From an optimization exercise on the open Yosys and OpenROAD flow, aimed at small area and a short achievable clock period; shortcuts taken in it are not production practice.
RTL that was checked went through simulation tests only; none was proved equivalent to the original.
Not every run is shown, and edits may drop behaviour that the tests do not exercise.
Function not checked in runs 1 and 13 to 15: the RTL went through the layout flow alone.
Power is estimated from default activity; no workload was simulated.

### Clock network drawn from the DEF, run 1

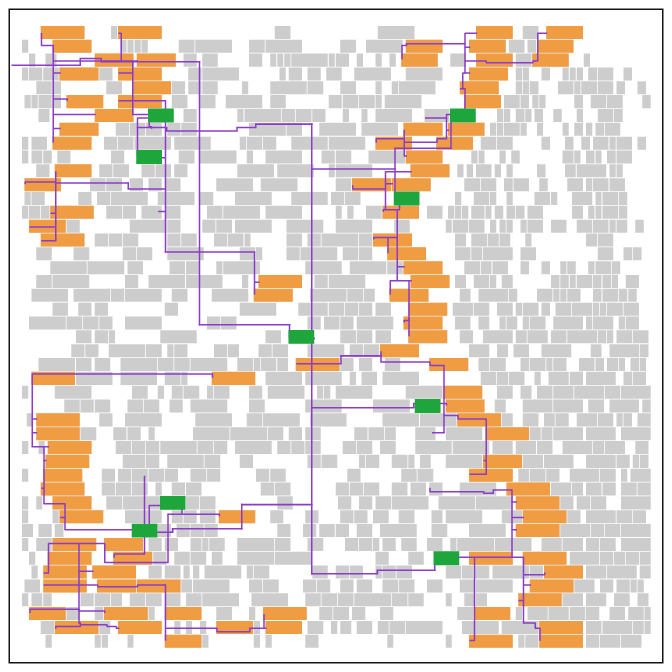
### Sizing map, run 1

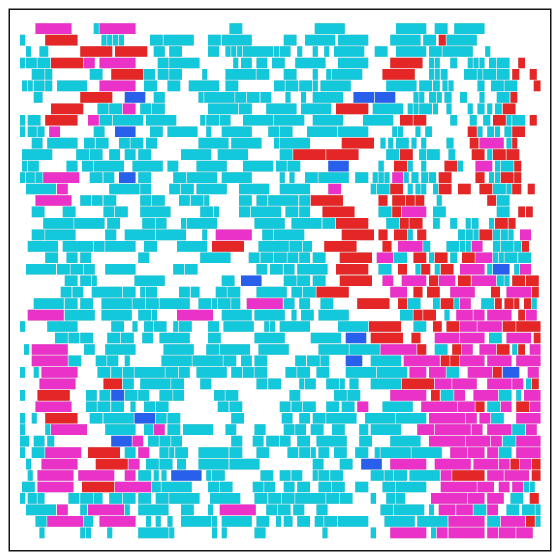
### Cell classes on the final placement, run 1

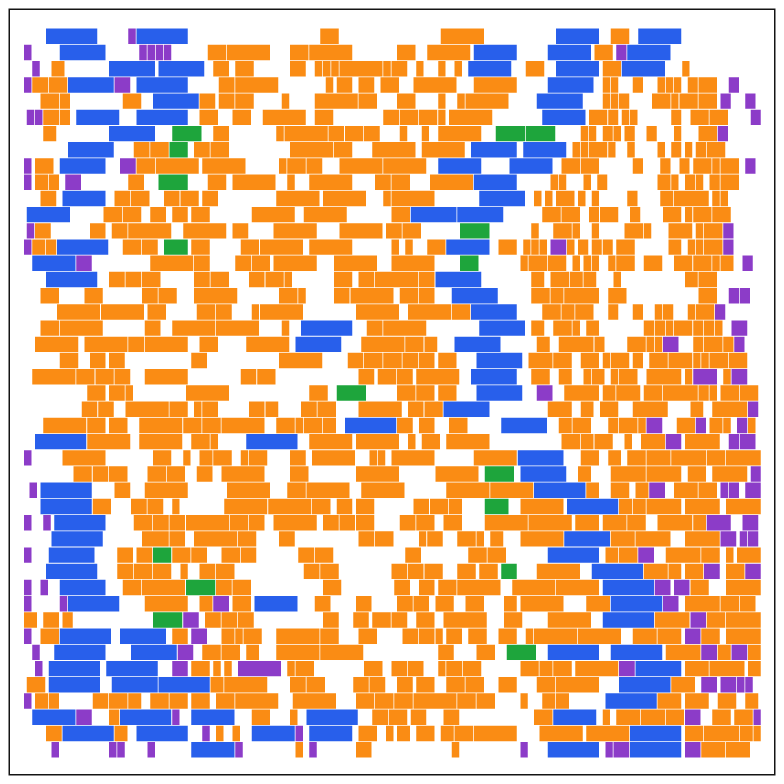
==> flow/design.v <==
module fa(input x, y, z, output s, c);
  assign s = x ^ y ^ z;
  assign c = (x & y) | (z & (x | y));
endmodule
module bsel(input a, b, one, two, neg, output pn);
  assign pn = ~(((a & one) | (b & two)) ^ neg);
endmodule
module bsel1(input a, s, neg, output pn);
  assign pn = ~((a & s) ^ neg);
endmodule
module hac(input xn, yn, output sn, cn);
  xnor_m u_s (.a(xn), .b(yn), .y(sn));
  or_m u_c (.a(xn), .b(yn), .y(cn));
endmodule
module xnor_m(input a, b, output y);
  assign y = ~(a ^ b);
endmodule
module or_m(input a, b, output y);
  assign y = a | b;
endmodule
module g_inv(input a, output y);
  assign y = ~a;
endmodule
module g_nand2(input a, b, output y);
  assign y = ~(a & b);
endmodule
module g_nor2(input a, b, output y);
  assign y = ~(a | b);
endmodule
module g_xor2(input a, b, output y);
  assign y = a ^ b;
endmodule
module g_xnor2(input a, b, output y);
  assign y = ~(a ^ b);
endmodule
module g_aoi21(input a, b, c, output y);
  assign y = ~(c | (a & b));
endmodule
module g_oai21(input a, b, c, output y);
  assign y = ~(c & (a | b));
endmodule
module dadda_16_16(mpd_in, mpr_in, op_out, clk);
  input clk;
  input [15:0] mpd_in, mpr_in;
  output [32:0] op_out;
  wire [17:0] ye = {2'b00, mpr_in};
  wire [7:0] e_one, e_two;
  genvar gi, gj;
  generate for (gi = 0; gi < 8; gi = gi + 1) begin : g_enc
    wire ym1 = (gi == 0) ? 1'b0 : ye[2*gi-1];
    assign e_one[gi] = ye[2*gi] ^ ym1;
    assign e_two[gi] = (ye[2*gi+1] & ~ye[2*gi] & ~ym1) | (~ye[2*gi+1] & ye[2*gi] & ym1);
  end endgenerate
  reg [15:0] x;
  reg [7:0] one, two, neg;
  reg [25:0] q0, q1;
  reg [5:0] ql;
  reg qc;
  wire carry_n = w270;
  wire [25:0] r0n, r1n;
  wire [5:0] sln;
  always @(posedge clk) begin
    x <= mpd_in;
    one <= e_one;
    two <= e_two;
    neg <= {mpr_in[15], mpr_in[13], mpr_in[11], mpr_in[9], mpr_in[7], mpr_in[5], mpr_in[3], mpr_in[1]};
    q0 <= r0n;
    q1 <= r1n;
    ql <= sln;
    qc <= carry_n;
  end
  wire [7:0] negn = ~neg;
  wire [16:0] ppn [0:7];
  generate for (gi = 0; gi < 8; gi = gi + 1) begin : g_pp
    for (gj = 0; gj < 17; gj = gj + 1) begin : g_ppj
      if (gj == 0) begin : g_lo
        bsel1 u_sel (.a(x[0]), .s(one[gi]), .neg(neg[gi]), .pn(ppn[gi][gj]));
      end else if (gj == 16) begin : g_hi
        bsel1 u_sel (.a(x[15]), .s(two[gi]), .neg(neg[gi]), .pn(ppn[gi][gj]));
      end else begin : g_mid
        bsel u_sel (.a(x[gj]), .b(x[gj-1]), .one(one[gi]), .two(two[gi]), .neg(neg[gi]), .pn(ppn[gi][gj]));
      end
    end
  end endgenerate
  wire [15:0] r8n;
  generate for (gj = 0; gj < 16; gj = gj + 1) begin : g_r8
    g_nand2 u_r8 (.a(x[gj]), .b(neg[7]), .y(r8n[gj]));
  end endgenerate
  wire ci1;
  wire ci2;
  wire ci3;
  wire ci4;
  wire ci5;
  wire ci6;
  wire w7;
  wire w8;
  wire w9;
  wire w10;
  wire w11;
  wire w12;
  wire w13;
  wire w14;
  wire w15;
  wire w16;
  wire w17;
  wire w18;
  wire w19;
  wire w20;
  wire w21;
  wire w22;
  wire w23;
  wire w24;
  wire w25;
  wire w26;
  wire w27;
  wire w28;
  wire w29;
  wire w30;
  wire w31;
  wire w32;
  wire w33;
  wire w34;
  wire w35;
  wire w36;
  wire w37;
  wire w38;
  wire w39;
  wire w40;
  wire w41;
  wire w42;
  wire w43;
  wire w44;
  wire w45;
  wire w46;
  wire w47;
  wire w48;
  wire w49;
  wire w50;
  wire w51;
  wire w52;
  wire w53;
  wire w54;
  wire w55;
  wire w56;
  wire w57;
  wire w58;
  wire w59;
  wire w60;
  wire w61;
  wire w62;
  wire w63;
  wire w64;
  wire w65;
  wire w66;
  wire w67;
  wire w68;
  wire w69;
  wire w70;
  wire w71;
  wire w72;
  wire w73;
  wire w74;
  wire w75;
  wire w76;
  wire w77;
  wire w78;
  wire w79;
  wire w80;
  wire w81;
  wire w82;
  wire w83;
  wire w84;
  wire w85;
  wire w86;
  wire w87;
  wire w88;
  wire w89;
  wire w90;
  wire w91;
  wire w92;
  wire w93;
  wire w94;
  wire w95;
  wire w96;
  wire w97;
  wire w98;
  wire w99;
  wire w100;
  wire w101;
  wire w102;
  wire w103;
  wire w104;
  wire w105;
  wire w106;
  wire w107;
  wire w108;
  wire w109;
  wire w110;
  wire w111;
  wire w112;
  wire w113;
  wire w114;
  wire w115;
  wire w116;
  wire w117;
  wire w118;
  wire w119;
  wire w120;
  wire w121;
  wire w122;
  wire w123;
  wire w124;
  wire w125;
  wire w126;
  wire w127;
  wire w128;
  wire w129;
  wire w130;
  wire w131;
  wire w132;
  wire w133;
  wire w134;
  wire w135;
  wire w136;
  wire w137;
  wire w138;
  wire w139;
  wire w140;
  wire w141;
  wire w142;
  wire w143;
  wire w144;
  wire w145;
  wire w146;
  wire w147;
  wire w148;
  wire w149;
  wire w150;
  wire w151;
  wire w152;
  wire w153;
  wire w154;
  wire w155;
  wire w156;
  wire w157;
  wire w158;
  wire w159;
  wire w160;
  wire w161;
  wire w162;
  wire w163;
  wire w164;
  wire w165;
  wire w166;
  wire w167;
  wire w168;
  wire w169;
  wire w170;
  wire w171;
  wire w172;
  wire w173;
  wire w174;
  wire w175;
  wire w176;
  wire w177;
  wire w178;
  wire w179;
  wire w180;
  wire w181;
  wire w182;
  wire w183;
  wire w184;
  wire w185;
  wire w186;
  wire w187;
  wire w188;
  wire w189;
  wire w190;
  wire w191;
  wire w192;
  wire w193;
  wire w194;
  wire w195;
  wire w196;
  wire w197;
  wire w198;
  wire w199;
  wire w200;
  wire w201;
  wire w202;
  wire w203;
  wire w204;
  wire w205;
  wire w206;
  wire w207;
  wire w208;
  wire w209;
  wire w210;
  wire w211;
  wire w212;
  wire w213;
  wire w214;
  wire w215;
  wire w216;
  wire w217;
  wire w218;
  wire w219;
  wire w220;
  wire w221;
  wire w222;
  wire w223;
  wire w224;
  wire w225;
  wire w226;
  wire w227;
  wire w228;
  wire w229;
  wire w230;
  wire w231;
  wire w232;
  wire w233;
  wire w234;
  wire w235;
  wire w236;
  wire w237;
  wire w238;
  wire w239;
  wire w240;
  wire w241;
  wire w242;
  wire w243;
  wire w244;
  wire w245;
  wire w246;
  wire w247;
  wire w248;
  wire w249;
  wire w250;
  wire w251;
  wire w252;
  wire w253;
  wire w254;
  wire w255;
  wire w256;
  wire w257;
  wire w258;
  wire w259;
  wire w260;
  wire w261;
  wire w262;
  wire w263;
  wire w264;
  wire w265;
  wire w266;
  wire w267;
  wire w268;
  wire w269;
  wire w270;
  assign ci1 = ~r8n[4];
  assign ci2 = ~r8n[6];
  assign ci3 = ~r8n[8];
  assign ci4 = ~r8n[10];
  assign ci5 = ~r8n[12];
  assign ci6 = ~r8n[14];
  hac u_w7 (.xn(negn[5]), .yn(ppn[0][10]), .sn(w7), .cn(w8));
  hac u_w9 (.xn(ppn[0][11]), .yn(ppn[1][9]), .sn(w9), .cn(w10));
  fa u_w11 (.x(negn[6]), .y(ppn[0][12]), .z(ppn[1][10]), .s(w11), .c(w12));
  hac u_w13 (.xn(ppn[2][8]), .yn(ppn[3][6]), .sn(w13), .cn(w14));
  fa u_w15 (.x(ppn[0][13]), .y(ppn[1][11]), .z(ppn[2][9]), .s(w15), .c(w16));
  hac u_w17 (.xn(ppn[3][7]), .yn(ppn[4][5]), .sn(w17), .cn(w18));
  fa u_w19 (.x(negn[7]), .y(ppn[0][14]), .z(ppn[1][12]), .s(w19), .c(w20));
  fa u_w21 (.x(ppn[2][10]), .y(ppn[3][8]), .z(ppn[4][6]), .s(w21), .c(w22));
  hac u_w23 (.xn(ppn[5][4]), .yn(ppn[6][2]), .sn(w23), .cn(w24));
  fa u_w25 (.x(ppn[0][15]), .y(ppn[1][13]), .z(ppn[2][11]), .s(w25), .c(w26));
  fa u_w27 (.x(ppn[3][9]), .y(ppn[4][7]), .z(ppn[5][5]), .s(w27), .c(w28));
  hac u_w29 (.xn(ppn[6][3]), .yn(ppn[7][1]), .sn(w29), .cn(w30));
  fa u_w31 (.x(r8n[0]), .y(ppn[0][16]), .z(ppn[1][14]), .s(w31), .c(w32));
  fa u_w33 (.x(ppn[2][12]), .y(ppn[3][10]), .z(ppn[4][8]), .s(w33), .c(w34));
  fa u_w35 (.x(ppn[5][6]), .y(ppn[6][4]), .z(ppn[7][2]), .s(w35), .c(w36));
  fa u_w37 (.x(r8n[1]), .y(negn[0]), .z(ppn[1][15]), .s(w37), .c(w38));
  fa u_w39 (.x(ppn[2][13]), .y(ppn[3][11]), .z(ppn[4][9]), .s(w39), .c(w40));
  fa u_w41 (.x(ppn[5][7]), .y(ppn[6][5]), .z(ppn[7][3]), .s(w41), .c(w42));
  fa u_w43 (.x(r8n[2]), .y(negn[0]), .z(ppn[1][16]), .s(w43), .c(w44));
  fa u_w45 (.x(ppn[2][14]), .y(ppn[3][12]), .z(ppn[4][10]), .s(w45), .c(w46));
  fa u_w47 (.x(ppn[5][8]), .y(ppn[6][6]), .z(ppn[7][4]), .s(w47), .c(w48));
  fa u_w49 (.x(r8n[3]), .y(neg[0]), .z(neg[1]), .s(w49), .c(w50));
  fa u_w51 (.x(ppn[2][15]), .y(ppn[3][13]), .z(ppn[4][11]), .s(w51), .c(w52));
  fa u_w53 (.x(ppn[5][9]), .y(ppn[6][7]), .z(ppn[7][5]), .s(w53), .c(w54));
  fa u_w55 (.x(ci1), .y(ppn[2][16]), .z(ppn[3][14]), .s(w55), .c(w56));
  fa u_w57 (.x(ppn[4][12]), .y(ppn[5][10]), .z(ppn[6][8]), .s(w57), .c(w58));
  fa u_w59 (.x(r8n[5]), .y(r8n[4]), .z(neg[2]), .s(w59), .c(w60));
  fa u_w61 (.x(ppn[3][15]), .y(ppn[4][13]), .z(ppn[5][11]), .s(w61), .c(w62));
  fa u_w63 (.x(ci2), .y(ppn[3][16]), .z(ppn[4][14]), .s(w63), .c(w64));
  fa u_w65 (.x(r8n[7]), .y(r8n[6]), .z(neg[3]), .s(w65), .c(w66));
  hac u_w67 (.xn(negn[3]), .yn(ppn[0][6]), .sn(w67), .cn(w68));
  hac u_w69 (.xn(ppn[0][7]), .yn(ppn[1][5]), .sn(w69), .cn(w70));
  fa u_w71 (.x(negn[4]), .y(ppn[0][8]), .z(ppn[1][6]), .s(w71), .c(w72));
  hac u_w73 (.xn(ppn[2][4]), .yn(ppn[3][2]), .sn(w73), .cn(w74));
  fa u_w75 (.x(ppn[0][9]), .y(ppn[1][7]), .z(ppn[2][5]), .s(w75), .c(w76));
  hac u_w77 (.xn(ppn[3][3]), .yn(ppn[4][1]), .sn(w77), .cn(w78));
  fa u_w79 (.x(ppn[1][8]), .y(ppn[2][6]), .z(ppn[3][4]), .s(w79), .c(w80));
  fa u_w81 (.x(ppn[4][2]), .y(ppn[5][0]), .z(w7), .s(w81), .c(w82));
  fa u_w83 (.x(ppn[2][7]), .y(ppn[3][5]), .z(ppn[4][3]), .s(w83), .c(w84));
  fa u_w85 (.x(ppn[5][1]), .y(w8), .z(w9), .s(w85), .c(w86));
  fa u_w87 (.x(ppn[4][4]), .y(ppn[5][2]), .z(ppn[6][0]), .s(w87), .c(w88));
  fa u_w89 (.x(w10), .y(w13), .z(w11), .s(w89), .c(w90));
  fa u_w91 (.x(ppn[5][3]), .y(ppn[6][1]), .z(w14), .s(w91), .c(w92));
  fa u_w93 (.x(w17), .y(w12), .z(w15), .s(w93), .c(w94));
  fa u_w95 (.x(ppn[7][0]), .y(w18), .z(w23), .s(w95), .c(w96));
  fa u_w97 (.x(w16), .y(w19), .z(w21), .s(w97), .c(w98));
  fa u_w99 (.x(w24), .y(w29), .z(w20), .s(w99), .c(w100));
  fa u_w101 (.x(w22), .y(w25), .z(w27), .s(w101), .c(w102));
  fa u_w103 (.x(w30), .y(w26), .z(w28), .s(w103), .c(w104));
  fa u_w105 (.x(w31), .y(w33), .z(w35), .s(w105), .c(w106));
  fa u_w107 (.x(w32), .y(w34), .z(w36), .s(w107), .c(w108));
  fa u_w109 (.x(w37), .y(w39), .z(w41), .s(w109), .c(w110));
  fa u_w111 (.x(w38), .y(w40), .z(w42), .s(w111), .c(w112));
  fa u_w113 (.x(w43), .y(w45), .z(w47), .s(w113), .c(w114));
  fa u_w115 (.x(w44), .y(w46), .z(w48), .s(w115), .c(w116));
  fa u_w117 (.x(w49), .y(w51), .z(w53), .s(w117), .c(w118));
  fa u_w119 (.x(ppn[7][6]), .y(w50), .z(w52), .s(w119), .c(w120));
  fa u_w121 (.x(w54), .y(w55), .z(w57), .s(w121), .c(w122));
  fa u_w123 (.x(ppn[6][9]), .y(ppn[7][7]), .z(w56), .s(w123), .c(w124));
  fa u_w125 (.x(w58), .y(w59), .z(w61), .s(w125), .c(w126));
  fa u_w127 (.x(ppn[5][12]), .y(ppn[6][10]), .z(ppn[7][8]), .s(w127), .c(w128));
  fa u_w129 (.x(w60), .y(w62), .z(w63), .s(w129), .c(w130));
  fa u_w131 (.x(ppn[4][15]), .y(ppn[5][13]), .z(ppn[6][11]), .s(w131), .c(w132));
  fa u_w133 (.x(ppn[7][9]), .y(w64), .z(w65), .s(w133), .c(w134));
  fa u_w135 (.x(ci3), .y(ppn[4][16]), .z(ppn[5][14]), .s(w135), .c(w136));
  fa u_w137 (.x(ppn[6][12]), .y(ppn[7][10]), .z(w66), .s(w137), .c(w138));
  fa u_w139 (.x(r8n[9]), .y(r8n[8]), .z(neg[4]), .s(w139), .c(w140));
  fa u_w141 (.x(ppn[5][15]), .y(ppn[6][13]), .z(ppn[7][11]), .s(w141), .c(w142));
  fa u_w143 (.x(ci4), .y(ppn[5][16]), .z(ppn[6][14]), .s(w143), .c(w144));
  fa u_w145 (.x(r8n[11]), .y(r8n[10]), .z(neg[5]), .s(w145), .c(w146));
  hac u_w147 (.xn(negn[2]), .yn(ppn[0][4]), .sn(w147), .cn(w148));
  hac u_w149 (.xn(ppn[0][5]), .yn(ppn[1][3]), .sn(w149), .cn(w150));
  fa u_w151 (.x(ppn[1][4]), .y(ppn[2][2]), .z(ppn[3][0]), .s(w151), .c(w152));
  fa u_w153 (.x(ppn[2][3]), .y(ppn[3][1]), .z(w68), .s(w153), .c(w154));
  fa u_w155 (.x(ppn[4][0]), .y(w70), .z(w73), .s(w155), .c(w156));
  fa u_w157 (.x(w74), .y(w77), .z(w72), .s(w157), .c(w158));
  fa u_w159 (.x(w78), .y(w76), .z(w79), .s(w159), .c(w160));
  fa u_w161 (.x(w80), .y(w83), .z(w82), .s(w161), .c(w162));
  fa u_w163 (.x(w84), .y(w87), .z(w86), .s(w163), .c(w164));
  fa u_w165 (.x(w88), .y(w91), .z(w90), .s(w165), .c(w166));
  fa u_w167 (.x(w92), .y(w95), .z(w94), .s(w167), .c(w168));
  fa u_w169 (.x(w96), .y(w98), .z(w99), .s(w169), .c(w170));
  fa u_w171 (.x(w100), .y(w102), .z(w103), .s(w171), .c(w172));
  fa u_w173 (.x(w104), .y(w106), .z(w107), .s(w173), .c(w174));
  fa u_w175 (.x(w108), .y(w110), .z(w111), .s(w175), .c(w176));
  fa u_w177 (.x(w112), .y(w114), .z(w115), .s(w177), .c(w178));
  fa u_w179 (.x(w116), .y(w118), .z(w119), .s(w179), .c(w180));
  fa u_w181 (.x(w120), .y(w122), .z(w123), .s(w181), .c(w182));
  fa u_w183 (.x(w127), .y(w124), .z(w126), .s(w183), .c(w184));
  fa u_w185 (.x(w128), .y(w131), .z(w130), .s(w185), .c(w186));
  fa u_w187 (.x(w132), .y(w135), .z(w137), .s(w187), .c(w188));
  fa u_w189 (.x(w136), .y(w139), .z(w141), .s(w189), .c(w190));
  fa u_w191 (.x(ppn[7][12]), .y(w140), .z(w142), .s(w191), .c(w192));
  fa u_w193 (.x(ppn[6][15]), .y(ppn[7][13]), .z(w144), .s(w193), .c(w194));
  fa u_w195 (.x(ci5), .y(ppn[6][16]), .z(ppn[7][14]), .s(w195), .c(w196));
  fa u_w197 (.x(r8n[13]), .y(r8n[12]), .z(neg[6]), .s(w197), .c(w198));
  hac u_w199 (.xn(negn[1]), .yn(ppn[0][2]), .sn(w199), .cn(w200));
  hac u_w201 (.xn(ppn[0][3]), .yn(ppn[1][1]), .sn(w201), .cn(w202));
  fa u_w203 (.x(ppn[1][2]), .y(ppn[2][0]), .z(w147), .s(w203), .c(w204));
  fa u_w205 (.x(ppn[2][1]), .y(w148), .z(w149), .s(w205), .c(w206));
  fa u_w207 (.x(w150), .y(w67), .z(w151), .s(w207), .c(w208));
  fa u_w209 (.x(w69), .y(w152), .z(w153), .s(w209), .c(w210));
  fa u_w211 (.x(w71), .y(w154), .z(w155), .s(w211), .c(w212));
  fa u_w213 (.x(w75), .y(w156), .z(w157), .s(w213), .c(w214));
  fa u_w215 (.x(w81), .y(w158), .z(w159), .s(w215), .c(w216));
  fa u_w217 (.x(w85), .y(w160), .z(w161), .s(w217), .c(w218));
  fa u_w219 (.x(w89), .y(w162), .z(w163), .s(w219), .c(w220));
  fa u_w221 (.x(w93), .y(w164), .z(w165), .s(w221), .c(w222));
  fa u_w223 (.x(w97), .y(w166), .z(w167), .s(w223), .c(w224));
  fa u_w225 (.x(w101), .y(w168), .z(w169), .s(w225), .c(w226));
  fa u_w227 (.x(w105), .y(w170), .z(w171), .s(w227), .c(w228));
  fa u_w229 (.x(w109), .y(w172), .z(w173), .s(w229), .c(w230));
  fa u_w231 (.x(w113), .y(w174), .z(w175), .s(w231), .c(w232));
  fa u_w233 (.x(w117), .y(w176), .z(w177), .s(w233), .c(w234));
  fa u_w235 (.x(w121), .y(w178), .z(w179), .s(w235), .c(w236));
  fa u_w237 (.x(w125), .y(w180), .z(w181), .s(w237), .c(w238));
  fa u_w239 (.x(w129), .y(w182), .z(w183), .s(w239), .c(w240));
  fa u_w241 (.x(w133), .y(w184), .z(w185), .s(w241), .c(w242));
  fa u_w243 (.x(w134), .y(w186), .z(w187), .s(w243), .c(w244));
  fa u_w245 (.x(w138), .y(w189), .z(w188), .s(w245), .c(w246));
  fa u_w247 (.x(w143), .y(w190), .z(w191), .s(w247), .c(w248));
  fa u_w249 (.x(w145), .y(w192), .z(w193), .s(w249), .c(w250));
  fa u_w251 (.x(w146), .y(w195), .z(w194), .s(w251), .c(w252));
  fa u_w253 (.x(ppn[7][15]), .y(w196), .z(w197), .s(w253), .c(w254));
  fa u_w255 (.x(ci6), .y(ppn[7][16]), .z(w198), .s(w255), .c(w256));
  fa u_w257 (.x(r8n[15]), .y(r8n[14]), .z(neg[7]), .s(w257), .c(w258));
  hac u_w259 (.xn(negn[0]), .yn(ppn[0][0]), .sn(w259), .cn(w260));
  hac u_w261 (.xn(ppn[0][1]), .yn(w260), .sn(w261), .cn(w262));
  fa u_w263 (.x(w199), .y(ppn[1][0]), .z(w262), .s(w263), .c(w264));
  fa u_w265 (.x(w200), .y(w201), .z(w264), .s(w265), .c(w266));
  fa u_w267 (.x(w202), .y(w203), .z(w266), .s(w267), .c(w268));
  fa u_w269 (.x(w204), .y(w205), .z(w268), .s(w269), .c(w270));
  assign r0n[0] = w206;
  assign r1n[0] = w207;
  assign r0n[1] = w208;
  assign r1n[1] = w209;
  assign r0n[2] = w210;
  assign r1n[2] = w211;
  assign r0n[3] = w212;
  assign r1n[3] = w213;
  assign r0n[4] = w214;
  assign r1n[4] = w215;
  assign r0n[5] = w216;
  assign r1n[5] = w217;
  assign r0n[6] = w218;
  assign r1n[6] = w219;
  assign r0n[7] = w220;
  assign r1n[7] = w221;
  assign r0n[8] = w222;
  assign r1n[8] = w223;
  assign r0n[9] = w224;
  assign r1n[9] = w225;
  assign r0n[10] = w226;
  assign r1n[10] = w227;
  assign r0n[11] = w228;
  assign r1n[11] = w229;
  assign r0n[12] = w230;
  assign r1n[12] = w231;
  assign r0n[13] = w232;
  assign r1n[13] = w233;
  assign r0n[14] = w234;
  assign r1n[14] = w235;
  assign r0n[15] = w236;
  assign r1n[15] = w237;
  assign r0n[16] = w238;
  assign r1n[16] = w239;
  assign r0n[17] = w240;
  assign r1n[17] = w241;
  assign r0n[18] = w242;
  assign r1n[18] = w243;
  assign r0n[19] = w244;
  assign r1n[19] = w245;
  assign r0n[20] = w246;
  assign r1n[20] = w247;
  assign r0n[21] = w248;
  assign r1n[21] = w249;
  assign r0n[22] = w250;
  assign r1n[22] = w251;
  assign r0n[23] = w252;
  assign r1n[23] = w253;
  assign r0n[24] = w254;
  assign r1n[24] = w255;
  assign r0n[25] = w256;
  assign r1n[25] = w257;
  assign sln[0] = w259;
  assign sln[1] = w261;
  assign sln[2] = w263;
  assign sln[3] = w265;
  assign sln[4] = w267;
  assign sln[5] = w269;
  wire a1;
  wire a2;
  wire a3;
  wire a4;
  wire a5;
  wire a6;
  wire a7;
  wire a8;
  wire a9;
  wire a10;
  wire a11;
  wire a12;
  wire a13;
  wire a14;
  wire a15;
  wire a16;
  wire a17;
  wire a18;
  wire a19;
  wire a20;
  wire a21;
  wire a22;
  wire a23;
  wire a24;
  wire a25;
  wire a26;
  wire a27;
  wire a28;
  wire a29;
  wire a30;
  wire a31;
  wire a32;
  wire a33;
  wire a34;
  wire a35;
  wire a36;
  wire a37;
  wire a38;
  wire a39;
  wire a40;
  wire a41;
  wire a42;
  wire a43;
  wire a44;
  wire a45;
  wire a46;
  wire a47;
  wire a48;
  wire a49;
  wire a50;
  wire a51;
  wire a52;
  wire a53;
  wire a54;
  wire a55;
  wire a56;
  wire a57;
  wire a58;
  wire a59;
  wire a60;
  wire a61;
  wire a62;
  wire a63;
  wire a64;
  wire a65;
  wire a66;
  wire a67;
  wire a68;
  wire a69;
  wire a70;
  wire a71;
  wire a72;
  wire a73;
  wire a74;
  wire a75;
  wire a76;
  wire a77;
  wire a78;
  wire a79;
  wire a80;
  wire a81;
  wire a82;
  wire a83;
  wire a84;
  wire a85;
  wire a86;
  wire a87;
  wire a88;
  wire a89;
  wire a90;
  wire a91;
  wire a92;
  wire a93;
  wire a94;
  wire a95;
  wire a96;
  wire a97;
  wire a98;
  wire a99;
  wire a100;
  wire a101;
  wire a102;
  wire a103;
  wire a104;
  wire a105;
  wire a106;
  wire a107;
  wire a108;
  wire a109;
  wire a110;
  wire a111;
  wire a112;
  wire a113;
  wire a114;
  wire a115;
  wire a116;
  wire a117;
  wire a118;
  wire a119;
  wire a120;
  wire a121;
  wire a122;
  wire a123;
  wire a124;
  wire a125;
  wire a126;
  wire a127;
  wire a128;
  wire a129;
  wire a130;
  wire a131;
  wire a132;
  wire a133;
  wire a134;
  wire a135;
  wire a136;
  wire a137;
  wire a138;
  wire a139;
  wire a140;
  wire a141;
  wire a142;
  wire a143;
  wire a144;
  wire a145;
  wire a146;
  wire a147;
  wire a148;
  wire a149;
  wire a150;
  wire a151;
  wire a152;
  wire a153;
  wire a154;
  wire a155;
  wire a156;
  wire a157;
  wire a158;
  wire a159;
  wire a160;
  wire a161;
  wire a162;
  wire a163;
  wire a164;
  wire a165;
  wire a166;
  wire a167;
  wire a168;
  wire a169;
  wire a170;
  wire a171;
  wire a172;
  wire a173;
  wire a174;
  wire a175;
  wire a176;
  wire a177;
  wire a178;
  wire a179;
  wire a180;
  wire a181;
  wire a182;
  wire a183;
  wire a184;
  wire a185;
  wire a186;
  wire a187;
  wire a188;
  wire a189;
  wire a190;
  wire a191;
  wire a192;
  wire a193;
  wire a194;
  wire a195;
  wire a196;
  wire a197;
  wire a198;
  wire a199;
  wire a200;
  wire a201;
  wire a202;
  wire a203;
  wire a204;
  wire a205;
  wire a206;
  wire a207;
  wire a208;
  wire a209;
  wire a210;
  wire a211;
  wire a212;
  wire a213;
  wire a214;
  wire a215;
  wire a216;
  wire a217;
  wire a218;
  wire a219;
  wire a220;
  wire a221;
  wire a222;
  wire a223;
  wire a224;
  wire a225;
  wire a226;
  wire a227;
  wire a228;
  wire a229;
  wire a230;
  wire a231;
  wire a232;
  wire a233;
  wire a234;
  wire a235;
  wire a236;
  wire a237;
  wire a238;
  wire a239;
  wire a240;
  wire a241;
  wire a242;
  wire a243;
  wire a244;
  wire a245;
  wire a246;
  wire a247;
  wire a248;
  wire a249;
  wire a250;
  wire a251;
  wire a252;
  wire a253;
  wire a254;
  wire a255;
  wire a256;
  wire a257;
  wire a258;
  wire a259;
  wire a260;
  wire a261;
  wire a262;
  wire a263;
  wire a264;
  wire a265;
  wire a266;
  wire a267;
  wire a268;
  wire a269;
  wire a270;
  wire a271;
  wire a272;
  wire a273;
  wire a274;
  wire a275;
  wire a276;
  wire a277;
  wire a278;
  wire a279;
  wire a280;
  wire a281;
  wire a282;
  wire a283;
  wire a284;
  wire a285;
  wire a286;
  wire a287;
  wire a288;
  wire a289;
  wire a290;
  wire a291;
  wire a292;
  wire a293;
  wire a294;
  g_nor2 u_a1 (.a(q0[0]), .b(q1[0]), .y(a1));
  g_xor2 u_a2 (.a(q0[0]), .b(q1[0]), .y(a2));
  g_nand2 u_a3 (.a(q0[0]), .b(q1[0]), .y(a3));
  g_nor2 u_a4 (.a(q0[1]), .b(q1[1]), .y(a4));
  g_xor2 u_a5 (.a(q0[1]), .b(q1[1]), .y(a5));
  g_nand2 u_a6 (.a(q0[1]), .b(q1[1]), .y(a6));
  g_nor2 u_a7 (.a(q0[2]), .b(q1[2]), .y(a7));
  g_xor2 u_a8 (.a(q0[2]), .b(q1[2]), .y(a8));
  g_nand2 u_a9 (.a(q0[2]), .b(q1[2]), .y(a9));
  g_nor2 u_a10 (.a(q0[3]), .b(q1[3]), .y(a10));
  g_xor2 u_a11 (.a(q0[3]), .b(q1[3]), .y(a11));
  g_nand2 u_a12 (.a(q0[3]), .b(q1[3]), .y(a12));
  g_nor2 u_a13 (.a(q0[4]), .b(q1[4]), .y(a13));
  g_xor2 u_a14 (.a(q0[4]), .b(q1[4]), .y(a14));
  g_nand2 u_a15 (.a(q0[4]), .b(q1[4]), .y(a15));
  g_nor2 u_a16 (.a(q0[5]), .b(q1[5]), .y(a16));
  g_xor2 u_a17 (.a(q0[5]), .b(q1[5]), .y(a17));
  g_nand2 u_a18 (.a(q0[5]), .b(q1[5]), .y(a18));
  g_nor2 u_a19 (.a(q0[6]), .b(q1[6]), .y(a19));
  g_xor2 u_a20 (.a(q0[6]), .b(q1[6]), .y(a20));
  g_nand2 u_a21 (.a(q0[6]), .b(q1[6]), .y(a21));
  g_nor2 u_a22 (.a(q0[7]), .b(q1[7]), .y(a22));
  g_xor2 u_a23 (.a(q0[7]), .b(q1[7]), .y(a23));
  g_nand2 u_a24 (.a(q0[7]), .b(q1[7]), .y(a24));
  g_nor2 u_a25 (.a(q0[8]), .b(q1[8]), .y(a25));
  g_xor2 u_a26 (.a(q0[8]), .b(q1[8]), .y(a26));
  g_nand2 u_a27 (.a(q0[8]), .b(q1[8]), .y(a27));
  g_nor2 u_a28 (.a(q0[9]), .b(q1[9]), .y(a28));
  g_xor2 u_a29 (.a(q0[9]), .b(q1[9]), .y(a29));
  g_nand2 u_a30 (.a(q0[9]), .b(q1[9]), .y(a30));
  g_nor2 u_a31 (.a(q0[10]), .b(q1[10]), .y(a31));
  g_xor2 u_a32 (.a(q0[10]), .b(q1[10]), .y(a32));
  g_nand2 u_a33 (.a(q0[10]), .b(q1[10]), .y(a33));
  g_nor2 u_a34 (.a(q0[11]), .b(q1[11]), .y(a34));
  g_xor2 u_a35 (.a(q0[11]), .b(q1[11]), .y(a35));
  g_nand2 u_a36 (.a(q0[11]), .b(q1[11]), .y(a36));
  g_nor2 u_a37 (.a(q0[12]), .b(q1[12]), .y(a37));
  g_xor2 u_a38 (.a(q0[12]), .b(q1[12]), .y(a38));
  g_nand2 u_a39 (.a(q0[12]), .b(q1[12]), .y(a39));
  g_nor2 u_a40 (.a(q0[13]), .b(q1[13]), .y(a40));
  g_xor2 u_a41 (.a(q0[13]), .b(q1[13]), .y(a41));
  g_nand2 u_a42 (.a(q0[13]), .b(q1[13]), .y(a42));
  g_nor2 u_a43 (.a(q0[14]), .b(q1[14]), .y(a43));
  g_xor2 u_a44 (.a(q0[14]), .b(q1[14]), .y(a44));
  g_nand2 u_a45 (.a(q0[14]), .b(q1[14]), .y(a45));
  g_nor2 u_a46 (.a(q0[15]), .b(q1[15]), .y(a46));
  g_xor2 u_a47 (.a(q0[15]), .b(q1[15]), .y(a47));
  g_nand2 u_a48 (.a(q0[15]), .b(q1[15]), .y(a48));
  g_nor2 u_a49 (.a(q0[16]), .b(q1[16]), .y(a49));
  g_xor2 u_a50 (.a(q0[16]), .b(q1[16]), .y(a50));
  g_nand2 u_a51 (.a(q0[16]), .b(q1[16]), .y(a51));
  g_nor2 u_a52 (.a(q0[17]), .b(q1[17]), .y(a52));
  g_xor2 u_a53 (.a(q0[17]), .b(q1[17]), .y(a53));
  g_nand2 u_a54 (.a(q0[17]), .b(q1[17]), .y(a54));
  g_nor2 u_a55 (.a(q0[18]), .b(q1[18]), .y(a55));
  g_xor2 u_a56 (.a(q0[18]), .b(q1[18]), .y(a56));
  g_nand2 u_a57 (.a(q0[18]), .b(q1[18]), .y(a57));
  g_nor2 u_a58 (.a(q0[19]), .b(q1[19]), .y(a58));
  g_xor2 u_a59 (.a(q0[19]), .b(q1[19]), .y(a59));
  g_nand2 u_a60 (.a(q0[19]), .b(q1[19]), .y(a60));
  g_nor2 u_a61 (.a(q0[20]), .b(q1[20]), .y(a61));
  g_xor2 u_a62 (.a(q0[20]), .b(q1[20]), .y(a62));
  g_nand2 u_a63 (.a(q0[20]), .b(q1[20]), .y(a63));
  g_nor2 u_a64 (.a(q0[21]), .b(q1[21]), .y(a64));
  g_xor2 u_a65 (.a(q0[21]), .b(q1[21]), .y(a65));
  g_nand2 u_a66 (.a(q0[21]), .b(q1[21]), .y(a66));
  g_nor2 u_a67 (.a(q0[22]), .b(q1[22]), .y(a67));
  g_xor2 u_a68 (.a(q0[22]), .b(q1[22]), .y(a68));
  g_nand2 u_a69 (.a(q0[22]), .b(q1[22]), .y(a69));
  g_nor2 u_a70 (.a(q0[23]), .b(q1[23]), .y(a70));
  g_xor2 u_a71 (.a(q0[23]), .b(q1[23]), .y(a71));
  g_nand2 u_a72 (.a(q0[23]), .b(q1[23]), .y(a72));
  g_nor2 u_a73 (.a(q0[24]), .b(q1[24]), .y(a73));
  g_xor2 u_a74 (.a(q0[24]), .b(q1[24]), .y(a74));
  g_nand2 u_a75 (.a(q0[24]), .b(q1[24]), .y(a75));
  g_nor2 u_a76 (.a(q0[25]), .b(q1[25]), .y(a76));
  g_xor2 u_a77 (.a(q0[25]), .b(q1[25]), .y(a77));
  g_nand2 u_a78 (.a(q0[25]), .b(q1[25]), .y(a78));
  g_inv u_a79 (.a(qc), .y(a79));
  g_aoi21 u_a80 (.a(a3), .b(a79), .c(a1), .y(a80));
  g_aoi21 u_a81 (.a(a6), .b(a1), .c(a4), .y(a81));
  g_nand2 u_a82 (.a(a6), .b(a3), .y(a82));
  g_aoi21 u_a83 (.a(a9), .b(a4), .c(a7), .y(a83));
  g_nand2 u_a84 (.a(a9), .b(a6), .y(a84));
  g_aoi21 u_a85 (.a(a12), .b(a7), .c(a10), .y(a85));
  g_nand2 u_a86 (.a(a12), .b(a9), .y(a86));
  g_aoi21 u_a87 (.a(a15), .b(a10), .c(a13), .y(a87));
  g_nand2 u_a88 (.a(a15), .b(a12), .y(a88));
  g_aoi21 u_a89 (.a(a18), .b(a13), .c(a16), .y(a89));
  g_nand2 u_a90 (.a(a18), .b(a15), .y(a90));
  g_aoi21 u_a91 (.a(a21), .b(a16), .c(a19), .y(a91));
  g_nand2 u_a92 (.a(a21), .b(a18), .y(a92));
  g_aoi21 u_a93 (.a(a24), .b(a19), .c(a22), .y(a93));
  g_nand2 u_a94 (.a(a24), .b(a21), .y(a94));
  g_aoi21 u_a95 (.a(a27), .b(a22), .c(a25), .y(a95));
  g_nand2 u_a96 (.a(a27), .b(a24), .y(a96));
  g_aoi21 u_a97 (.a(a30), .b(a25), .c(a28), .y(a97));
  g_nand2 u_a98 (.a(a30), .b(a27), .y(a98));
  g_aoi21 u_a99 (.a(a33), .b(a28), .c(a31), .y(a99));
  g_nand2 u_a100 (.a(a33), .b(a30), .y(a100));
  g_aoi21 u_a101 (.a(a36), .b(a31), .c(a34), .y(a101));
  g_nand2 u_a102 (.a(a36), .b(a33), .y(a102));
  g_aoi21 u_a103 (.a(a39), .b(a34), .c(a37), .y(a103));
  g_nand2 u_a104 (.a(a39), .b(a36), .y(a104));
  g_aoi21 u_a105 (.a(a42), .b(a37), .c(a40), .y(a105));
  g_nand2 u_a106 (.a(a42), .b(a39), .y(a106));
  g_aoi21 u_a107 (.a(a45), .b(a40), .c(a43), .y(a107));
  g_nand2 u_a108 (.a(a45), .b(a42), .y(a108));
  g_aoi21 u_a109 (.a(a48), .b(a43), .c(a46), .y(a109));
  g_nand2 u_a110 (.a(a48), .b(a45), .y(a110));
  g_aoi21 u_a111 (.a(a51), .b(a46), .c(a49), .y(a111));
  g_nand2 u_a112 (.a(a51), .b(a48), .y(a112));
  g_aoi21 u_a113 (.a(a54), .b(a49), .c(a52), .y(a113));
  g_nand2 u_a114 (.a(a54), .b(a51), .y(a114));
  g_aoi21 u_a115 (.a(a57), .b(a52), .c(a55), .y(a115));
  g_nand2 u_a116 (.a(a57), .b(a54), .y(a116));
  g_aoi21 u_a117 (.a(a60), .b(a55), .c(a58), .y(a117));
  g_nand2 u_a118 (.a(a60), .b(a57), .y(a118));
  g_aoi21 u_a119 (.a(a63), .b(a58), .c(a61), .y(a119));
  g_nand2 u_a120 (.a(a63), .b(a60), .y(a120));
  g_aoi21 u_a121 (.a(a66), .b(a61), .c(a64), .y(a121));
  g_nand2 u_a122 (.a(a66), .b(a63), .y(a122));
  g_aoi21 u_a123 (.a(a69), .b(a64), .c(a67), .y(a123));
  g_nand2 u_a124 (.a(a69), .b(a66), .y(a124));
  g_aoi21 u_a125 (.a(a72), .b(a67), .c(a70), .y(a125));
  g_nand2 u_a126 (.a(a72), .b(a69), .y(a126));
  g_aoi21 u_a127 (.a(a75), .b(a70), .c(a73), .y(a127));
  g_nand2 u_a128 (.a(a75), .b(a72), .y(a128));
  g_aoi21 u_a129 (.a(a78), .b(a73), .c(a76), .y(a129));
  g_nand2 u_a130 (.a(a78), .b(a75), .y(a130));
  g_oai21 u_a131 (.a(a82), .b(qc), .c(a81), .y(a131));
  g_oai21 u_a132 (.a(a84), .b(a80), .c(a83), .y(a132));
  g_oai21 u_a133 (.a(a86), .b(a81), .c(a85), .y(a133));
  g_nor2 u_a134 (.a(a86), .b(a82), .y(a134));
  g_oai21 u_a135 (.a(a88), .b(a83), .c(a87), .y(a135));
  g_nor2 u_a136 (.a(a88), .b(a84), .y(a136));
  g_oai21 u_a137 (.a(a90), .b(a85), .c(a89), .y(a137));
  g_nor2 u_a138 (.a(a90), .b(a86), .y(a138));
  g_oai21 u_a139 (.a(a92), .b(a87), .c(a91), .y(a139));
  g_nor2 u_a140 (.a(a92), .b(a88), .y(a140));
  g_oai21 u_a141 (.a(a94), .b(a89), .c(a93), .y(a141));
  g_nor2 u_a142 (.a(a94), .b(a90), .y(a142));
  g_oai21 u_a143 (.a(a96), .b(a91), .c(a95), .y(a143));
  g_nor2 u_a144 (.a(a96), .b(a92), .y(a144));
  g_oai21 u_a145 (.a(a98), .b(a93), .c(a97), .y(a145));
  g_nor2 u_a146 (.a(a98), .b(a94), .y(a146));
  g_oai21 u_a147 (.a(a100), .b(a95), .c(a99), .y(a147));
  g_nor2 u_a148 (.a(a100), .b(a96), .y(a148));
  g_oai21 u_a149 (.a(a102), .b(a97), .c(a101), .y(a149));
  g_nor2 u_a150 (.a(a102), .b(a98), .y(a150));
  g_oai21 u_a151 (.a(a104), .b(a99), .c(a103), .y(a151));
  g_nor2 u_a152 (.a(a104), .b(a100), .y(a152));
  g_oai21 u_a153 (.a(a106), .b(a101), .c(a105), .y(a153));
  g_nor2 u_a154 (.a(a106), .b(a102), .y(a154));
  g_oai21 u_a155 (.a(a108), .b(a103), .c(a107), .y(a155));
  g_nor2 u_a156 (.a(a108), .b(a104), .y(a156));
  g_oai21 u_a157 (.a(a110), .b(a105), .c(a109), .y(a157));
  g_nor2 u_a158 (.a(a110), .b(a106), .y(a158));
  g_oai21 u_a159 (.a(a112), .b(a107), .c(a111), .y(a159));
  g_nor2 u_a160 (.a(a112), .b(a108), .y(a160));
  g_oai21 u_a161 (.a(a114), .b(a109), .c(a113), .y(a161));
  g_nor2 u_a162 (.a(a114), .b(a110), .y(a162));
  g_oai21 u_a163 (.a(a116), .b(a111), .c(a115), .y(a163));
  g_nor2 u_a164 (.a(a116), .b(a112), .y(a164));
  g_oai21 u_a165 (.a(a118), .b(a113), .c(a117), .y(a165));
  g_nor2 u_a166 (.a(a118), .b(a114), .y(a166));
  g_oai21 u_a167 (.a(a120), .b(a115), .c(a119), .y(a167));
  g_nor2 u_a168 (.a(a120), .b(a116), .y(a168));
  g_oai21 u_a169 (.a(a122), .b(a117), .c(a121), .y(a169));
  g_nor2 u_a170 (.a(a122), .b(a118), .y(a170));
  g_oai21 u_a171 (.a(a124), .b(a119), .c(a123), .y(a171));
  g_nor2 u_a172 (.a(a124), .b(a120), .y(a172));
  g_oai21 u_a173 (.a(a126), .b(a121), .c(a125), .y(a173));
  g_nor2 u_a174 (.a(a126), .b(a122), .y(a174));
  g_oai21 u_a175 (.a(a128), .b(a123), .c(a127), .y(a175));
  g_nor2 u_a176 (.a(a128), .b(a124), .y(a176));
  g_oai21 u_a177 (.a(a130), .b(a125), .c(a129), .y(a177));
  g_nor2 u_a178 (.a(a130), .b(a126), .y(a178));
  g_aoi21 u_a179 (.a(a134), .b(a79), .c(a133), .y(a179));
  g_inv u_a180 (.a(a80), .y(a180));
  g_aoi21 u_a181 (.a(a136), .b(a180), .c(a135), .y(a181));
  g_aoi21 u_a182 (.a(a138), .b(a131), .c(a137), .y(a182));
  g_aoi21 u_a183 (.a(a140), .b(a132), .c(a139), .y(a183));
  g_aoi21 u_a184 (.a(a142), .b(a133), .c(a141), .y(a184));
  g_nand2 u_a185 (.a(a142), .b(a134), .y(a185));
  g_aoi21 u_a186 (.a(a144), .b(a135), .c(a143), .y(a186));
  g_nand2 u_a187 (.a(a144), .b(a136), .y(a187));
  g_aoi21 u_a188 (.a(a146), .b(a137), .c(a145), .y(a188));
  g_nand2 u_a189 (.a(a146), .b(a138), .y(a189));
  g_aoi21 u_a190 (.a(a148), .b(a139), .c(a147), .y(a190));
  g_nand2 u_a191 (.a(a148), .b(a140), .y(a191));
  g_aoi21 u_a192 (.a(a150), .b(a141), .c(a149), .y(a192));
  g_nand2 u_a193 (.a(a150), .b(a142), .y(a193));
  g_aoi21 u_a194 (.a(a152), .b(a143), .c(a151), .y(a194));
  g_nand2 u_a195 (.a(a152), .b(a144), .y(a195));
  g_aoi21 u_a196 (.a(a154), .b(a145), .c(a153), .y(a196));
  g_nand2 u_a197 (.a(a154), .b(a146), .y(a197));
  g_aoi21 u_a198 (.a(a156), .b(a147), .c(a155), .y(a198));
  g_nand2 u_a199 (.a(a156), .b(a148), .y(a199));
  g_aoi21 u_a200 (.a(a158), .b(a149), .c(a157), .y(a200));
  g_nand2 u_a201 (.a(a158), .b(a150), .y(a201));
  g_aoi21 u_a202 (.a(a160), .b(a151), .c(a159), .y(a202));
  g_nand2 u_a203 (.a(a160), .b(a152), .y(a203));
  g_aoi21 u_a204 (.a(a162), .b(a153), .c(a161), .y(a204));
  g_nand2 u_a205 (.a(a162), .b(a154), .y(a205));
  g_aoi21 u_a206 (.a(a164), .b(a155), .c(a163), .y(a206));
  g_nand2 u_a207 (.a(a164), .b(a156), .y(a207));
  g_aoi21 u_a208 (.a(a166), .b(a157), .c(a165), .y(a208));
  g_nand2 u_a209 (.a(a166), .b(a158), .y(a209));
  g_aoi21 u_a210 (.a(a168), .b(a159), .c(a167), .y(a210));
  g_nand2 u_a211 (.a(a168), .b(a160), .y(a211));
  g_aoi21 u_a212 (.a(a170), .b(a161), .c(a169), .y(a212));
  g_nand2 u_a213 (.a(a170), .b(a162), .y(a213));
  g_aoi21 u_a214 (.a(a172), .b(a163), .c(a171), .y(a214));
  g_nand2 u_a215 (.a(a172), .b(a164), .y(a215));
  g_aoi21 u_a216 (.a(a174), .b(a165), .c(a173), .y(a216));
  g_nand2 u_a217 (.a(a174), .b(a166), .y(a217));
  g_aoi21 u_a218 (.a(a176), .b(a167), .c(a175), .y(a218));
  g_nand2 u_a219 (.a(a176), .b(a168), .y(a219));
  g_aoi21 u_a220 (.a(a178), .b(a169), .c(a177), .y(a220));
  g_nand2 u_a221 (.a(a178), .b(a170), .y(a221));
  g_oai21 u_a222 (.a(a185), .b(qc), .c(a184), .y(a222));
  g_oai21 u_a223 (.a(a187), .b(a80), .c(a186), .y(a223));
  g_inv u_a224 (.a(a131), .y(a224));
  g_oai21 u_a225 (.a(a189), .b(a224), .c(a188), .y(a225));
  g_inv u_a226 (.a(a132), .y(a226));
  g_oai21 u_a227 (.a(a191), .b(a226), .c(a190), .y(a227));
  g_oai21 u_a228 (.a(a193), .b(a179), .c(a192), .y(a228));
  g_oai21 u_a229 (.a(a195), .b(a181), .c(a194), .y(a229));
  g_oai21 u_a230 (.a(a197), .b(a182), .c(a196), .y(a230));
  g_oai21 u_a231 (.a(a199), .b(a183), .c(a198), .y(a231));
  g_oai21 u_a232 (.a(a201), .b(a184), .c(a200), .y(a232));
  g_nor2 u_a233 (.a(a201), .b(a185), .y(a233));
  g_oai21 u_a234 (.a(a203), .b(a186), .c(a202), .y(a234));
  g_nor2 u_a235 (.a(a203), .b(a187), .y(a235));
  g_oai21 u_a236 (.a(a205), .b(a188), .c(a204), .y(a236));
  g_nor2 u_a237 (.a(a205), .b(a189), .y(a237));
  g_oai21 u_a238 (.a(a207), .b(a190), .c(a206), .y(a238));
  g_nor2 u_a239 (.a(a207), .b(a191), .y(a239));
  g_oai21 u_a240 (.a(a209), .b(a192), .c(a208), .y(a240));
  g_nor2 u_a241 (.a(a209), .b(a193), .y(a241));
  g_oai21 u_a242 (.a(a211), .b(a194), .c(a210), .y(a242));
  g_nor2 u_a243 (.a(a211), .b(a195), .y(a243));
  g_oai21 u_a244 (.a(a213), .b(a196), .c(a212), .y(a244));
  g_nor2 u_a245 (.a(a213), .b(a197), .y(a245));
  g_oai21 u_a246 (.a(a215), .b(a198), .c(a214), .y(a246));
  g_nor2 u_a247 (.a(a215), .b(a199), .y(a247));
  g_oai21 u_a248 (.a(a217), .b(a200), .c(a216), .y(a248));
  g_nor2 u_a249 (.a(a217), .b(a201), .y(a249));
  g_oai21 u_a250 (.a(a219), .b(a202), .c(a218), .y(a250));
  g_nor2 u_a251 (.a(a219), .b(a203), .y(a251));
  g_oai21 u_a252 (.a(a221), .b(a204), .c(a220), .y(a252));
  g_nor2 u_a253 (.a(a221), .b(a205), .y(a253));
  g_aoi21 u_a254 (.a(a233), .b(a79), .c(a232), .y(a254));
  g_aoi21 u_a255 (.a(a235), .b(a180), .c(a234), .y(a255));
  g_aoi21 u_a256 (.a(a237), .b(a131), .c(a236), .y(a256));
  g_aoi21 u_a257 (.a(a239), .b(a132), .c(a238), .y(a257));
  g_inv u_a258 (.a(a179), .y(a258));
  g_aoi21 u_a259 (.a(a241), .b(a258), .c(a240), .y(a259));
  g_inv u_a260 (.a(a181), .y(a260));
  g_aoi21 u_a261 (.a(a243), .b(a260), .c(a242), .y(a261));
  g_inv u_a262 (.a(a182), .y(a262));
  g_aoi21 u_a263 (.a(a245), .b(a262), .c(a244), .y(a263));
  g_inv u_a264 (.a(a183), .y(a264));
  g_aoi21 u_a265 (.a(a247), .b(a264), .c(a246), .y(a265));
  g_aoi21 u_a266 (.a(a249), .b(a222), .c(a248), .y(a266));
  g_aoi21 u_a267 (.a(a251), .b(a223), .c(a250), .y(a267));
  g_aoi21 u_a268 (.a(a253), .b(a225), .c(a252), .y(a268));
  g_xnor2 u_a269 (.a(a2), .b(qc), .y(a269));
  g_xnor2 u_a270 (.a(a5), .b(a80), .y(a270));
  g_xor2 u_a271 (.a(a8), .b(a131), .y(a271));
  g_xor2 u_a272 (.a(a11), .b(a132), .y(a272));
  g_xnor2 u_a273 (.a(a14), .b(a179), .y(a273));
  g_xnor2 u_a274 (.a(a17), .b(a181), .y(a274));
  g_xnor2 u_a275 (.a(a20), .b(a182), .y(a275));
  g_xnor2 u_a276 (.a(a23), .b(a183), .y(a276));
  g_xor2 u_a277 (.a(a26), .b(a222), .y(a277));
  g_xor2 u_a278 (.a(a29), .b(a223), .y(a278));
  g_xor2 u_a279 (.a(a32), .b(a225), .y(a279));
  g_xor2 u_a280 (.a(a35), .b(a227), .y(a280));
  g_xor2 u_a281 (.a(a38), .b(a228), .y(a281));
  g_xor2 u_a282 (.a(a41), .b(a229), .y(a282));
  g_xor2 u_a283 (.a(a44), .b(a230), .y(a283));
  g_xor2 u_a284 (.a(a47), .b(a231), .y(a284));
  g_xnor2 u_a285 (.a(a50), .b(a254), .y(a285));
  g_xnor2 u_a286 (.a(a53), .b(a255), .y(a286));
  g_xnor2 u_a287 (.a(a56), .b(a256), .y(a287));
  g_xnor2 u_a288 (.a(a59), .b(a257), .y(a288));
  g_xnor2 u_a289 (.a(a62), .b(a259), .y(a289));
  g_xnor2 u_a290 (.a(a65), .b(a261), .y(a290));
  g_xnor2 u_a291 (.a(a68), .b(a263), .y(a291));
  g_xnor2 u_a292 (.a(a71), .b(a265), .y(a292));
  g_xnor2 u_a293 (.a(a74), .b(a266), .y(a293));
  g_xnor2 u_a294 (.a(a77), .b(a267), .y(a294));
  wire [25:0] hi;
  assign hi[0] = a269;
  assign hi[1] = a270;
  assign hi[2] = a271;
  assign hi[3] = a272;
  assign hi[4] = a273;
  assign hi[5] = a274;
  assign hi[6] = a275;
  assign hi[7] = a276;
  assign hi[8] = a277;
  assign hi[9] = a278;
  assign hi[10] = a279;
  assign hi[11] = a280;
  assign hi[12] = a281;
  assign hi[13] = a282;
  assign hi[14] = a283;
  assign hi[15] = a284;
  assign hi[16] = a285;
  assign hi[17] = a286;
  assign hi[18] = a287;
  assign hi[19] = a288;
  assign hi[20] = a289;
  assign hi[21] = a290;
  assign hi[22] = a291;
  assign hi[23] = a292;
  assign hi[24] = a293;
  assign hi[25] = a294;
  assign op_out = {1'b0, hi, ~ql};
endmodule
==> flow/flow/run.sh <==
#!/bin/bash
# Standard layout (standard.sh) with two changes:
#  - after synthesis, flow/post_synth.tcl takes logic cells down to their
#    smallest drive strength (timing repair later sizes up what it needs);
#  - the port buffers are buf_1 cells (sized up by repair where needed).
set -euo pipefail
here=$(pwd)
bash standard.sh POST_SYNTH_TCL=$here/flow/post_synth.tcl \
  "BUFFER_PORTS_ARGS=-buffer_cell sky130_fd_sc_hd__buf_1" finish > $here/standard_flow.log 2>&1
==> flow/flow/post_synth.tcl <==
# After synthesis: take every logic cell down to the smallest drive strength
# of its own kind and drop the buffers synthesis inserted; timing repair in the
# later steps sizes up what the critical paths need.
set n_resized 0
foreach inst [get_cells *] {
  set master [get_property $inst ref_name]
  if {![regexp {^(sky130_fd_sc_hd__[a-z0-9]+)_([0-9]+)$} $master -> base size]} { continue }
  if {[regexp {__(df|dl|sdf|edf|conb|tap|fill|decap|clk)} $base]} { continue }
  set best ""
  set best_area 1e9
  foreach s {0 1 2 4} {
    set lc [get_lib_cells -quiet */${base}_$s]
    if {$lc eq ""} { continue }
    if {[get_property $lc dont_use]} { continue }
    set a [get_property $lc area]
    if {$a < $best_area} { set best_area $a; set best [get_name $lc] }
  }
  if {$best ne "" && $best ne $master} {
    replace_cell $inst $best
    incr n_resized
  }
}
puts "post_synth: resized $n_resized cells"
remove_buffers
==> flow/standard.sh <==
#!/bin/bash
# synth_recipe.tcl (not shown) runs the flow's synth.tcl, then flattens the netlist and writes it again
# the make line also repeats each setting of config.mk as NAME=value (left out here)
make -C /OpenROAD-flow-scripts/flow DESIGN_CONFIG=/design/flow/config.mk WORK_HOME=/design/flow/orfs CLKGATE_MAP_FILE= SYNTH_SCRIPT=/design/flow/synth_recipe.tcl "${@:-finish}"
==> flow/config.mk <==
export PLATFORM = sky130hd
export DESIGN_NAME = dadda_16_16
export DESIGN_NICKNAME = dadda_16_16
export VERILOG_FILES = /design/flow/design.v
export SDC_FILE = /design/flow/constraint.sdc
export NUM_CORES = 4
export LEC_CHECK = 0
export CAP_MARGIN = 20
export CORE_MARGIN = 2
export CORE_UTILIZATION = 55
export CTS_BUF_LIST = sky130_fd_sc_hd__clkbuf_4 sky130_fd_sc_hd__clkbuf_8
export SETUP_SLACK_MARGIN = 3.8
export SLEW_MARGIN = 20
export SYNTH_HIERARCHICAL = 1
==> flow/constraint.sdc <==
create_clock -name core_clock -period 7.0 [get_ports {clk}]
set_input_delay 1.4000 -clock core_clock [delete_from_list [all_inputs] [get_ports {clk}]]
set_output_delay 1.4000 -clock core_clock [all_outputs]
set_load 0.01 [all_outputs]
==> flow_results.xml, run 1 <==
<?xml version="1.0" encoding="UTF-8"?>
<metrics>
  <group name="cells_and_area">
    <metric name="num-clock-buffers" unit="">10</metric>
    <metric name="total_number_of_multi_input_combinational_cells" unit="">741</metric>
    <metric name="antennaDiodeCount" unit="">0</metric>
    <metric name="n_sequential_cell" unit="">99</metric>
    <metric name="inverters_excl_clock" unit="">28</metric>
    <metric name="non_clock_buffer_area_share" unit="">0.0570</metric>
    <metric name="largestClassByArea" unit="">multi-input gates</metric>
    <metric name="drive_above_1_share" unit="">0.283</metric>
    <metric name="layout.cells.most_common_list" unit="">sky130_fd_sc_hd__xor2_1 (179), sky130_fd_sc_hd__a22oi_1 (119), sky130_fd_sc_hd__fa_1 (116)</metric>
    <metric name="most_frequent_standard_cell_in_the_layout_excluding_fill_and_tap_cells" unit="">sky130_fd_sc_hd__xor2_1</metric>
    <metric name="multi_input_area_share" unit="">0.683</metric>
    <metric name="clockNetworkAreaShare" unit="">0.0186</metric>
  </group>
  <group name="clock_tree">
    <metric name="clk-insertion-delay-late" unit="ps">410</metric>
    <metric name="cts_sinks" unit="">99</metric>
    <metric name="cts_resized" unit="">270</metric>
    <metric name="tritoncts_clock_tree" unit="">yes</metric>
    <metric name="worst_setup_hold_path_clk_slew" unit="ps">110</metric>
    <metric name="ctsHtreeMaxLevel" unit="">3</metric>
  </group>
  <group name="detailed_routing">
    <metric name="route.detailed.wl_per_inst" unit="µm">21.9</metric>
    <metric name="topRoutingLayerUsed" unit="">met4</metric>
    <metric name="drc" unit="">0</metric>
    <metric name="dr_wl_met3" unit="µm">2040</metric>
    <metric name="via_per_instance_ratio" unit="">6.15</metric>
    <metric name="routed_wl" unit="µm">25800</metric>
    <metric name="detailroute.wirelength.met2" unit="µm">12100</metric>
    <metric name="vias" unit="">7237</metric>
    <metric name="drt_pass1_iterations" unit="">6</metric>
  </group>
  <group name="worst_setup_path">
    <metric name="ff2ff_setup_slack" unit="ps">3840</metric>
    <metric name="critical_path.n_buffers_inverters" unit="">1</metric>
    <metric name="arrival_worst_endpoint" unit="ps">2010</metric>
    <metric name="critPathKind" unit="">flip-flop to output port</metric>
    <metric name="path_cells" unit="">nand2_2 -&gt; nand2_2 -&gt; nor2_4 -&gt; nand2_1 -&gt; o21ai_4 -&gt; a21oi_2 -&gt; xnor2_1 -&gt; buf_2</metric>
    <metric name="worst_setup_path_start_kind" unit="">flip-flop</metric>
    <metric name="rr_worst_depth" unit="">6</metric>
    <metric name="worstSetupPathDepth" unit="">8</metric>
    <metric name="worstSetupEndpointType" unit="">output port</metric>
    <metric name="regToRegStartpoint" unit="">x[12]$_DFF_P_</metric>
    <metric name="worstPathRequired" unit="ps">5600</metric>
    <metric name="crit_path_end" unit="">op_out[31]</metric>
  </group>
  <group name="hold_path">
    <metric name="hold_depth" unit="">2</metric>
    <metric name="end_of_the_worst_hold_path" unit="">ql[0]$_DFF_P_</metric>
    <metric name="worstHoldStart" unit="">neg[0]$_DFF_P_</metric>
  </group>
  <group name="global_route">
    <metric name="grt_pass1_wl" unit="µm">39400</metric>
    <metric name="grt_remaining_overflow" unit="">0</metric>
    <metric name="globalRouteTotalUtil" unit="">0.317</metric>
    <metric name="grt_max_degree" unit="">36</metric>
    <metric name="met1_usage" unit="">0.437</metric>
  </group>
  <group name="timing">
    <metric name="worst_clock_skew" unit="ps">18.7</metric>
    <metric name="hold_slack" unit="ps">653</metric>
    <metric name="post-route-min-period" unit="ps">3410</metric>
    <metric name="grt_setup_unrepaired" unit="">true</metric>
    <metric name="tightestPinTransition" unit="ps">530</metric>
    <metric name="drv_slew" unit="">0</metric>
    <metric name="worst_slew_margin_rel" unit="">0.646</metric>
    <metric name="maxClockFrequency" unit="GHz">0.293</metric>
  </group>
  <group name="floorplanning">
    <metric name="tapCellCount" unit="">188</metric>
    <metric name="top_level_ports" unit="">66</metric>
    <metric name="die_area" unit="µm²">16400</metric>
    <metric name="chipWidth" unit="µm">128</metric>
    <metric name="die_y" unit="µm">128</metric>
    <metric name="fp.coreArea" unit="µm²">15100</metric>
  </group>
  <group name="power_and_ir_drop">
    <metric name="sequential_share_of_power" unit="">0.207</metric>
    <metric name="powerComb" unit="µW">3910</metric>
    <metric name="power.net_switching" unit="µW">2780</metric>
    <metric name="combinationalPowerShare" unit="">0.725</metric>
    <metric name="report.power.total" unit="µW">5400</metric>
    <metric name="ir_drop" unit="V">0.000351</metric>
    <metric name="internal_power" unit="µW">2620</metric>
    <metric name="power.leakage" unit="µW">0.00392</metric>
  </group>
  <group name="placement">
    <metric name="cells_after_dpl" unit="">1125</metric>
    <metric name="globalplace.congestion" unit="">0.896</metric>
  </group>
  <group name="yosys">
    <metric name="yosys_warnings" unit="">7</metric>
    <metric name="synth_nets" unit="">1017</metric>
    <metric name="syn-cell-area" unit="µm²">8480</metric>
  </group>
  <group name="outcome">
    <metric name="result_of_the_run" unit="">finished clean</metric>
  </group>
  <group name="run">
    <metric name="timing.max_cap.violations" unit="">0</metric>
  </group>
</metrics>
About 'Clock network drawn from the DEF':
[clock wires] purple | length: 1200 µm
[clock-net drivers] green | count: 9
[flip-flops] orange | count: 99
routed clock nets	10
flops lie	widely spread

About 'Sizing map':
size	color	cells	most used
x2	red	130	dfxtp_2
x6 and larger	blue	16	clkbuf_8
x3 and x4	magenta	134	dfxtp_4
x1 and smaller	cyan	709	xor2_1
crit path setup slack, layout: 3590 ps
P&R area growth vs syn: 23.0%
area of all placed cells without fillers: 10400 µm²
number of buffers other than clock buffers in the final layout: 105

About 'Cell classes on the final placement':
class	color	cells	share of their area
clock drivers and dummy loads	green	16	1.9%
remaining logic cells	orange	769	71%
remaining buffers and delay cells	purple	105	5.8%
registers	blue	99	21%

==> run 2: a larger rewrite; changed files in full <==
==> flow/design.v <==
module fa(input x, y, z, output s, c);
  assign s = x ^ y ^ z;
  assign c = (x & y) | (z & (x | y));
endmodule
module bsel(input a, b, one, two, neg, output pn);
  assign pn = ~(((a & one) | (b & two)) ^ neg);
endmodule
module bsel1(input a, s, neg, output pn);
  assign pn = ~((a & s) ^ neg);
endmodule
module hac(input xn, yn, output sn, cn);
  xnor_m u_s (.a(xn), .b(yn), .y(sn));
  or_m u_c (.a(xn), .b(yn), .y(cn));
endmodule
module xnor_m(input a, b, output y);
  assign y = ~(a ^ b);
endmodule
module or_m(input a, b, output y);
  assign y = a | b;
endmodule
module g_inv(input a, output y);
  assign y = ~a;
endmodule
module g_nand2(input a, b, output y);
  assign y = ~(a & b);
endmodule
module g_nor2(input a, b, output y);
  assign y = ~(a | b);
endmodule
module g_xor2(input a, b, output y);
  assign y = a ^ b;
endmodule
module g_xnor2(input a, b, output y);
  assign y = ~(a ^ b);
endmodule
module g_aoi21(input a, b, c, output y);
  assign y = ~(c | (a & b));
endmodule
module g_oai21(input a, b, c, output y);
  assign y = ~(c & (a | b));
endmodule
module dadda_16_16(mpd_in, mpr_in, op_out, clk);
  input clk;
  input [15:0] mpd_in, mpr_in;
  output [32:0] op_out;
  wire [17:0] ye = {2'b00, mpr_in};
  wire [7:0] e_one, e_two;
  genvar gi, gj;
  generate for (gi = 0; gi < 8; gi = gi + 1) begin : g_enc
    wire ym1 = (gi == 0) ? 1'b0 : ye[2*gi-1];
    assign e_one[gi] = ye[2*gi] ^ ym1;
    assign e_two[gi] = (ye[2*gi+1] & ~ye[2*gi] & ~ym1) | (~ye[2*gi+1] & ye[2*gi] & ym1);
  end endgenerate
  reg [15:0] x;
  reg [7:0] one, two, neg;
  reg [25:0] q0, q1;
  reg [5:0] ql;
  reg qc;
  wire carry_n = w270;
  wire [25:0] r0n, r1n;
  wire [5:0] sln;
  always @(posedge clk) begin
    x <= mpd_in;
    one <= e_one;
    two <= e_two;
    neg <= {mpr_in[15], mpr_in[13], mpr_in[11], mpr_in[9], mpr_in[7], mpr_in[5], mpr_in[3], mpr_in[1]};
    q0 <= r0n;
    q1 <= r1n;
    ql <= sln;
    qc <= carry_n;
  end
  wire [7:0] negn = ~neg;
  wire [16:0] ppn [0:7];
  generate for (gi = 0; gi < 8; gi = gi + 1) begin : g_pp
    for (gj = 0; gj < 17; gj = gj + 1) begin : g_ppj
      if (gj == 0) begin : g_lo
        bsel1 u_sel (.a(x[0]), .s(one[gi]), .neg(neg[gi]), .pn(ppn[gi][gj]));
      end else if (gj == 16) begin : g_hi
        bsel1 u_sel (.a(x[15]), .s(two[gi]), .neg(neg[gi]), .pn(ppn[gi][gj]));
      end else begin : g_mid
        bsel u_sel (.a(x[gj]), .b(x[gj-1]), .one(one[gi]), .two(two[gi]), .neg(neg[gi]), .pn(ppn[gi][gj]));
      end
    end
  end endgenerate
  wire [15:0] r8n;
  generate for (gj = 0; gj < 16; gj = gj + 1) begin : g_r8
    g_nand2 u_r8 (.a(x[gj]), .b(neg[7]), .y(r8n[gj]));
  end endgenerate
  wire ci1;
  wire ci2;
  wire ci3;
  wire ci4;
  wire ci5;
  wire ci6;
  wire w7;
  wire w8;
  wire w9;
  wire w10;
  wire w11;
  wire w12;
  wire w13;
  wire w14;
  wire w15;
  wire w16;
  wire w17;
  wire w18;
  wire w19;
  wire w20;
  wire w21;
  wire w22;
  wire w23;
  wire w24;
  wire w25;
  wire w26;
  wire w27;
  wire w28;
  wire w29;
  wire w30;
  wire w31;
  wire w32;
  wire w33;
  wire w34;
  wire w35;
  wire w36;
  wire w37;
  wire w38;
  wire w39;
  wire w40;
  wire w41;
  wire w42;
  wire w43;
  wire w44;
  wire w45;
  wire w46;
  wire w47;
  wire w48;
  wire w49;
  wire w50;
  wire w51;
  wire w52;
  wire w53;
  wire w54;
  wire w55;
  wire w56;
  wire w57;
  wire w58;
  wire w59;
  wire w60;
  wire w61;
  wire w62;
  wire w63;
  wire w64;
  wire w65;
  wire w66;
  wire w67;
  wire w68;
  wire w69;
  wire w70;
  wire w71;
  wire w72;
  wire w73;
  wire w74;
  wire w75;
  wire w76;
  wire w77;
  wire w78;
  wire w79;
  wire w80;
  wire w81;
  wire w82;
  wire w83;
  wire w84;
  wire w85;
  wire w86;
  wire w87;
  wire w88;
  wire w89;
  wire w90;
  wire w91;
  wire w92;
  wire w93;
  wire w94;
  wire w95;
  wire w96;
  wire w97;
  wire w98;
  wire w99;
  wire w100;
  wire w101;
  wire w102;
  wire w103;
  wire w104;
  wire w105;
  wire w106;
  wire w107;
  wire w108;
  wire w109;
  wire w110;
  wire w111;
  wire w112;
  wire w113;
  wire w114;
  wire w115;
  wire w116;
  wire w117;
  wire w118;
  wire w119;
  wire w120;
  wire w121;
  wire w122;
  wire w123;
  wire w124;
  wire w125;
  wire w126;
  wire w127;
  wire w128;
  wire w129;
  wire w130;
  wire w131;
  wire w132;
  wire w133;
  wire w134;
  wire w135;
  wire w136;
  wire w137;
  wire w138;
  wire w139;
  wire w140;
  wire w141;
  wire w142;
  wire w143;
  wire w144;
  wire w145;
  wire w146;
  wire w147;
  wire w148;
  wire w149;
  wire w150;
  wire w151;
  wire w152;
  wire w153;
  wire w154;
  wire w155;
  wire w156;
  wire w157;
  wire w158;
  wire w159;
  wire w160;
  wire w161;
  wire w162;
  wire w163;
  wire w164;
  wire w165;
  wire w166;
  wire w167;
  wire w168;
  wire w169;
  wire w170;
  wire w171;
  wire w172;
  wire w173;
  wire w174;
  wire w175;
  wire w176;
  wire w177;
  wire w178;
  wire w179;
  wire w180;
  wire w181;
  wire w182;
  wire w183;
  wire w184;
  wire w185;
  wire w186;
  wire w187;
  wire w188;
  wire w189;
  wire w190;
  wire w191;
  wire w192;
  wire w193;
  wire w194;
  wire w195;
  wire w196;
  wire w197;
  wire w198;
  wire w199;
  wire w200;
  wire w201;
  wire w202;
  wire w203;
  wire w204;
  wire w205;
  wire w206;
  wire w207;
  wire w208;
  wire w209;
  wire w210;
  wire w211;
  wire w212;
  wire w213;
  wire w214;
  wire w215;
  wire w216;
  wire w217;
  wire w218;
  wire w219;
  wire w220;
  wire w221;
  wire w222;
  wire w223;
  wire w224;
  wire w225;
  wire w226;
  wire w227;
  wire w228;
  wire w229;
  wire w230;
  wire w231;
  wire w232;
  wire w233;
  wire w234;
  wire w235;
  wire w236;
  wire w237;
  wire w238;
  wire w239;
  wire w240;
  wire w241;
  wire w242;
  wire w243;
  wire w244;
  wire w245;
  wire w246;
  wire w247;
  wire w248;
  wire w249;
  wire w250;
  wire w251;
  wire w252;
  wire w253;
  wire w254;
  wire w255;
  wire w256;
  wire w257;
  wire w258;
  wire w259;
  wire w260;
  wire w261;
  wire w262;
  wire w263;
  wire w264;
  wire w265;
  wire w266;
  wire w267;
  wire w268;
  wire w269;
  wire w270;
  assign ci1 = ~r8n[4];
  assign ci2 = ~r8n[6];
  assign ci3 = ~r8n[8];
  assign ci4 = ~r8n[10];
  assign ci5 = ~r8n[12];
  assign ci6 = ~r8n[14];
  hac u_w7 (.xn(negn[5]), .yn(ppn[0][10]), .sn(w7), .cn(w8));
  hac u_w9 (.xn(ppn[0][11]), .yn(ppn[1][9]), .sn(w9), .cn(w10));
  fa u_w11 (.x(negn[6]), .y(ppn[0][12]), .z(ppn[1][10]), .s(w11), .c(w12));
  hac u_w13 (.xn(ppn[2][8]), .yn(ppn[3][6]), .sn(w13), .cn(w14));
  fa u_w15 (.x(ppn[0][13]), .y(ppn[1][11]), .z(ppn[2][9]), .s(w15), .c(w16));
  hac u_w17 (.xn(ppn[3][7]), .yn(ppn[4][5]), .sn(w17), .cn(w18));
  fa u_w19 (.x(negn[7]), .y(ppn[0][14]), .z(ppn[1][12]), .s(w19), .c(w20));
  fa u_w21 (.x(ppn[2][10]), .y(ppn[3][8]), .z(ppn[4][6]), .s(w21), .c(w22));
  hac u_w23 (.xn(ppn[5][4]), .yn(ppn[6][2]), .sn(w23), .cn(w24));
  fa u_w25 (.x(ppn[0][15]), .y(ppn[1][13]), .z(ppn[2][11]), .s(w25), .c(w26));
  fa u_w27 (.x(ppn[3][9]), .y(ppn[4][7]), .z(ppn[5][5]), .s(w27), .c(w28));
  hac u_w29 (.xn(ppn[6][3]), .yn(ppn[7][1]), .sn(w29), .cn(w30));
  fa u_w31 (.x(r8n[0]), .y(ppn[0][16]), .z(ppn[1][14]), .s(w31), .c(w32));
  fa u_w33 (.x(ppn[2][12]), .y(ppn[3][10]), .z(ppn[4][8]), .s(w33), .c(w34));
  fa u_w35 (.x(ppn[5][6]), .y(ppn[6][4]), .z(ppn[7][2]), .s(w35), .c(w36));
  fa u_w37 (.x(r8n[1]), .y(negn[0]), .z(ppn[1][15]), .s(w37), .c(w38));
  fa u_w39 (.x(ppn[2][13]), .y(ppn[3][11]), .z(ppn[4][9]), .s(w39), .c(w40));
  fa u_w41 (.x(ppn[5][7]), .y(ppn[6][5]), .z(ppn[7][3]), .s(w41), .c(w42));
  fa u_w43 (.x(r8n[2]), .y(negn[0]), .z(ppn[1][16]), .s(w43), .c(w44));
  fa u_w45 (.x(ppn[2][14]), .y(ppn[3][12]), .z(ppn[4][10]), .s(w45), .c(w46));
  fa u_w47 (.x(ppn[5][8]), .y(ppn[6][6]), .z(ppn[7][4]), .s(w47), .c(w48));
  fa u_w49 (.x(r8n[3]), .y(neg[0]), .z(neg[1]), .s(w49), .c(w50));
  fa u_w51 (.x(ppn[2][15]), .y(ppn[3][13]), .z(ppn[4][11]), .s(w51), .c(w52));
  fa u_w53 (.x(ppn[5][9]), .y(ppn[6][7]), .z(ppn[7][5]), .s(w53), .c(w54));
  fa u_w55 (.x(ci1), .y(ppn[2][16]), .z(ppn[3][14]), .s(w55), .c(w56));
  fa u_w57 (.x(ppn[4][12]), .y(ppn[5][10]), .z(ppn[6][8]), .s(w57), .c(w58));
  fa u_w59 (.x(r8n[5]), .y(r8n[4]), .z(neg[2]), .s(w59), .c(w60));
  fa u_w61 (.x(ppn[3][15]), .y(ppn[4][13]), .z(ppn[5][11]), .s(w61), .c(w62));
  fa u_w63 (.x(ci2), .y(ppn[3][16]), .z(ppn[4][14]), .s(w63), .c(w64));
  fa u_w65 (.x(r8n[7]), .y(r8n[6]), .z(neg[3]), .s(w65), .c(w66));
  hac u_w67 (.xn(negn[3]), .yn(ppn[0][6]), .sn(w67), .cn(w68));
  hac u_w69 (.xn(ppn[0][7]), .yn(ppn[1][5]), .sn(w69), .cn(w70));
  fa u_w71 (.x(negn[4]), .y(ppn[0][8]), .z(ppn[1][6]), .s(w71), .c(w72));
  hac u_w73 (.xn(ppn[2][4]), .yn(ppn[3][2]), .sn(w73), .cn(w74));
  fa u_w75 (.x(ppn[0][9]), .y(ppn[1][7]), .z(ppn[2][5]), .s(w75), .c(w76));
  hac u_w77 (.xn(ppn[3][3]), .yn(ppn[4][1]), .sn(w77), .cn(w78));
  fa u_w79 (.x(ppn[1][8]), .y(ppn[2][6]), .z(ppn[3][4]), .s(w79), .c(w80));
  fa u_w81 (.x(ppn[4][2]), .y(ppn[5][0]), .z(w7), .s(w81), .c(w82));
  fa u_w83 (.x(ppn[2][7]), .y(ppn[3][5]), .z(ppn[4][3]), .s(w83), .c(w84));
  fa u_w85 (.x(ppn[5][1]), .y(w8), .z(w9), .s(w85), .c(w86));
  fa u_w87 (.x(ppn[4][4]), .y(ppn[5][2]), .z(ppn[6][0]), .s(w87), .c(w88));
  fa u_w89 (.x(w10), .y(w13), .z(w11), .s(w89), .c(w90));
  fa u_w91 (.x(ppn[5][3]), .y(ppn[6][1]), .z(w14), .s(w91), .c(w92));
  fa u_w93 (.x(w17), .y(w12), .z(w15), .s(w93), .c(w94));
  fa u_w95 (.x(ppn[7][0]), .y(w18), .z(w23), .s(w95), .c(w96));
  fa u_w97 (.x(w16), .y(w19), .z(w21), .s(w97), .c(w98));
  fa u_w99 (.x(w24), .y(w29), .z(w20), .s(w99), .c(w100));
  fa u_w101 (.x(w22), .y(w25), .z(w27), .s(w101), .c(w102));
  fa u_w103 (.x(w30), .y(w26), .z(w28), .s(w103), .c(w104));
  fa u_w105 (.x(w31), .y(w33), .z(w35), .s(w105), .c(w106));
  fa u_w107 (.x(w32), .y(w34), .z(w36), .s(w107), .c(w108));
  fa u_w109 (.x(w37), .y(w39), .z(w41), .s(w109), .c(w110));
  fa u_w111 (.x(w38), .y(w40), .z(w42), .s(w111), .c(w112));
  fa u_w113 (.x(w43), .y(w45), .z(w47), .s(w113), .c(w114));
  fa u_w115 (.x(w44), .y(w46), .z(w48), .s(w115), .c(w116));
  fa u_w117 (.x(w49), .y(w51), .z(w53), .s(w117), .c(w118));
  fa u_w119 (.x(ppn[7][6]), .y(w50), .z(w52), .s(w119), .c(w120));
  fa u_w121 (.x(w54), .y(w55), .z(w57), .s(w121), .c(w122));
  fa u_w123 (.x(ppn[6][9]), .y(ppn[7][7]), .z(w56), .s(w123), .c(w124));
  fa u_w125 (.x(w58), .y(w59), .z(w61), .s(w125), .c(w126));
  fa u_w127 (.x(ppn[5][12]), .y(ppn[6][10]), .z(ppn[7][8]), .s(w127), .c(w128));
  fa u_w129 (.x(w60), .y(w62), .z(w63), .s(w129), .c(w130));
  fa u_w131 (.x(ppn[4][15]), .y(ppn[5][13]), .z(ppn[6][11]), .s(w131), .c(w132));
  fa u_w133 (.x(ppn[7][9]), .y(w64), .z(w65), .s(w133), .c(w134));
  fa u_w135 (.x(ci3), .y(ppn[4][16]), .z(ppn[5][14]), .s(w135), .c(w136));
  fa u_w137 (.x(ppn[6][12]), .y(ppn[7][10]), .z(w66), .s(w137), .c(w138));
  fa u_w139 (.x(r8n[9]), .y(r8n[8]), .z(neg[4]), .s(w139), .c(w140));
  fa u_w141 (.x(ppn[5][15]), .y(ppn[6][13]), .z(ppn[7][11]), .s(w141), .c(w142));
  fa u_w143 (.x(ci4), .y(ppn[5][16]), .z(ppn[6][14]), .s(w143), .c(w144));
  fa u_w145 (.x(r8n[11]), .y(r8n[10]), .z(neg[5]), .s(w145), .c(w146));
  hac u_w147 (.xn(negn[2]), .yn(ppn[0][4]), .sn(w147), .cn(w148));
  hac u_w149 (.xn(ppn[0][5]), .yn(ppn[1][3]), .sn(w149), .cn(w150));
  fa u_w151 (.x(ppn[1][4]), .y(ppn[2][2]), .z(ppn[3][0]), .s(w151), .c(w152));
  fa u_w153 (.x(ppn[2][3]), .y(ppn[3][1]), .z(w68), .s(w153), .c(w154));
  fa u_w155 (.x(ppn[4][0]), .y(w70), .z(w73), .s(w155), .c(w156));
  fa u_w157 (.x(w74), .y(w77), .z(w72), .s(w157), .c(w158));
  fa u_w159 (.x(w78), .y(w76), .z(w79), .s(w159), .c(w160));
  fa u_w161 (.x(w80), .y(w83), .z(w82), .s(w161), .c(w162));
  fa u_w163 (.x(w84), .y(w87), .z(w86), .s(w163), .c(w164));
  fa u_w165 (.x(w88), .y(w91), .z(w90), .s(w165), .c(w166));
  fa u_w167 (.x(w92), .y(w95), .z(w94), .s(w167), .c(w168));
  fa u_w169 (.x(w96), .y(w98), .z(w99), .s(w169), .c(w170));
  fa u_w171 (.x(w100), .y(w102), .z(w103), .s(w171), .c(w172));
  fa u_w173 (.x(w104), .y(w106), .z(w107), .s(w173), .c(w174));
  fa u_w175 (.x(w108), .y(w110), .z(w111), .s(w175), .c(w176));
  fa u_w177 (.x(w112), .y(w114), .z(w115), .s(w177), .c(w178));
  fa u_w179 (.x(w116), .y(w118), .z(w119), .s(w179), .c(w180));
  fa u_w181 (.x(w120), .y(w122), .z(w123), .s(w181), .c(w182));
  fa u_w183 (.x(w127), .y(w124), .z(w126), .s(w183), .c(w184));
  fa u_w185 (.x(w128), .y(w131), .z(w130), .s(w185), .c(w186));
  fa u_w187 (.x(w132), .y(w135), .z(w137), .s(w187), .c(w188));
  fa u_w189 (.x(w136), .y(w139), .z(w141), .s(w189), .c(w190));
  fa u_w191 (.x(ppn[7][12]), .y(w140), .z(w142), .s(w191), .c(w192));
  fa u_w193 (.x(ppn[6][15]), .y(ppn[7][13]), .z(w144), .s(w193), .c(w194));
  fa u_w195 (.x(ci5), .y(ppn[6][16]), .z(ppn[7][14]), .s(w195), .c(w196));
  fa u_w197 (.x(r8n[13]), .y(r8n[12]), .z(neg[6]), .s(w197), .c(w198));
  hac u_w199 (.xn(negn[1]), .yn(ppn[0][2]), .sn(w199), .cn(w200));
  hac u_w201 (.xn(ppn[0][3]), .yn(ppn[1][1]), .sn(w201), .cn(w202));
  fa u_w203 (.x(ppn[1][2]), .y(ppn[2][0]), .z(w147), .s(w203), .c(w204));
  fa u_w205 (.x(ppn[2][1]), .y(w148), .z(w149), .s(w205), .c(w206));
  fa u_w207 (.x(w150), .y(w67), .z(w151), .s(w207), .c(w208));
  fa u_w209 (.x(w69), .y(w152), .z(w153), .s(w209), .c(w210));
  fa u_w211 (.x(w71), .y(w154), .z(w155), .s(w211), .c(w212));
  fa u_w213 (.x(w75), .y(w156), .z(w157), .s(w213), .c(w214));
  fa u_w215 (.x(w81), .y(w158), .z(w159), .s(w215), .c(w216));
  fa u_w217 (.x(w85), .y(w160), .z(w161), .s(w217), .c(w218));
  fa u_w219 (.x(w89), .y(w162), .z(w163), .s(w219), .c(w220));
  fa u_w221 (.x(w93), .y(w164), .z(w165), .s(w221), .c(w222));
  fa u_w223 (.x(w97), .y(w166), .z(w167), .s(w223), .c(w224));
  fa u_w225 (.x(w101), .y(w168), .z(w169), .s(w225), .c(w226));
  fa u_w227 (.x(w105), .y(w170), .z(w171), .s(w227), .c(w228));
  fa u_w229 (.x(w109), .y(w172), .z(w173), .s(w229), .c(w230));
  fa u_w231 (.x(w113), .y(w174), .z(w175), .s(w231), .c(w232));
  fa u_w233 (.x(w117), .y(w176), .z(w177), .s(w233), .c(w234));
  fa u_w235 (.x(w121), .y(w178), .z(w179), .s(w235), .c(w236));
  fa u_w237 (.x(w125), .y(w180), .z(w181), .s(w237), .c(w238));
  fa u_w239 (.x(w129), .y(w182), .z(w183), .s(w239), .c(w240));
  fa u_w241 (.x(w133), .y(w184), .z(w185), .s(w241), .c(w242));
  fa u_w243 (.x(w134), .y(w186), .z(w187), .s(w243), .c(w244));
  fa u_w245 (.x(w138), .y(w189), .z(w188), .s(w245), .c(w246));
  fa u_w247 (.x(w143), .y(w190), .z(w191), .s(w247), .c(w248));
  fa u_w249 (.x(w145), .y(w192), .z(w193), .s(w249), .c(w250));
  fa u_w251 (.x(w146), .y(w195), .z(w194), .s(w251), .c(w252));
  fa u_w253 (.x(ppn[7][15]), .y(w196), .z(w197), .s(w253), .c(w254));
  fa u_w255 (.x(ci6), .y(ppn[7][16]), .z(w198), .s(w255), .c(w256));
  fa u_w257 (.x(r8n[15]), .y(r8n[14]), .z(neg[7]), .s(w257), .c(w258));
  hac u_w259 (.xn(negn[0]), .yn(ppn[0][0]), .sn(w259), .cn(w260));
  hac u_w261 (.xn(ppn[0][1]), .yn(w260), .sn(w261), .cn(w262));
  fa u_w263 (.x(w199), .y(ppn[1][0]), .z(w262), .s(w263), .c(w264));
  fa u_w265 (.x(w200), .y(w201), .z(w264), .s(w265), .c(w266));
  fa u_w267 (.x(w202), .y(w203), .z(w266), .s(w267), .c(w268));
  fa u_w269 (.x(w204), .y(w205), .z(w268), .s(w269), .c(w270));
  g_nor2 u_g0 (.a(w206), .b(w207), .y(r0n[0]));
  g_xor2 u_p0 (.a(w206), .b(w207), .y(r1n[0]));
  g_nor2 u_g1 (.a(w208), .b(w209), .y(r0n[1]));
  g_xor2 u_p1 (.a(w208), .b(w209), .y(r1n[1]));
  g_nor2 u_g2 (.a(w210), .b(w211), .y(r0n[2]));
  g_xor2 u_p2 (.a(w210), .b(w211), .y(r1n[2]));
  g_nor2 u_g3 (.a(w212), .b(w213), .y(r0n[3]));
  g_xor2 u_p3 (.a(w212), .b(w213), .y(r1n[3]));
  g_nor2 u_g4 (.a(w214), .b(w215), .y(r0n[4]));
  g_xor2 u_p4 (.a(w214), .b(w215), .y(r1n[4]));
  g_nor2 u_g5 (.a(w216), .b(w217), .y(r0n[5]));
  g_xor2 u_p5 (.a(w216), .b(w217), .y(r1n[5]));
  g_nor2 u_g6 (.a(w218), .b(w219), .y(r0n[6]));
  g_xor2 u_p6 (.a(w218), .b(w219), .y(r1n[6]));
  g_nor2 u_g7 (.a(w220), .b(w221), .y(r0n[7]));
  g_xor2 u_p7 (.a(w220), .b(w221), .y(r1n[7]));
  g_nor2 u_g8 (.a(w222), .b(w223), .y(r0n[8]));
  g_xor2 u_p8 (.a(w222), .b(w223), .y(r1n[8]));
  g_nor2 u_g9 (.a(w224), .b(w225), .y(r0n[9]));
  g_xor2 u_p9 (.a(w224), .b(w225), .y(r1n[9]));
  g_nor2 u_g10 (.a(w226), .b(w227), .y(r0n[10]));
  g_xor2 u_p10 (.a(w226), .b(w227), .y(r1n[10]));
  g_nor2 u_g11 (.a(w228), .b(w229), .y(r0n[11]));
  g_xor2 u_p11 (.a(w228), .b(w229), .y(r1n[11]));
  g_nor2 u_g12 (.a(w230), .b(w231), .y(r0n[12]));
  g_xor2 u_p12 (.a(w230), .b(w231), .y(r1n[12]));
  g_nor2 u_g13 (.a(w232), .b(w233), .y(r0n[13]));
  g_xor2 u_p13 (.a(w232), .b(w233), .y(r1n[13]));
  g_nor2 u_g14 (.a(w234), .b(w235), .y(r0n[14]));
  g_xor2 u_p14 (.a(w234), .b(w235), .y(r1n[14]));
  g_nor2 u_g15 (.a(w236), .b(w237), .y(r0n[15]));
  g_xor2 u_p15 (.a(w236), .b(w237), .y(r1n[15]));
  g_nor2 u_g16 (.a(w238), .b(w239), .y(r0n[16]));
  g_xor2 u_p16 (.a(w238), .b(w239), .y(r1n[16]));
  g_nor2 u_g17 (.a(w240), .b(w241), .y(r0n[17]));
  g_xor2 u_p17 (.a(w240), .b(w241), .y(r1n[17]));
  g_nor2 u_g18 (.a(w242), .b(w243), .y(r0n[18]));
  g_xor2 u_p18 (.a(w242), .b(w243), .y(r1n[18]));
  g_nor2 u_g19 (.a(w244), .b(w245), .y(r0n[19]));
  g_xor2 u_p19 (.a(w244), .b(w245), .y(r1n[19]));
  g_nor2 u_g20 (.a(w246), .b(w247), .y(r0n[20]));
  g_xor2 u_p20 (.a(w246), .b(w247), .y(r1n[20]));
  g_nor2 u_g21 (.a(w248), .b(w249), .y(r0n[21]));
  g_xor2 u_p21 (.a(w248), .b(w249), .y(r1n[21]));
  g_nor2 u_g22 (.a(w250), .b(w251), .y(r0n[22]));
  g_xor2 u_p22 (.a(w250), .b(w251), .y(r1n[22]));
  g_nor2 u_g23 (.a(w252), .b(w253), .y(r0n[23]));
  g_xor2 u_p23 (.a(w252), .b(w253), .y(r1n[23]));
  g_nor2 u_g24 (.a(w254), .b(w255), .y(r0n[24]));
  g_xor2 u_p24 (.a(w254), .b(w255), .y(r1n[24]));
  g_nor2 u_g25 (.a(w256), .b(w257), .y(r0n[25]));
  g_xor2 u_p25 (.a(w256), .b(w257), .y(r1n[25]));
  assign sln[0] = w259;
  assign sln[1] = w261;
  assign sln[2] = w263;
  assign sln[3] = w265;
  assign sln[4] = w267;
  assign sln[5] = w269;
  wire a1;
  wire a2;
  wire a3;
  wire a4;
  wire a5;
  wire a6;
  wire a7;
  wire a8;
  wire a9;
  wire a10;
  wire a11;
  wire a12;
  wire a13;
  wire a14;
  wire a15;
  wire a16;
  wire a17;
  wire a18;
  wire a19;
  wire a20;
  wire a21;
  wire a22;
  wire a23;
  wire a24;
  wire a25;
  wire a26;
  wire a27;
  wire a28;
  wire a29;
  wire a30;
  wire a31;
  wire a32;
  wire a33;
  wire a34;
  wire a35;
  wire a36;
  wire a37;
  wire a38;
  wire a39;
  wire a40;
  wire a41;
  wire a42;
  wire a43;
  wire a44;
  wire a45;
  wire a46;
  wire a47;
  wire a48;
  wire a49;
  wire a50;
  wire a51;
  wire a52;
  wire a53;
  wire a54;
  wire a55;
  wire a56;
  wire a57;
  wire a58;
  wire a59;
  wire a60;
  wire a61;
  wire a62;
  wire a63;
  wire a64;
  wire a65;
  wire a66;
  wire a67;
  wire a68;
  wire a69;
  wire a70;
  wire a71;
  wire a72;
  wire a73;
  wire a74;
  wire a75;
  wire a76;
  wire a77;
  wire a78;
  wire a79;
  wire a80;
  wire a81;
  wire a82;
  wire a83;
  wire a84;
  wire a85;
  wire a86;
  wire a87;
  wire a88;
  wire a89;
  wire a90;
  wire a91;
  wire a92;
  wire a93;
  wire a94;
  wire a95;
  wire a96;
  wire a97;
  wire a98;
  wire a99;
  wire a100;
  wire a101;
  wire a102;
  wire a103;
  wire a104;
  wire a105;
  wire a106;
  wire a107;
  wire a108;
  wire a109;
  wire a110;
  wire a111;
  wire a112;
  wire a113;
  wire a114;
  wire a115;
  wire a116;
  wire a117;
  wire a118;
  wire a119;
  wire a120;
  wire a121;
  wire a122;
  wire a123;
  wire a124;
  wire a125;
  wire a126;
  wire a127;
  wire a128;
  wire a129;
  wire a130;
  wire a131;
  wire a132;
  wire a133;
  wire a134;
  wire a135;
  wire a136;
  wire a137;
  wire a138;
  wire a139;
  wire a140;
  wire a141;
  wire a142;
  wire a143;
  wire a144;
  wire a145;
  wire a146;
  wire a147;
  g_inv u_a1 (.a(qc), .y(a1));
  g_aoi21 u_a2 (.a(q1[0]), .b(a1), .c(q0[0]), .y(a2));
  g_aoi21 u_a3 (.a(q1[2]), .b(q0[1]), .c(q0[2]), .y(a3));
  g_nand2 u_a4 (.a(q1[2]), .b(q1[1]), .y(a4));
  g_aoi21 u_a5 (.a(q1[4]), .b(q0[3]), .c(q0[4]), .y(a5));
  g_nand2 u_a6 (.a(q1[4]), .b(q1[3]), .y(a6));
  g_aoi21 u_a7 (.a(q1[6]), .b(q0[5]), .c(q0[6]), .y(a7));
  g_nand2 u_a8 (.a(q1[6]), .b(q1[5]), .y(a8));
  g_aoi21 u_a9 (.a(q1[8]), .b(q0[7]), .c(q0[8]), .y(a9));
  g_nand2 u_a10 (.a(q1[8]), .b(q1[7]), .y(a10));
  g_aoi21 u_a11 (.a(q1[10]), .b(q0[9]), .c(q0[10]), .y(a11));
  g_nand2 u_a12 (.a(q1[10]), .b(q1[9]), .y(a12));
  g_aoi21 u_a13 (.a(q1[12]), .b(q0[11]), .c(q0[12]), .y(a13));
  g_nand2 u_a14 (.a(q1[12]), .b(q1[11]), .y(a14));
  g_aoi21 u_a15 (.a(q1[14]), .b(q0[13]), .c(q0[14]), .y(a15));
  g_nand2 u_a16 (.a(q1[14]), .b(q1[13]), .y(a16));
  g_aoi21 u_a17 (.a(q1[16]), .b(q0[15]), .c(q0[16]), .y(a17));
  g_nand2 u_a18 (.a(q1[16]), .b(q1[15]), .y(a18));
  g_aoi21 u_a19 (.a(q1[18]), .b(q0[17]), .c(q0[18]), .y(a19));
  g_nand2 u_a20 (.a(q1[18]), .b(q1[17]), .y(a20));
  g_aoi21 u_a21 (.a(q1[20]), .b(q0[19]), .c(q0[20]), .y(a21));
  g_nand2 u_a22 (.a(q1[20]), .b(q1[19]), .y(a22));
  g_aoi21 u_a23 (.a(q1[22]), .b(q0[21]), .c(q0[22]), .y(a23));
  g_nand2 u_a24 (.a(q1[22]), .b(q1[21]), .y(a24));
  g_aoi21 u_a25 (.a(q1[24]), .b(q0[23]), .c(q0[24]), .y(a25));
  g_nand2 u_a26 (.a(q1[24]), .b(q1[23]), .y(a26));
  g_inv u_a27 (.a(a2), .y(a27));
  g_aoi21 u_a28 (.a(q1[1]), .b(a27), .c(q0[1]), .y(a28));
  g_oai21 u_a29 (.a(a4), .b(a2), .c(a3), .y(a29));
  g_inv u_a30 (.a(a5), .y(a30));
  g_aoi21 u_a31 (.a(q1[5]), .b(a30), .c(q0[5]), .y(a31));
  g_inv u_a32 (.a(a6), .y(a32));
  g_nand2 u_a33 (.a(q1[5]), .b(a32), .y(a33));
  g_oai21 u_a34 (.a(a8), .b(a5), .c(a7), .y(a34));
  g_nor2 u_a35 (.a(a8), .b(a6), .y(a35));
  g_inv u_a36 (.a(a9), .y(a36));
  g_aoi21 u_a37 (.a(q1[9]), .b(a36), .c(q0[9]), .y(a37));
  g_inv u_a38 (.a(a10), .y(a38));
  g_nand2 u_a39 (.a(q1[9]), .b(a38), .y(a39));
  g_oai21 u_a40 (.a(a12), .b(a9), .c(a11), .y(a40));
  g_nor2 u_a41 (.a(a12), .b(a10), .y(a41));
  g_inv u_a42 (.a(a13), .y(a42));
  g_aoi21 u_a43 (.a(q1[13]), .b(a42), .c(q0[13]), .y(a43));
  g_inv u_a44 (.a(a14), .y(a44));
  g_nand2 u_a45 (.a(q1[13]), .b(a44), .y(a45));
  g_oai21 u_a46 (.a(a16), .b(a13), .c(a15), .y(a46));
  g_nor2 u_a47 (.a(a16), .b(a14), .y(a47));
  g_inv u_a48 (.a(a17), .y(a48));
  g_aoi21 u_a49 (.a(q1[17]), .b(a48), .c(q0[17]), .y(a49));
  g_inv u_a50 (.a(a18), .y(a50));
  g_nand2 u_a51 (.a(q1[17]), .b(a50), .y(a51));
  g_oai21 u_a52 (.a(a20), .b(a17), .c(a19), .y(a52));
  g_nor2 u_a53 (.a(a20), .b(a18), .y(a53));
  g_inv u_a54 (.a(a21), .y(a54));
  g_aoi21 u_a55 (.a(q1[21]), .b(a54), .c(q0[21]), .y(a55));
  g_inv u_a56 (.a(a22), .y(a56));
  g_nand2 u_a57 (.a(q1[21]), .b(a56), .y(a57));
  g_oai21 u_a58 (.a(a24), .b(a21), .c(a23), .y(a58));
  g_nor2 u_a59 (.a(a24), .b(a22), .y(a59));
  g_inv u_a60 (.a(a25), .y(a60));
  g_aoi21 u_a61 (.a(q1[25]), .b(a60), .c(q0[25]), .y(a61));
  g_inv u_a62 (.a(a26), .y(a62));
  g_nand2 u_a63 (.a(q1[25]), .b(a62), .y(a63));
  g_aoi21 u_a64 (.a(q1[3]), .b(a29), .c(q0[3]), .y(a64));
  g_inv u_a65 (.a(a29), .y(a65));
  g_oai21 u_a66 (.a(a6), .b(a65), .c(a5), .y(a66));
  g_oai21 u_a67 (.a(a33), .b(a65), .c(a31), .y(a67));
  g_aoi21 u_a68 (.a(a35), .b(a29), .c(a34), .y(a68));
  g_aoi21 u_a69 (.a(q1[11]), .b(a40), .c(q0[11]), .y(a69));
  g_nand2 u_a70 (.a(q1[11]), .b(a41), .y(a70));
  g_inv u_a71 (.a(a40), .y(a71));
  g_oai21 u_a72 (.a(a14), .b(a71), .c(a13), .y(a72));
  g_nand2 u_a73 (.a(a44), .b(a41), .y(a73));
  g_oai21 u_a74 (.a(a45), .b(a71), .c(a43), .y(a74));
  g_inv u_a75 (.a(a45), .y(a75));
  g_nand2 u_a76 (.a(a75), .b(a41), .y(a76));
  g_aoi21 u_a77 (.a(a47), .b(a40), .c(a46), .y(a77));
  g_nand2 u_a78 (.a(a47), .b(a41), .y(a78));
  g_aoi21 u_a79 (.a(q1[19]), .b(a52), .c(q0[19]), .y(a79));
  g_nand2 u_a80 (.a(q1[19]), .b(a53), .y(a80));
  g_inv u_a81 (.a(a52), .y(a81));
  g_oai21 u_a82 (.a(a22), .b(a81), .c(a21), .y(a82));
  g_nand2 u_a83 (.a(a56), .b(a53), .y(a83));
  g_oai21 u_a84 (.a(a57), .b(a81), .c(a55), .y(a84));
  g_inv u_a85 (.a(a57), .y(a85));
  g_nand2 u_a86 (.a(a85), .b(a53), .y(a86));
  g_aoi21 u_a87 (.a(a59), .b(a52), .c(a58), .y(a87));
  g_nand2 u_a88 (.a(a59), .b(a53), .y(a88));
  g_inv u_a89 (.a(a68), .y(a89));
  g_aoi21 u_a90 (.a(q1[7]), .b(a89), .c(q0[7]), .y(a90));
  g_oai21 u_a91 (.a(a10), .b(a68), .c(a9), .y(a91));
  g_oai21 u_a92 (.a(a39), .b(a68), .c(a37), .y(a92));
  g_aoi21 u_a93 (.a(a41), .b(a89), .c(a40), .y(a93));
  g_oai21 u_a94 (.a(a70), .b(a68), .c(a69), .y(a94));
  g_inv u_a95 (.a(a72), .y(a95));
  g_oai21 u_a96 (.a(a73), .b(a68), .c(a95), .y(a96));
  g_inv u_a97 (.a(a74), .y(a97));
  g_oai21 u_a98 (.a(a76), .b(a68), .c(a97), .y(a98));
  g_oai21 u_a99 (.a(a78), .b(a68), .c(a77), .y(a99));
  g_inv u_a100 (.a(a87), .y(a100));
  g_aoi21 u_a101 (.a(q1[23]), .b(a100), .c(q0[23]), .y(a101));
  g_inv u_a102 (.a(a88), .y(a102));
  g_nand2 u_a103 (.a(q1[23]), .b(a102), .y(a103));
  g_oai21 u_a104 (.a(a26), .b(a87), .c(a25), .y(a104));
  g_nor2 u_a105 (.a(a26), .b(a88), .y(a105));
  g_oai21 u_a106 (.a(a63), .b(a87), .c(a61), .y(a106));
  g_nor2 u_a107 (.a(a63), .b(a88), .y(a107));
  g_aoi21 u_a108 (.a(q1[15]), .b(a99), .c(q0[15]), .y(a108));
  g_inv u_a109 (.a(a99), .y(a109));
  g_oai21 u_a110 (.a(a18), .b(a109), .c(a17), .y(a110));
  g_oai21 u_a111 (.a(a51), .b(a109), .c(a49), .y(a111));
  g_aoi21 u_a112 (.a(a53), .b(a99), .c(a52), .y(a112));
  g_oai21 u_a113 (.a(a80), .b(a109), .c(a79), .y(a113));
  g_inv u_a114 (.a(a83), .y(a114));
  g_aoi21 u_a115 (.a(a114), .b(a99), .c(a82), .y(a115));
  g_inv u_a116 (.a(a86), .y(a116));
  g_aoi21 u_a117 (.a(a116), .b(a99), .c(a84), .y(a117));
  g_oai21 u_a118 (.a(a88), .b(a109), .c(a87), .y(a118));
  g_oai21 u_a119 (.a(a103), .b(a109), .c(a101), .y(a119));
  g_aoi21 u_a120 (.a(a105), .b(a99), .c(a104), .y(a120));
  g_aoi21 u_a121 (.a(a107), .b(a99), .c(a106), .y(a121));
  g_xnor2 u_a122 (.a(q1[0]), .b(qc), .y(a122));
  g_xnor2 u_a123 (.a(q1[1]), .b(a2), .y(a123));
  g_xnor2 u_a124 (.a(q1[2]), .b(a28), .y(a124));
  g_xor2 u_a125 (.a(q1[3]), .b(a29), .y(a125));
  g_xnor2 u_a126 (.a(q1[4]), .b(a64), .y(a126));
  g_xor2 u_a127 (.a(q1[5]), .b(a66), .y(a127));
  g_xor2 u_a128 (.a(q1[6]), .b(a67), .y(a128));
  g_xnor2 u_a129 (.a(q1[7]), .b(a68), .y(a129));
  g_xnor2 u_a130 (.a(q1[8]), .b(a90), .y(a130));
  g_xor2 u_a131 (.a(q1[9]), .b(a91), .y(a131));
  g_xor2 u_a132 (.a(q1[10]), .b(a92), .y(a132));
  g_xnor2 u_a133 (.a(q1[11]), .b(a93), .y(a133));
  g_xor2 u_a134 (.a(q1[12]), .b(a94), .y(a134));
  g_xor2 u_a135 (.a(q1[13]), .b(a96), .y(a135));
  g_xor2 u_a136 (.a(q1[14]), .b(a98), .y(a136));
  g_xor2 u_a137 (.a(q1[15]), .b(a99), .y(a137));
  g_xnor2 u_a138 (.a(q1[16]), .b(a108), .y(a138));
  g_xor2 u_a139 (.a(q1[17]), .b(a110), .y(a139));
  g_xor2 u_a140 (.a(q1[18]), .b(a111), .y(a140));
  g_xnor2 u_a141 (.a(q1[19]), .b(a112), .y(a141));
  g_xor2 u_a142 (.a(q1[20]), .b(a113), .y(a142));
  g_xnor2 u_a143 (.a(q1[21]), .b(a115), .y(a143));
  g_xnor2 u_a144 (.a(q1[22]), .b(a117), .y(a144));
  g_xor2 u_a145 (.a(q1[23]), .b(a118), .y(a145));
  g_xor2 u_a146 (.a(q1[24]), .b(a119), .y(a146));
  g_xnor2 u_a147 (.a(q1[25]), .b(a120), .y(a147));
  wire [25:0] hi;
  assign hi[0] = a122;
  assign hi[1] = a123;
  assign hi[2] = a124;
  assign hi[3] = a125;
  assign hi[4] = a126;
  assign hi[5] = a127;
  assign hi[6] = a128;
  assign hi[7] = a129;
  assign hi[8] = a130;
  assign hi[9] = a131;
  assign hi[10] = a132;
  assign hi[11] = a133;
  assign hi[12] = a134;
  assign hi[13] = a135;
  assign hi[14] = a136;
  assign hi[15] = a137;
  assign hi[16] = a138;
  assign hi[17] = a139;
  assign hi[18] = a140;
  assign hi[19] = a141;
  assign hi[20] = a142;
  assign hi[21] = a143;
  assign hi[22] = a144;
  assign hi[23] = a145;
  assign hi[24] = a146;
  assign hi[25] = a147;
  assign op_out = {1'b0, hi, ~ql};
endmodule
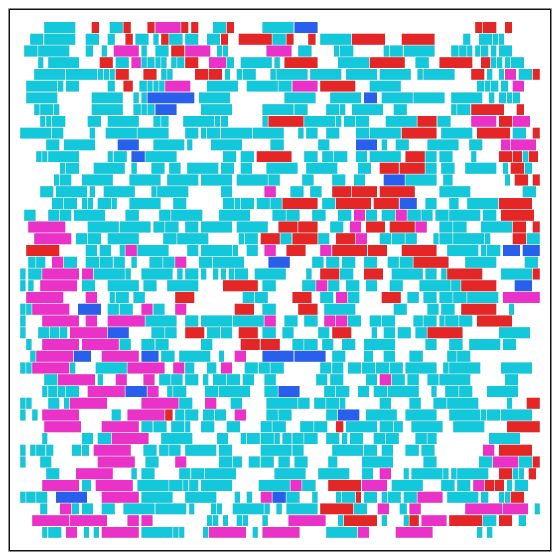
*Sizing map, run 2*
size	color	cells	most used
x2	red	111	a22oi_2
x6 and larger	blue	24	clkbuf_8
x3 and x4	magenta	101	buf_4
x1 and smaller	cyan	674	xor2_1
P&R area growth vs syn: 22.3%
number of buffers other than clock buffers in the final layout: 120
area of all placed cells without fillers: 9860 µm²

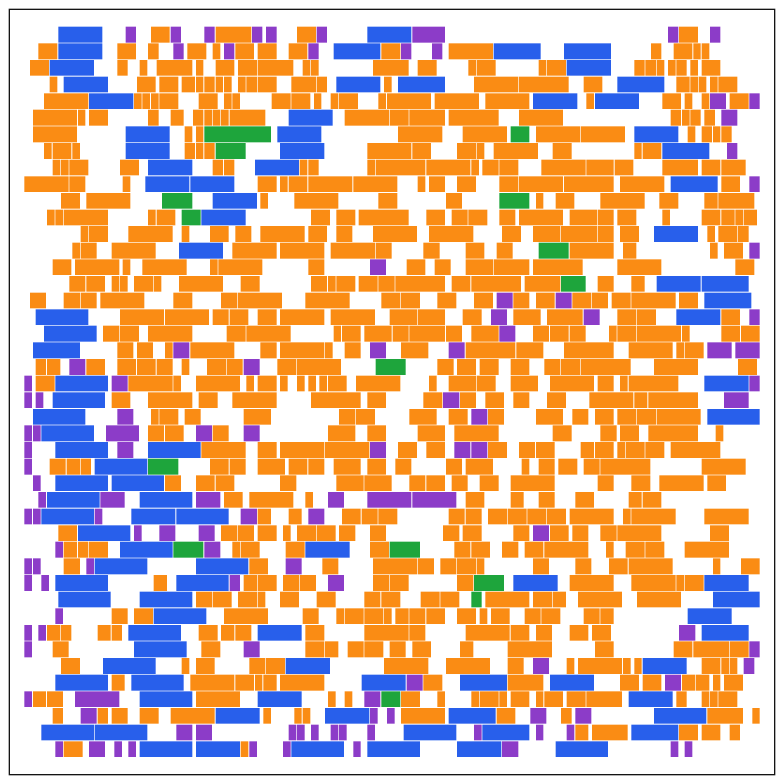
*Cell classes on the final placement, run 2*
class	color	cells	share of their area
remaining buffers and delay cells	purple	120	7.8%
clock drivers and dummy loads	green	15	2.0%
remaining logic cells	orange	677	68%
registers	blue	98	22%
Placeable Area: 14400 µm²
number of rows in the core area: 44
Seq/total area: 0.216
end-of-flow core utilization: 0.684

==> run 2 against run 1 <==
Effect of this change:
- clock skew fell by 3.3 ps
- setup slack improved by 22 ps
- sequential power fell by 9.8%
- register-to-register slack improved by 20 ps
- largest cell class unchanged
- cell count fell by 7.1%
- still clean on timing, DRC and antenna
- final area fell by 5.5%
- first-iteration DRC count fell by 32%
==> flow_results.xml, run 2 <==
<?xml version="1.0" encoding="UTF-8"?>
<metrics>
  <group name="cells_and_area">
    <metric name="num-clock-buffers" unit="">9</metric>
    <metric name="sequential_cell_area" unit="µm²">2130</metric>
    <metric name="most_frequent_standard_cell_in_the_layout_excluding_fill_and_tap_cells" unit="">sky130_fd_sc_hd__xor2_1</metric>
    <metric name="clockNetworkAreaShare" unit="">0.0199</metric>
    <metric name="drive_above_1_share" unit="">0.259</metric>
    <metric name="multi_input_area_share" unit="">0.647</metric>
    <metric name="layout.cells.most_common_list" unit="">sky130_fd_sc_hd__xor2_1 (178), sky130_fd_sc_hd__fa_1 (99), sky130_fd_sc_hd__a22oi_1 (97)</metric>
    <metric name="inverters_excl_clock" unit="">45</metric>
    <metric name="largestClassByArea" unit="">multi-input gates</metric>
  </group>
  <group name="timing">
    <metric name="post-route-min-period" unit="ps">3390</metric>
    <metric name="hold_slack" unit="ps">682</metric>
    <metric name="drv_slew" unit="">0</metric>
    <metric name="worst_clock_skew" unit="ps">15.4</metric>
    <metric name="grt_setup_unrepaired" unit="">true</metric>
  </group>
  <group name="floorplanning">
    <metric name="tapCellCount" unit="">184</metric>
    <metric name="die_area" unit="µm²">15600</metric>
    <metric name="top_level_ports" unit="">66</metric>
    <metric name="die_y" unit="µm">125</metric>
  </group>
  <group name="power_and_ir_drop">
    <metric name="internal_power" unit="µW">2270</metric>
    <metric name="sequential_share_of_power" unit="">0.247</metric>
    <metric name="combinationalPowerShare" unit="">0.661</metric>
    <metric name="power.net_switching" unit="µW">1830</metric>
    <metric name="powerComb" unit="µW">2710</metric>
    <metric name="report.power.total" unit="µW">4100</metric>
    <metric name="ir_drop" unit="V">0.000225</metric>
  </group>
  <group name="detailed_routing">
    <metric name="topRoutingLayerUsed" unit="">met4</metric>
    <metric name="drc" unit="">0</metric>
    <metric name="route.detailed.wl_per_inst" unit="µm">19.3</metric>
    <metric name="dr_wl_met3" unit="µm">1110</metric>
  </group>
  <group name="clock_tree">
    <metric name="cts_sinks" unit="">98</metric>
    <metric name="worst_setup_hold_path_clk_slew" unit="ps">100</metric>
    <metric name="tritoncts_clock_tree" unit="">yes</metric>
    <metric name="cts_resized" unit="">144</metric>
    <metric name="ctsHtreeMaxLevel" unit="">3</metric>
  </group>
  <group name="worst_setup_path">
    <metric name="worstPathRequired" unit="ps">5600</metric>
    <metric name="rr_worst_depth" unit="">9</metric>
    <metric name="critical_path.n_buffers_inverters" unit="">2</metric>
    <metric name="critPathKind" unit="">flip-flop to output port</metric>
    <metric name="worstSetupPathDepth" unit="">8</metric>
    <metric name="regToRegStartpoint" unit="">x[9]$_DFF_P_</metric>
    <metric name="arrival_worst_endpoint" unit="ps">1990</metric>
    <metric name="ff2ff_setup_slack" unit="ps">3860</metric>
    <metric name="worst_setup_path_start_kind" unit="">flip-flop</metric>
    <metric name="path_cells" unit="">a21oi_2 -&gt; o21ai_4 -&gt; a21oi_2 -&gt; o21ai_4 -&gt; buf_8 -&gt; a21oi_4 -&gt; xnor2_1 -&gt; buf_2</metric>
    <metric name="worstSetupEndpointType" unit="">output port</metric>
  </group>
  <group name="placement">
    <metric name="cells_after_dpl" unit="">1026</metric>
    <metric name="globalplace.congestion" unit="">0.820</metric>
  </group>
  <group name="hold_path">
    <metric name="end_of_the_worst_hold_path" unit="">ql[0]$_DFF_P_</metric>
    <metric name="hold_path.class" unit="">flip-flop to flip-flop</metric>
    <metric name="worstHoldStart" unit="">x[0]$_DFF_P_</metric>
  </group>
  <group name="run">
    <metric name="timing.max_cap.violations" unit="">0</metric>
  </group>
  <group name="yosys">
    <metric name="yosys_warnings" unit="">7</metric>
    <metric name="synth_nets" unit="">924</metric>
    <metric name="syn-cell-area" unit="µm²">8060</metric>
  </group>
  <group name="global_route">
    <metric name="met3_usage" unit="">0.0368</metric>
    <metric name="grt_pass1_wl" unit="µm">34300</metric>
    <metric name="globalRouteTotalUtil" unit="">0.273</metric>
    <metric name="grt_max_degree" unit="">20</metric>
    <metric name="grt_remaining_overflow" unit="">0</metric>
  </group>
  <group name="outcome">
    <metric name="result_of_the_run" unit="">finished clean</metric>
  </group>
</metrics>
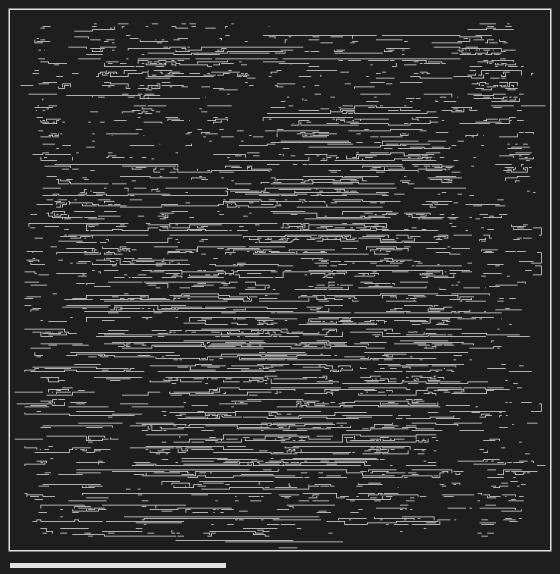
*Met1 routing, run 2*
The bar under the picture is 50 µm long.
main direction	horizontal
share of all routed wire	42%
longest straight run	48.3 µm
wire length on this layer	8790 µm
routed vias: 6361
routed wire length: 21200 µm
met1 usage: 0.358

==> inputs of run 3 (changes only) <==
--- a/flow/config.mk
+++ b/flow/config.mk
@@ -10,5 +10,5 @@
 export CORE_UTILIZATION = 55
 export CTS_BUF_LIST = sky130_fd_sc_hd__clkbuf_4 sky130_fd_sc_hd__clkbuf_8
-export SETUP_SLACK_MARGIN = 3.8
+export SETUP_SLACK_MARGIN = 3.6
 export SLEW_MARGIN = 20
 export SYNTH_HIERARCHICAL = 1
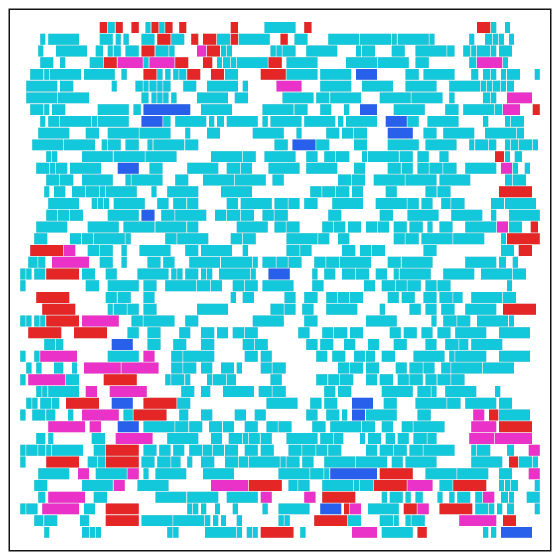
*Sizing map, run 3*
size	color	cells	most used
x1 and smaller	cyan	751	xor2_1
x3 and x4	magenta	43	buf_4
x6 and larger	blue	18	clkbuf_8
x2	red	62	dfxtp_2
number of buffers other than clock buffers in the final layout: 83
crit path setup slack, layout: 3490 ps
P&R area growth vs syn: 14.5%

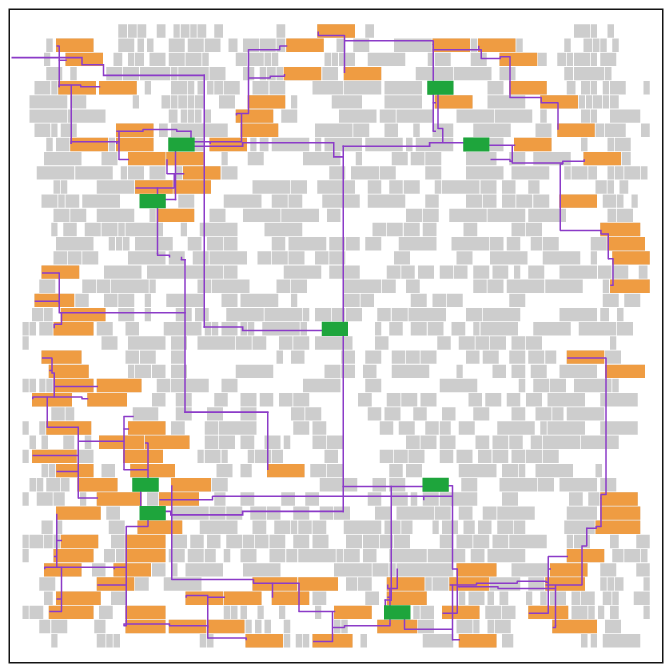
*Clock network drawn from the DEF, run 3*
[clock-net drivers] green | count: 9
[flip-flops] orange | count: 98
[clock wires] purple | length: 1320 µm
routed clock nets	10
flops lie	widely spread
clock insertion delay at the later pin of the skew report: 400 ps
worst clock skew: 21.4 ps
P_clk: 445 µW
clock network fraction of total power: 0.111

==> run 3 against run 2 <==
Effect of this change:
- still clean
- combinational power shrank 4%
- register-to-register slack lost 170 ps
- core utilization shrank 4.4 points
- largest cell class unchanged
- highest routed layer unchanged
==> flow_results.xml, run 3 <==
<?xml version="1.0" encoding="UTF-8"?>
<metrics>
  <group name="outcome">
    <metric name="result_of_the_run" unit="">finished clean</metric>
  </group>
  <group name="power_and_ir_drop">
    <metric name="combinationalPowerShare" unit="">0.644</metric>
    <metric name="internal_power" unit="µW">2230</metric>
    <metric name="p_sw_frac" unit="">0.445</metric>
    <metric name="powerComb" unit="µW">2590</metric>
    <metric name="power.net_switching" unit="µW">1790</metric>
    <metric name="ir_drop" unit="V">0.000171</metric>
    <metric name="report.power.total" unit="µW">4030</metric>
    <metric name="p_seq" unit="µW">990</metric>
    <metric name="power.leakage" unit="µW">0.00362</metric>
    <metric name="sequential_share_of_power" unit="">0.246</metric>
  </group>
  <group name="cells_and_area">
    <metric name="inverters_excl_clock" unit="">45</metric>
    <metric name="final_util" unit="">0.640</metric>
    <metric name="non_clock_buffer_area_share" unit="">0.0454</metric>
    <metric name="antennaDiodeCount" unit="">0</metric>
    <metric name="largest_reg_flops" unit="">26</metric>
    <metric name="total_number_of_multi_input_combinational_cells" unit="">632</metric>
    <metric name="top_register" unit="">q1</metric>
    <metric name="seq_share" unit="">0.222</metric>
    <metric name="multi_input_area" unit="µm²">6110</metric>
    <metric name="multi_input_area_share" unit="">0.662</metric>
    <metric name="post-route-cell-area" unit="µm²">9230</metric>
    <metric name="stdcell_count" unit="">1058</metric>
    <metric name="sequential_cell_area" unit="µm²">2050</metric>
    <metric name="num-clock-buffers" unit="">10</metric>
    <metric name="layout.cells.most_common_list" unit="">sky130_fd_sc_hd__xor2_1 (183), sky130_fd_sc_hd__a22oi_1 (120), sky130_fd_sc_hd__fa_1 (116)</metric>
    <metric name="clockNetworkAreaShare" unit="">0.0263</metric>
    <metric name="most_frequent_standard_cell_in_the_layout_excluding_fill_and_tap_cells" unit="">sky130_fd_sc_hd__xor2_1</metric>
    <metric name="drive_above_1_share" unit="">0.141</metric>
    <metric name="largestClassByArea" unit="">multi-input gates</metric>
    <metric name="n_sequential_cell" unit="">98</metric>
  </group>
  <group name="placement">
    <metric name="globalplace.congestion" unit="">0.832</metric>
    <metric name="post_dp_cell_area" unit="µm²">8600</metric>
    <metric name="cells_after_dpl" unit="">1032</metric>
    <metric name="io_buffers" unit="">64</metric>
    <metric name="dp_hpwl" unit="µm">14000</metric>
    <metric name="post-place-ws" unit="ps">2830</metric>
  </group>
  <group name="worst_setup_path">
    <metric name="regToRegStartpoint" unit="">x[13]$_DFF_P_</metric>
    <metric name="worstSetupPathDepth" unit="">10</metric>
    <metric name="critPathKind" unit="">flip-flop to output port</metric>
    <metric name="max_stage_delay" unit="ps">340</metric>
    <metric name="worstSetupEndpointType" unit="">output port</metric>
    <metric name="cpLargestDelayFamily" unit="">compound AO/OA/AOI/OAI gates</metric>
    <metric name="crit_path_end" unit="">op_out[25]</metric>
    <metric name="path_cells" unit="">inv_2 -&gt; a21oi_4 -&gt; o21ai_4 -&gt; a21oi_4 -&gt; buf_12 -&gt; o21ai_4 -&gt; buf_8 -&gt; a21oi_2 -&gt; xnor2_1 -&gt; buf_2</metric>
    <metric name="arrival_worst_endpoint" unit="ps">2110</metric>
    <metric name="worst_setup_path_start_kind" unit="">flip-flop</metric>
    <metric name="critical_path.n_buffers_inverters" unit="">4</metric>
    <metric name="worstPathRequired" unit="ps">5600</metric>
    <metric name="critical_path.slowest_cell" unit="">sky130_fd_sc_hd__dfxtp_2</metric>
    <metric name="rr_worst_depth" unit="">7</metric>
    <metric name="ff2ff_setup_slack" unit="ps">3690</metric>
    <metric name="reg2reg_to" unit="">q1[14]$_DFF_P_</metric>
  </group>
  <group name="timing">
    <metric name="drv_slew" unit="">0</metric>
    <metric name="maxClockFrequency" unit="GHz">0.285</metric>
    <metric name="tightestPinTransition" unit="ps">504</metric>
    <metric name="report.final.hold_viol_count" unit="">0</metric>
    <metric name="grt_setup_unrepaired" unit="">true</metric>
    <metric name="hold_slack" unit="ps">764</metric>
    <metric name="post-route-min-period" unit="ps">3510</metric>
    <metric name="worst_slew_margin_rel" unit="">0.664</metric>
    <metric name="finalSetupViolations" unit="">0</metric>
  </group>
  <group name="clock_tree">
    <metric name="ctsHtreeMaxLevel" unit="">3</metric>
    <metric name="tritoncts_clock_tree" unit="">yes</metric>
    <metric name="worst_setup_hold_path_clk_slew" unit="ps">110</metric>
    <metric name="cts_sinks" unit="">98</metric>
    <metric name="clock-root-buffer" unit="">sky130_fd_sc_hd__clkbuf_8</metric>
    <metric name="ctsLongestPathBuffers" unit="">2</metric>
    <metric name="cts_resized" unit="">90</metric>
  </group>
  <group name="yosys">
    <metric name="syn-cell-area" unit="µm²">8060</metric>
    <metric name="synth_nets" unit="">924</metric>
    <metric name="synthesis.instances" unit="">775</metric>
    <metric name="yosys_warnings" unit="">7</metric>
  </group>
  <group name="hold_path">
    <metric name="worstHoldStart" unit="">x[0]$_DFF_P_</metric>
    <metric name="end_of_the_worst_hold_path" unit="">ql[0]$_DFF_P_</metric>
    <metric name="hold_path.class" unit="">flip-flop to flip-flop</metric>
    <metric name="hold_depth" unit="">3</metric>
  </group>
  <group name="detailed_routing">
    <metric name="detailroute.wirelength.met2" unit="µm">10400</metric>
    <metric name="drc" unit="">0</metric>
    <metric name="dr_wl_met3" unit="µm">999</metric>
    <metric name="route.detailed.wl_per_inst" unit="µm">19.1</metric>
    <metric name="drt_pass1_iterations" unit="">5</metric>
    <metric name="topRoutingLayerUsed" unit="">met4</metric>
    <metric name="via_per_instance_ratio" unit="">5.85</metric>
    <metric name="initialDrtViolationCount" unit="">442</metric>
  </group>
  <group name="global_route">
    <metric name="grt_pass1_wl" unit="µm">33800</metric>
    <metric name="met3_usage" unit="">0.0492</metric>
    <metric name="grt_pass1_vias" unit="">6694</metric>
    <metric name="grt_max_degree" unit="">36</metric>
    <metric name="grt_antenna_before_repair" unit="">0</metric>
    <metric name="grt.busiest_layer" unit="">met2</metric>
    <metric name="grtUsageMet2" unit="">0.465</metric>
    <metric name="globalRouteTotalUtil" unit="">0.271</metric>
    <metric name="grt_remaining_overflow" unit="">0</metric>
  </group>
  <group name="floorplanning">
    <metric name="die_y" unit="µm">125</metric>
    <metric name="number_of_rows_in_the_core_area" unit="">44</metric>
    <metric name="top_level_ports" unit="">66</metric>
    <metric name="chipWidth" unit="µm">125</metric>
    <metric name="tapCellCount" unit="">184</metric>
    <metric name="fp.coreArea" unit="µm²">14400</metric>
    <metric name="die_area" unit="µm²">15600</metric>
  </group>
  <group name="run">
    <metric name="timing.max_cap.violations" unit="">0</metric>
  </group>
</metrics>
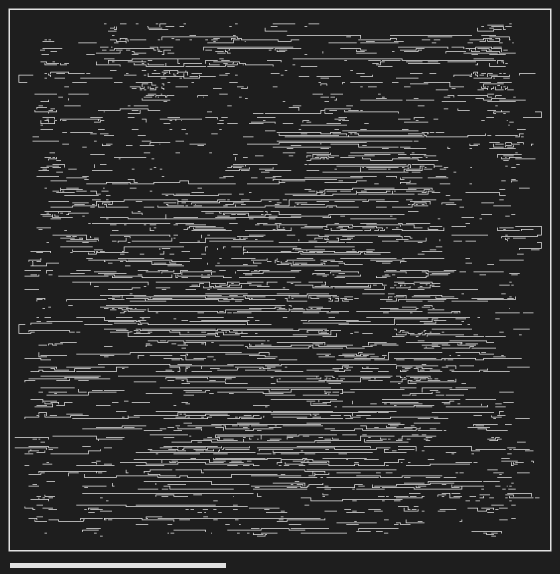
*Met1 routing, run 3*
The bar under the picture is 50 µm long.
nets with wire on the layer	893
wire length on this layer	8370 µm
longest straight run	46.5 µm
main direction	horizontal
routed wire length: 20200 µm
routed vias: 6189
met1 usage: 0.341

==> inputs of run 4 (changes only) <==
--- a/flow/config.mk
+++ b/flow/config.mk
@@ -10,5 +10,5 @@
 export CORE_UTILIZATION = 55
 export CTS_BUF_LIST = sky130_fd_sc_hd__clkbuf_4 sky130_fd_sc_hd__clkbuf_8
-export SETUP_SLACK_MARGIN = 3.6
+export SETUP_SLACK_MARGIN = 3.2
 export SLEW_MARGIN = 20
 export SYNTH_HIERARCHICAL = 1
==> run 4 against run 3 <==
Effect of this change:
- final area is 3.7% lower
- power is 7.2% lower
- clock skew is 5.7 ps lower
- largest power group unchanged
==> flow_results.xml, run 4 <==
<?xml version="1.0" encoding="UTF-8"?>
<metrics>
  <group name="global_route">
    <metric name="met1_usage" unit="">0.328</metric>
    <metric name="grt_max_degree" unit="">36</metric>
    <metric name="grt_remaining_overflow" unit="">0</metric>
    <metric name="grt_pass1_wl" unit="µm">33100</metric>
    <metric name="grt.busiest_layer" unit="">met2</metric>
    <metric name="grtUsageMet2" unit="">0.464</metric>
    <metric name="met3_usage" unit="">0.0526</metric>
    <metric name="grt_antenna_before_repair" unit="">0</metric>
    <metric name="globalRouteTotalUtil" unit="">0.265</metric>
  </group>
  <group name="clock_tree">
    <metric name="cts_resized" unit="">4</metric>
    <metric name="clock-root-buffer" unit="">sky130_fd_sc_hd__clkbuf_8</metric>
    <metric name="ctsHtreeMaxLevel" unit="">3</metric>
    <metric name="cts_sinks" unit="">98</metric>
    <metric name="ctsLongestPathBuffers" unit="">2</metric>
    <metric name="tritoncts_clock_tree" unit="">yes</metric>
  </group>
  <group name="worst_setup_path">
    <metric name="regToRegStartpoint" unit="">one[6]$_DFF_P_</metric>
    <metric name="ff2ff_setup_slack" unit="ps">3380</metric>
    <metric name="reg2reg_to" unit="">q1[13]$_DFF_P_</metric>
    <metric name="worst_setup_path_start_kind" unit="">flip-flop</metric>
    <metric name="critical_path.slowest_cell" unit="">sky130_fd_sc_hd__dfxtp_1</metric>
    <metric name="worstPathRequired" unit="ps">5600</metric>
    <metric name="max_stage_delay" unit="ps">400</metric>
    <metric name="crit_path_end" unit="">op_out[30]</metric>
    <metric name="critical_path.n_buffers_inverters" unit="">3</metric>
    <metric name="rr_worst_depth" unit="">7</metric>
    <metric name="arrival_worst_endpoint" unit="ps">2240</metric>
    <metric name="path_cells" unit="">a21oi_4 -&gt; o21ai_4 -&gt; a21oi_4 -&gt; o21ai_0 -&gt; buf_4 -&gt; inv_1 -&gt; o21ai_0 -&gt; xor2_1 -&gt; buf_1</metric>
    <metric name="cpLargestDelayFamily" unit="">compound AO/OA/AOI/OAI gates</metric>
    <metric name="critPathKind" unit="">flip-flop to output port</metric>
  </group>
  <group name="cells_and_area">
    <metric name="area_delta_synth_final" unit="%">10.2</metric>
    <metric name="most_frequent_standard_cell_in_the_layout_excluding_fill_and_tap_cells" unit="">sky130_fd_sc_hd__xor2_1</metric>
    <metric name="n_sequential_cell" unit="">98</metric>
    <metric name="largest_reg_flops" unit="">26</metric>
    <metric name="stdcell_count" unit="">1052</metric>
    <metric name="final_util" unit="">0.616</metric>
    <metric name="layout.cells.most_common_list" unit="">sky130_fd_sc_hd__xor2_1 (183), sky130_fd_sc_hd__a22oi_1 (120), sky130_fd_sc_hd__fa_1 (116)</metric>
    <metric name="multi_input_area" unit="µm²">5970</metric>
    <metric name="drive_above_1_share" unit="">0.0380</metric>
    <metric name="inverters_excl_clock" unit="">45</metric>
    <metric name="clockNetworkAreaShare" unit="">0.0245</metric>
    <metric name="top_register" unit="">q1</metric>
    <metric name="post-route-cell-area" unit="µm²">8880</metric>
    <metric name="number_of_buffers_other_than_clock_buffers_in_the_final_layout" unit="">77</metric>
    <metric name="seq_share" unit="">0.221</metric>
    <metric name="num-clock-buffers" unit="">10</metric>
    <metric name="non_clock_buffer_area_share" unit="">0.0380</metric>
    <metric name="multi_input_area_share" unit="">0.672</metric>
    <metric name="sequential_cell_area" unit="µm²">1960</metric>
    <metric name="largestClassByArea" unit="">multi-input gates</metric>
    <metric name="antennaDiodeCount" unit="">0</metric>
  </group>
  <group name="power_and_ir_drop">
    <metric name="power.net_switching" unit="µW">1680</metric>
    <metric name="internal_power" unit="µW">2060</metric>
    <metric name="combinationalPowerShare" unit="">0.638</metric>
    <metric name="p_seq" unit="µW">956</metric>
    <metric name="p_sw_frac" unit="">0.448</metric>
    <metric name="ir_drop" unit="V">0.000192</metric>
    <metric name="sequential_share_of_power" unit="">0.256</metric>
    <metric name="powerComb" unit="µW">2380</metric>
    <metric name="report.power.total" unit="µW">3740</metric>
    <metric name="power.leakage" unit="µW">0.00350</metric>
  </group>
  <group name="hold_path">
    <metric name="hold_depth" unit="">3</metric>
    <metric name="worstHoldStart" unit="">one[0]$_DFF_P_</metric>
    <metric name="end_of_the_worst_hold_path" unit="">ql[0]$_DFF_P_</metric>
    <metric name="hold_path.class" unit="">flip-flop to flip-flop</metric>
  </group>
  <group name="outcome">
    <metric name="result_of_the_run" unit="">finished clean</metric>
  </group>
  <group name="detailed_routing">
    <metric name="topRoutingLayerUsed" unit="">met4</metric>
    <metric name="routed_wl" unit="µm">19500</metric>
    <metric name="dr_wl_met3" unit="µm">1110</metric>
    <metric name="vias" unit="">6069</metric>
    <metric name="drc" unit="">0</metric>
    <metric name="drt_pass1_iterations" unit="">5</metric>
    <metric name="via_per_instance_ratio" unit="">5.77</metric>
    <metric name="detailroute.wirelength.met2" unit="µm">10100</metric>
  </group>
  <group name="floorplanning">
    <metric name="die_y" unit="µm">125</metric>
    <metric name="chipWidth" unit="µm">125</metric>
    <metric name="number_of_rows_in_the_core_area" unit="">44</metric>
    <metric name="top_level_ports" unit="">66</metric>
    <metric name="fp.coreArea" unit="µm²">14400</metric>
    <metric name="tapCellCount" unit="">184</metric>
  </group>
  <group name="timing">
    <metric name="drv_slew" unit="">0</metric>
    <metric name="worst_clock_skew" unit="ps">15.8</metric>
    <metric name="post-route-min-period" unit="ps">3640</metric>
    <metric name="tightestPinTransition" unit="ps">843</metric>
    <metric name="finalSetupViolations" unit="">0</metric>
    <metric name="hold_slack" unit="ps">874</metric>
    <metric name="finalWorstSetupSlack" unit="ps">3360</metric>
    <metric name="grt_setup_unrepaired" unit="">true</metric>
    <metric name="worst_slew_margin_rel" unit="">0.437</metric>
  </group>
  <group name="placement">
    <metric name="globalplace.congestion" unit="">0.853</metric>
    <metric name="dp_hpwl" unit="µm">14000</metric>
    <metric name="post_dp_cell_area" unit="µm²">8620</metric>
    <metric name="post-place-ws" unit="ps">3050</metric>
  </group>
  <group name="yosys">
    <metric name="yosys_warnings" unit="">7</metric>
    <metric name="syn-cell-area" unit="µm²">8060</metric>
  </group>
</metrics>
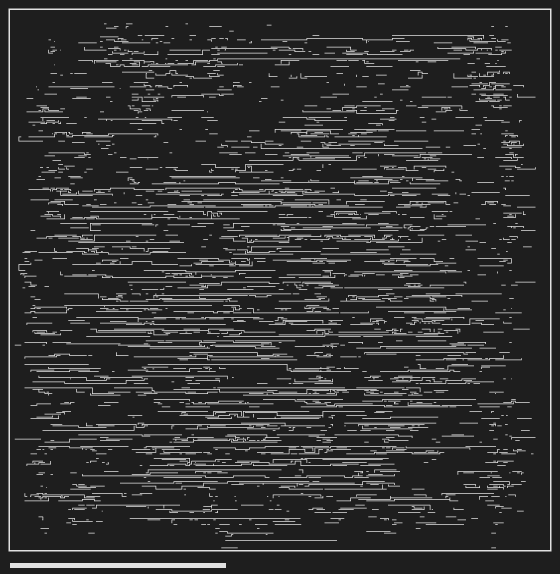
*Met1 routing, run 4*
The bar under the picture is 50 µm long.
longest straight run	56.1 µm
main direction	horizontal
share of all routed wire	41%

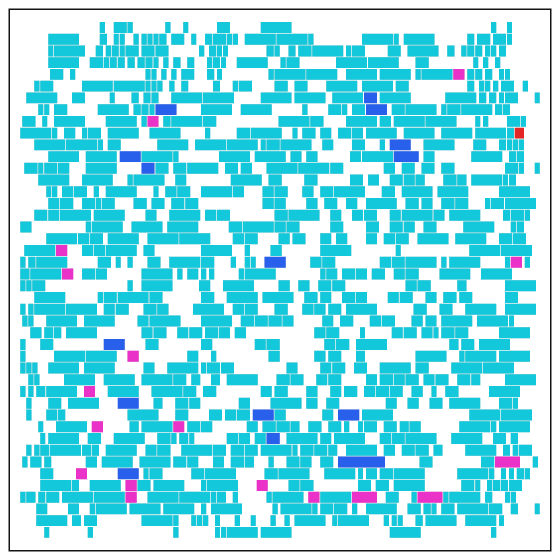
*Sizing map, run 4*
size	color	cells	most used
x2	red	1	nor2_2
x3 and x4	magenta	17	buf_4
x1 and smaller	cyan	835	xor2_1
x6 and larger	blue	15	clkbuf_8

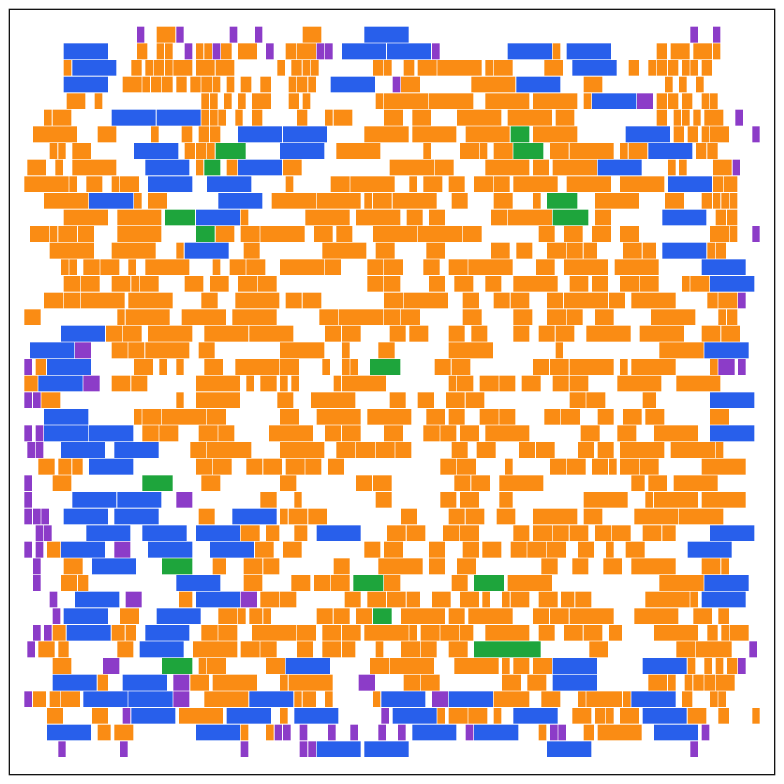
*Cell classes on the final placement, run 4*
class	color	cells	share of their area
remaining buffers and delay cells	purple	77	3.9%
remaining logic cells	orange	677	71%
clock drivers and dummy loads	green	16	2.5%
registers	blue	98	23%

==> inputs of run 5 (changes only) <==
--- a/flow/config.mk
+++ b/flow/config.mk
@@ -10,5 +10,5 @@
 export CORE_UTILIZATION = 55
 export CTS_BUF_LIST = sky130_fd_sc_hd__clkbuf_4 sky130_fd_sc_hd__clkbuf_8
-export SETUP_SLACK_MARGIN = 3.2
+export SETUP_SLACK_MARGIN = 3.3
 export SLEW_MARGIN = 20
 export SYNTH_HIERARCHICAL = 1
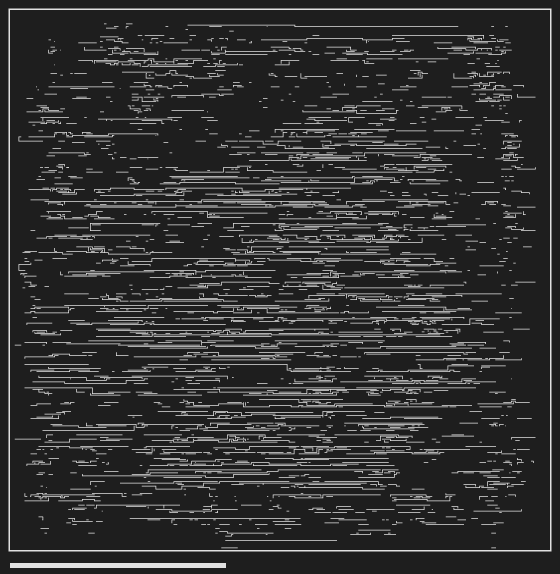
*Met1 routing, run 5*
The bar under the picture is 50 µm long.
share of all routed wire	42%
longest straight run	39.4 µm
main direction	horizontal
wire length on this layer	8100 µm

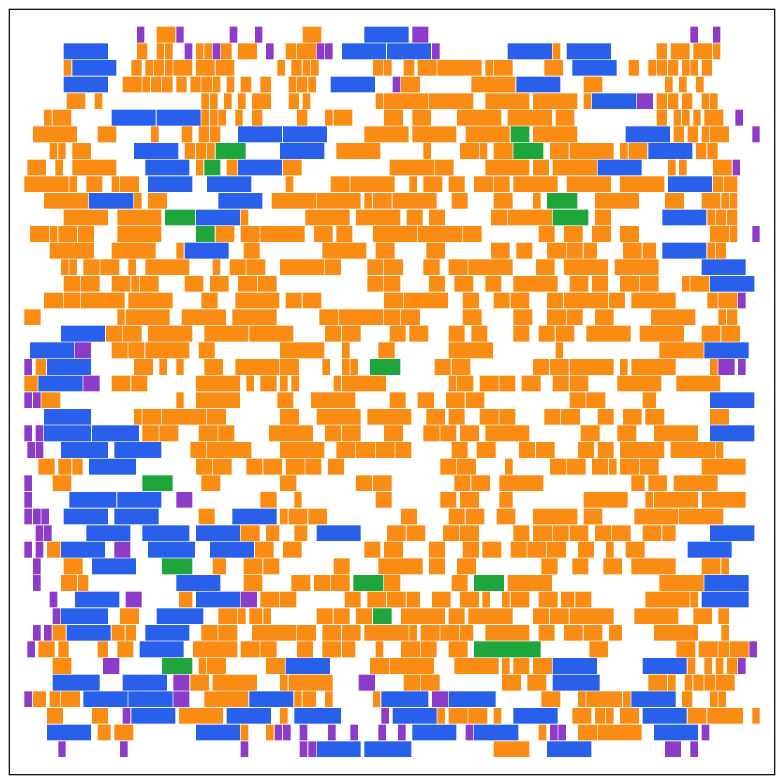
*Cell classes on the final placement, run 5*
class	color	cells	share of their area
registers	blue	98	23%
clock drivers and dummy loads	green	16	2.5%
remaining buffers and delay cells	purple	79	4.1%
remaining logic cells	orange	677	71%
Seq/total area: 0.222
area of all placed cells without fillers: 8930 µm²

==> run 5 against run 4 <==
Effect of this change:
- still clean on timing, DRC and antenna
- sequential power is 0.4% higher
- critical path depth is 2 lower
- synthesized cell count stayed put
- synthesized area stayed put
- non-clock buffer count is 2 higher
- fmax is 1.8% higher
- routed wire length is 0.14% higher
- critical path type is now flip-flop to flip-flop
- largest cell class unchanged
==> flow_results.xml, run 5 <==
<?xml version="1.0" encoding="UTF-8"?>
<metrics>
  <group name="timing">
    <metric name="hold_slack" unit="ps">801</metric>
    <metric name="worst_slew_margin_rel" unit="">0.468</metric>
    <metric name="maxClockFrequency" unit="GHz">0.280</metric>
    <metric name="finalWorstSetupSlack" unit="ps">3430</metric>
    <metric name="worst_clock_skew" unit="ps">16.0</metric>
    <metric name="tightestPinTransition" unit="ps">797</metric>
  </group>
  <group name="power_and_ir_drop">
    <metric name="combinationalPowerShare" unit="">0.640</metric>
    <metric name="power.net_switching" unit="µW">1680</metric>
    <metric name="power.leakage" unit="µW">0.00351</metric>
    <metric name="p_sw_frac" unit="">0.447</metric>
    <metric name="power.clock.total" unit="µW">397</metric>
    <metric name="powerComb" unit="µW">2410</metric>
    <metric name="ir_drop" unit="V">0.000192</metric>
    <metric name="internal_power" unit="µW">2080</metric>
  </group>
  <group name="worst_setup_path">
    <metric name="worstSetupEndpointType" unit="">flip-flop</metric>
    <metric name="critical_path.n_buffers_inverters" unit="">0</metric>
    <metric name="max_stage_delay" unit="ps">810</metric>
    <metric name="worstPathRequired" unit="ps">7270</metric>
    <metric name="cpLargestDelayFamily" unit="">adder cells</metric>
    <metric name="path_cells" unit="">a22oi_1 -&gt; xor2_1 -&gt; fa_1 -&gt; fa_1 -&gt; fa_1 -&gt; fa_1 -&gt; xor2_1</metric>
    <metric name="reg2reg_to" unit="">q1[15]$_DFF_P_</metric>
    <metric name="critPathKind" unit="">flip-flop to flip-flop</metric>
    <metric name="rr_worst_depth" unit="">7</metric>
    <metric name="critical_path.slowest_cell" unit="">sky130_fd_sc_hd__dfxtp_1</metric>
    <metric name="worst_setup_path_start_kind" unit="">flip-flop</metric>
  </group>
  <group name="hold_path">
    <metric name="worstHoldStart" unit="">x[0]$_DFF_P_</metric>
    <metric name="end_of_the_worst_hold_path" unit="">ql[0]$_DFF_P_</metric>
  </group>
  <group name="cells_and_area">
    <metric name="inverters_excl_clock" unit="">45</metric>
    <metric name="stdcell_count" unit="">1054</metric>
    <metric name="final_util" unit="">0.619</metric>
    <metric name="largestClassByArea" unit="">multi-input gates</metric>
    <metric name="n_sequential_cell" unit="">98</metric>
    <metric name="area_delta_synth_final" unit="%">10.8</metric>
    <metric name="antennaDiodeCount" unit="">0</metric>
    <metric name="multi_input_area" unit="µm²">5980</metric>
    <metric name="total_number_of_multi_input_combinational_cells" unit="">632</metric>
    <metric name="largest_reg_flops" unit="">26</metric>
    <metric name="most_frequent_standard_cell_in_the_layout_excluding_fill_and_tap_cells" unit="">sky130_fd_sc_hd__xor2_1</metric>
    <metric name="number_of_buffers_other_than_clock_buffers_in_the_final_layout" unit="">79</metric>
    <metric name="layout.cells.most_common_list" unit="">sky130_fd_sc_hd__xor2_1 (183), sky130_fd_sc_hd__a22oi_1 (120), sky130_fd_sc_hd__fa_1 (116)</metric>
  </group>
  <group name="detailed_routing">
    <metric name="drt_pass1_iterations" unit="">5</metric>
    <metric name="vias" unit="">6072</metric>
    <metric name="topRoutingLayerUsed" unit="">met4</metric>
    <metric name="initialDrtViolationCount" unit="">433</metric>
    <metric name="detailroute.wirelength.met2" unit="µm">10100</metric>
  </group>
  <group name="global_route">
    <metric name="grt_pass1_vias" unit="">6741</metric>
    <metric name="grt_remaining_overflow" unit="">0</metric>
    <metric name="globalRouteTotalUtil" unit="">0.265</metric>
    <metric name="grt.busiest_layer" unit="">met2</metric>
    <metric name="grt_pass1_wl" unit="µm">33200</metric>
    <metric name="grtUsageMet2" unit="">0.462</metric>
    <metric name="met1_usage" unit="">0.329</metric>
  </group>
  <group name="placement">
    <metric name="post-place-ws" unit="ps">3050</metric>
    <metric name="post_dp_cell_area" unit="µm²">8620</metric>
    <metric name="dp_hpwl" unit="µm">14000</metric>
    <metric name="globalplace.congestion" unit="">0.853</metric>
    <metric name="io_buffers" unit="">64</metric>
  </group>
  <group name="clock_tree">
    <metric name="cts_resized" unit="">9</metric>
    <metric name="cts_sinks" unit="">98</metric>
    <metric name="clk-insertion-delay-late" unit="ps">390</metric>
    <metric name="ctsHtreeMaxLevel" unit="">3</metric>
    <metric name="ctsLongestPathBuffers" unit="">2</metric>
    <metric name="clock-root-buffer" unit="">sky130_fd_sc_hd__clkbuf_8</metric>
  </group>
  <group name="yosys">
    <metric name="synthesis.instances" unit="">775</metric>
    <metric name="yosys_warnings" unit="">7</metric>
  </group>
  <group name="outcome">
    <metric name="result_of_the_run" unit="">finished clean</metric>
  </group>
  <group name="floorplanning">
    <metric name="number_of_rows_in_the_core_area" unit="">44</metric>
    <metric name="die_area" unit="µm²">15600</metric>
    <metric name="top_level_ports" unit="">66</metric>
    <metric name="chipWidth" unit="µm">125</metric>
  </group>
  <group name="run">
    <metric name="timing.max_cap.violations" unit="">0</metric>
  </group>
</metrics>
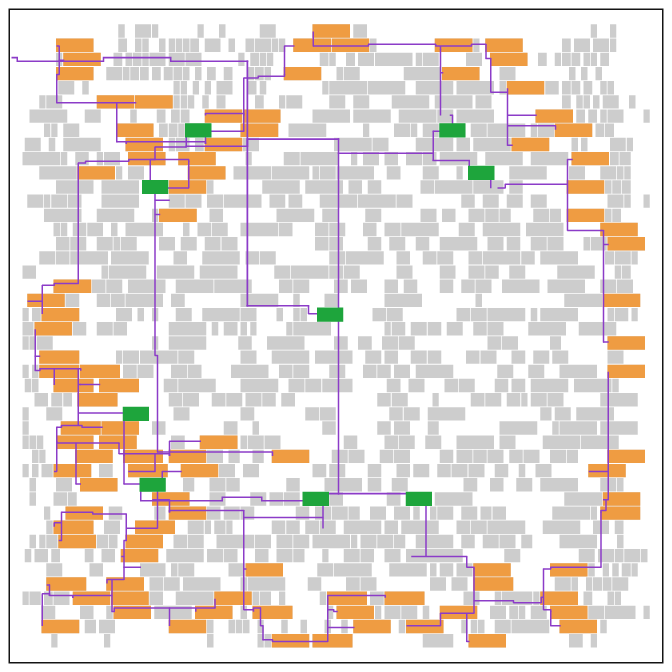
*Clock network drawn from the DEF, run 5*
[clock-net drivers] green | count: 9
[clock wires] purple | length: 1220 µm
[flip-flops] orange | count: 98
flops lie	widely spread
routed clock nets	10

### Sizing map, run 5

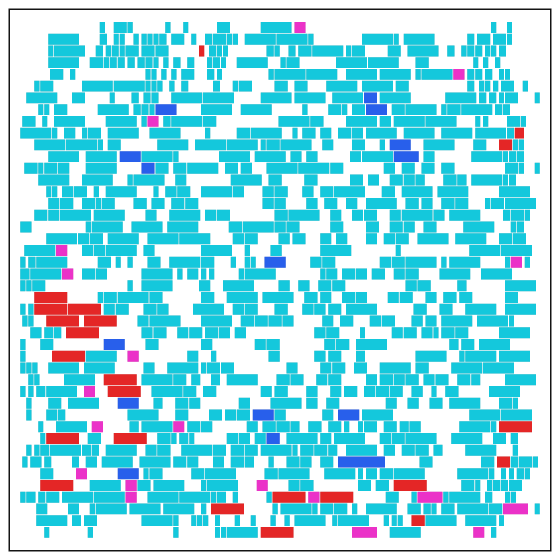

==> inputs of run 6 (changes only) <==
--- a/flow/config.mk
+++ b/flow/config.mk
@@ -10,5 +10,5 @@
 export CORE_UTILIZATION = 55
 export CTS_BUF_LIST = sky130_fd_sc_hd__clkbuf_4 sky130_fd_sc_hd__clkbuf_8
-export SETUP_SLACK_MARGIN = 3.3
+export SETUP_SLACK_MARGIN = 3.4
 export SLEW_MARGIN = 20
 export SYNTH_HIERARCHICAL = 1
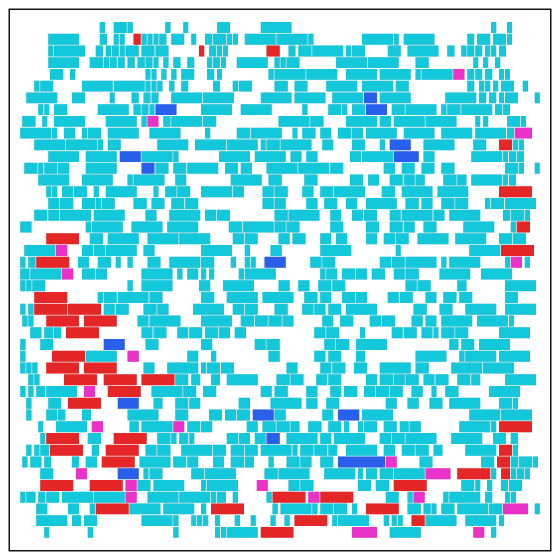
*Sizing map, run 6*
size	color	cells	most used
x6 and larger	blue	15	clkbuf_8
x3 and x4	magenta	21	buf_4
x2	red	44	dfxtp_2
x1 and smaller	cyan	791	xor2_1

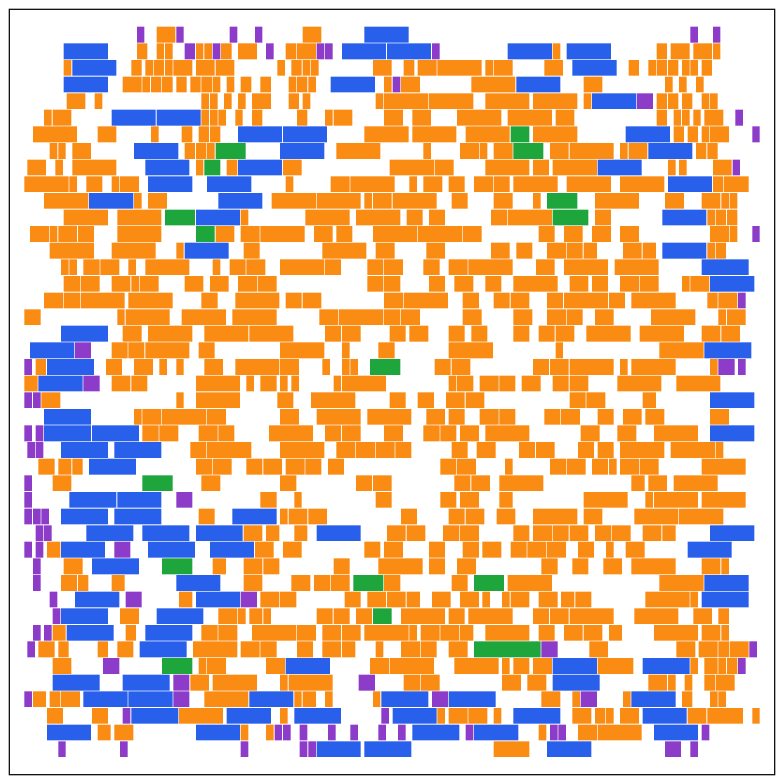
*Cell classes on the final placement, run 6*
class	color	cells	share of their area
registers	blue	98	23%
remaining buffers and delay cells	purple	80	4.1%
remaining logic cells	orange	677	70%
clock drivers and dummy loads	green	16	2.5%
area of all placed cells without fillers: 8980 µm²
end-of-flow core utilization: 0.623
Seq/total area: 0.223

==> run 6 against run 5 <==
Effect of this change:
- synthesized cell count unchanged
- clock power about the same
- fmax increased by 3.0%
- critical path type is now flip-flop to output port
- largest cell class unchanged
==> flow_results.xml, run 6 <==
<?xml version="1.0" encoding="UTF-8"?>
<metrics>
  <group name="power_and_ir_drop">
    <metric name="power.leakage" unit="µW">0.00352</metric>
    <metric name="p_sw_frac" unit="">0.447</metric>
    <metric name="clock_network_fraction_of_total_power" unit="">0.105</metric>
    <metric name="p_seq" unit="µW">971</metric>
    <metric name="power.clock.total" unit="µW">397</metric>
    <metric name="power.net_switching" unit="µW">1700</metric>
    <metric name="ir_drop" unit="V">0.000191</metric>
    <metric name="powerComb" unit="µW">2420</metric>
    <metric name="combinationalPowerShare" unit="">0.639</metric>
  </group>
  <group name="detailed_routing">
    <metric name="drt_pass1_iterations" unit="">5</metric>
    <metric name="initialDrtViolationCount" unit="">409</metric>
    <metric name="detailroute.wirelength.met2" unit="µm">10100</metric>
    <metric name="via_per_instance_ratio" unit="">5.76</metric>
  </group>
  <group name="worst_setup_path">
    <metric name="crit_path_end" unit="">op_out[23]</metric>
    <metric name="worstPathRequired" unit="ps">5600</metric>
    <metric name="worstSetupPathDepth" unit="">10</metric>
    <metric name="regToRegStartpoint" unit="">one[0]$_DFF_P_</metric>
    <metric name="critical_path.n_buffers_inverters" unit="">4</metric>
    <metric name="rr_worst_depth" unit="">7</metric>
    <metric name="critPathKind" unit="">flip-flop to output port</metric>
    <metric name="critical_path.slowest_cell" unit="">sky130_fd_sc_hd__dfxtp_2</metric>
    <metric name="worstSetupEndpointType" unit="">output port</metric>
    <metric name="max_stage_delay" unit="ps">340</metric>
    <metric name="cpLargestDelayFamily" unit="">compound AO/OA/AOI/OAI gates</metric>
    <metric name="path_cells" unit="">inv_1 -&gt; a21oi_4 -&gt; o21ai_4 -&gt; a21oi_4 -&gt; o21ai_1 -&gt; buf_4 -&gt; inv_2 -&gt; o21ai_1 -&gt; xor2_1 -&gt; buf_1</metric>
  </group>
  <group name="global_route">
    <metric name="grt.busiest_layer" unit="">met2</metric>
    <metric name="met3_usage" unit="">0.0531</metric>
    <metric name="grtUsageMet2" unit="">0.463</metric>
    <metric name="met1_usage" unit="">0.329</metric>
    <metric name="grt_pass1_vias" unit="">6749</metric>
    <metric name="grt_remaining_overflow" unit="">0</metric>
  </group>
  <group name="floorplanning">
    <metric name="die_y" unit="µm">125</metric>
    <metric name="number_of_rows_in_the_core_area" unit="">44</metric>
    <metric name="die_area" unit="µm²">15600</metric>
    <metric name="top_level_ports" unit="">66</metric>
  </group>
  <group name="cells_and_area">
    <metric name="non_clock_buffer_area_share" unit="">0.0403</metric>
    <metric name="total_number_of_multi_input_combinational_cells" unit="">632</metric>
    <metric name="multi_input_area_share" unit="">0.668</metric>
    <metric name="clockNetworkAreaShare" unit="">0.0242</metric>
    <metric name="largest_reg_flops" unit="">26</metric>
    <metric name="antennaDiodeCount" unit="">0</metric>
    <metric name="area_delta_synth_final" unit="%">11.4</metric>
    <metric name="top_register" unit="">q1</metric>
    <metric name="drive_above_1_share" unit="">0.0918</metric>
    <metric name="n_sequential_cell" unit="">98</metric>
    <metric name="layout.cells.most_common_list" unit="">sky130_fd_sc_hd__xor2_1 (183), sky130_fd_sc_hd__a22oi_1 (120), sky130_fd_sc_hd__fa_1 (116)</metric>
    <metric name="stdcell_count" unit="">1055</metric>
    <metric name="num-clock-buffers" unit="">10</metric>
  </group>
  <group name="timing">
    <metric name="worst_clock_skew" unit="ps">15.5</metric>
    <metric name="report.final.hold_viol_count" unit="">0</metric>
    <metric name="hold_slack" unit="ps">803</metric>
    <metric name="maxClockFrequency" unit="GHz">0.289</metric>
    <metric name="post-route-min-period" unit="ps">3470</metric>
    <metric name="grt_setup_unrepaired" unit="">true</metric>
    <metric name="worst_slew_margin_rel" unit="">0.633</metric>
    <metric name="tightestPinTransition" unit="ps">549</metric>
    <metric name="finalSetupViolations" unit="">0</metric>
  </group>
  <group name="clock_tree">
    <metric name="ctsLongestPathBuffers" unit="">2</metric>
    <metric name="tritoncts_clock_tree" unit="">yes</metric>
  </group>
  <group name="yosys">
    <metric name="synthesis.instances" unit="">775</metric>
    <metric name="synth_nets" unit="">924</metric>
    <metric name="syn-cell-area" unit="µm²">8060</metric>
  </group>
  <group name="placement">
    <metric name="globalplace.congestion" unit="">0.853</metric>
    <metric name="dp_hpwl" unit="µm">14000</metric>
    <metric name="post-place-ws" unit="ps">3050</metric>
    <metric name="io_buffers" unit="">64</metric>
    <metric name="post_dp_cell_area" unit="µm²">8620</metric>
  </group>
  <group name="hold_path">
    <metric name="hold_path.class" unit="">flip-flop to flip-flop</metric>
    <metric name="worstHoldStart" unit="">x[0]$_DFF_P_</metric>
  </group>
  <group name="run">
    <metric name="timing.max_cap.violations" unit="">0</metric>
  </group>
  <group name="outcome">
    <metric name="result_of_the_run" unit="">finished clean</metric>
  </group>
</metrics>
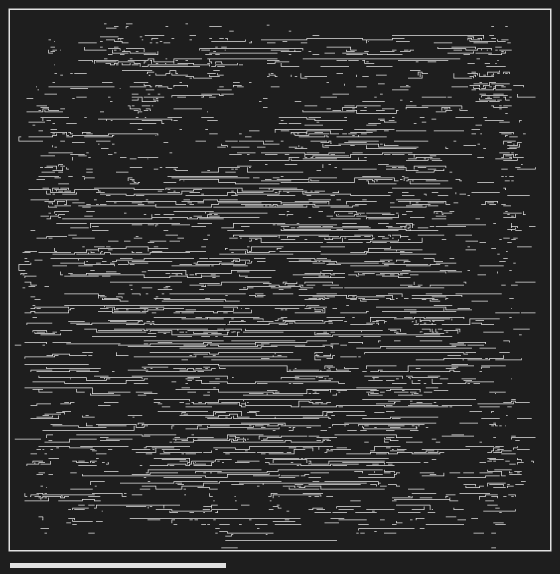
*Met1 routing, run 6*
The bar under the picture is 50 µm long.
nets with wire on the layer	906
main direction	horizontal
longest straight run	55.7 µm
wire length on this layer	8070 µm
share of all routed wire	41%

==> inputs of run 7 (changes only) <==
--- a/flow/config.mk
+++ b/flow/config.mk
@@ -8,5 +8,5 @@
 export CAP_MARGIN = 20
 export CORE_MARGIN = 2
-export CORE_UTILIZATION = 55
+export CORE_UTILIZATION = 65
 export CTS_BUF_LIST = sky130_fd_sc_hd__clkbuf_4 sky130_fd_sc_hd__clkbuf_8
 export SETUP_SLACK_MARGIN = 3.4
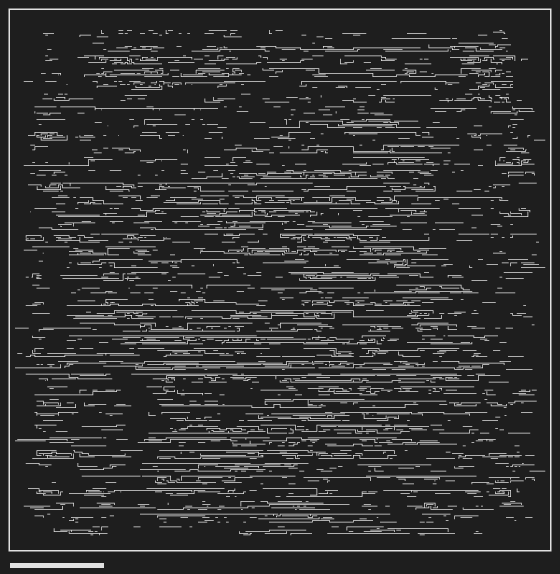
*Met1 routing, run 7*
The bar under the picture is 20 µm long.
main direction	horizontal
nets with wire on the layer	908
share of all routed wire	38%
wire length on this layer	7270 µm
longest straight run	40.0 µm
met1 usage: 0.381
routed wire length: 18900 µm
routed vias: 6188

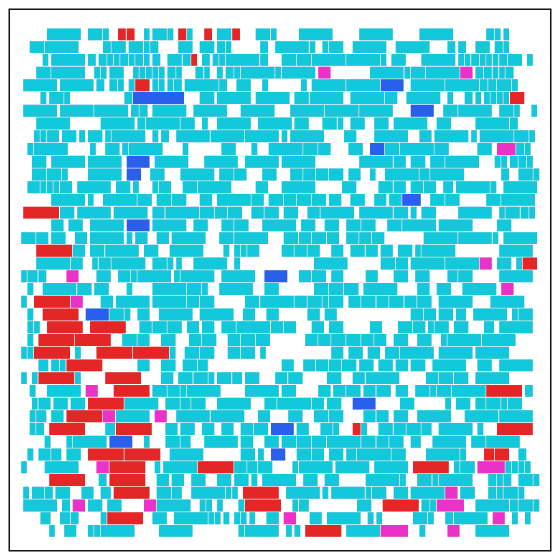
*Sizing map, run 7*
size	color	cells	most used
x6 and larger	blue	14	clkbuf_8
x2	red	46	dfxtp_2
x3 and x4	magenta	20	buf_4
x1 and smaller	cyan	790	xor2_1

==> run 7 against run 6 <==
Effect of this change:
- cell count fell by 1.6%
- final area decreased by 0.50%
- die area decreased by 15%
- first-iteration DRC count is 8.1% higher
- clock power shrank 4%
- global-route usage grew 4.3 points
- sequential power hardly changed
- fmax shrank 0.49%
- critical path depth unchanged
- largest power group unchanged
==> flow_results.xml, run 7 <==
<?xml version="1.0" encoding="UTF-8"?>
<metrics>
  <group name="worst_setup_path">
    <metric name="path_cells" unit="">inv_1 -&gt; a21oi_4 -&gt; o21ai_4 -&gt; a21oi_4 -&gt; buf_4 -&gt; buf_4 -&gt; inv_1 -&gt; a21oi_1 -&gt; xnor2_1 -&gt; buf_1</metric>
    <metric name="critPathKind" unit="">flip-flop to output port</metric>
    <metric name="rr_worst_depth" unit="">7</metric>
    <metric name="arrival_worst_endpoint" unit="ps">2080</metric>
    <metric name="max_stage_delay" unit="ps">360</metric>
    <metric name="setup.worst_path.start" unit="">qc$_DFF_P_</metric>
    <metric name="worstSetupEndpointType" unit="">output port</metric>
    <metric name="cpLargestDelayFamily" unit="">compound AO/OA/AOI/OAI gates</metric>
    <metric name="reg2reg_to" unit="">q1[9]$_DFF_P_</metric>
    <metric name="worstPathRequired" unit="ps">5600</metric>
    <metric name="crit_path_end" unit="">op_out[17]</metric>
    <metric name="regToRegStartpoint" unit="">two[0]$_DFF_P_</metric>
    <metric name="critical_path.slowest_cell" unit="">sky130_fd_sc_hd__dfxtp_1</metric>
    <metric name="ff2ff_setup_slack" unit="ps">3580</metric>
    <metric name="critical_path.n_buffers_inverters" unit="">5</metric>
    <metric name="worst_setup_path_start_kind" unit="">flip-flop</metric>
  </group>
  <group name="cells_and_area">
    <metric name="largest_reg_flops" unit="">26</metric>
    <metric name="top_register" unit="">q1</metric>
    <metric name="area_delta_synth_final" unit="%">10.8</metric>
    <metric name="largestClassByArea" unit="">multi-input gates</metric>
    <metric name="sequential_cell_area" unit="µm²">2000</metric>
    <metric name="largestRegisters" unit="">q1 x26, q0 x25, x x16</metric>
    <metric name="clockNetworkAreaShare" unit="">0.0220</metric>
    <metric name="seq_share" unit="">0.224</metric>
    <metric name="drive_above_1_share" unit="">0.0920</metric>
    <metric name="total_number_of_multi_input_combinational_cells" unit="">632</metric>
    <metric name="layout.cells.most_common_list" unit="">sky130_fd_sc_hd__xor2_1 (183), sky130_fd_sc_hd__a22oi_1 (120), sky130_fd_sc_hd__fa_1 (116)</metric>
    <metric name="number_of_buffers_other_than_clock_buffers_in_the_final_layout" unit="">80</metric>
    <metric name="antennaDiodeCount" unit="">0</metric>
    <metric name="most_frequent_standard_cell_in_the_layout_excluding_fill_and_tap_cells" unit="">sky130_fd_sc_hd__xor2_1</metric>
    <metric name="final_util" unit="">0.741</metric>
    <metric name="non_clock_buffer_area_share" unit="">0.0410</metric>
    <metric name="inverters_excl_clock" unit="">45</metric>
    <metric name="multi_input_area_share" unit="">0.670</metric>
    <metric name="multi_input_area" unit="µm²">5990</metric>
    <metric name="post-route-cell-area" unit="µm²">8940</metric>
    <metric name="num-clock-buffers" unit="">9</metric>
  </group>
  <group name="global_route">
    <metric name="grt_pass1_vias" unit="">6490</metric>
    <metric name="grt_antenna_before_repair" unit="">0</metric>
    <metric name="grt.busiest_layer" unit="">met2</metric>
    <metric name="grtUsageMet2" unit="">0.534</metric>
    <metric name="grt_remaining_overflow" unit="">0</metric>
    <metric name="globalRouteTotalUtil" unit="">0.309</metric>
    <metric name="met3_usage" unit="">0.0532</metric>
  </group>
  <group name="timing">
    <metric name="finalSetupViolations" unit="">0</metric>
    <metric name="post-route-min-period" unit="ps">3480</metric>
    <metric name="grt_setup_unrepaired" unit="">true</metric>
    <metric name="worst_slew_margin_rel" unit="">0.642</metric>
    <metric name="tightestPinTransition" unit="ps">536</metric>
    <metric name="hold_slack" unit="ps">750</metric>
    <metric name="finalWorstSetupSlack" unit="ps">3520</metric>
    <metric name="drv_slew" unit="">0</metric>
    <metric name="maxClockFrequency" unit="GHz">0.287</metric>
    <metric name="report.final.hold_viol_count" unit="">0</metric>
  </group>
  <group name="detailed_routing">
    <metric name="topRoutingLayerUsed" unit="">met4</metric>
    <metric name="route.detailed.wl_per_inst" unit="µm">18.2</metric>
    <metric name="drc" unit="">0</metric>
    <metric name="via_per_instance_ratio" unit="">5.96</metric>
    <metric name="initialDrtViolationCount" unit="">442</metric>
    <metric name="detailroute.wirelength.met2" unit="µm">9650</metric>
    <metric name="drt_pass1_iterations" unit="">6</metric>
    <metric name="dr_wl_met3" unit="µm">1430</metric>
    <metric name="met1Wirelength" unit="µm">7270</metric>
  </group>
  <group name="power_and_ir_drop">
    <metric name="report.power.total" unit="µW">3790</metric>
    <metric name="ir_drop" unit="V">0.000213</metric>
    <metric name="power.clock.total" unit="µW">382</metric>
    <metric name="power.net_switching" unit="µW">1690</metric>
    <metric name="power.leakage" unit="µW">0.00353</metric>
    <metric name="sequential_share_of_power" unit="">0.256</metric>
    <metric name="powerComb" unit="µW">2440</metric>
    <metric name="internal_power" unit="µW">2100</metric>
    <metric name="p_sw_frac" unit="">0.446</metric>
    <metric name="clock_network_fraction_of_total_power" unit="">0.101</metric>
    <metric name="combinationalPowerShare" unit="">0.643</metric>
    <metric name="p_seq" unit="µW">969</metric>
  </group>
  <group name="placement">
    <metric name="post_dp_cell_area" unit="µm²">8590</metric>
    <metric name="globalplace.congestion" unit="">0.885</metric>
    <metric name="io_buffers" unit="">64</metric>
    <metric name="dp_hpwl" unit="µm">13400</metric>
    <metric name="cells_after_dpl" unit="">1017</metric>
    <metric name="post-place-ws" unit="ps">3090</metric>
  </group>
  <group name="hold_path">
    <metric name="hold_path.class" unit="">flip-flop to flip-flop</metric>
    <metric name="worstHoldStart" unit="">one[0]$_DFF_P_</metric>
    <metric name="end_of_the_worst_hold_path" unit="">ql[0]$_DFF_P_</metric>
    <metric name="hold_depth" unit="">3</metric>
  </group>
  <group name="clock_tree">
    <metric name="cts_resized" unit="">16</metric>
    <metric name="tritoncts_clock_tree" unit="">yes</metric>
    <metric name="ctsHtreeMaxLevel" unit="">3</metric>
    <metric name="clk-insertion-delay-late" unit="ps">390</metric>
    <metric name="worst_setup_hold_path_clk_slew" unit="ps">110</metric>
    <metric name="cts_sinks" unit="">98</metric>
    <metric name="clock-root-buffer" unit="">sky130_fd_sc_hd__clkbuf_8</metric>
    <metric name="ctsLongestPathBuffers" unit="">2</metric>
  </group>
  <group name="floorplanning">
    <metric name="tapCellCount" unit="">168</metric>
    <metric name="die_y" unit="µm">115</metric>
    <metric name="number_of_rows_in_the_core_area" unit="">40</metric>
    <metric name="top_level_ports" unit="">66</metric>
    <metric name="die_area" unit="µm²">13300</metric>
    <metric name="fp.coreArea" unit="µm²">12100</metric>
    <metric name="chipWidth" unit="µm">115</metric>
  </group>
  <group name="yosys">
    <metric name="syn-cell-area" unit="µm²">8060</metric>
    <metric name="synth_nets" unit="">924</metric>
    <metric name="synthesis.instances" unit="">775</metric>
    <metric name="yosys_warnings" unit="">7</metric>
  </group>
  <group name="run">
    <metric name="timing.max_cap.violations" unit="">0</metric>
  </group>
  <group name="outcome">
    <metric name="result_of_the_run" unit="">finished clean</metric>
  </group>
</metrics>
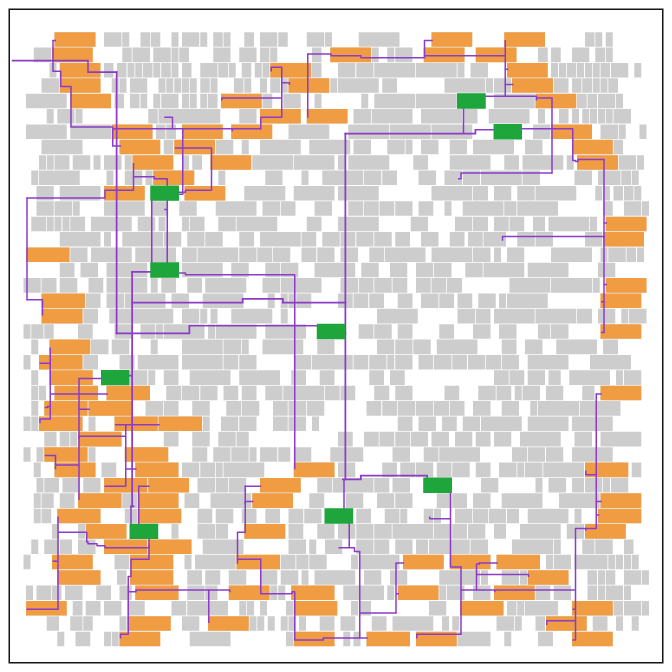
*Clock network drawn from the DEF, run 7*
[clock wires] purple | length: 1220 µm
[flip-flops] orange | count: 98
[clock-net drivers] green | count: 9
flops lie	widely spread

==> inputs of run 8 (changes only) <==
--- a/flow/config.mk
+++ b/flow/config.mk
@@ -8,5 +8,5 @@
 export CAP_MARGIN = 20
 export CORE_MARGIN = 2
-export CORE_UTILIZATION = 65
+export CORE_UTILIZATION = 45
 export CTS_BUF_LIST = sky130_fd_sc_hd__clkbuf_4 sky130_fd_sc_hd__clkbuf_8
 export SETUP_SLACK_MARGIN = 3.4
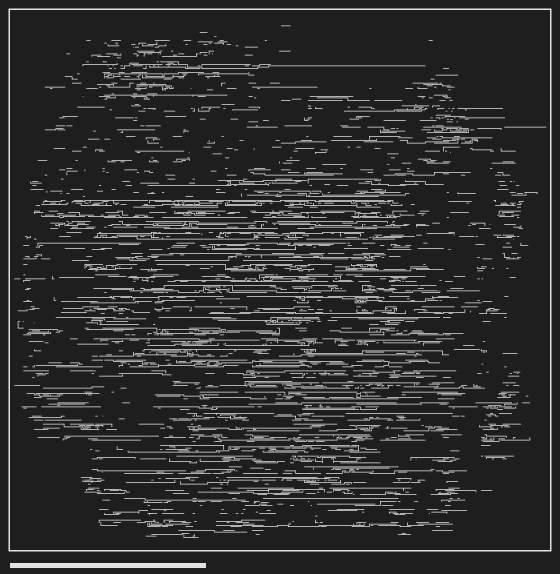
*Met1 routing, run 8*
The bar under the picture is 50 µm long.
nets with wire on the layer	904
share of all routed wire	41%
wire length on this layer	8170 µm

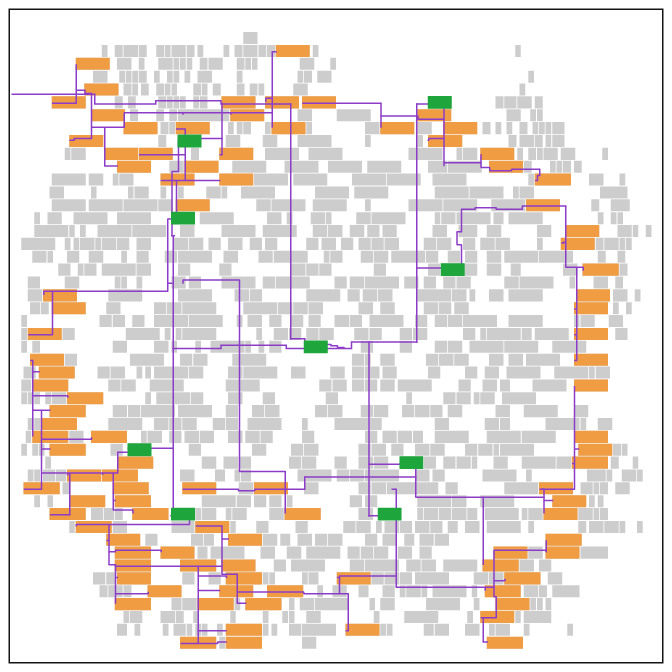
*Clock network drawn from the DEF, run 8*
[flip-flops] orange | count: 98
[clock-net drivers] green | count: 9
[clock wires] purple | length: 1370 µm
flops lie	widely spread
routed clock nets	10

==> run 8 against run 7 <==
Effect of this change:
- highest routed layer unchanged
- register-to-register slack lost 50 ps
- sequential power grew 1%
- setup slack lost 20 ps
- final area grew 1.4%
- hold slack gained 27 ps
- clock-buffer cell count grew 1
- power grew 1.9%
- routed wire length grew 5.2%
- combinational power is essentially flat
==> flow_results.xml, run 8 <==
<?xml version="1.0" encoding="UTF-8"?>
<metrics>
  <group name="cells_and_area">
    <metric name="number_of_buffers_other_than_clock_buffers_in_the_final_layout" unit="">77</metric>
    <metric name="largestClassByArea" unit="">multi-input gates</metric>
    <metric name="clockNetworkAreaShare" unit="">0.0262</metric>
    <metric name="drive_above_1_share" unit="">0.0979</metric>
    <metric name="num-clock-buffers" unit="">10</metric>
    <metric name="antennaDiodeCount" unit="">0</metric>
    <metric name="layout.cells.most_common_list" unit="">sky130_fd_sc_hd__xor2_1 (183), sky130_fd_sc_hd__a22oi_1 (120), sky130_fd_sc_hd__fa_1 (116)</metric>
    <metric name="multi_input_area_share" unit="">0.664</metric>
    <metric name="inverters_excl_clock" unit="">45</metric>
    <metric name="largestRegisters" unit="">q1 x26, q0 x25, x x16</metric>
    <metric name="top_register" unit="">q1</metric>
    <metric name="stdcell_count" unit="">1093</metric>
    <metric name="multi_input_area" unit="µm²">6020</metric>
    <metric name="n_sequential_cell" unit="">98</metric>
    <metric name="largest_reg_flops" unit="">26</metric>
  </group>
  <group name="clock_tree">
    <metric name="clk-insertion-delay-late" unit="ps">400</metric>
    <metric name="ctsHtreeMaxLevel" unit="">3</metric>
    <metric name="cts_resized" unit="">27</metric>
    <metric name="clock-root-buffer" unit="">sky130_fd_sc_hd__clkbuf_8</metric>
    <metric name="cts_sinks" unit="">98</metric>
    <metric name="tritoncts_clock_tree" unit="">yes</metric>
  </group>
  <group name="floorplanning">
    <metric name="tapCellCount" unit="">225</metric>
    <metric name="die_y" unit="µm">138</metric>
    <metric name="top_level_ports" unit="">66</metric>
  </group>
  <group name="timing">
    <metric name="finalWorstSetupSlack" unit="ps">3500</metric>
    <metric name="drv_slew" unit="">0</metric>
    <metric name="grt_setup_unrepaired" unit="">true</metric>
  </group>
  <group name="run">
    <metric name="timing.max_cap.violations" unit="">0</metric>
  </group>
  <group name="hold_path">
    <metric name="hold_depth" unit="">3</metric>
    <metric name="hold_path.class" unit="">flip-flop to flip-flop</metric>
    <metric name="end_of_the_worst_hold_path" unit="">ql[0]$_DFF_P_</metric>
    <metric name="worstHoldStart" unit="">one[0]$_DFF_P_</metric>
  </group>
  <group name="worst_setup_path">
    <metric name="critical_path.n_buffers_inverters" unit="">3</metric>
    <metric name="rr_worst_depth" unit="">7</metric>
    <metric name="path_cells" unit="">a21oi_2 -&gt; o21ai_2 -&gt; a21oi_4 -&gt; o21ai_2 -&gt; buf_4 -&gt; inv_2 -&gt; o21ai_0 -&gt; xor2_1 -&gt; buf_2</metric>
    <metric name="crit_path_end" unit="">op_out[24]</metric>
    <metric name="max_stage_delay" unit="ps">350</metric>
    <metric name="critical_path.slowest_cell" unit="">sky130_fd_sc_hd__dfxtp_2</metric>
    <metric name="setup.worst_path.start" unit="">q1[4]$_DFF_P_</metric>
    <metric name="ff2ff_setup_slack" unit="ps">3530</metric>
    <metric name="worstSetupEndpointType" unit="">output port</metric>
    <metric name="worstPathRequired" unit="ps">5600</metric>
  </group>
  <group name="detailed_routing">
    <metric name="detailroute.wirelength.met2" unit="µm">10000</metric>
    <metric name="dr_wl_met3" unit="µm">1270</metric>
    <metric name="met1Wirelength" unit="µm">8170</metric>
    <metric name="route.detailed.wl_per_inst" unit="µm">18.2</metric>
    <metric name="initialDrtViolationCount" unit="">388</metric>
    <metric name="topRoutingLayerUsed" unit="">met4</metric>
    <metric name="via_per_instance_ratio" unit="">5.55</metric>
    <metric name="drt_pass1_iterations" unit="">5</metric>
    <metric name="vias" unit="">6067</metric>
  </group>
  <group name="placement">
    <metric name="post-place-ws" unit="ps">3020</metric>
    <metric name="dp_hpwl" unit="µm">14100</metric>
    <metric name="globalplace.congestion" unit="">0.876</metric>
  </group>
  <group name="global_route">
    <metric name="globalRouteTotalUtil" unit="">0.227</metric>
    <metric name="met3_usage" unit="">0.0402</metric>
    <metric name="met1_usage" unit="">0.293</metric>
    <metric name="grt_max_degree" unit="">36</metric>
    <metric name="grt.busiest_layer" unit="">met2</metric>
    <metric name="grt_remaining_overflow" unit="">0</metric>
    <metric name="grt_pass1_wl" unit="µm">33200</metric>
  </group>
  <group name="power_and_ir_drop">
    <metric name="power.leakage" unit="µW">0.00353</metric>
    <metric name="power.clock.total" unit="µW">444</metric>
    <metric name="clock_network_fraction_of_total_power" unit="">0.115</metric>
    <metric name="p_seq" unit="µW">979</metric>
    <metric name="ir_drop" unit="V">0.000224</metric>
    <metric name="powerComb" unit="µW">2440</metric>
    <metric name="combinationalPowerShare" unit="">0.631</metric>
  </group>
  <group name="yosys">
    <metric name="yosys_warnings" unit="">7</metric>
    <metric name="syn-cell-area" unit="µm²">8060</metric>
  </group>
  <group name="outcome">
    <metric name="result_of_the_run" unit="">finished clean</metric>
  </group>
</metrics>
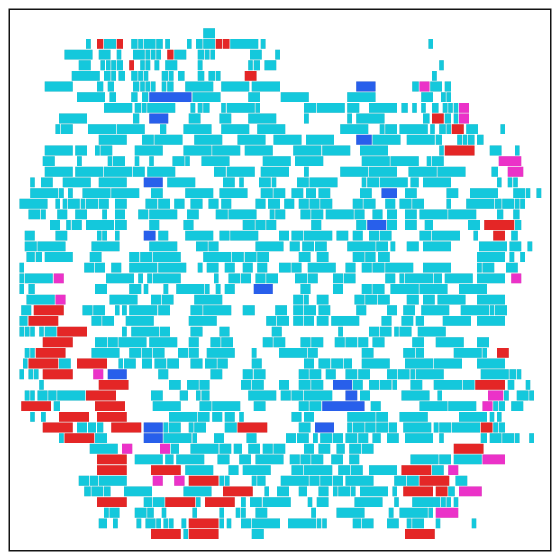
*Sizing map, run 8*
size	color	cells	most used
x3 and x4	magenta	19	buf_4
x2	red	50	dfxtp_2
x6 and larger	blue	16	clkbuf_8
x1 and smaller	cyan	783	xor2_1

==> inputs of run 9 (changes only) <==
--- a/flow/config.mk
+++ b/flow/config.mk
@@ -8,6 +8,8 @@
 export CAP_MARGIN = 20
 export CORE_MARGIN = 2
-export CORE_UTILIZATION = 45
-export CTS_BUF_LIST = sky130_fd_sc_hd__clkbuf_4 sky130_fd_sc_hd__clkbuf_8
+export CORE_UTILIZATION = 55
+export CTS_BUF_LIST = sky130_fd_sc_hd__clkbuf_8 sky130_fd_sc_hd__clkbuf_16
+export CTS_CLUSTER_DIAMETER = 60
+export CTS_CLUSTER_SIZE = 30
 export SETUP_SLACK_MARGIN = 3.4
 export SLEW_MARGIN = 20
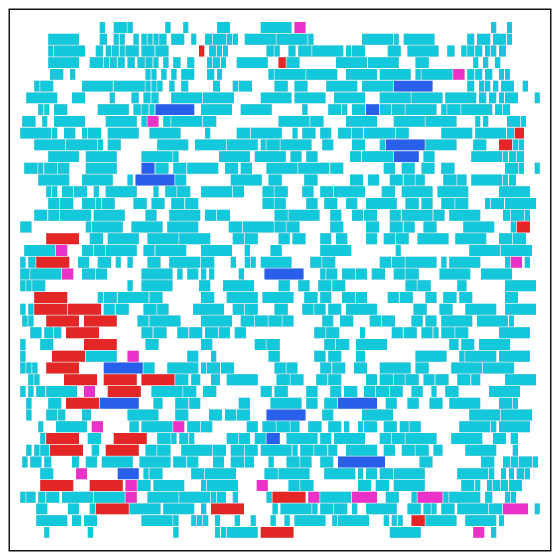
*Sizing map, run 9*
size	color	cells	most used
x2	red	32	dfxtp_2
x1 and smaller	cyan	804	xor2_1
x6 and larger	blue	15	clkbuf_16
x3 and x4	magenta	19	buf_4
P&R area growth vs syn: 12.2%
area of all placed cells without fillers: 9050 µm²

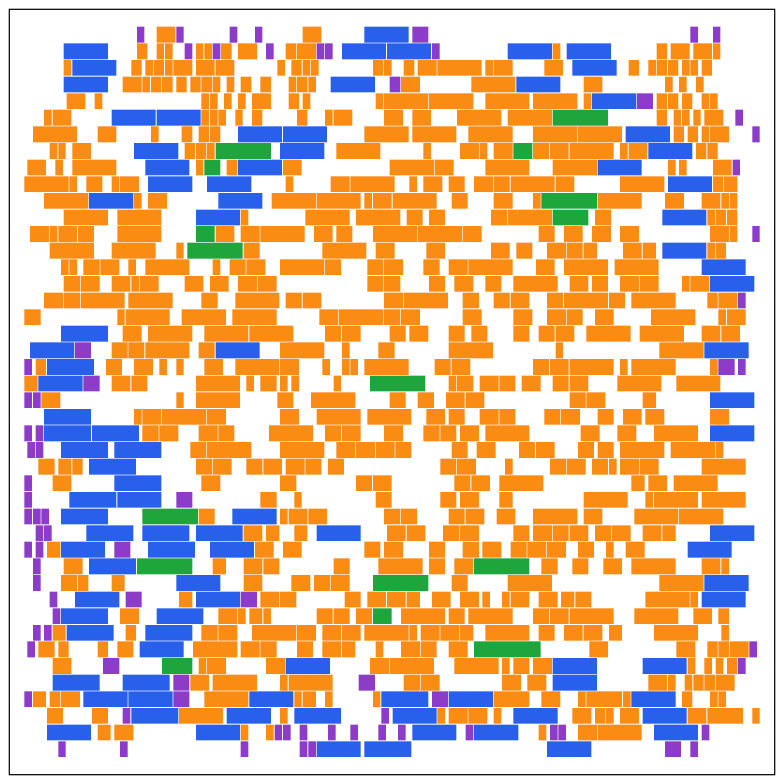
*Cell classes on the final placement, run 9*
class	color	cells	share of their area
remaining logic cells	orange	677	70%
remaining buffers and delay cells	purple	79	4.0%
registers	blue	98	23%
clock drivers and dummy loads	green	16	3.6%
end-of-flow core utilization: 0.627
Seq/total area: 0.220

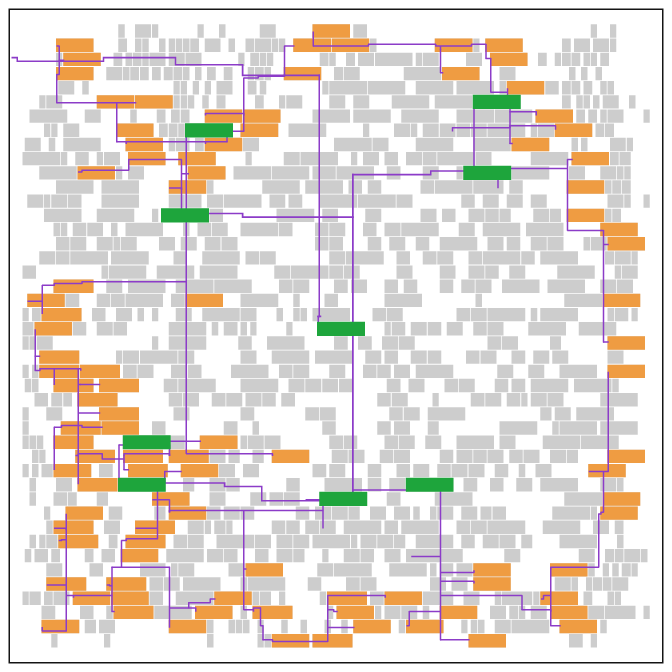
*Clock network drawn from the DEF, run 9*
[clock wires] purple | length: 1220 µm
[flip-flops] orange | count: 98
[clock-net drivers] green | count: 9
flops lie	widely spread
routed clock nets	10

==> run 9 against run 8 <==
Effect of this change:
- critical path depth is the same
- cell count decreased by 3.6%
- final area is 0.14% lower
- global-route usage up 3.9 points
- register-to-register slack barely moved
- clock power up 18%
- sequential power fell by 2%
- fmax hardly changed
- combinational power about the same
- clock skew is 9.6 ps lower
- power increased by 1.1%
- highest routed layer unchanged
- largest power group unchanged
- routed wire length is 1.3% lower
==> flow_results.xml, run 9 <==
<?xml version="1.0" encoding="UTF-8"?>
<metrics>
  <group name="worst_setup_path">
    <metric name="worstSetupEndpointType" unit="">output port</metric>
    <metric name="reg2reg_to" unit="">q1[10]$_DFF_P_</metric>
    <metric name="worstPathRequired" unit="ps">5600</metric>
    <metric name="ff2ff_setup_slack" unit="ps">3520</metric>
    <metric name="worst_setup_path_start_kind" unit="">flip-flop</metric>
    <metric name="rr_worst_depth" unit="">7</metric>
    <metric name="worstSetupPathDepth" unit="">9</metric>
    <metric name="regToRegStartpoint" unit="">two[1]$_DFF_P_</metric>
    <metric name="cpLargestDelayFamily" unit="">compound AO/OA/AOI/OAI gates</metric>
    <metric name="max_stage_delay" unit="ps">340</metric>
    <metric name="setup.worst_path.start" unit="">q1[4]$_DFF_P_</metric>
    <metric name="crit_path_end" unit="">op_out[22]</metric>
    <metric name="path_cells" unit="">a21oi_1 -&gt; o21ai_1 -&gt; a21oi_4 -&gt; o21ai_1 -&gt; buf_4 -&gt; buf_4 -&gt; a21oi_1 -&gt; xnor2_1 -&gt; clkbuf_2</metric>
    <metric name="critPathKind" unit="">flip-flop to output port</metric>
    <metric name="arrival_worst_endpoint" unit="ps">2100</metric>
  </group>
  <group name="clock_tree">
    <metric name="clock-root-buffer" unit="">sky130_fd_sc_hd__clkbuf_16</metric>
    <metric name="tritoncts_clock_tree" unit="">yes</metric>
    <metric name="cts_sinks" unit="">98</metric>
    <metric name="ctsHtreeMaxLevel" unit="">3</metric>
    <metric name="cts_resized" unit="">11</metric>
    <metric name="clk-insertion-delay-late" unit="ps">350</metric>
  </group>
  <group name="placement">
    <metric name="io_buffers" unit="">64</metric>
    <metric name="dp_hpwl" unit="µm">14000</metric>
    <metric name="post_dp_cell_area" unit="µm²">8620</metric>
    <metric name="cells_after_dpl" unit="">1035</metric>
    <metric name="globalplace.congestion" unit="">0.853</metric>
    <metric name="post-place-ws" unit="ps">3050</metric>
  </group>
  <group name="detailed_routing">
    <metric name="detailroute.wirelength.met2" unit="µm">10000</metric>
    <metric name="dr_wl_met3" unit="µm">1090</metric>
    <metric name="vias" unit="">6059</metric>
    <metric name="routed_wl" unit="µm">19600</metric>
    <metric name="met1Wirelength" unit="µm">8090</metric>
    <metric name="topRoutingLayerUsed" unit="">met4</metric>
  </group>
  <group name="floorplanning">
    <metric name="top_level_ports" unit="">66</metric>
    <metric name="chipWidth" unit="µm">125</metric>
    <metric name="tapCellCount" unit="">184</metric>
    <metric name="number_of_rows_in_the_core_area" unit="">44</metric>
    <metric name="die_y" unit="µm">125</metric>
    <metric name="fp.coreArea" unit="µm²">14400</metric>
  </group>
  <group name="cells_and_area">
    <metric name="most_frequent_standard_cell_in_the_layout_excluding_fill_and_tap_cells" unit="">sky130_fd_sc_hd__xor2_1</metric>
    <metric name="multi_input_area" unit="µm²">5980</metric>
    <metric name="number_of_buffers_other_than_clock_buffers_in_the_final_layout" unit="">79</metric>
    <metric name="largestClassByArea" unit="">multi-input gates</metric>
    <metric name="n_sequential_cell" unit="">98</metric>
    <metric name="sequential_cell_area" unit="µm²">1990</metric>
    <metric name="stdcell_count" unit="">1054</metric>
    <metric name="largest_reg_flops" unit="">26</metric>
    <metric name="largestRegisters" unit="">q1 x26, q0 x25, x x16</metric>
    <metric name="multi_input_area_share" unit="">0.661</metric>
    <metric name="layout.cells.most_common_list" unit="">sky130_fd_sc_hd__xor2_1 (183), sky130_fd_sc_hd__a22oi_1 (120), sky130_fd_sc_hd__fa_1 (116)</metric>
    <metric name="top_register" unit="">q1</metric>
    <metric name="inverters_excl_clock" unit="">45</metric>
    <metric name="drive_above_1_share" unit="">0.0759</metric>
    <metric name="non_clock_buffer_area_share" unit="">0.0391</metric>
    <metric name="total_number_of_multi_input_combinational_cells" unit="">632</metric>
    <metric name="num-clock-buffers" unit="">10</metric>
    <metric name="antennaDiodeCount" unit="">0</metric>
  </group>
  <group name="power_and_ir_drop">
    <metric name="clock_network_fraction_of_total_power" unit="">0.134</metric>
    <metric name="power.net_switching" unit="µW">1700</metric>
    <metric name="power.leakage" unit="µW">0.00356</metric>
    <metric name="power.clock.total" unit="µW">523</metric>
    <metric name="powerComb" unit="µW">2420</metric>
    <metric name="sequential_share_of_power" unit="">0.246</metric>
    <metric name="p_sw_frac" unit="">0.437</metric>
    <metric name="p_seq" unit="µW">961</metric>
    <metric name="internal_power" unit="µW">2200</metric>
    <metric name="report.power.total" unit="µW">3900</metric>
  </group>
  <group name="global_route">
    <metric name="grt_remaining_overflow" unit="">0</metric>
    <metric name="met3_usage" unit="">0.0488</metric>
    <metric name="grt_max_degree" unit="">36</metric>
    <metric name="grt_pass1_wl" unit="µm">33300</metric>
    <metric name="met1_usage" unit="">0.336</metric>
    <metric name="globalRouteTotalUtil" unit="">0.267</metric>
    <metric name="grt.busiest_layer" unit="">met2</metric>
    <metric name="grt_pass1_vias" unit="">6710</metric>
    <metric name="grtUsageMet2" unit="">0.461</metric>
  </group>
  <group name="yosys">
    <metric name="synthesis.instances" unit="">775</metric>
    <metric name="syn-cell-area" unit="µm²">8060</metric>
    <metric name="synth_nets" unit="">924</metric>
    <metric name="yosys_warnings" unit="">7</metric>
  </group>
  <group name="hold_path">
    <metric name="worstHoldStart" unit="">x[0]$_DFF_P_</metric>
    <metric name="end_of_the_worst_hold_path" unit="">ql[0]$_DFF_P_</metric>
    <metric name="hold_path.class" unit="">flip-flop to flip-flop</metric>
    <metric name="hold_depth" unit="">3</metric>
  </group>
  <group name="timing">
    <metric name="worst_clock_skew" unit="ps">9.93</metric>
    <metric name="post-route-min-period" unit="ps">3500</metric>
    <metric name="grt_setup_unrepaired" unit="">false</metric>
    <metric name="tightestPinTransition" unit="ps">669</metric>
    <metric name="hold_slack" unit="ps">799</metric>
  </group>
  <group name="run">
    <metric name="timing.max_cap.violations" unit="">0</metric>
  </group>
  <group name="outcome">
    <metric name="result_of_the_run" unit="">finished clean</metric>
  </group>
</metrics>
==> inputs of run 10 (changes only) <==
--- a/flow/config.mk
+++ b/flow/config.mk
@@ -12,5 +12,5 @@
 export CTS_CLUSTER_DIAMETER = 60
 export CTS_CLUSTER_SIZE = 30
-export SETUP_SLACK_MARGIN = 3.4
+export SETUP_SLACK_MARGIN = 3.45
 export SLEW_MARGIN = 20
 export SYNTH_HIERARCHICAL = 1
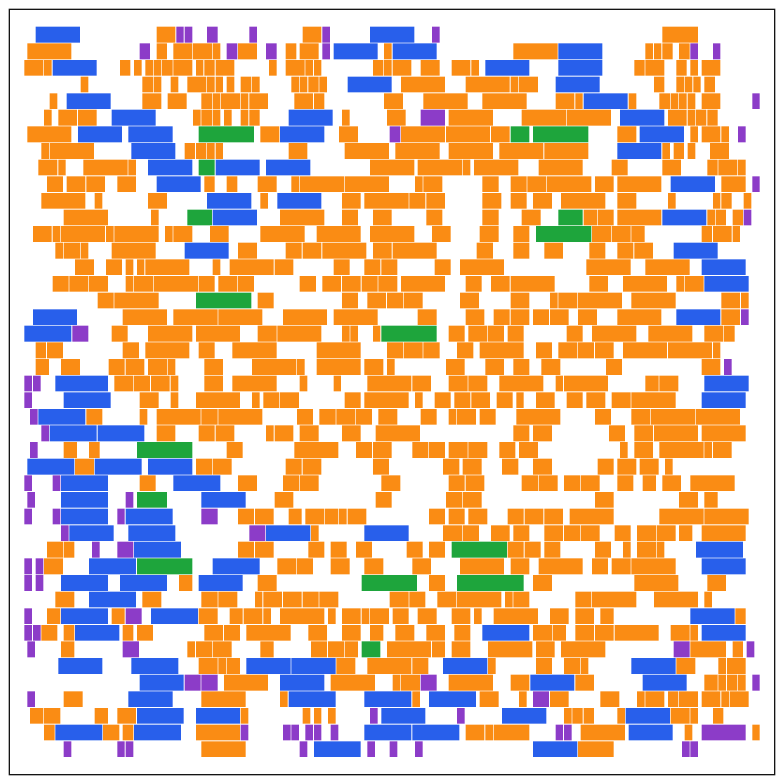
*Cell classes on the final placement, run 10*
class	color	cells	share of their area
remaining logic cells	orange	677	70%
clock drivers and dummy loads	green	16	3.6%
registers	blue	98	23%
remaining buffers and delay cells	purple	77	4.1%
area of all placed cells without fillers: 9120 µm²
end-of-flow core utilization: 0.632

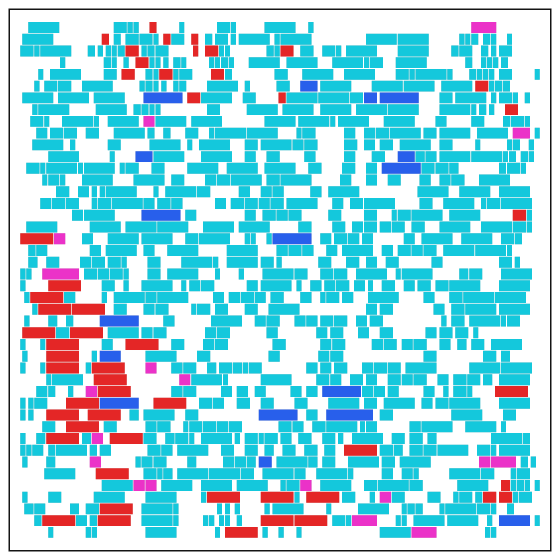
*Sizing map, run 10*
size	color	cells	most used
x3 and x4	magenta	18	buf_4
x6 and larger	blue	17	clkbuf_16
x1 and smaller	cyan	780	xor2_1
x2	red	53	dfxtp_2

==> run 10 against run 9 <==
Effect of this change:
- still clean on timing, DRC and antenna
- synthesized cell count unchanged
- first-iteration DRC count decreased by 4.9%
- via count about the same
- setup slack improved by 44 ps
- critical path depth unchanged
- sequential power grew 1%
- die area unchanged
- clock-buffer cell count unchanged
- final area grew 0.80%
- hold slack worse by 51 ps
- non-clock buffer count down 2
- critical endpoint is now op_out[28]
- largest power group unchanged
- highest routed layer unchanged
==> flow_results.xml, run 10 <==
<?xml version="1.0" encoding="UTF-8"?>
<metrics>
  <group name="outcome">
    <metric name="result_of_the_run" unit="">finished clean</metric>
  </group>
  <group name="placement">
    <metric name="post_dp_cell_area" unit="µm²">8600</metric>
    <metric name="dp_hpwl" unit="µm">13900</metric>
    <metric name="globalplace.congestion" unit="">0.829</metric>
    <metric name="post-place-ws" unit="ps">2870</metric>
    <metric name="cells_after_dpl" unit="">1032</metric>
  </group>
  <group name="worst_setup_path">
    <metric name="setup.worst_path.start" unit="">q1[2]$_DFF_P_</metric>
    <metric name="reg2reg_to" unit="">q1[15]$_DFF_P_</metric>
    <metric name="critical_path.n_buffers_inverters" unit="">3</metric>
    <metric name="rr_worst_depth" unit="">7</metric>
    <metric name="critical_path.slowest_cell" unit="">sky130_fd_sc_hd__dfxtp_1</metric>
    <metric name="worstSetupEndpointType" unit="">output port</metric>
    <metric name="ff2ff_setup_slack" unit="ps">3660</metric>
    <metric name="crit_path_end" unit="">op_out[28]</metric>
    <metric name="worst_setup_path_start_kind" unit="">flip-flop</metric>
    <metric name="arrival_worst_endpoint" unit="ps">2060</metric>
    <metric name="cpLargestDelayFamily" unit="">compound AO/OA/AOI/OAI gates</metric>
    <metric name="path_cells" unit="">a21oi_1 -&gt; o21ai_4 -&gt; a21oi_4 -&gt; buf_12 -&gt; o21ai_4 -&gt; buf_6 -&gt; a21oi_1 -&gt; xnor2_1 -&gt; clkbuf_2</metric>
    <metric name="regToRegStartpoint" unit="">one[5]$_DFF_P_</metric>
    <metric name="worstPathRequired" unit="ps">5600</metric>
    <metric name="critPathKind" unit="">flip-flop to output port</metric>
  </group>
  <group name="power_and_ir_drop">
    <metric name="ir_drop" unit="V">0.000181</metric>
    <metric name="report.power.total" unit="µW">3970</metric>
    <metric name="power.net_switching" unit="µW">1740</metric>
    <metric name="p_sw_frac" unit="">0.438</metric>
    <metric name="sequential_share_of_power" unit="">0.245</metric>
    <metric name="powerComb" unit="µW">2480</metric>
    <metric name="internal_power" unit="µW">2230</metric>
    <metric name="power.clock.total" unit="µW">526</metric>
    <metric name="power.leakage" unit="µW">0.00358</metric>
    <metric name="p_seq" unit="µW">972</metric>
    <metric name="combinationalPowerShare" unit="">0.623</metric>
  </group>
  <group name="global_route">
    <metric name="grtUsageMet2" unit="">0.474</metric>
    <metric name="globalRouteTotalUtil" unit="">0.271</metric>
    <metric name="grt_pass1_vias" unit="">6785</metric>
    <metric name="met1_usage" unit="">0.347</metric>
    <metric name="met3_usage" unit="">0.0329</metric>
    <metric name="grt_pass1_wl" unit="µm">33800</metric>
    <metric name="grt_remaining_overflow" unit="">0</metric>
    <metric name="grt.busiest_layer" unit="">met2</metric>
  </group>
  <group name="timing">
    <metric name="worst_clock_skew" unit="ps">9.76</metric>
    <metric name="finalSetupViolations" unit="">0</metric>
    <metric name="finalWorstSetupSlack" unit="ps">3540</metric>
    <metric name="hold_slack" unit="ps">748</metric>
    <metric name="maxClockFrequency" unit="GHz">0.289</metric>
    <metric name="report.final.hold_viol_count" unit="">0</metric>
  </group>
  <group name="yosys">
    <metric name="yosys_warnings" unit="">7</metric>
    <metric name="syn-cell-area" unit="µm²">8060</metric>
    <metric name="synthesis.instances" unit="">775</metric>
  </group>
  <group name="clock_tree">
    <metric name="clock-root-buffer" unit="">sky130_fd_sc_hd__clkbuf_16</metric>
    <metric name="cts_resized" unit="">21</metric>
    <metric name="clk-insertion-delay-late" unit="ps">360</metric>
    <metric name="tritoncts_clock_tree" unit="">yes</metric>
    <metric name="cts_sinks" unit="">98</metric>
  </group>
  <group name="detailed_routing">
    <metric name="vias" unit="">6058</metric>
    <metric name="dr_wl_met3" unit="µm">1130</metric>
    <metric name="via_per_instance_ratio" unit="">5.76</metric>
    <metric name="drc" unit="">0</metric>
    <metric name="detailroute.wirelength.met2" unit="µm">10200</metric>
    <metric name="initialDrtViolationCount" unit="">347</metric>
    <metric name="route.detailed.wl_per_inst" unit="µm">18.7</metric>
    <metric name="met1Wirelength" unit="µm">8020</metric>
  </group>
  <group name="floorplanning">
    <metric name="top_level_ports" unit="">66</metric>
    <metric name="die_y" unit="µm">125</metric>
    <metric name="die_area" unit="µm²">15600</metric>
    <metric name="tapCellCount" unit="">184</metric>
    <metric name="fp.coreArea" unit="µm²">14400</metric>
  </group>
  <group name="cells_and_area">
    <metric name="stdcell_count" unit="">1052</metric>
    <metric name="sequential_cell_area" unit="µm²">2010</metric>
    <metric name="number_of_buffers_other_than_clock_buffers_in_the_final_layout" unit="">77</metric>
    <metric name="largestClassByArea" unit="">multi-input gates</metric>
    <metric name="multi_input_area_share" unit="">0.662</metric>
    <metric name="area_delta_synth_final" unit="%">13.1</metric>
    <metric name="drive_above_1_share" unit="">0.101</metric>
    <metric name="layout.cells.most_common_list" unit="">sky130_fd_sc_hd__xor2_1 (183), sky130_fd_sc_hd__a22oi_1 (120), sky130_fd_sc_hd__fa_1 (116)</metric>
    <metric name="n_sequential_cell" unit="">98</metric>
    <metric name="largestRegisters" unit="">q1 x26, q0 x25, x x16</metric>
    <metric name="non_clock_buffer_area_share" unit="">0.0395</metric>
    <metric name="antennaDiodeCount" unit="">0</metric>
    <metric name="most_frequent_standard_cell_in_the_layout_excluding_fill_and_tap_cells" unit="">sky130_fd_sc_hd__xor2_1</metric>
    <metric name="total_number_of_multi_input_combinational_cells" unit="">632</metric>
    <metric name="seq_share" unit="">0.220</metric>
    <metric name="top_register" unit="">q1</metric>
  </group>
  <group name="hold_path">
    <metric name="end_of_the_worst_hold_path" unit="">ql[0]$_DFF_P_</metric>
    <metric name="hold_depth" unit="">3</metric>
    <metric name="hold_path.class" unit="">flip-flop to flip-flop</metric>
    <metric name="worstHoldStart" unit="">one[0]$_DFF_P_</metric>
  </group>
</metrics>
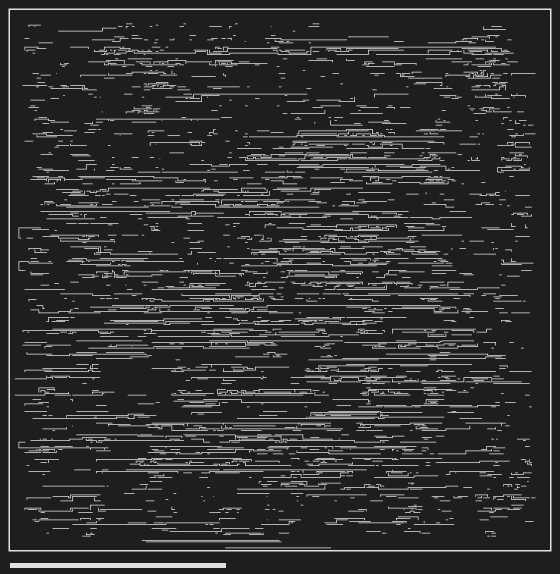
*Met1 routing, run 10*
The bar under the picture is 50 µm long.
main direction	horizontal
wire length on this layer	8020 µm
nets with wire on the layer	887
longest straight run	42.8 µm

==> inputs of run 11 (changes only) <==
--- a/flow/flow/post_synth.tcl
+++ b/flow/flow/post_synth.tcl
@@ -23,2 +23,12 @@
 puts "post_synth: resized $n_resized cells"
 remove_buffers
+# The first-stage registers each drive a row or column of Booth selectors
+# (16-17 loads): give them the strongest flip-flop of their kind.
+set n_up 0
+foreach inst [get_cells *] {
+  if {[regexp {^(x|one|two|neg)\[} [get_name $inst]] && [get_property $inst ref_name] eq "sky130_fd_sc_hd__dfxtp_1"} {
+    replace_cell $inst sky130_fd_sc_hd__dfxtp_4
+    incr n_up
+  }
+}
+puts "post_synth: upsized $n_up first-stage flip-flops"
--- a/flow/config.mk
+++ b/flow/config.mk
@@ -12,5 +12,5 @@
 export CTS_CLUSTER_DIAMETER = 60
 export CTS_CLUSTER_SIZE = 30
-export SETUP_SLACK_MARGIN = 3.45
+export SETUP_SLACK_MARGIN = 3.6
 export SLEW_MARGIN = 20
 export SYNTH_HIERARCHICAL = 1
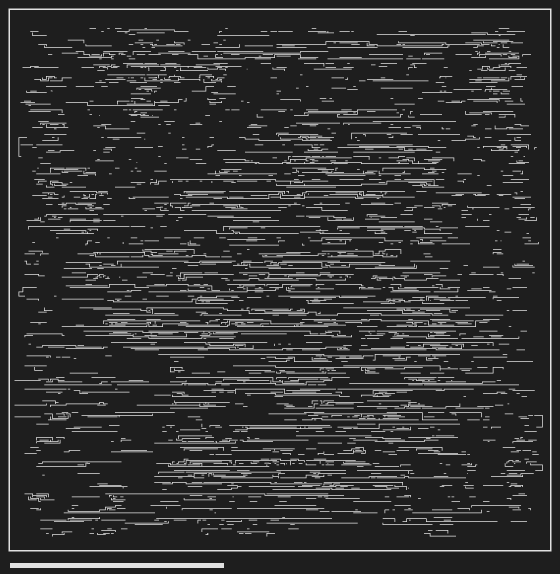
*Met1 routing, run 11*
The bar under the picture is 50 µm long.
longest straight run	40.9 µm
share of all routed wire	41%
routed vias: 6097
met1 usage: 0.338

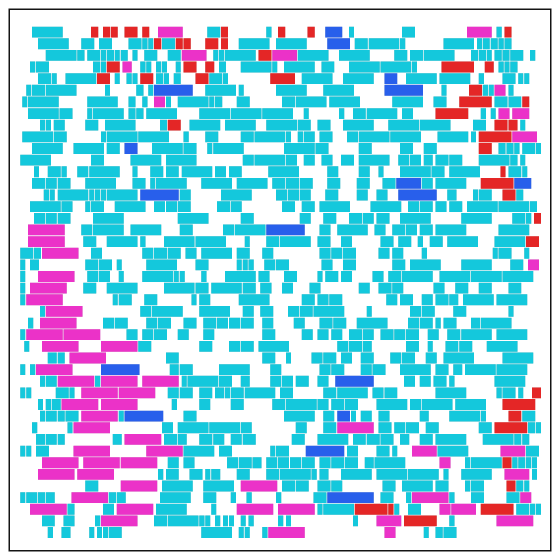
*Sizing map, run 11*
size	color	cells	most used
x6 and larger	blue	17	clkbuf_16
x2	red	48	buf_2
x1 and smaller	cyan	737	xor2_1
x3 and x4	magenta	63	dfxtp_4

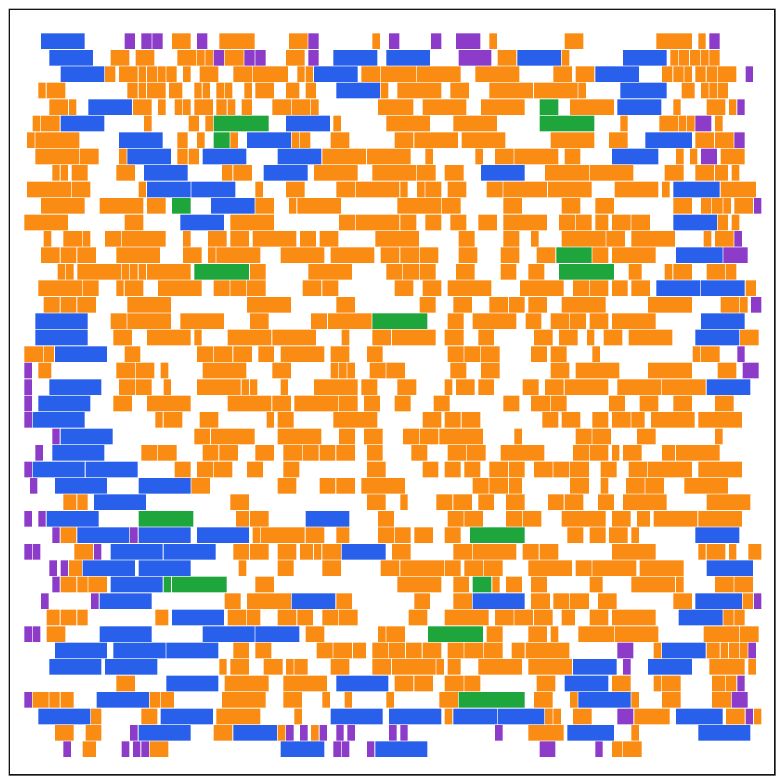
*Cell classes on the final placement, run 11*
class	color	cells	share of their area
clock drivers and dummy loads	green	16	3.4%
remaining buffers and delay cells	purple	74	3.8%
registers	blue	98	23%
remaining logic cells	orange	677	69%
Placeable Area: 14600 µm²
Seq/total area: 0.229
end-of-flow core utilization: 0.639

==> run 11 against run 10 <==
Effect of this change:
- power grew 3.4%
- still clean
- sequential share of layout area rose by 0.89 points
- combinational power is 4% higher
- global-route usage fell by 0.21 points
- sequential power increased by 5%
==> flow_results.xml, run 11 <==
<?xml version="1.0" encoding="UTF-8"?>
<metrics>
  <group name="outcome">
    <metric name="result_of_the_run" unit="">finished clean</metric>
  </group>
  <group name="detailed_routing">
    <metric name="met1Wirelength" unit="µm">8310</metric>
    <metric name="dr_wl_met3" unit="µm">1260</metric>
    <metric name="drc" unit="">0</metric>
    <metric name="via_per_instance_ratio" unit="">5.81</metric>
    <metric name="initialDrtViolationCount" unit="">436</metric>
    <metric name="route.detailed.wl_per_inst" unit="µm">19.5</metric>
    <metric name="detailroute.wirelength.met2" unit="µm">10300</metric>
  </group>
  <group name="clock_tree">
    <metric name="clock-root-buffer" unit="">sky130_fd_sc_hd__clkbuf_16</metric>
    <metric name="ctsHtreeMaxLevel" unit="">3</metric>
    <metric name="cts_sinks" unit="">98</metric>
    <metric name="worst_setup_hold_path_clk_slew" unit="ps">80</metric>
    <metric name="clk-insertion-delay-late" unit="ps">360</metric>
    <metric name="tritoncts_clock_tree" unit="">yes</metric>
    <metric name="cts_resized" unit="">44</metric>
    <metric name="ctsLongestPathBuffers" unit="">2</metric>
  </group>
  <group name="timing">
    <metric name="finalWorstSetupSlack" unit="ps">3620</metric>
    <metric name="post-route-min-period" unit="ps">3380</metric>
    <metric name="report.final.hold_viol_count" unit="">0</metric>
    <metric name="grt_setup_unrepaired" unit="">true</metric>
    <metric name="worst_clock_skew" unit="ps">15.0</metric>
  </group>
  <group name="worst_setup_path">
    <metric name="regToRegStartpoint" unit="">neg[0]$_DFF_P_</metric>
    <metric name="crit_path_end" unit="">op_out[21]</metric>
    <metric name="worstSetupPathDepth" unit="">8</metric>
    <metric name="critical_path.n_buffers_inverters" unit="">3</metric>
    <metric name="max_stage_delay" unit="ps">360</metric>
    <metric name="critPathKind" unit="">flip-flop to output port</metric>
    <metric name="setup.worst_path.start" unit="">q1[0]$_DFF_P_</metric>
    <metric name="path_cells" unit="">a21oi_4 -&gt; o21ai_4 -&gt; a21oi_4 -&gt; o21ai_4 -&gt; buf_8 -&gt; buf_6 -&gt; xor2_1 -&gt; buf_2</metric>
    <metric name="worstSetupEndpointType" unit="">output port</metric>
    <metric name="worst_setup_path_start_kind" unit="">flip-flop</metric>
    <metric name="rr_worst_depth" unit="">7</metric>
  </group>
  <group name="cells_and_area">
    <metric name="post-route-cell-area" unit="µm²">9330</metric>
    <metric name="area_delta_synth_final" unit="%">13.5</metric>
    <metric name="stdcell_count" unit="">1049</metric>
    <metric name="largestClassByArea" unit="">multi-input gates</metric>
    <metric name="non_clock_buffer_area_share" unit="">0.0373</metric>
    <metric name="largestRegisters" unit="">q1 x26, q0 x25, x x16</metric>
    <metric name="drive_above_1_share" unit="">0.148</metric>
    <metric name="most_frequent_standard_cell_in_the_layout_excluding_fill_and_tap_cells" unit="">sky130_fd_sc_hd__xor2_1</metric>
    <metric name="antennaDiodeCount" unit="">0</metric>
    <metric name="clockNetworkAreaShare" unit="">0.0331</metric>
    <metric name="num-clock-buffers" unit="">9</metric>
    <metric name="top_register" unit="">q1</metric>
    <metric name="inverters_excl_clock" unit="">45</metric>
    <metric name="multi_input_area" unit="µm²">6130</metric>
  </group>
  <group name="global_route">
    <metric name="grt_max_degree" unit="">36</metric>
    <metric name="grtUsageMet2" unit="">0.457</metric>
    <metric name="grt.busiest_layer" unit="">met2</metric>
    <metric name="met3_usage" unit="">0.0535</metric>
    <metric name="grt_antenna_before_repair" unit="">0</metric>
    <metric name="globalRouteTotalUtil" unit="">0.268</metric>
    <metric name="grt_remaining_overflow" unit="">0</metric>
  </group>
  <group name="yosys">
    <metric name="yosys_warnings" unit="">7</metric>
    <metric name="syn-cell-area" unit="µm²">8210</metric>
    <metric name="synth_nets" unit="">924</metric>
  </group>
  <group name="power_and_ir_drop">
    <metric name="ir_drop" unit="V">0.000223</metric>
    <metric name="sequential_share_of_power" unit="">0.249</metric>
    <metric name="clock_network_fraction_of_total_power" unit="">0.126</metric>
    <metric name="p_seq" unit="µW">1020</metric>
    <metric name="p_sw_frac" unit="">0.443</metric>
  </group>
  <group name="floorplanning">
    <metric name="die_area" unit="µm²">15900</metric>
    <metric name="tapCellCount" unit="">184</metric>
    <metric name="number_of_rows_in_the_core_area" unit="">44</metric>
  </group>
  <group name="placement">
    <metric name="dp_hpwl" unit="µm">14100</metric>
    <metric name="io_buffers" unit="">64</metric>
    <metric name="globalplace.congestion" unit="">0.839</metric>
    <metric name="cells_after_dpl" unit="">1023</metric>
  </group>
  <group name="hold_path">
    <metric name="worstHoldStart" unit="">one[0]$_DFF_P_</metric>
    <metric name="hold_path.class" unit="">flip-flop to flip-flop</metric>
  </group>
  <group name="run">
    <metric name="timing.max_cap.violations" unit="">0</metric>
  </group>
</metrics>
==> inputs of run 12 (changes only) <==
--- a/flow/config.mk
+++ b/flow/config.mk
@@ -12,5 +12,5 @@
 export CTS_CLUSTER_DIAMETER = 60
 export CTS_CLUSTER_SIZE = 30
-export SETUP_SLACK_MARGIN = 3.6
+export SETUP_SLACK_MARGIN = 3.4
 export SLEW_MARGIN = 20
 export SYNTH_HIERARCHICAL = 1
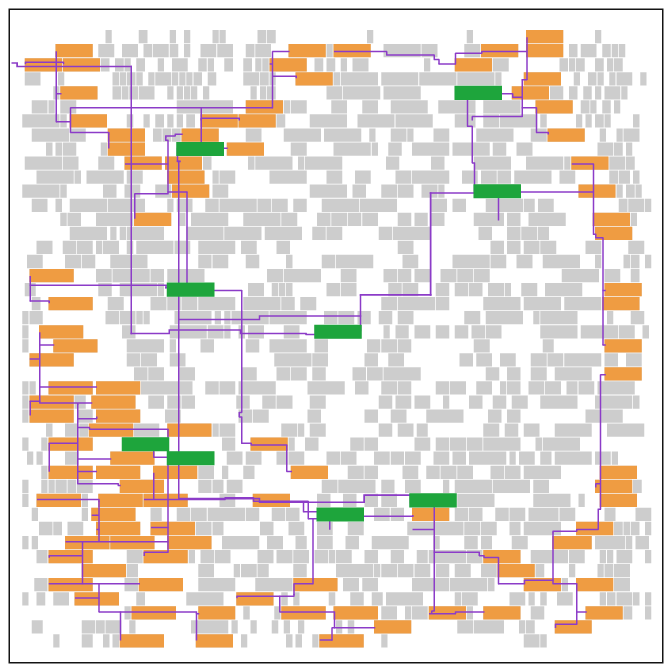
*Clock network drawn from the DEF, run 12*
[clock wires] purple | length: 1290 µm
[flip-flops] orange | count: 98
[clock-net drivers] green | count: 9
flops lie	widely spread
routed clock nets	10

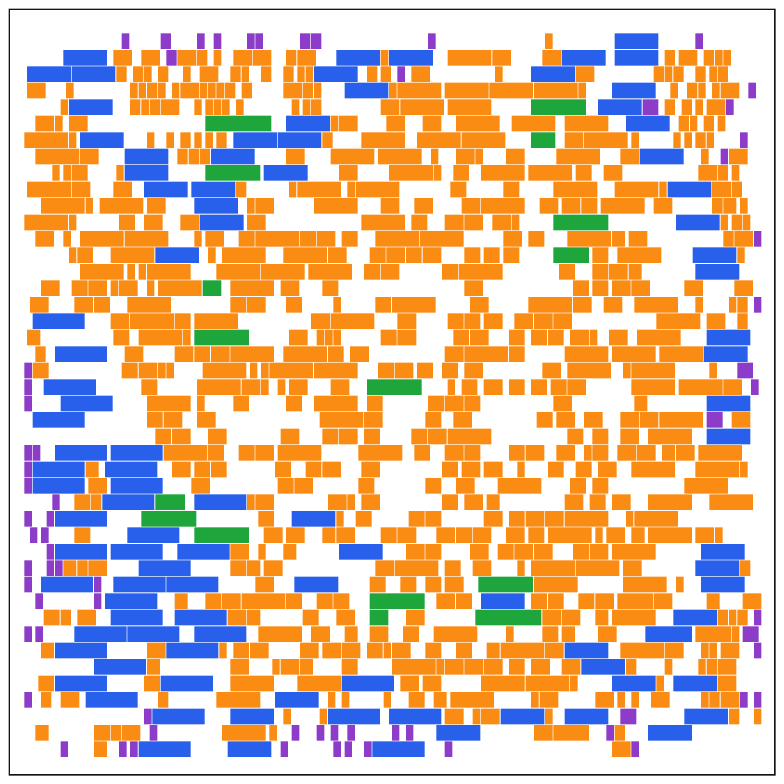
*Cell classes on the final placement, run 12*
class	color	cells	share of their area
remaining logic cells	orange	677	69%
registers	blue	98	24%
clock drivers and dummy loads	green	16	3.9%
remaining buffers and delay cells	purple	69	3.2%
area of all placed cells without fillers: 9120 µm²
end-of-flow core utilization: 0.625
Seq/total area: 0.232

==> run 12 against run 11 <==
Effect of this change:
- sequential share of layout area grew 0.27 points
- still clean on timing, DRC and antenna
- largest cell class unchanged
- sequential power is essentially flat
- flip-flop and latch count is the same
- critical path type unchanged
- highest routed layer unchanged
- critical endpoint is now op_out[17]
==> flow_results.xml, run 12 <==
<?xml version="1.0" encoding="UTF-8"?>
<metrics>
  <group name="clock_tree">
    <metric name="clk-insertion-delay-late" unit="ps">360</metric>
    <metric name="worst_setup_hold_path_clk_slew" unit="ps">80</metric>
    <metric name="tritoncts_clock_tree" unit="">yes</metric>
    <metric name="cts_sinks" unit="">98</metric>
    <metric name="cts_resized" unit="">11</metric>
    <metric name="ctsLongestPathBuffers" unit="">2</metric>
  </group>
  <group name="worst_setup_path">
    <metric name="worst_setup_path_start_kind" unit="">flip-flop</metric>
    <metric name="worstPathRequired" unit="ps">5600</metric>
    <metric name="reg2reg_to" unit="">ql[5]$_DFF_P_</metric>
    <metric name="setup.worst_path.start" unit="">q1[2]$_DFF_P_</metric>
    <metric name="critPathKind" unit="">flip-flop to output port</metric>
    <metric name="worstSetupPathDepth" unit="">9</metric>
    <metric name="worstSetupEndpointType" unit="">output port</metric>
    <metric name="regToRegStartpoint" unit="">neg[0]$_DFF_P_</metric>
    <metric name="cpLargestDelayFamily" unit="">compound AO/OA/AOI/OAI gates</metric>
    <metric name="max_stage_delay" unit="ps">340</metric>
    <metric name="crit_path_end" unit="">op_out[17]</metric>
    <metric name="arrival_worst_endpoint" unit="ps">2040</metric>
    <metric name="path_cells" unit="">a21oi_1 -&gt; o21ai_4 -&gt; a21oi_4 -&gt; buf_4 -&gt; buf_4 -&gt; inv_1 -&gt; a21oi_1 -&gt; xnor2_1 -&gt; buf_1</metric>
    <metric name="rr_worst_depth" unit="">7</metric>
    <metric name="ff2ff_setup_slack" unit="ps">3730</metric>
    <metric name="critical_path.slowest_cell" unit="">sky130_fd_sc_hd__dfxtp_1</metric>
  </group>
  <group name="hold_path">
    <metric name="worstHoldStart" unit="">one[0]$_DFF_P_</metric>
    <metric name="end_of_the_worst_hold_path" unit="">ql[0]$_DFF_P_</metric>
    <metric name="hold_path.class" unit="">flip-flop to flip-flop</metric>
    <metric name="hold_depth" unit="">3</metric>
  </group>
  <group name="detailed_routing">
    <metric name="met1Wirelength" unit="µm">8190</metric>
    <metric name="routed_wl" unit="µm">19900</metric>
    <metric name="topRoutingLayerUsed" unit="">met4</metric>
    <metric name="via_per_instance_ratio" unit="">5.83</metric>
    <metric name="dr_wl_met3" unit="µm">1190</metric>
    <metric name="initialDrtViolationCount" unit="">428</metric>
    <metric name="drt_pass1_iterations" unit="">5</metric>
    <metric name="route.detailed.wl_per_inst" unit="µm">19.1</metric>
    <metric name="detailroute.wirelength.met2" unit="µm">9950</metric>
    <metric name="vias" unit="">6087</metric>
    <metric name="drc" unit="">0</metric>
  </group>
  <group name="yosys">
    <metric name="syn-cell-area" unit="µm²">8210</metric>
    <metric name="yosys_warnings" unit="">7</metric>
  </group>
  <group name="cells_and_area">
    <metric name="largestClassByArea" unit="">multi-input gates</metric>
    <metric name="multi_input_area" unit="µm²">5980</metric>
    <metric name="top_register" unit="">q1</metric>
    <metric name="stdcell_count" unit="">1044</metric>
    <metric name="num-clock-buffers" unit="">10</metric>
    <metric name="most_frequent_standard_cell_in_the_layout_excluding_fill_and_tap_cells" unit="">sky130_fd_sc_hd__xor2_1</metric>
    <metric name="clockNetworkAreaShare" unit="">0.0377</metric>
    <metric name="antennaDiodeCount" unit="">0</metric>
    <metric name="non_clock_buffer_area_share" unit="">0.0310</metric>
    <metric name="inverters_excl_clock" unit="">45</metric>
    <metric name="layout.cells.most_common_list" unit="">sky130_fd_sc_hd__xor2_1 (183), sky130_fd_sc_hd__a22oi_1 (120), sky130_fd_sc_hd__fa_1 (116)</metric>
    <metric name="multi_input_area_share" unit="">0.656</metric>
    <metric name="drive_above_1_share" unit="">0.0872</metric>
    <metric name="n_sequential_cell" unit="">98</metric>
  </group>
  <group name="timing">
    <metric name="report.final.hold_viol_count" unit="">0</metric>
    <metric name="drv_slew" unit="">0</metric>
    <metric name="hold_slack" unit="ps">736</metric>
    <metric name="grt_setup_unrepaired" unit="">false</metric>
    <metric name="post-route-min-period" unit="ps">3440</metric>
  </group>
  <group name="global_route">
    <metric name="met3_usage" unit="">0.0527</metric>
    <metric name="grt_max_degree" unit="">36</metric>
    <metric name="globalRouteTotalUtil" unit="">0.268</metric>
    <metric name="met1_usage" unit="">0.341</metric>
    <metric name="grt_antenna_before_repair" unit="">0</metric>
    <metric name="grt_pass1_vias" unit="">6661</metric>
    <metric name="grt_remaining_overflow" unit="">0</metric>
    <metric name="grtUsageMet2" unit="">0.446</metric>
  </group>
  <group name="floorplanning">
    <metric name="top_level_ports" unit="">66</metric>
    <metric name="die_area" unit="µm²">15900</metric>
    <metric name="tapCellCount" unit="">184</metric>
    <metric name="number_of_rows_in_the_core_area" unit="">44</metric>
    <metric name="fp.coreArea" unit="µm²">14600</metric>
    <metric name="chipWidth" unit="µm">126</metric>
  </group>
  <group name="placement">
    <metric name="io_buffers" unit="">64</metric>
    <metric name="globalplace.congestion" unit="">0.845</metric>
    <metric name="post_dp_cell_area" unit="µm²">8690</metric>
    <metric name="post-place-ws" unit="ps">3050</metric>
    <metric name="cells_after_dpl" unit="">1024</metric>
  </group>
  <group name="power_and_ir_drop">
    <metric name="p_sw_frac" unit="">0.434</metric>
    <metric name="clock_network_fraction_of_total_power" unit="">0.143</metric>
    <metric name="combinationalPowerShare" unit="">0.607</metric>
    <metric name="powerComb" unit="µW">2400</metric>
    <metric name="report.power.total" unit="µW">3950</metric>
    <metric name="power.clock.total" unit="µW">567</metric>
    <metric name="power.leakage" unit="µW">0.00355</metric>
    <metric name="power.net_switching" unit="µW">1710</metric>
    <metric name="ir_drop" unit="V">0.000175</metric>
    <metric name="p_seq" unit="µW">987</metric>
  </group>
  <group name="outcome">
    <metric name="result_of_the_run" unit="">finished clean</metric>
  </group>
</metrics>
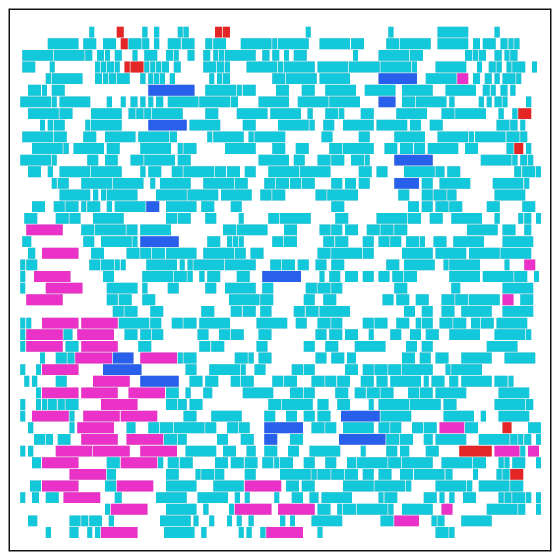
*Sizing map, run 12*
size	color	cells	most used
x6 and larger	blue	16	clkbuf_16
x2	red	11	buf_2
x3 and x4	magenta	48	dfxtp_4
x1 and smaller	cyan	785	xor2_1
number of buffers other than clock buffers in the final layout: 69
P&R area growth vs syn: 11.1%
crit path setup slack, layout: 3560 ps

==> inputs of run 13 (changes only) <==
--- a/flow/design.v
+++ b/flow/design.v
@@ -700,4 +700,7 @@
   wire a146;
   wire a147;
+  wire a148;
+  wire a149;
+  wire a150;
   g_inv u_a1 (.a(qc), .y(a1));
   g_aoi21 u_a2 (.a(q1[0]), .b(a1), .c(q0[0]), .y(a2));
@@ -793,85 +796,88 @@
   g_oai21 u_a92 (.a(a39), .b(a68), .c(a37), .y(a92));
   g_aoi21 u_a93 (.a(a41), .b(a89), .c(a40), .y(a93));
-  g_oai21 u_a94 (.a(a70), .b(a68), .c(a69), .y(a94));
-  g_inv u_a95 (.a(a72), .y(a95));
-  g_oai21 u_a96 (.a(a73), .b(a68), .c(a95), .y(a96));
-  g_inv u_a97 (.a(a74), .y(a97));
-  g_oai21 u_a98 (.a(a76), .b(a68), .c(a97), .y(a98));
-  g_oai21 u_a99 (.a(a78), .b(a68), .c(a77), .y(a99));
-  g_inv u_a100 (.a(a87), .y(a100));
-  g_aoi21 u_a101 (.a(q1[23]), .b(a100), .c(q0[23]), .y(a101));
-  g_inv u_a102 (.a(a88), .y(a102));
-  g_nand2 u_a103 (.a(q1[23]), .b(a102), .y(a103));
-  g_oai21 u_a104 (.a(a26), .b(a87), .c(a25), .y(a104));
-  g_nor2 u_a105 (.a(a26), .b(a88), .y(a105));
-  g_oai21 u_a106 (.a(a63), .b(a87), .c(a61), .y(a106));
-  g_nor2 u_a107 (.a(a63), .b(a88), .y(a107));
-  g_aoi21 u_a108 (.a(q1[15]), .b(a99), .c(q0[15]), .y(a108));
-  g_inv u_a109 (.a(a99), .y(a109));
-  g_oai21 u_a110 (.a(a18), .b(a109), .c(a17), .y(a110));
-  g_oai21 u_a111 (.a(a51), .b(a109), .c(a49), .y(a111));
-  g_aoi21 u_a112 (.a(a53), .b(a99), .c(a52), .y(a112));
-  g_oai21 u_a113 (.a(a80), .b(a109), .c(a79), .y(a113));
-  g_inv u_a114 (.a(a83), .y(a114));
-  g_aoi21 u_a115 (.a(a114), .b(a99), .c(a82), .y(a115));
-  g_inv u_a116 (.a(a86), .y(a116));
-  g_aoi21 u_a117 (.a(a116), .b(a99), .c(a84), .y(a117));
-  g_oai21 u_a118 (.a(a88), .b(a109), .c(a87), .y(a118));
-  g_oai21 u_a119 (.a(a103), .b(a109), .c(a101), .y(a119));
-  g_aoi21 u_a120 (.a(a105), .b(a99), .c(a104), .y(a120));
-  g_aoi21 u_a121 (.a(a107), .b(a99), .c(a106), .y(a121));
-  g_xnor2 u_a122 (.a(q1[0]), .b(qc), .y(a122));
-  g_xnor2 u_a123 (.a(q1[1]), .b(a2), .y(a123));
-  g_xnor2 u_a124 (.a(q1[2]), .b(a28), .y(a124));
-  g_xor2 u_a125 (.a(q1[3]), .b(a29), .y(a125));
-  g_xnor2 u_a126 (.a(q1[4]), .b(a64), .y(a126));
-  g_xor2 u_a127 (.a(q1[5]), .b(a66), .y(a127));
-  g_xor2 u_a128 (.a(q1[6]), .b(a67), .y(a128));
-  g_xnor2 u_a129 (.a(q1[7]), .b(a68), .y(a129));
-  g_xnor2 u_a130 (.a(q1[8]), .b(a90), .y(a130));
-  g_xor2 u_a131 (.a(q1[9]), .b(a91), .y(a131));
-  g_xor2 u_a132 (.a(q1[10]), .b(a92), .y(a132));
-  g_xnor2 u_a133 (.a(q1[11]), .b(a93), .y(a133));
-  g_xor2 u_a134 (.a(q1[12]), .b(a94), .y(a134));
-  g_xor2 u_a135 (.a(q1[13]), .b(a96), .y(a135));
-  g_xor2 u_a136 (.a(q1[14]), .b(a98), .y(a136));
-  g_xor2 u_a137 (.a(q1[15]), .b(a99), .y(a137));
-  g_xnor2 u_a138 (.a(q1[16]), .b(a108), .y(a138));
-  g_xor2 u_a139 (.a(q1[17]), .b(a110), .y(a139));
-  g_xor2 u_a140 (.a(q1[18]), .b(a111), .y(a140));
-  g_xnor2 u_a141 (.a(q1[19]), .b(a112), .y(a141));
-  g_xor2 u_a142 (.a(q1[20]), .b(a113), .y(a142));
-  g_xnor2 u_a143 (.a(q1[21]), .b(a115), .y(a143));
-  g_xnor2 u_a144 (.a(q1[22]), .b(a117), .y(a144));
-  g_xor2 u_a145 (.a(q1[23]), .b(a118), .y(a145));
-  g_xor2 u_a146 (.a(q1[24]), .b(a119), .y(a146));
-  g_xnor2 u_a147 (.a(q1[25]), .b(a120), .y(a147));
+  g_aoi21 u_a94 (.a(a35), .b(a29), .c(a34), .y(a94));
+  g_oai21 u_a95 (.a(a70), .b(a94), .c(a69), .y(a95));
+  g_inv u_a96 (.a(a72), .y(a96));
+  g_oai21 u_a97 (.a(a73), .b(a94), .c(a96), .y(a97));
+  g_inv u_a98 (.a(a74), .y(a98));
+  g_oai21 u_a99 (.a(a76), .b(a94), .c(a98), .y(a99));
+  g_oai21 u_a100 (.a(a78), .b(a94), .c(a77), .y(a100));
+  g_inv u_a101 (.a(a87), .y(a101));
+  g_aoi21 u_a102 (.a(q1[23]), .b(a101), .c(q0[23]), .y(a102));
+  g_inv u_a103 (.a(a88), .y(a103));
+  g_nand2 u_a104 (.a(q1[23]), .b(a103), .y(a104));
+  g_oai21 u_a105 (.a(a26), .b(a87), .c(a25), .y(a105));
+  g_nor2 u_a106 (.a(a26), .b(a88), .y(a106));
+  g_oai21 u_a107 (.a(a63), .b(a87), .c(a61), .y(a107));
+  g_nor2 u_a108 (.a(a63), .b(a88), .y(a108));
+  g_aoi21 u_a109 (.a(q1[15]), .b(a100), .c(q0[15]), .y(a109));
+  g_inv u_a110 (.a(a100), .y(a110));
+  g_oai21 u_a111 (.a(a18), .b(a110), .c(a17), .y(a111));
+  g_oai21 u_a112 (.a(a51), .b(a110), .c(a49), .y(a112));
+  g_aoi21 u_a113 (.a(a53), .b(a100), .c(a52), .y(a113));
+  g_oai21 u_a114 (.a(a78), .b(a94), .c(a77), .y(a114));
+  g_inv u_a115 (.a(a114), .y(a115));
+  g_oai21 u_a116 (.a(a80), .b(a115), .c(a79), .y(a116));
+  g_inv u_a117 (.a(a83), .y(a117));
+  g_aoi21 u_a118 (.a(a117), .b(a114), .c(a82), .y(a118));
+  g_inv u_a119 (.a(a86), .y(a119));
+  g_aoi21 u_a120 (.a(a119), .b(a114), .c(a84), .y(a120));
+  g_oai21 u_a121 (.a(a88), .b(a115), .c(a87), .y(a121));
+  g_oai21 u_a122 (.a(a104), .b(a115), .c(a102), .y(a122));
+  g_aoi21 u_a123 (.a(a106), .b(a114), .c(a105), .y(a123));
+  g_aoi21 u_a124 (.a(a108), .b(a114), .c(a107), .y(a124));
+  g_xnor2 u_a125 (.a(q1[0]), .b(qc), .y(a125));
+  g_xnor2 u_a126 (.a(q1[1]), .b(a2), .y(a126));
+  g_xnor2 u_a127 (.a(q1[2]), .b(a28), .y(a127));
+  g_xor2 u_a128 (.a(q1[3]), .b(a29), .y(a128));
+  g_xnor2 u_a129 (.a(q1[4]), .b(a64), .y(a129));
+  g_xor2 u_a130 (.a(q1[5]), .b(a66), .y(a130));
+  g_xor2 u_a131 (.a(q1[6]), .b(a67), .y(a131));
+  g_xnor2 u_a132 (.a(q1[7]), .b(a68), .y(a132));
+  g_xnor2 u_a133 (.a(q1[8]), .b(a90), .y(a133));
+  g_xor2 u_a134 (.a(q1[9]), .b(a91), .y(a134));
+  g_xor2 u_a135 (.a(q1[10]), .b(a92), .y(a135));
+  g_xnor2 u_a136 (.a(q1[11]), .b(a93), .y(a136));
+  g_xor2 u_a137 (.a(q1[12]), .b(a95), .y(a137));
+  g_xor2 u_a138 (.a(q1[13]), .b(a97), .y(a138));
+  g_xor2 u_a139 (.a(q1[14]), .b(a99), .y(a139));
+  g_xor2 u_a140 (.a(q1[15]), .b(a100), .y(a140));
+  g_xnor2 u_a141 (.a(q1[16]), .b(a109), .y(a141));
+  g_xor2 u_a142 (.a(q1[17]), .b(a111), .y(a142));
+  g_xor2 u_a143 (.a(q1[18]), .b(a112), .y(a143));
+  g_xnor2 u_a144 (.a(q1[19]), .b(a113), .y(a144));
+  g_xor2 u_a145 (.a(q1[20]), .b(a116), .y(a145));
+  g_xnor2 u_a146 (.a(q1[21]), .b(a118), .y(a146));
+  g_xnor2 u_a147 (.a(q1[22]), .b(a120), .y(a147));
+  g_xor2 u_a148 (.a(q1[23]), .b(a121), .y(a148));
+  g_xor2 u_a149 (.a(q1[24]), .b(a122), .y(a149));
+  g_xnor2 u_a150 (.a(q1[25]), .b(a123), .y(a150));
   wire [25:0] hi;
-  assign hi[0] = a122;
-  assign hi[1] = a123;
-  assign hi[2] = a124;
-  assign hi[3] = a125;
-  assign hi[4] = a126;
-  assign hi[5] = a127;
-  assign hi[6] = a128;
-  assign hi[7] = a129;
-  assign hi[8] = a130;
-  assign hi[9] = a131;
-  assign hi[10] = a132;
-  assign hi[11] = a133;
-  assign hi[12] = a134;
-  assign hi[13] = a135;
-  assign hi[14] = a136;
-  assign hi[15] = a137;
-  assign hi[16] = a138;
-  assign hi[17] = a139;
-  assign hi[18] = a140;
-  assign hi[19] = a141;
-  assign hi[20] = a142;
-  assign hi[21] = a143;
-  assign hi[22] = a144;
-  assign hi[23] = a145;
-  assign hi[24] = a146;
-  assign hi[25] = a147;
+  assign hi[0] = a125;
+  assign hi[1] = a126;
+  assign hi[2] = a127;
+  assign hi[3] = a128;
+  assign hi[4] = a129;
+  assign hi[5] = a130;
+  assign hi[6] = a131;
+  assign hi[7] = a132;
+  assign hi[8] = a133;
+  assign hi[9] = a134;
+  assign hi[10] = a135;
+  assign hi[11] = a136;
+  assign hi[12] = a137;
+  assign hi[13] = a138;
+  assign hi[14] = a139;
+  assign hi[15] = a140;
+  assign hi[16] = a141;
+  assign hi[17] = a142;
+  assign hi[18] = a143;
+  assign hi[19] = a144;
+  assign hi[20] = a145;
+  assign hi[21] = a146;
+  assign hi[22] = a147;
+  assign hi[23] = a148;
+  assign hi[24] = a149;
+  assign hi[25] = a150;
   assign op_out = {1'b0, hi, ~ql};
 endmodule
--- a/flow/config.mk
+++ b/flow/config.mk
@@ -12,5 +12,5 @@
 export CTS_CLUSTER_DIAMETER = 60
 export CTS_CLUSTER_SIZE = 30
-export SETUP_SLACK_MARGIN = 3.4
+export SETUP_SLACK_MARGIN = 3.5
 export SLEW_MARGIN = 20
 export SYNTH_HIERARCHICAL = 1
==> run 13 against run 12 <==
Effect of this change:
- combinational power rose by 3%
- fmax rose by 1.7%
- synthesized cell count rose by 0.39%
- still clean
- setup slack improved by 57 ps
- cell count rose by 0.29%
- core utilization rose by 0.63 points
==> flow_results.xml, run 13 <==
<?xml version="1.0" encoding="UTF-8"?>
<metrics>
  <group name="worst_setup_path">
    <metric name="reg2reg_to" unit="">qc$_DFF_P_</metric>
    <metric name="worstSetupEndpointType" unit="">output port</metric>
    <metric name="crit_path_end" unit="">op_out[23]</metric>
    <metric name="critPathKind" unit="">flip-flop to output port</metric>
    <metric name="regToRegStartpoint" unit="">neg[0]$_DFF_P_</metric>
    <metric name="setup.worst_path.start" unit="">qc$_DFF_P_</metric>
    <metric name="rr_worst_depth" unit="">7</metric>
    <metric name="worst_setup_path_start_kind" unit="">flip-flop</metric>
    <metric name="critical_path.n_buffers_inverters" unit="">4</metric>
    <metric name="worstSetupPathDepth" unit="">10</metric>
    <metric name="path_cells" unit="">inv_2 -&gt; a21oi_4 -&gt; o21ai_4 -&gt; a21oi_4 -&gt; buf_12 -&gt; o21ai_4 -&gt; inv_2 -&gt; o21ai_2 -&gt; xor2_1 -&gt; clkbuf_2</metric>
    <metric name="arrival_worst_endpoint" unit="ps">1990</metric>
  </group>
  <group name="cells_and_area">
    <metric name="clockNetworkAreaShare" unit="">0.0344</metric>
    <metric name="non_clock_buffer_area_share" unit="">0.0322</metric>
    <metric name="number_of_buffers_other_than_clock_buffers_in_the_final_layout" unit="">69</metric>
    <metric name="largestClassByArea" unit="">multi-input gates</metric>
    <metric name="most_frequent_standard_cell_in_the_layout_excluding_fill_and_tap_cells" unit="">sky130_fd_sc_hd__xor2_1</metric>
    <metric name="antennaDiodeCount" unit="">0</metric>
    <metric name="num-clock-buffers" unit="">10</metric>
    <metric name="sequential_cell_area" unit="µm²">2120</metric>
    <metric name="largestRegisters" unit="">q1 x26, q0 x25, x x16</metric>
    <metric name="drive_above_1_share" unit="">0.112</metric>
    <metric name="inverters_excl_clock" unit="">46</metric>
    <metric name="top_register" unit="">q1</metric>
    <metric name="seq_share" unit="">0.230</metric>
    <metric name="total_number_of_multi_input_combinational_cells" unit="">634</metric>
    <metric name="layout.cells.most_common_list" unit="">sky130_fd_sc_hd__xor2_1 (183), sky130_fd_sc_hd__a22oi_1 (120), sky130_fd_sc_hd__fa_1 (116)</metric>
  </group>
  <group name="timing">
    <metric name="post-route-min-period" unit="ps">3390</metric>
    <metric name="drv_slew" unit="">0</metric>
    <metric name="maxClockFrequency" unit="GHz">0.295</metric>
    <metric name="report.final.hold_viol_count" unit="">0</metric>
  </group>
  <group name="detailed_routing">
    <metric name="dr_wl_met3" unit="µm">1270</metric>
    <metric name="via_per_instance_ratio" unit="">5.81</metric>
    <metric name="topRoutingLayerUsed" unit="">met4</metric>
    <metric name="initialDrtViolationCount" unit="">427</metric>
    <metric name="met1Wirelength" unit="µm">8230</metric>
    <metric name="route.detailed.wl_per_inst" unit="µm">19.1</metric>
  </group>
  <group name="floorplanning">
    <metric name="chipWidth" unit="µm">126</metric>
    <metric name="top_level_ports" unit="">66</metric>
    <metric name="die_area" unit="µm²">16000</metric>
    <metric name="number_of_rows_in_the_core_area" unit="">44</metric>
    <metric name="die_y" unit="µm">126</metric>
  </group>
  <group name="power_and_ir_drop">
    <metric name="power.net_switching" unit="µW">1760</metric>
    <metric name="clock_network_fraction_of_total_power" unit="">0.131</metric>
    <metric name="power.clock.total" unit="µW">525</metric>
    <metric name="p_seq" unit="µW">996</metric>
    <metric name="combinationalPowerShare" unit="">0.620</metric>
  </group>
  <group name="global_route">
    <metric name="grt_remaining_overflow" unit="">0</metric>
    <metric name="met3_usage" unit="">0.0493</metric>
    <metric name="grtUsageMet2" unit="">0.453</metric>
    <metric name="grt_pass1_vias" unit="">6666</metric>
    <metric name="globalRouteTotalUtil" unit="">0.266</metric>
    <metric name="grt.busiest_layer" unit="">met2</metric>
  </group>
  <group name="placement">
    <metric name="globalplace.congestion" unit="">0.872</metric>
    <metric name="post_dp_cell_area" unit="µm²">8700</metric>
    <metric name="io_buffers" unit="">64</metric>
    <metric name="post-place-ws" unit="ps">2940</metric>
    <metric name="dp_hpwl" unit="µm">14100</metric>
  </group>
  <group name="clock_tree">
    <metric name="worst_setup_hold_path_clk_slew" unit="ps">70</metric>
    <metric name="ctsHtreeMaxLevel" unit="">3</metric>
    <metric name="clock-root-buffer" unit="">sky130_fd_sc_hd__clkbuf_16</metric>
    <metric name="cts_resized" unit="">23</metric>
  </group>
  <group name="hold_path">
    <metric name="end_of_the_worst_hold_path" unit="">ql[0]$_DFF_P_</metric>
    <metric name="worstHoldStart" unit="">one[0]$_DFF_P_</metric>
  </group>
  <group name="yosys">
    <metric name="synthesis.instances" unit="">778</metric>
    <metric name="synth_nets" unit="">927</metric>
  </group>
  <group name="run">
    <metric name="timing.max_cap.violations" unit="">0</metric>
  </group>
  <group name="outcome">
    <metric name="result_of_the_run" unit="">finished clean</metric>
  </group>
</metrics>
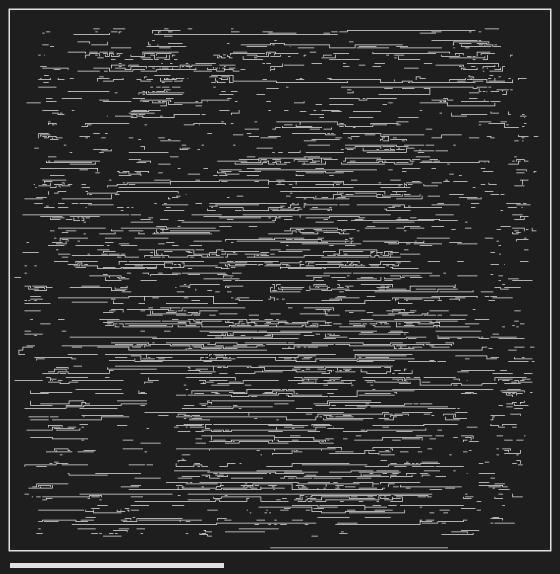
*Met1 routing, run 13*
The bar under the picture is 50 µm long.
nets with wire on the layer	885
main direction	horizontal
share of all routed wire	41%
wire length on this layer	8230 µm
routed wire length: 20000 µm
routed vias: 6088
met1 usage: 0.347

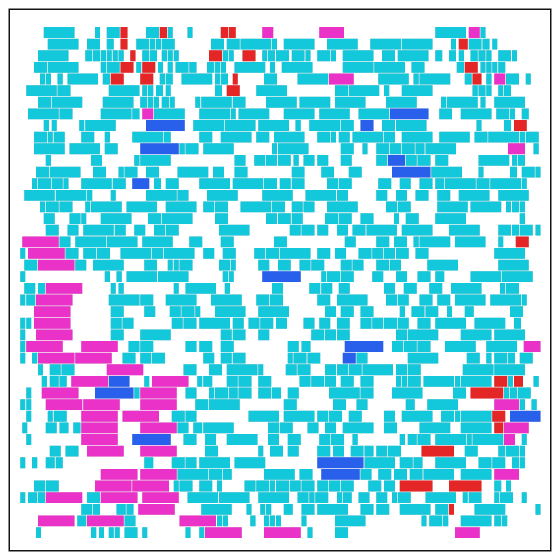
*Sizing map, run 13*
size	color	cells
x6 and larger	blue	16
x3 and x4	magenta	53
x1 and smaller	cyan	766
x2	red	28
P&R area growth vs syn: 12.0%
area of all placed cells without fillers: 9210 µm²
crit path setup slack, layout: 3610 ps

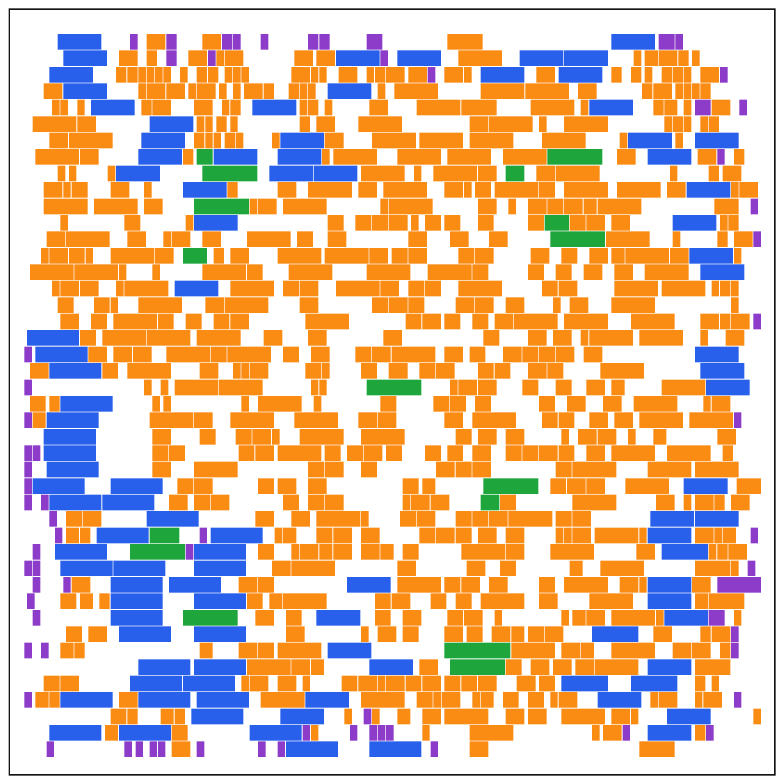
*Cell classes on the final placement, run 13*
class	color	cells	share of their area
remaining logic cells	orange	680	70%
clock drivers and dummy loads	green	16	3.5%
remaining buffers and delay cells	purple	69	3.3%
registers	blue	98	24%

==> inputs of run 14 (changes only) <==
--- a/flow/design.v
+++ b/flow/design.v
@@ -703,4 +703,8 @@
   wire a149;
   wire a150;
+  wire a151;
+  wire a152;
+  wire a153;
+  wire a154;
   g_inv u_a1 (.a(qc), .y(a1));
   g_aoi21 u_a2 (.a(q1[0]), .b(a1), .c(q0[0]), .y(a2));
@@ -770,114 +774,118 @@
   g_oai21 u_a66 (.a(a6), .b(a65), .c(a5), .y(a66));
   g_oai21 u_a67 (.a(a33), .b(a65), .c(a31), .y(a67));
-  g_aoi21 u_a68 (.a(a35), .b(a29), .c(a34), .y(a68));
-  g_aoi21 u_a69 (.a(q1[11]), .b(a40), .c(q0[11]), .y(a69));
-  g_nand2 u_a70 (.a(q1[11]), .b(a41), .y(a70));
-  g_inv u_a71 (.a(a40), .y(a71));
-  g_oai21 u_a72 (.a(a14), .b(a71), .c(a13), .y(a72));
-  g_nand2 u_a73 (.a(a44), .b(a41), .y(a73));
-  g_oai21 u_a74 (.a(a45), .b(a71), .c(a43), .y(a74));
-  g_inv u_a75 (.a(a45), .y(a75));
-  g_nand2 u_a76 (.a(a75), .b(a41), .y(a76));
-  g_aoi21 u_a77 (.a(a47), .b(a40), .c(a46), .y(a77));
-  g_nand2 u_a78 (.a(a47), .b(a41), .y(a78));
-  g_aoi21 u_a79 (.a(q1[19]), .b(a52), .c(q0[19]), .y(a79));
-  g_nand2 u_a80 (.a(q1[19]), .b(a53), .y(a80));
-  g_inv u_a81 (.a(a52), .y(a81));
-  g_oai21 u_a82 (.a(a22), .b(a81), .c(a21), .y(a82));
-  g_nand2 u_a83 (.a(a56), .b(a53), .y(a83));
-  g_oai21 u_a84 (.a(a57), .b(a81), .c(a55), .y(a84));
-  g_inv u_a85 (.a(a57), .y(a85));
-  g_nand2 u_a86 (.a(a85), .b(a53), .y(a86));
-  g_aoi21 u_a87 (.a(a59), .b(a52), .c(a58), .y(a87));
-  g_nand2 u_a88 (.a(a59), .b(a53), .y(a88));
-  g_inv u_a89 (.a(a68), .y(a89));
-  g_aoi21 u_a90 (.a(q1[7]), .b(a89), .c(q0[7]), .y(a90));
-  g_oai21 u_a91 (.a(a10), .b(a68), .c(a9), .y(a91));
-  g_oai21 u_a92 (.a(a39), .b(a68), .c(a37), .y(a92));
-  g_aoi21 u_a93 (.a(a41), .b(a89), .c(a40), .y(a93));
-  g_aoi21 u_a94 (.a(a35), .b(a29), .c(a34), .y(a94));
-  g_oai21 u_a95 (.a(a70), .b(a94), .c(a69), .y(a95));
-  g_inv u_a96 (.a(a72), .y(a96));
-  g_oai21 u_a97 (.a(a73), .b(a94), .c(a96), .y(a97));
-  g_inv u_a98 (.a(a74), .y(a98));
-  g_oai21 u_a99 (.a(a76), .b(a94), .c(a98), .y(a99));
-  g_oai21 u_a100 (.a(a78), .b(a94), .c(a77), .y(a100));
-  g_inv u_a101 (.a(a87), .y(a101));
-  g_aoi21 u_a102 (.a(q1[23]), .b(a101), .c(q0[23]), .y(a102));
-  g_inv u_a103 (.a(a88), .y(a103));
-  g_nand2 u_a104 (.a(q1[23]), .b(a103), .y(a104));
-  g_oai21 u_a105 (.a(a26), .b(a87), .c(a25), .y(a105));
-  g_nor2 u_a106 (.a(a26), .b(a88), .y(a106));
-  g_oai21 u_a107 (.a(a63), .b(a87), .c(a61), .y(a107));
-  g_nor2 u_a108 (.a(a63), .b(a88), .y(a108));
-  g_aoi21 u_a109 (.a(q1[15]), .b(a100), .c(q0[15]), .y(a109));
-  g_inv u_a110 (.a(a100), .y(a110));
-  g_oai21 u_a111 (.a(a18), .b(a110), .c(a17), .y(a111));
-  g_oai21 u_a112 (.a(a51), .b(a110), .c(a49), .y(a112));
-  g_aoi21 u_a113 (.a(a53), .b(a100), .c(a52), .y(a113));
-  g_oai21 u_a114 (.a(a78), .b(a94), .c(a77), .y(a114));
-  g_inv u_a115 (.a(a114), .y(a115));
-  g_oai21 u_a116 (.a(a80), .b(a115), .c(a79), .y(a116));
-  g_inv u_a117 (.a(a83), .y(a117));
-  g_aoi21 u_a118 (.a(a117), .b(a114), .c(a82), .y(a118));
-  g_inv u_a119 (.a(a86), .y(a119));
-  g_aoi21 u_a120 (.a(a119), .b(a114), .c(a84), .y(a120));
-  g_oai21 u_a121 (.a(a88), .b(a115), .c(a87), .y(a121));
-  g_oai21 u_a122 (.a(a104), .b(a115), .c(a102), .y(a122));
-  g_aoi21 u_a123 (.a(a106), .b(a114), .c(a105), .y(a123));
-  g_aoi21 u_a124 (.a(a108), .b(a114), .c(a107), .y(a124));
-  g_xnor2 u_a125 (.a(q1[0]), .b(qc), .y(a125));
-  g_xnor2 u_a126 (.a(q1[1]), .b(a2), .y(a126));
-  g_xnor2 u_a127 (.a(q1[2]), .b(a28), .y(a127));
-  g_xor2 u_a128 (.a(q1[3]), .b(a29), .y(a128));
-  g_xnor2 u_a129 (.a(q1[4]), .b(a64), .y(a129));
-  g_xor2 u_a130 (.a(q1[5]), .b(a66), .y(a130));
-  g_xor2 u_a131 (.a(q1[6]), .b(a67), .y(a131));
-  g_xnor2 u_a132 (.a(q1[7]), .b(a68), .y(a132));
-  g_xnor2 u_a133 (.a(q1[8]), .b(a90), .y(a133));
-  g_xor2 u_a134 (.a(q1[9]), .b(a91), .y(a134));
-  g_xor2 u_a135 (.a(q1[10]), .b(a92), .y(a135));
-  g_xnor2 u_a136 (.a(q1[11]), .b(a93), .y(a136));
-  g_xor2 u_a137 (.a(q1[12]), .b(a95), .y(a137));
-  g_xor2 u_a138 (.a(q1[13]), .b(a97), .y(a138));
-  g_xor2 u_a139 (.a(q1[14]), .b(a99), .y(a139));
-  g_xor2 u_a140 (.a(q1[15]), .b(a100), .y(a140));
-  g_xnor2 u_a141 (.a(q1[16]), .b(a109), .y(a141));
-  g_xor2 u_a142 (.a(q1[17]), .b(a111), .y(a142));
-  g_xor2 u_a143 (.a(q1[18]), .b(a112), .y(a143));
-  g_xnor2 u_a144 (.a(q1[19]), .b(a113), .y(a144));
-  g_xor2 u_a145 (.a(q1[20]), .b(a116), .y(a145));
-  g_xnor2 u_a146 (.a(q1[21]), .b(a118), .y(a146));
-  g_xnor2 u_a147 (.a(q1[22]), .b(a120), .y(a147));
-  g_xor2 u_a148 (.a(q1[23]), .b(a121), .y(a148));
-  g_xor2 u_a149 (.a(q1[24]), .b(a122), .y(a149));
-  g_xnor2 u_a150 (.a(q1[25]), .b(a123), .y(a150));
+  g_oai21 u_a68 (.a(a4), .b(a2), .c(a3), .y(a68));
+  g_aoi21 u_a69 (.a(a35), .b(a68), .c(a34), .y(a69));
+  g_aoi21 u_a70 (.a(q1[11]), .b(a40), .c(q0[11]), .y(a70));
+  g_nand2 u_a71 (.a(q1[11]), .b(a41), .y(a71));
+  g_inv u_a72 (.a(a40), .y(a72));
+  g_oai21 u_a73 (.a(a14), .b(a72), .c(a13), .y(a73));
+  g_nand2 u_a74 (.a(a44), .b(a41), .y(a74));
+  g_oai21 u_a75 (.a(a45), .b(a72), .c(a43), .y(a75));
+  g_inv u_a76 (.a(a45), .y(a76));
+  g_nand2 u_a77 (.a(a76), .b(a41), .y(a77));
+  g_oai21 u_a78 (.a(a12), .b(a9), .c(a11), .y(a78));
+  g_aoi21 u_a79 (.a(a47), .b(a78), .c(a46), .y(a79));
+  g_nand2 u_a80 (.a(a47), .b(a41), .y(a80));
+  g_aoi21 u_a81 (.a(q1[19]), .b(a52), .c(q0[19]), .y(a81));
+  g_nand2 u_a82 (.a(q1[19]), .b(a53), .y(a82));
+  g_inv u_a83 (.a(a52), .y(a83));
+  g_oai21 u_a84 (.a(a22), .b(a83), .c(a21), .y(a84));
+  g_nand2 u_a85 (.a(a56), .b(a53), .y(a85));
+  g_oai21 u_a86 (.a(a57), .b(a83), .c(a55), .y(a86));
+  g_inv u_a87 (.a(a57), .y(a87));
+  g_nand2 u_a88 (.a(a87), .b(a53), .y(a88));
+  g_oai21 u_a89 (.a(a20), .b(a17), .c(a19), .y(a89));
+  g_aoi21 u_a90 (.a(a59), .b(a89), .c(a58), .y(a90));
+  g_nand2 u_a91 (.a(a59), .b(a53), .y(a91));
+  g_inv u_a92 (.a(a69), .y(a92));
+  g_aoi21 u_a93 (.a(q1[7]), .b(a92), .c(q0[7]), .y(a93));
+  g_oai21 u_a94 (.a(a10), .b(a69), .c(a9), .y(a94));
+  g_oai21 u_a95 (.a(a39), .b(a69), .c(a37), .y(a95));
+  g_aoi21 u_a96 (.a(a35), .b(a68), .c(a34), .y(a96));
+  g_inv u_a97 (.a(a96), .y(a97));
+  g_aoi21 u_a98 (.a(a41), .b(a97), .c(a40), .y(a98));
+  g_oai21 u_a99 (.a(a71), .b(a96), .c(a70), .y(a99));
+  g_inv u_a100 (.a(a73), .y(a100));
+  g_oai21 u_a101 (.a(a74), .b(a96), .c(a100), .y(a101));
+  g_inv u_a102 (.a(a75), .y(a102));
+  g_oai21 u_a103 (.a(a77), .b(a96), .c(a102), .y(a103));
+  g_oai21 u_a104 (.a(a80), .b(a96), .c(a79), .y(a104));
+  g_inv u_a105 (.a(a90), .y(a105));
+  g_aoi21 u_a106 (.a(q1[23]), .b(a105), .c(q0[23]), .y(a106));
+  g_inv u_a107 (.a(a91), .y(a107));
+  g_nand2 u_a108 (.a(q1[23]), .b(a107), .y(a108));
+  g_oai21 u_a109 (.a(a26), .b(a90), .c(a25), .y(a109));
+  g_nor2 u_a110 (.a(a26), .b(a91), .y(a110));
+  g_oai21 u_a111 (.a(a63), .b(a90), .c(a61), .y(a111));
+  g_nor2 u_a112 (.a(a63), .b(a91), .y(a112));
+  g_aoi21 u_a113 (.a(q1[15]), .b(a104), .c(q0[15]), .y(a113));
+  g_inv u_a114 (.a(a104), .y(a114));
+  g_oai21 u_a115 (.a(a18), .b(a114), .c(a17), .y(a115));
+  g_oai21 u_a116 (.a(a51), .b(a114), .c(a49), .y(a116));
+  g_oai21 u_a117 (.a(a80), .b(a96), .c(a79), .y(a117));
+  g_aoi21 u_a118 (.a(a53), .b(a117), .c(a52), .y(a118));
+  g_inv u_a119 (.a(a117), .y(a119));
+  g_oai21 u_a120 (.a(a82), .b(a119), .c(a81), .y(a120));
+  g_inv u_a121 (.a(a85), .y(a121));
+  g_aoi21 u_a122 (.a(a121), .b(a117), .c(a84), .y(a122));
+  g_inv u_a123 (.a(a88), .y(a123));
+  g_aoi21 u_a124 (.a(a123), .b(a117), .c(a86), .y(a124));
+  g_oai21 u_a125 (.a(a91), .b(a119), .c(a90), .y(a125));
+  g_oai21 u_a126 (.a(a108), .b(a119), .c(a106), .y(a126));
+  g_aoi21 u_a127 (.a(a110), .b(a117), .c(a109), .y(a127));
+  g_aoi21 u_a128 (.a(a112), .b(a117), .c(a111), .y(a128));
+  g_xnor2 u_a129 (.a(q1[0]), .b(qc), .y(a129));
+  g_xnor2 u_a130 (.a(q1[1]), .b(a2), .y(a130));
+  g_xnor2 u_a131 (.a(q1[2]), .b(a28), .y(a131));
+  g_xor2 u_a132 (.a(q1[3]), .b(a29), .y(a132));
+  g_xnor2 u_a133 (.a(q1[4]), .b(a64), .y(a133));
+  g_xor2 u_a134 (.a(q1[5]), .b(a66), .y(a134));
+  g_xor2 u_a135 (.a(q1[6]), .b(a67), .y(a135));
+  g_xnor2 u_a136 (.a(q1[7]), .b(a69), .y(a136));
+  g_xnor2 u_a137 (.a(q1[8]), .b(a93), .y(a137));
+  g_xor2 u_a138 (.a(q1[9]), .b(a94), .y(a138));
+  g_xor2 u_a139 (.a(q1[10]), .b(a95), .y(a139));
+  g_xnor2 u_a140 (.a(q1[11]), .b(a98), .y(a140));
+  g_xor2 u_a141 (.a(q1[12]), .b(a99), .y(a141));
+  g_xor2 u_a142 (.a(q1[13]), .b(a101), .y(a142));
+  g_xor2 u_a143 (.a(q1[14]), .b(a103), .y(a143));
+  g_xor2 u_a144 (.a(q1[15]), .b(a104), .y(a144));
+  g_xnor2 u_a145 (.a(q1[16]), .b(a113), .y(a145));
+  g_xor2 u_a146 (.a(q1[17]), .b(a115), .y(a146));
+  g_xor2 u_a147 (.a(q1[18]), .b(a116), .y(a147));
+  g_xnor2 u_a148 (.a(q1[19]), .b(a118), .y(a148));
+  g_xor2 u_a149 (.a(q1[20]), .b(a120), .y(a149));
+  g_xnor2 u_a150 (.a(q1[21]), .b(a122), .y(a150));
+  g_xnor2 u_a151 (.a(q1[22]), .b(a124), .y(a151));
+  g_xor2 u_a152 (.a(q1[23]), .b(a125), .y(a152));
+  g_xor2 u_a153 (.a(q1[24]), .b(a126), .y(a153));
+  g_xnor2 u_a154 (.a(q1[25]), .b(a127), .y(a154));
   wire [25:0] hi;
-  assign hi[0] = a125;
-  assign hi[1] = a126;
-  assign hi[2] = a127;
-  assign hi[3] = a128;
-  assign hi[4] = a129;
-  assign hi[5] = a130;
-  assign hi[6] = a131;
-  assign hi[7] = a132;
-  assign hi[8] = a133;
-  assign hi[9] = a134;
-  assign hi[10] = a135;
-  assign hi[11] = a136;
-  assign hi[12] = a137;
-  assign hi[13] = a138;
-  assign hi[14] = a139;
-  assign hi[15] = a140;
-  assign hi[16] = a141;
-  assign hi[17] = a142;
-  assign hi[18] = a143;
-  assign hi[19] = a144;
-  assign hi[20] = a145;
-  assign hi[21] = a146;
-  assign hi[22] = a147;
-  assign hi[23] = a148;
-  assign hi[24] = a149;
-  assign hi[25] = a150;
+  assign hi[0] = a129;
+  assign hi[1] = a130;
+  assign hi[2] = a131;
+  assign hi[3] = a132;
+  assign hi[4] = a133;
+  assign hi[5] = a134;
+  assign hi[6] = a135;
+  assign hi[7] = a136;
+  assign hi[8] = a137;
+  assign hi[9] = a138;
+  assign hi[10] = a139;
+  assign hi[11] = a140;
+  assign hi[12] = a141;
+  assign hi[13] = a142;
+  assign hi[14] = a143;
+  assign hi[15] = a144;
+  assign hi[16] = a145;
+  assign hi[17] = a146;
+  assign hi[18] = a147;
+  assign hi[19] = a148;
+  assign hi[20] = a149;
+  assign hi[21] = a150;
+  assign hi[22] = a151;
+  assign hi[23] = a152;
+  assign hi[24] = a153;
+  assign hi[25] = a154;
   assign op_out = {1'b0, hi, ~ql};
 endmodule
==> run 14 against run 13 <==
Effect of this change:
- global-route usage is 0.45 points lower
- clock skew is 1.5 ps higher
- hold slack worse by 27 ps
- setup slack worse by 15 ps
- fmax is 0.43% lower
- die area is 0.22% higher
- critical path type unchanged
- highest routed layer unchanged
==> flow_results.xml, run 14 <==
<?xml version="1.0" encoding="UTF-8"?>
<metrics>
  <group name="timing">
    <metric name="hold_slack" unit="ps">729</metric>
    <metric name="maxClockFrequency" unit="GHz">0.294</metric>
    <metric name="finalSetupViolations" unit="">0</metric>
    <metric name="drv_slew" unit="">0</metric>
    <metric name="finalWorstSetupSlack" unit="ps">3600</metric>
  </group>
  <group name="cells_and_area">
    <metric name="inverters_excl_clock" unit="">47</metric>
    <metric name="drive_above_1_share" unit="">0.105</metric>
    <metric name="clockNetworkAreaShare" unit="">0.0325</metric>
    <metric name="area_delta_synth_final" unit="%">11.0</metric>
    <metric name="total_number_of_multi_input_combinational_cells" unit="">637</metric>
    <metric name="non_clock_buffer_area_share" unit="">0.0298</metric>
    <metric name="n_sequential_cell" unit="">98</metric>
    <metric name="num-clock-buffers" unit="">9</metric>
    <metric name="most_frequent_standard_cell_in_the_layout_excluding_fill_and_tap_cells" unit="">sky130_fd_sc_hd__xor2_1</metric>
    <metric name="sequential_cell_area" unit="µm²">2120</metric>
    <metric name="multi_input_area_share" unit="">0.662</metric>
    <metric name="number_of_buffers_other_than_clock_buffers_in_the_final_layout" unit="">67</metric>
    <metric name="multi_input_area" unit="µm²">6050</metric>
  </group>
  <group name="detailed_routing">
    <metric name="drc" unit="">0</metric>
    <metric name="initialDrtViolationCount" unit="">446</metric>
    <metric name="detailroute.wirelength.met2" unit="µm">10100</metric>
  </group>
  <group name="floorplanning">
    <metric name="number_of_rows_in_the_core_area" unit="">44</metric>
    <metric name="die_area" unit="µm²">16000</metric>
    <metric name="chipWidth" unit="µm">126</metric>
    <metric name="die_y" unit="µm">126</metric>
    <metric name="top_level_ports" unit="">66</metric>
    <metric name="fp.coreArea" unit="µm²">14600</metric>
    <metric name="tapCellCount" unit="">184</metric>
  </group>
  <group name="worst_setup_path">
    <metric name="worstPathRequired" unit="ps">5600</metric>
    <metric name="regToRegStartpoint" unit="">neg[0]$_DFF_P_</metric>
    <metric name="worstSetupEndpointType" unit="">output port</metric>
    <metric name="path_cells" unit="">a21oi_2 -&gt; o21ai_1 -&gt; a21oi_2 -&gt; o21ai_4 -&gt; a21oi_1 -&gt; xnor2_1 -&gt; buf_1</metric>
    <metric name="cpLargestDelayFamily" unit="">compound AO/OA/AOI/OAI gates</metric>
    <metric name="worstSetupPathDepth" unit="">7</metric>
    <metric name="critical_path.n_buffers_inverters" unit="">1</metric>
  </group>
  <group name="yosys">
    <metric name="synth_nets" unit="">931</metric>
    <metric name="syn-cell-area" unit="µm²">8250</metric>
  </group>
  <group name="clock_tree">
    <metric name="tritoncts_clock_tree" unit="">yes</metric>
    <metric name="ctsHtreeMaxLevel" unit="">3</metric>
    <metric name="ctsLongestPathBuffers" unit="">2</metric>
    <metric name="clk-insertion-delay-late" unit="ps">350</metric>
    <metric name="clock-root-buffer" unit="">sky130_fd_sc_hd__clkbuf_16</metric>
  </group>
  <group name="power_and_ir_drop">
    <metric name="ir_drop" unit="V">0.000215</metric>
    <metric name="clock_network_fraction_of_total_power" unit="">0.129</metric>
    <metric name="combinationalPowerShare" unit="">0.620</metric>
    <metric name="sequential_share_of_power" unit="">0.252</metric>
    <metric name="p_seq" unit="µW">994</metric>
    <metric name="p_sw_frac" unit="">0.445</metric>
    <metric name="power.leakage" unit="µW">0.00354</metric>
    <metric name="internal_power" unit="µW">2190</metric>
  </group>
  <group name="global_route">
    <metric name="met3_usage" unit="">0.0481</metric>
    <metric name="globalRouteTotalUtil" unit="">0.262</metric>
    <metric name="grt_antenna_before_repair" unit="">0</metric>
    <metric name="grt_remaining_overflow" unit="">0</metric>
    <metric name="grt_max_degree" unit="">36</metric>
    <metric name="grtUsageMet2" unit="">0.444</metric>
  </group>
  <group name="hold_path">
    <metric name="end_of_the_worst_hold_path" unit="">ql[0]$_DFF_P_</metric>
    <metric name="hold_path.class" unit="">flip-flop to flip-flop</metric>
    <metric name="worstHoldStart" unit="">one[0]$_DFF_P_</metric>
  </group>
  <group name="placement">
    <metric name="cells_after_dpl" unit="">1030</metric>
    <metric name="post_dp_cell_area" unit="µm²">8720</metric>
    <metric name="io_buffers" unit="">64</metric>
  </group>
  <group name="run">
    <metric name="timing.max_cap.violations" unit="">0</metric>
  </group>
  <group name="outcome">
    <metric name="result_of_the_run" unit="">finished clean</metric>
  </group>
</metrics>
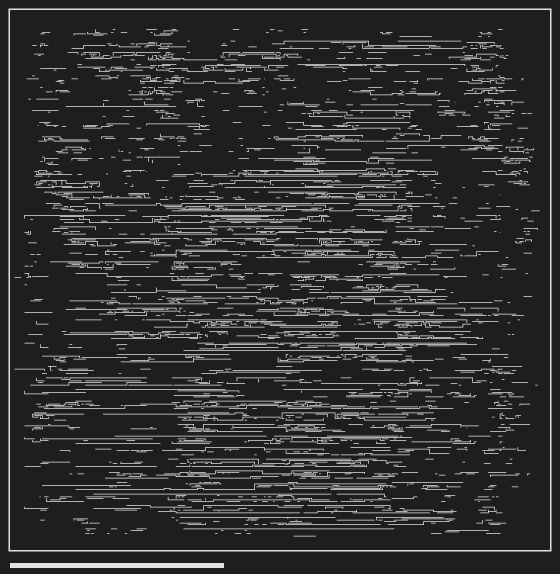
*Met1 routing, run 14*
The bar under the picture is 50 µm long.
main direction	horizontal
share of all routed wire	41%
met1 usage: 0.341
routed vias: 6057
routed wire length: 20000 µm

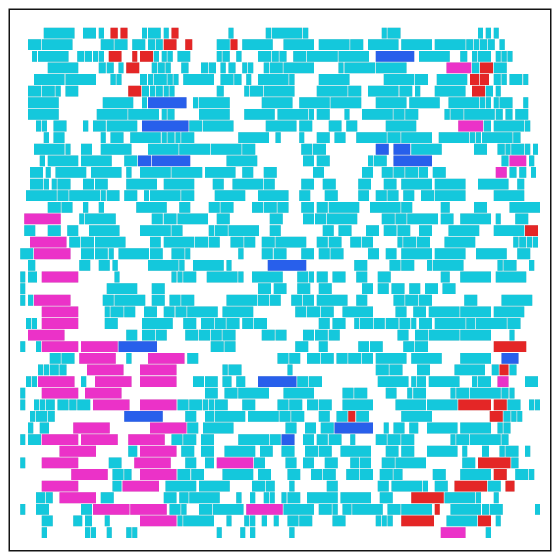
*Sizing map, run 14*
size	color	cells	most used
x2	red	30	a21oi_2
x3 and x4	magenta	46	dfxtp_4
x6 and larger	blue	15	clkbuf_16
x1 and smaller	cyan	773	xor2_1

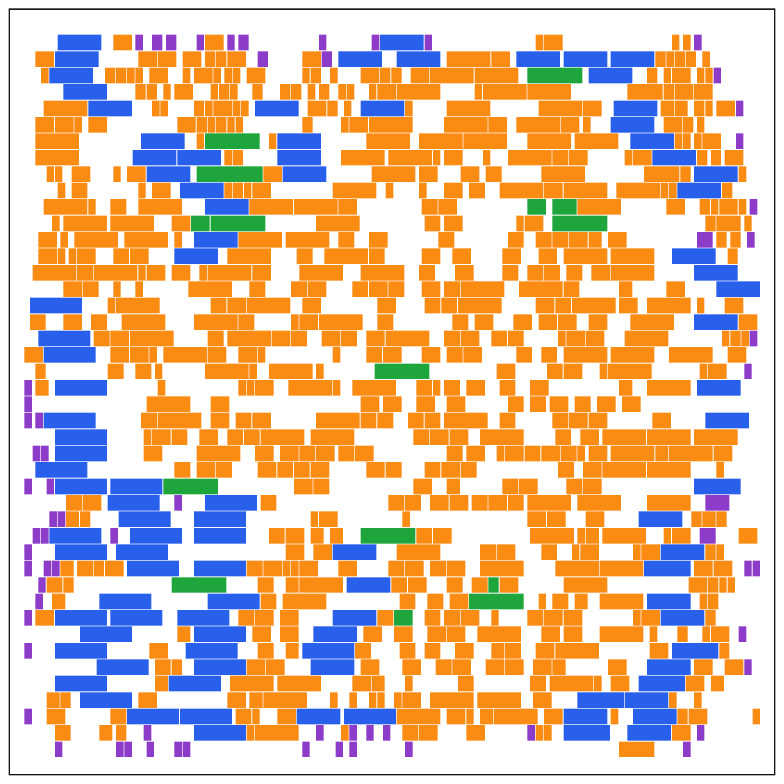
*Cell classes on the final placement, run 14*
class	color	cells	share of their area
remaining logic cells	orange	684	70%
registers	blue	98	24%
remaining buffers and delay cells	purple	67	3.1%
clock drivers and dummy loads	green	15	3.3%
area of all placed cells without fillers: 9150 µm²
end-of-flow core utilization: 0.627
Seq/total area: 0.232

==> inputs of run 15 (changes only) <==
--- a/flow/config.mk
+++ b/flow/config.mk
@@ -12,5 +12,5 @@
 export CTS_CLUSTER_DIAMETER = 60
 export CTS_CLUSTER_SIZE = 30
-export SETUP_SLACK_MARGIN = 3.5
+export SETUP_SLACK_MARGIN = 3.75
 export SLEW_MARGIN = 20
 export SYNTH_HIERARCHICAL = 1
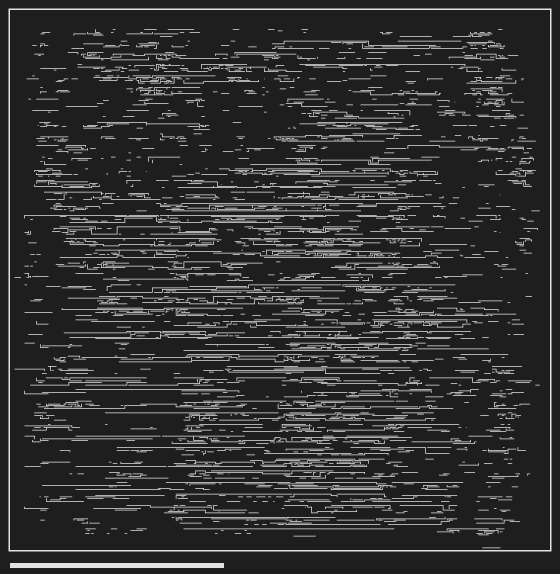
*Met1 routing, run 15*
The bar under the picture is 50 µm long.
nets with wire on the layer	916
wire length on this layer	8570 µm
longest straight run	50.1 µm
share of all routed wire	41%
main direction	horizontal
routed vias: 6231
routed wire length: 20700 µm

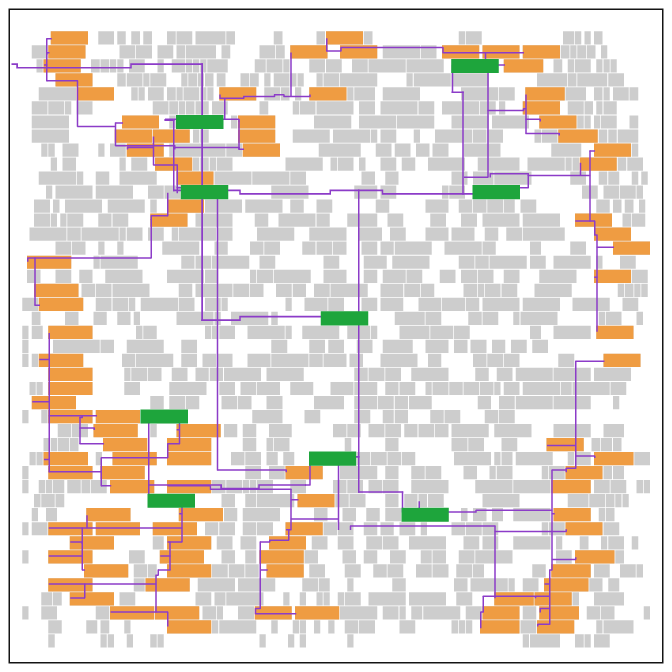
*Clock network drawn from the DEF, run 15*
[clock-net drivers] green | count: 9
[flip-flops] orange | count: 98
[clock wires] purple | length: 1260 µm
flops lie	widely spread
P_clk: 508 µW
worst clock skew: 12.2 ps
clock network fraction of total power: 0.123
clock insertion delay at the later pin of the skew report: 360 ps

==> run 15 against run 14 <==
Effect of this change:
- clock-buffer cell count stayed put
- sequential share of layout area shrank 1.1 points
- routed wire length grew 3.5%
- synthesized cell count did not move
- critical path depth increased by 2
==> flow_results.xml, run 15 <==
<?xml version="1.0" encoding="UTF-8"?>
<metrics>
  <group name="outcome">
    <metric name="result_of_the_run" unit="">finished clean</metric>
  </group>
  <group name="floorplanning">
    <metric name="die_area" unit="µm²">16000</metric>
    <metric name="chipWidth" unit="µm">126</metric>
  </group>
  <group name="global_route">
    <metric name="met1_usage" unit="">0.345</metric>
    <metric name="grt.busiest_layer" unit="">met2</metric>
    <metric name="grt_remaining_overflow" unit="">0</metric>
  </group>
  <group name="clock_tree">
    <metric name="clock-root-buffer" unit="">sky130_fd_sc_hd__clkbuf_16</metric>
  </group>
  <group name="placement">
    <metric name="cells_after_dpl" unit="">1030</metric>
    <metric name="io_buffers" unit="">64</metric>
    <metric name="dp_hpwl" unit="µm">14100</metric>
  </group>
  <group name="worst_setup_path">
    <metric name="max_stage_delay" unit="ps">390</metric>
    <metric name="rr_worst_depth" unit="">7</metric>
    <metric name="critical_path.slowest_cell" unit="">sky130_fd_sc_hd__dfxtp_4</metric>
    <metric name="arrival_worst_endpoint" unit="ps">1990</metric>
  </group>
  <group name="cells_and_area">
    <metric name="multi_input_area_share" unit="">0.656</metric>
    <metric name="largestRegisters" unit="">q1 x26, q0 x25, x x16</metric>
    <metric name="num-clock-buffers" unit="">9</metric>
    <metric name="total_number_of_multi_input_combinational_cells" unit="">637</metric>
    <metric name="top_register" unit="">q1</metric>
    <metric name="area_delta_synth_final" unit="%">17.0</metric>
    <metric name="drive_above_1_share" unit="">0.199</metric>
    <metric name="multi_input_area" unit="µm²">6320</metric>
    <metric name="number_of_buffers_other_than_clock_buffers_in_the_final_layout" unit="">91</metric>
    <metric name="largestClassByArea" unit="">multi-input gates</metric>
    <metric name="sequential_cell_area" unit="µm²">2130</metric>
    <metric name="stdcell_count" unit="">1072</metric>
  </group>
  <group name="yosys">
    <metric name="synth_nets" unit="">931</metric>
    <metric name="synthesis.instances" unit="">782</metric>
  </group>
  <group name="run">
    <metric name="timing.max_cap.violations" unit="">0</metric>
  </group>
  <group name="power_and_ir_drop">
    <metric name="report.power.total" unit="µW">4130</metric>
    <metric name="powerComb" unit="µW">2610</metric>
    <metric name="ir_drop" unit="V">0.000217</metric>
    <metric name="power.net_switching" unit="µW">1840</metric>
    <metric name="internal_power" unit="µW">2300</metric>
    <metric name="power.leakage" unit="µW">0.00373</metric>
  </group>
  <group name="timing">
    <metric name="maxClockFrequency" unit="GHz">0.295</metric>
    <metric name="drv_slew" unit="">0</metric>
    <metric name="grt_setup_unrepaired" unit="">true</metric>
    <metric name="post-route-min-period" unit="ps">3390</metric>
  </group>
  <group name="detailed_routing">
    <metric name="topRoutingLayerUsed" unit="">met4</metric>
    <metric name="via_per_instance_ratio" unit="">5.81</metric>
    <metric name="dr_wl_met3" unit="µm">1200</metric>
  </group>
  <group name="hold_path">
    <metric name="hold_path.class" unit="">flip-flop to flip-flop</metric>
  </group>
</metrics>
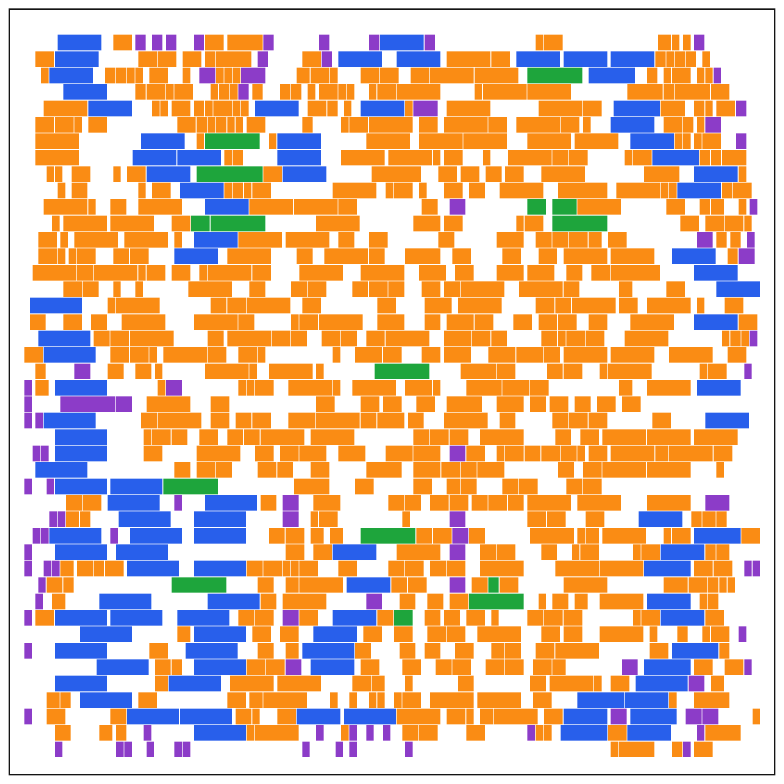
*Cell classes on the final placement, run 15*
class	color	cells	share of their area
clock drivers and dummy loads	green	15	3.2%
registers	blue	98	23%
remaining buffers and delay cells	purple	91	5.2%
remaining logic cells	orange	684	69%
Seq/total area: 0.221
end-of-flow core utilization: 0.661
area of all placed cells without fillers: 9640 µm²

==> separate check: timing with driven ports <==
In the flow no input, the clock included, has a driving cell. The finished layouts below were timed again as built, in two steps.
Step 1 (the two cells are an assumption about what drives the block):
set clk [get_ports {clk}]
set_driving_cell -lib_cell sky130_fd_sc_hd__clkbuf_16 $clk
set_driving_cell -lib_cell sky130_fd_sc_hd__buf_2 [delete_from_list [all_inputs] $clk]
Step 2, shift: input delay + t, output delay - t, t = (earliest + latest rising clock arrival at the registers) / 2. This alone moves slack from input paths to output paths.
a / b / c = no drivers / after step 1 / after step 2; a / b = the first two.
run	t, ns	setup slack, ns	latest minus earliest clock arrival (ns)	worst register clock-pin slew, ns	pins driven straight from the clock port
run 1	0.439	3.591 / 3.551 / 3.836	0.019 / 0.019	0.11 / 0.11	1
run 2	0.415	3.613 / 3.575 / 3.858	0.016 / 0.016	0.10 / 0.10	1
run 3	0.429	3.494 / 3.456 / 3.695	0.024 / 0.023	0.12 / 0.12	1
run 4	0.419	3.365 / 3.327 / 3.377	0.018 / 0.018	0.11 / 0.11	1
run 5	0.418	3.429 / 3.395 / 3.429	0.016 / 0.016	0.11 / 0.11	1
run 6	0.415	3.535 / 3.497 / 3.612	0.015 / 0.015	0.11 / 0.11	1
run 7	0.421	3.517 / 3.480 / 3.584	0.019 / 0.019	0.11 / 0.11	1
run 8	0.430	3.498 / 3.459 / 3.528	0.019 / 0.020	0.11 / 0.11	1
run 9	0.390	3.499 / 3.457 / 3.516	0.012 / 0.012	0.07 / 0.07	1
run 10	0.394	3.544 / 3.504 / 3.661	0.010 / 0.010	0.07 / 0.07	1
run 11	0.397	3.616 / 3.576 / 3.757	0.015 / 0.016	0.08 / 0.08	1
run 12	0.396	3.558 / 3.514 / 3.732	0.012 / 0.012	0.08 / 0.08	1
run 13	0.394	3.615 / 3.572 / 3.714	0.011 / 0.010	0.07 / 0.07	1
run 14	0.391	3.600 / 3.558 / 3.742	0.013 / 0.012	0.08 / 0.08	1
run 15	0.393	3.607 / 3.564 / 3.824	0.012 / 0.012	0.08 / 0.08	1
After both steps setup and hold are still met in every run listed.
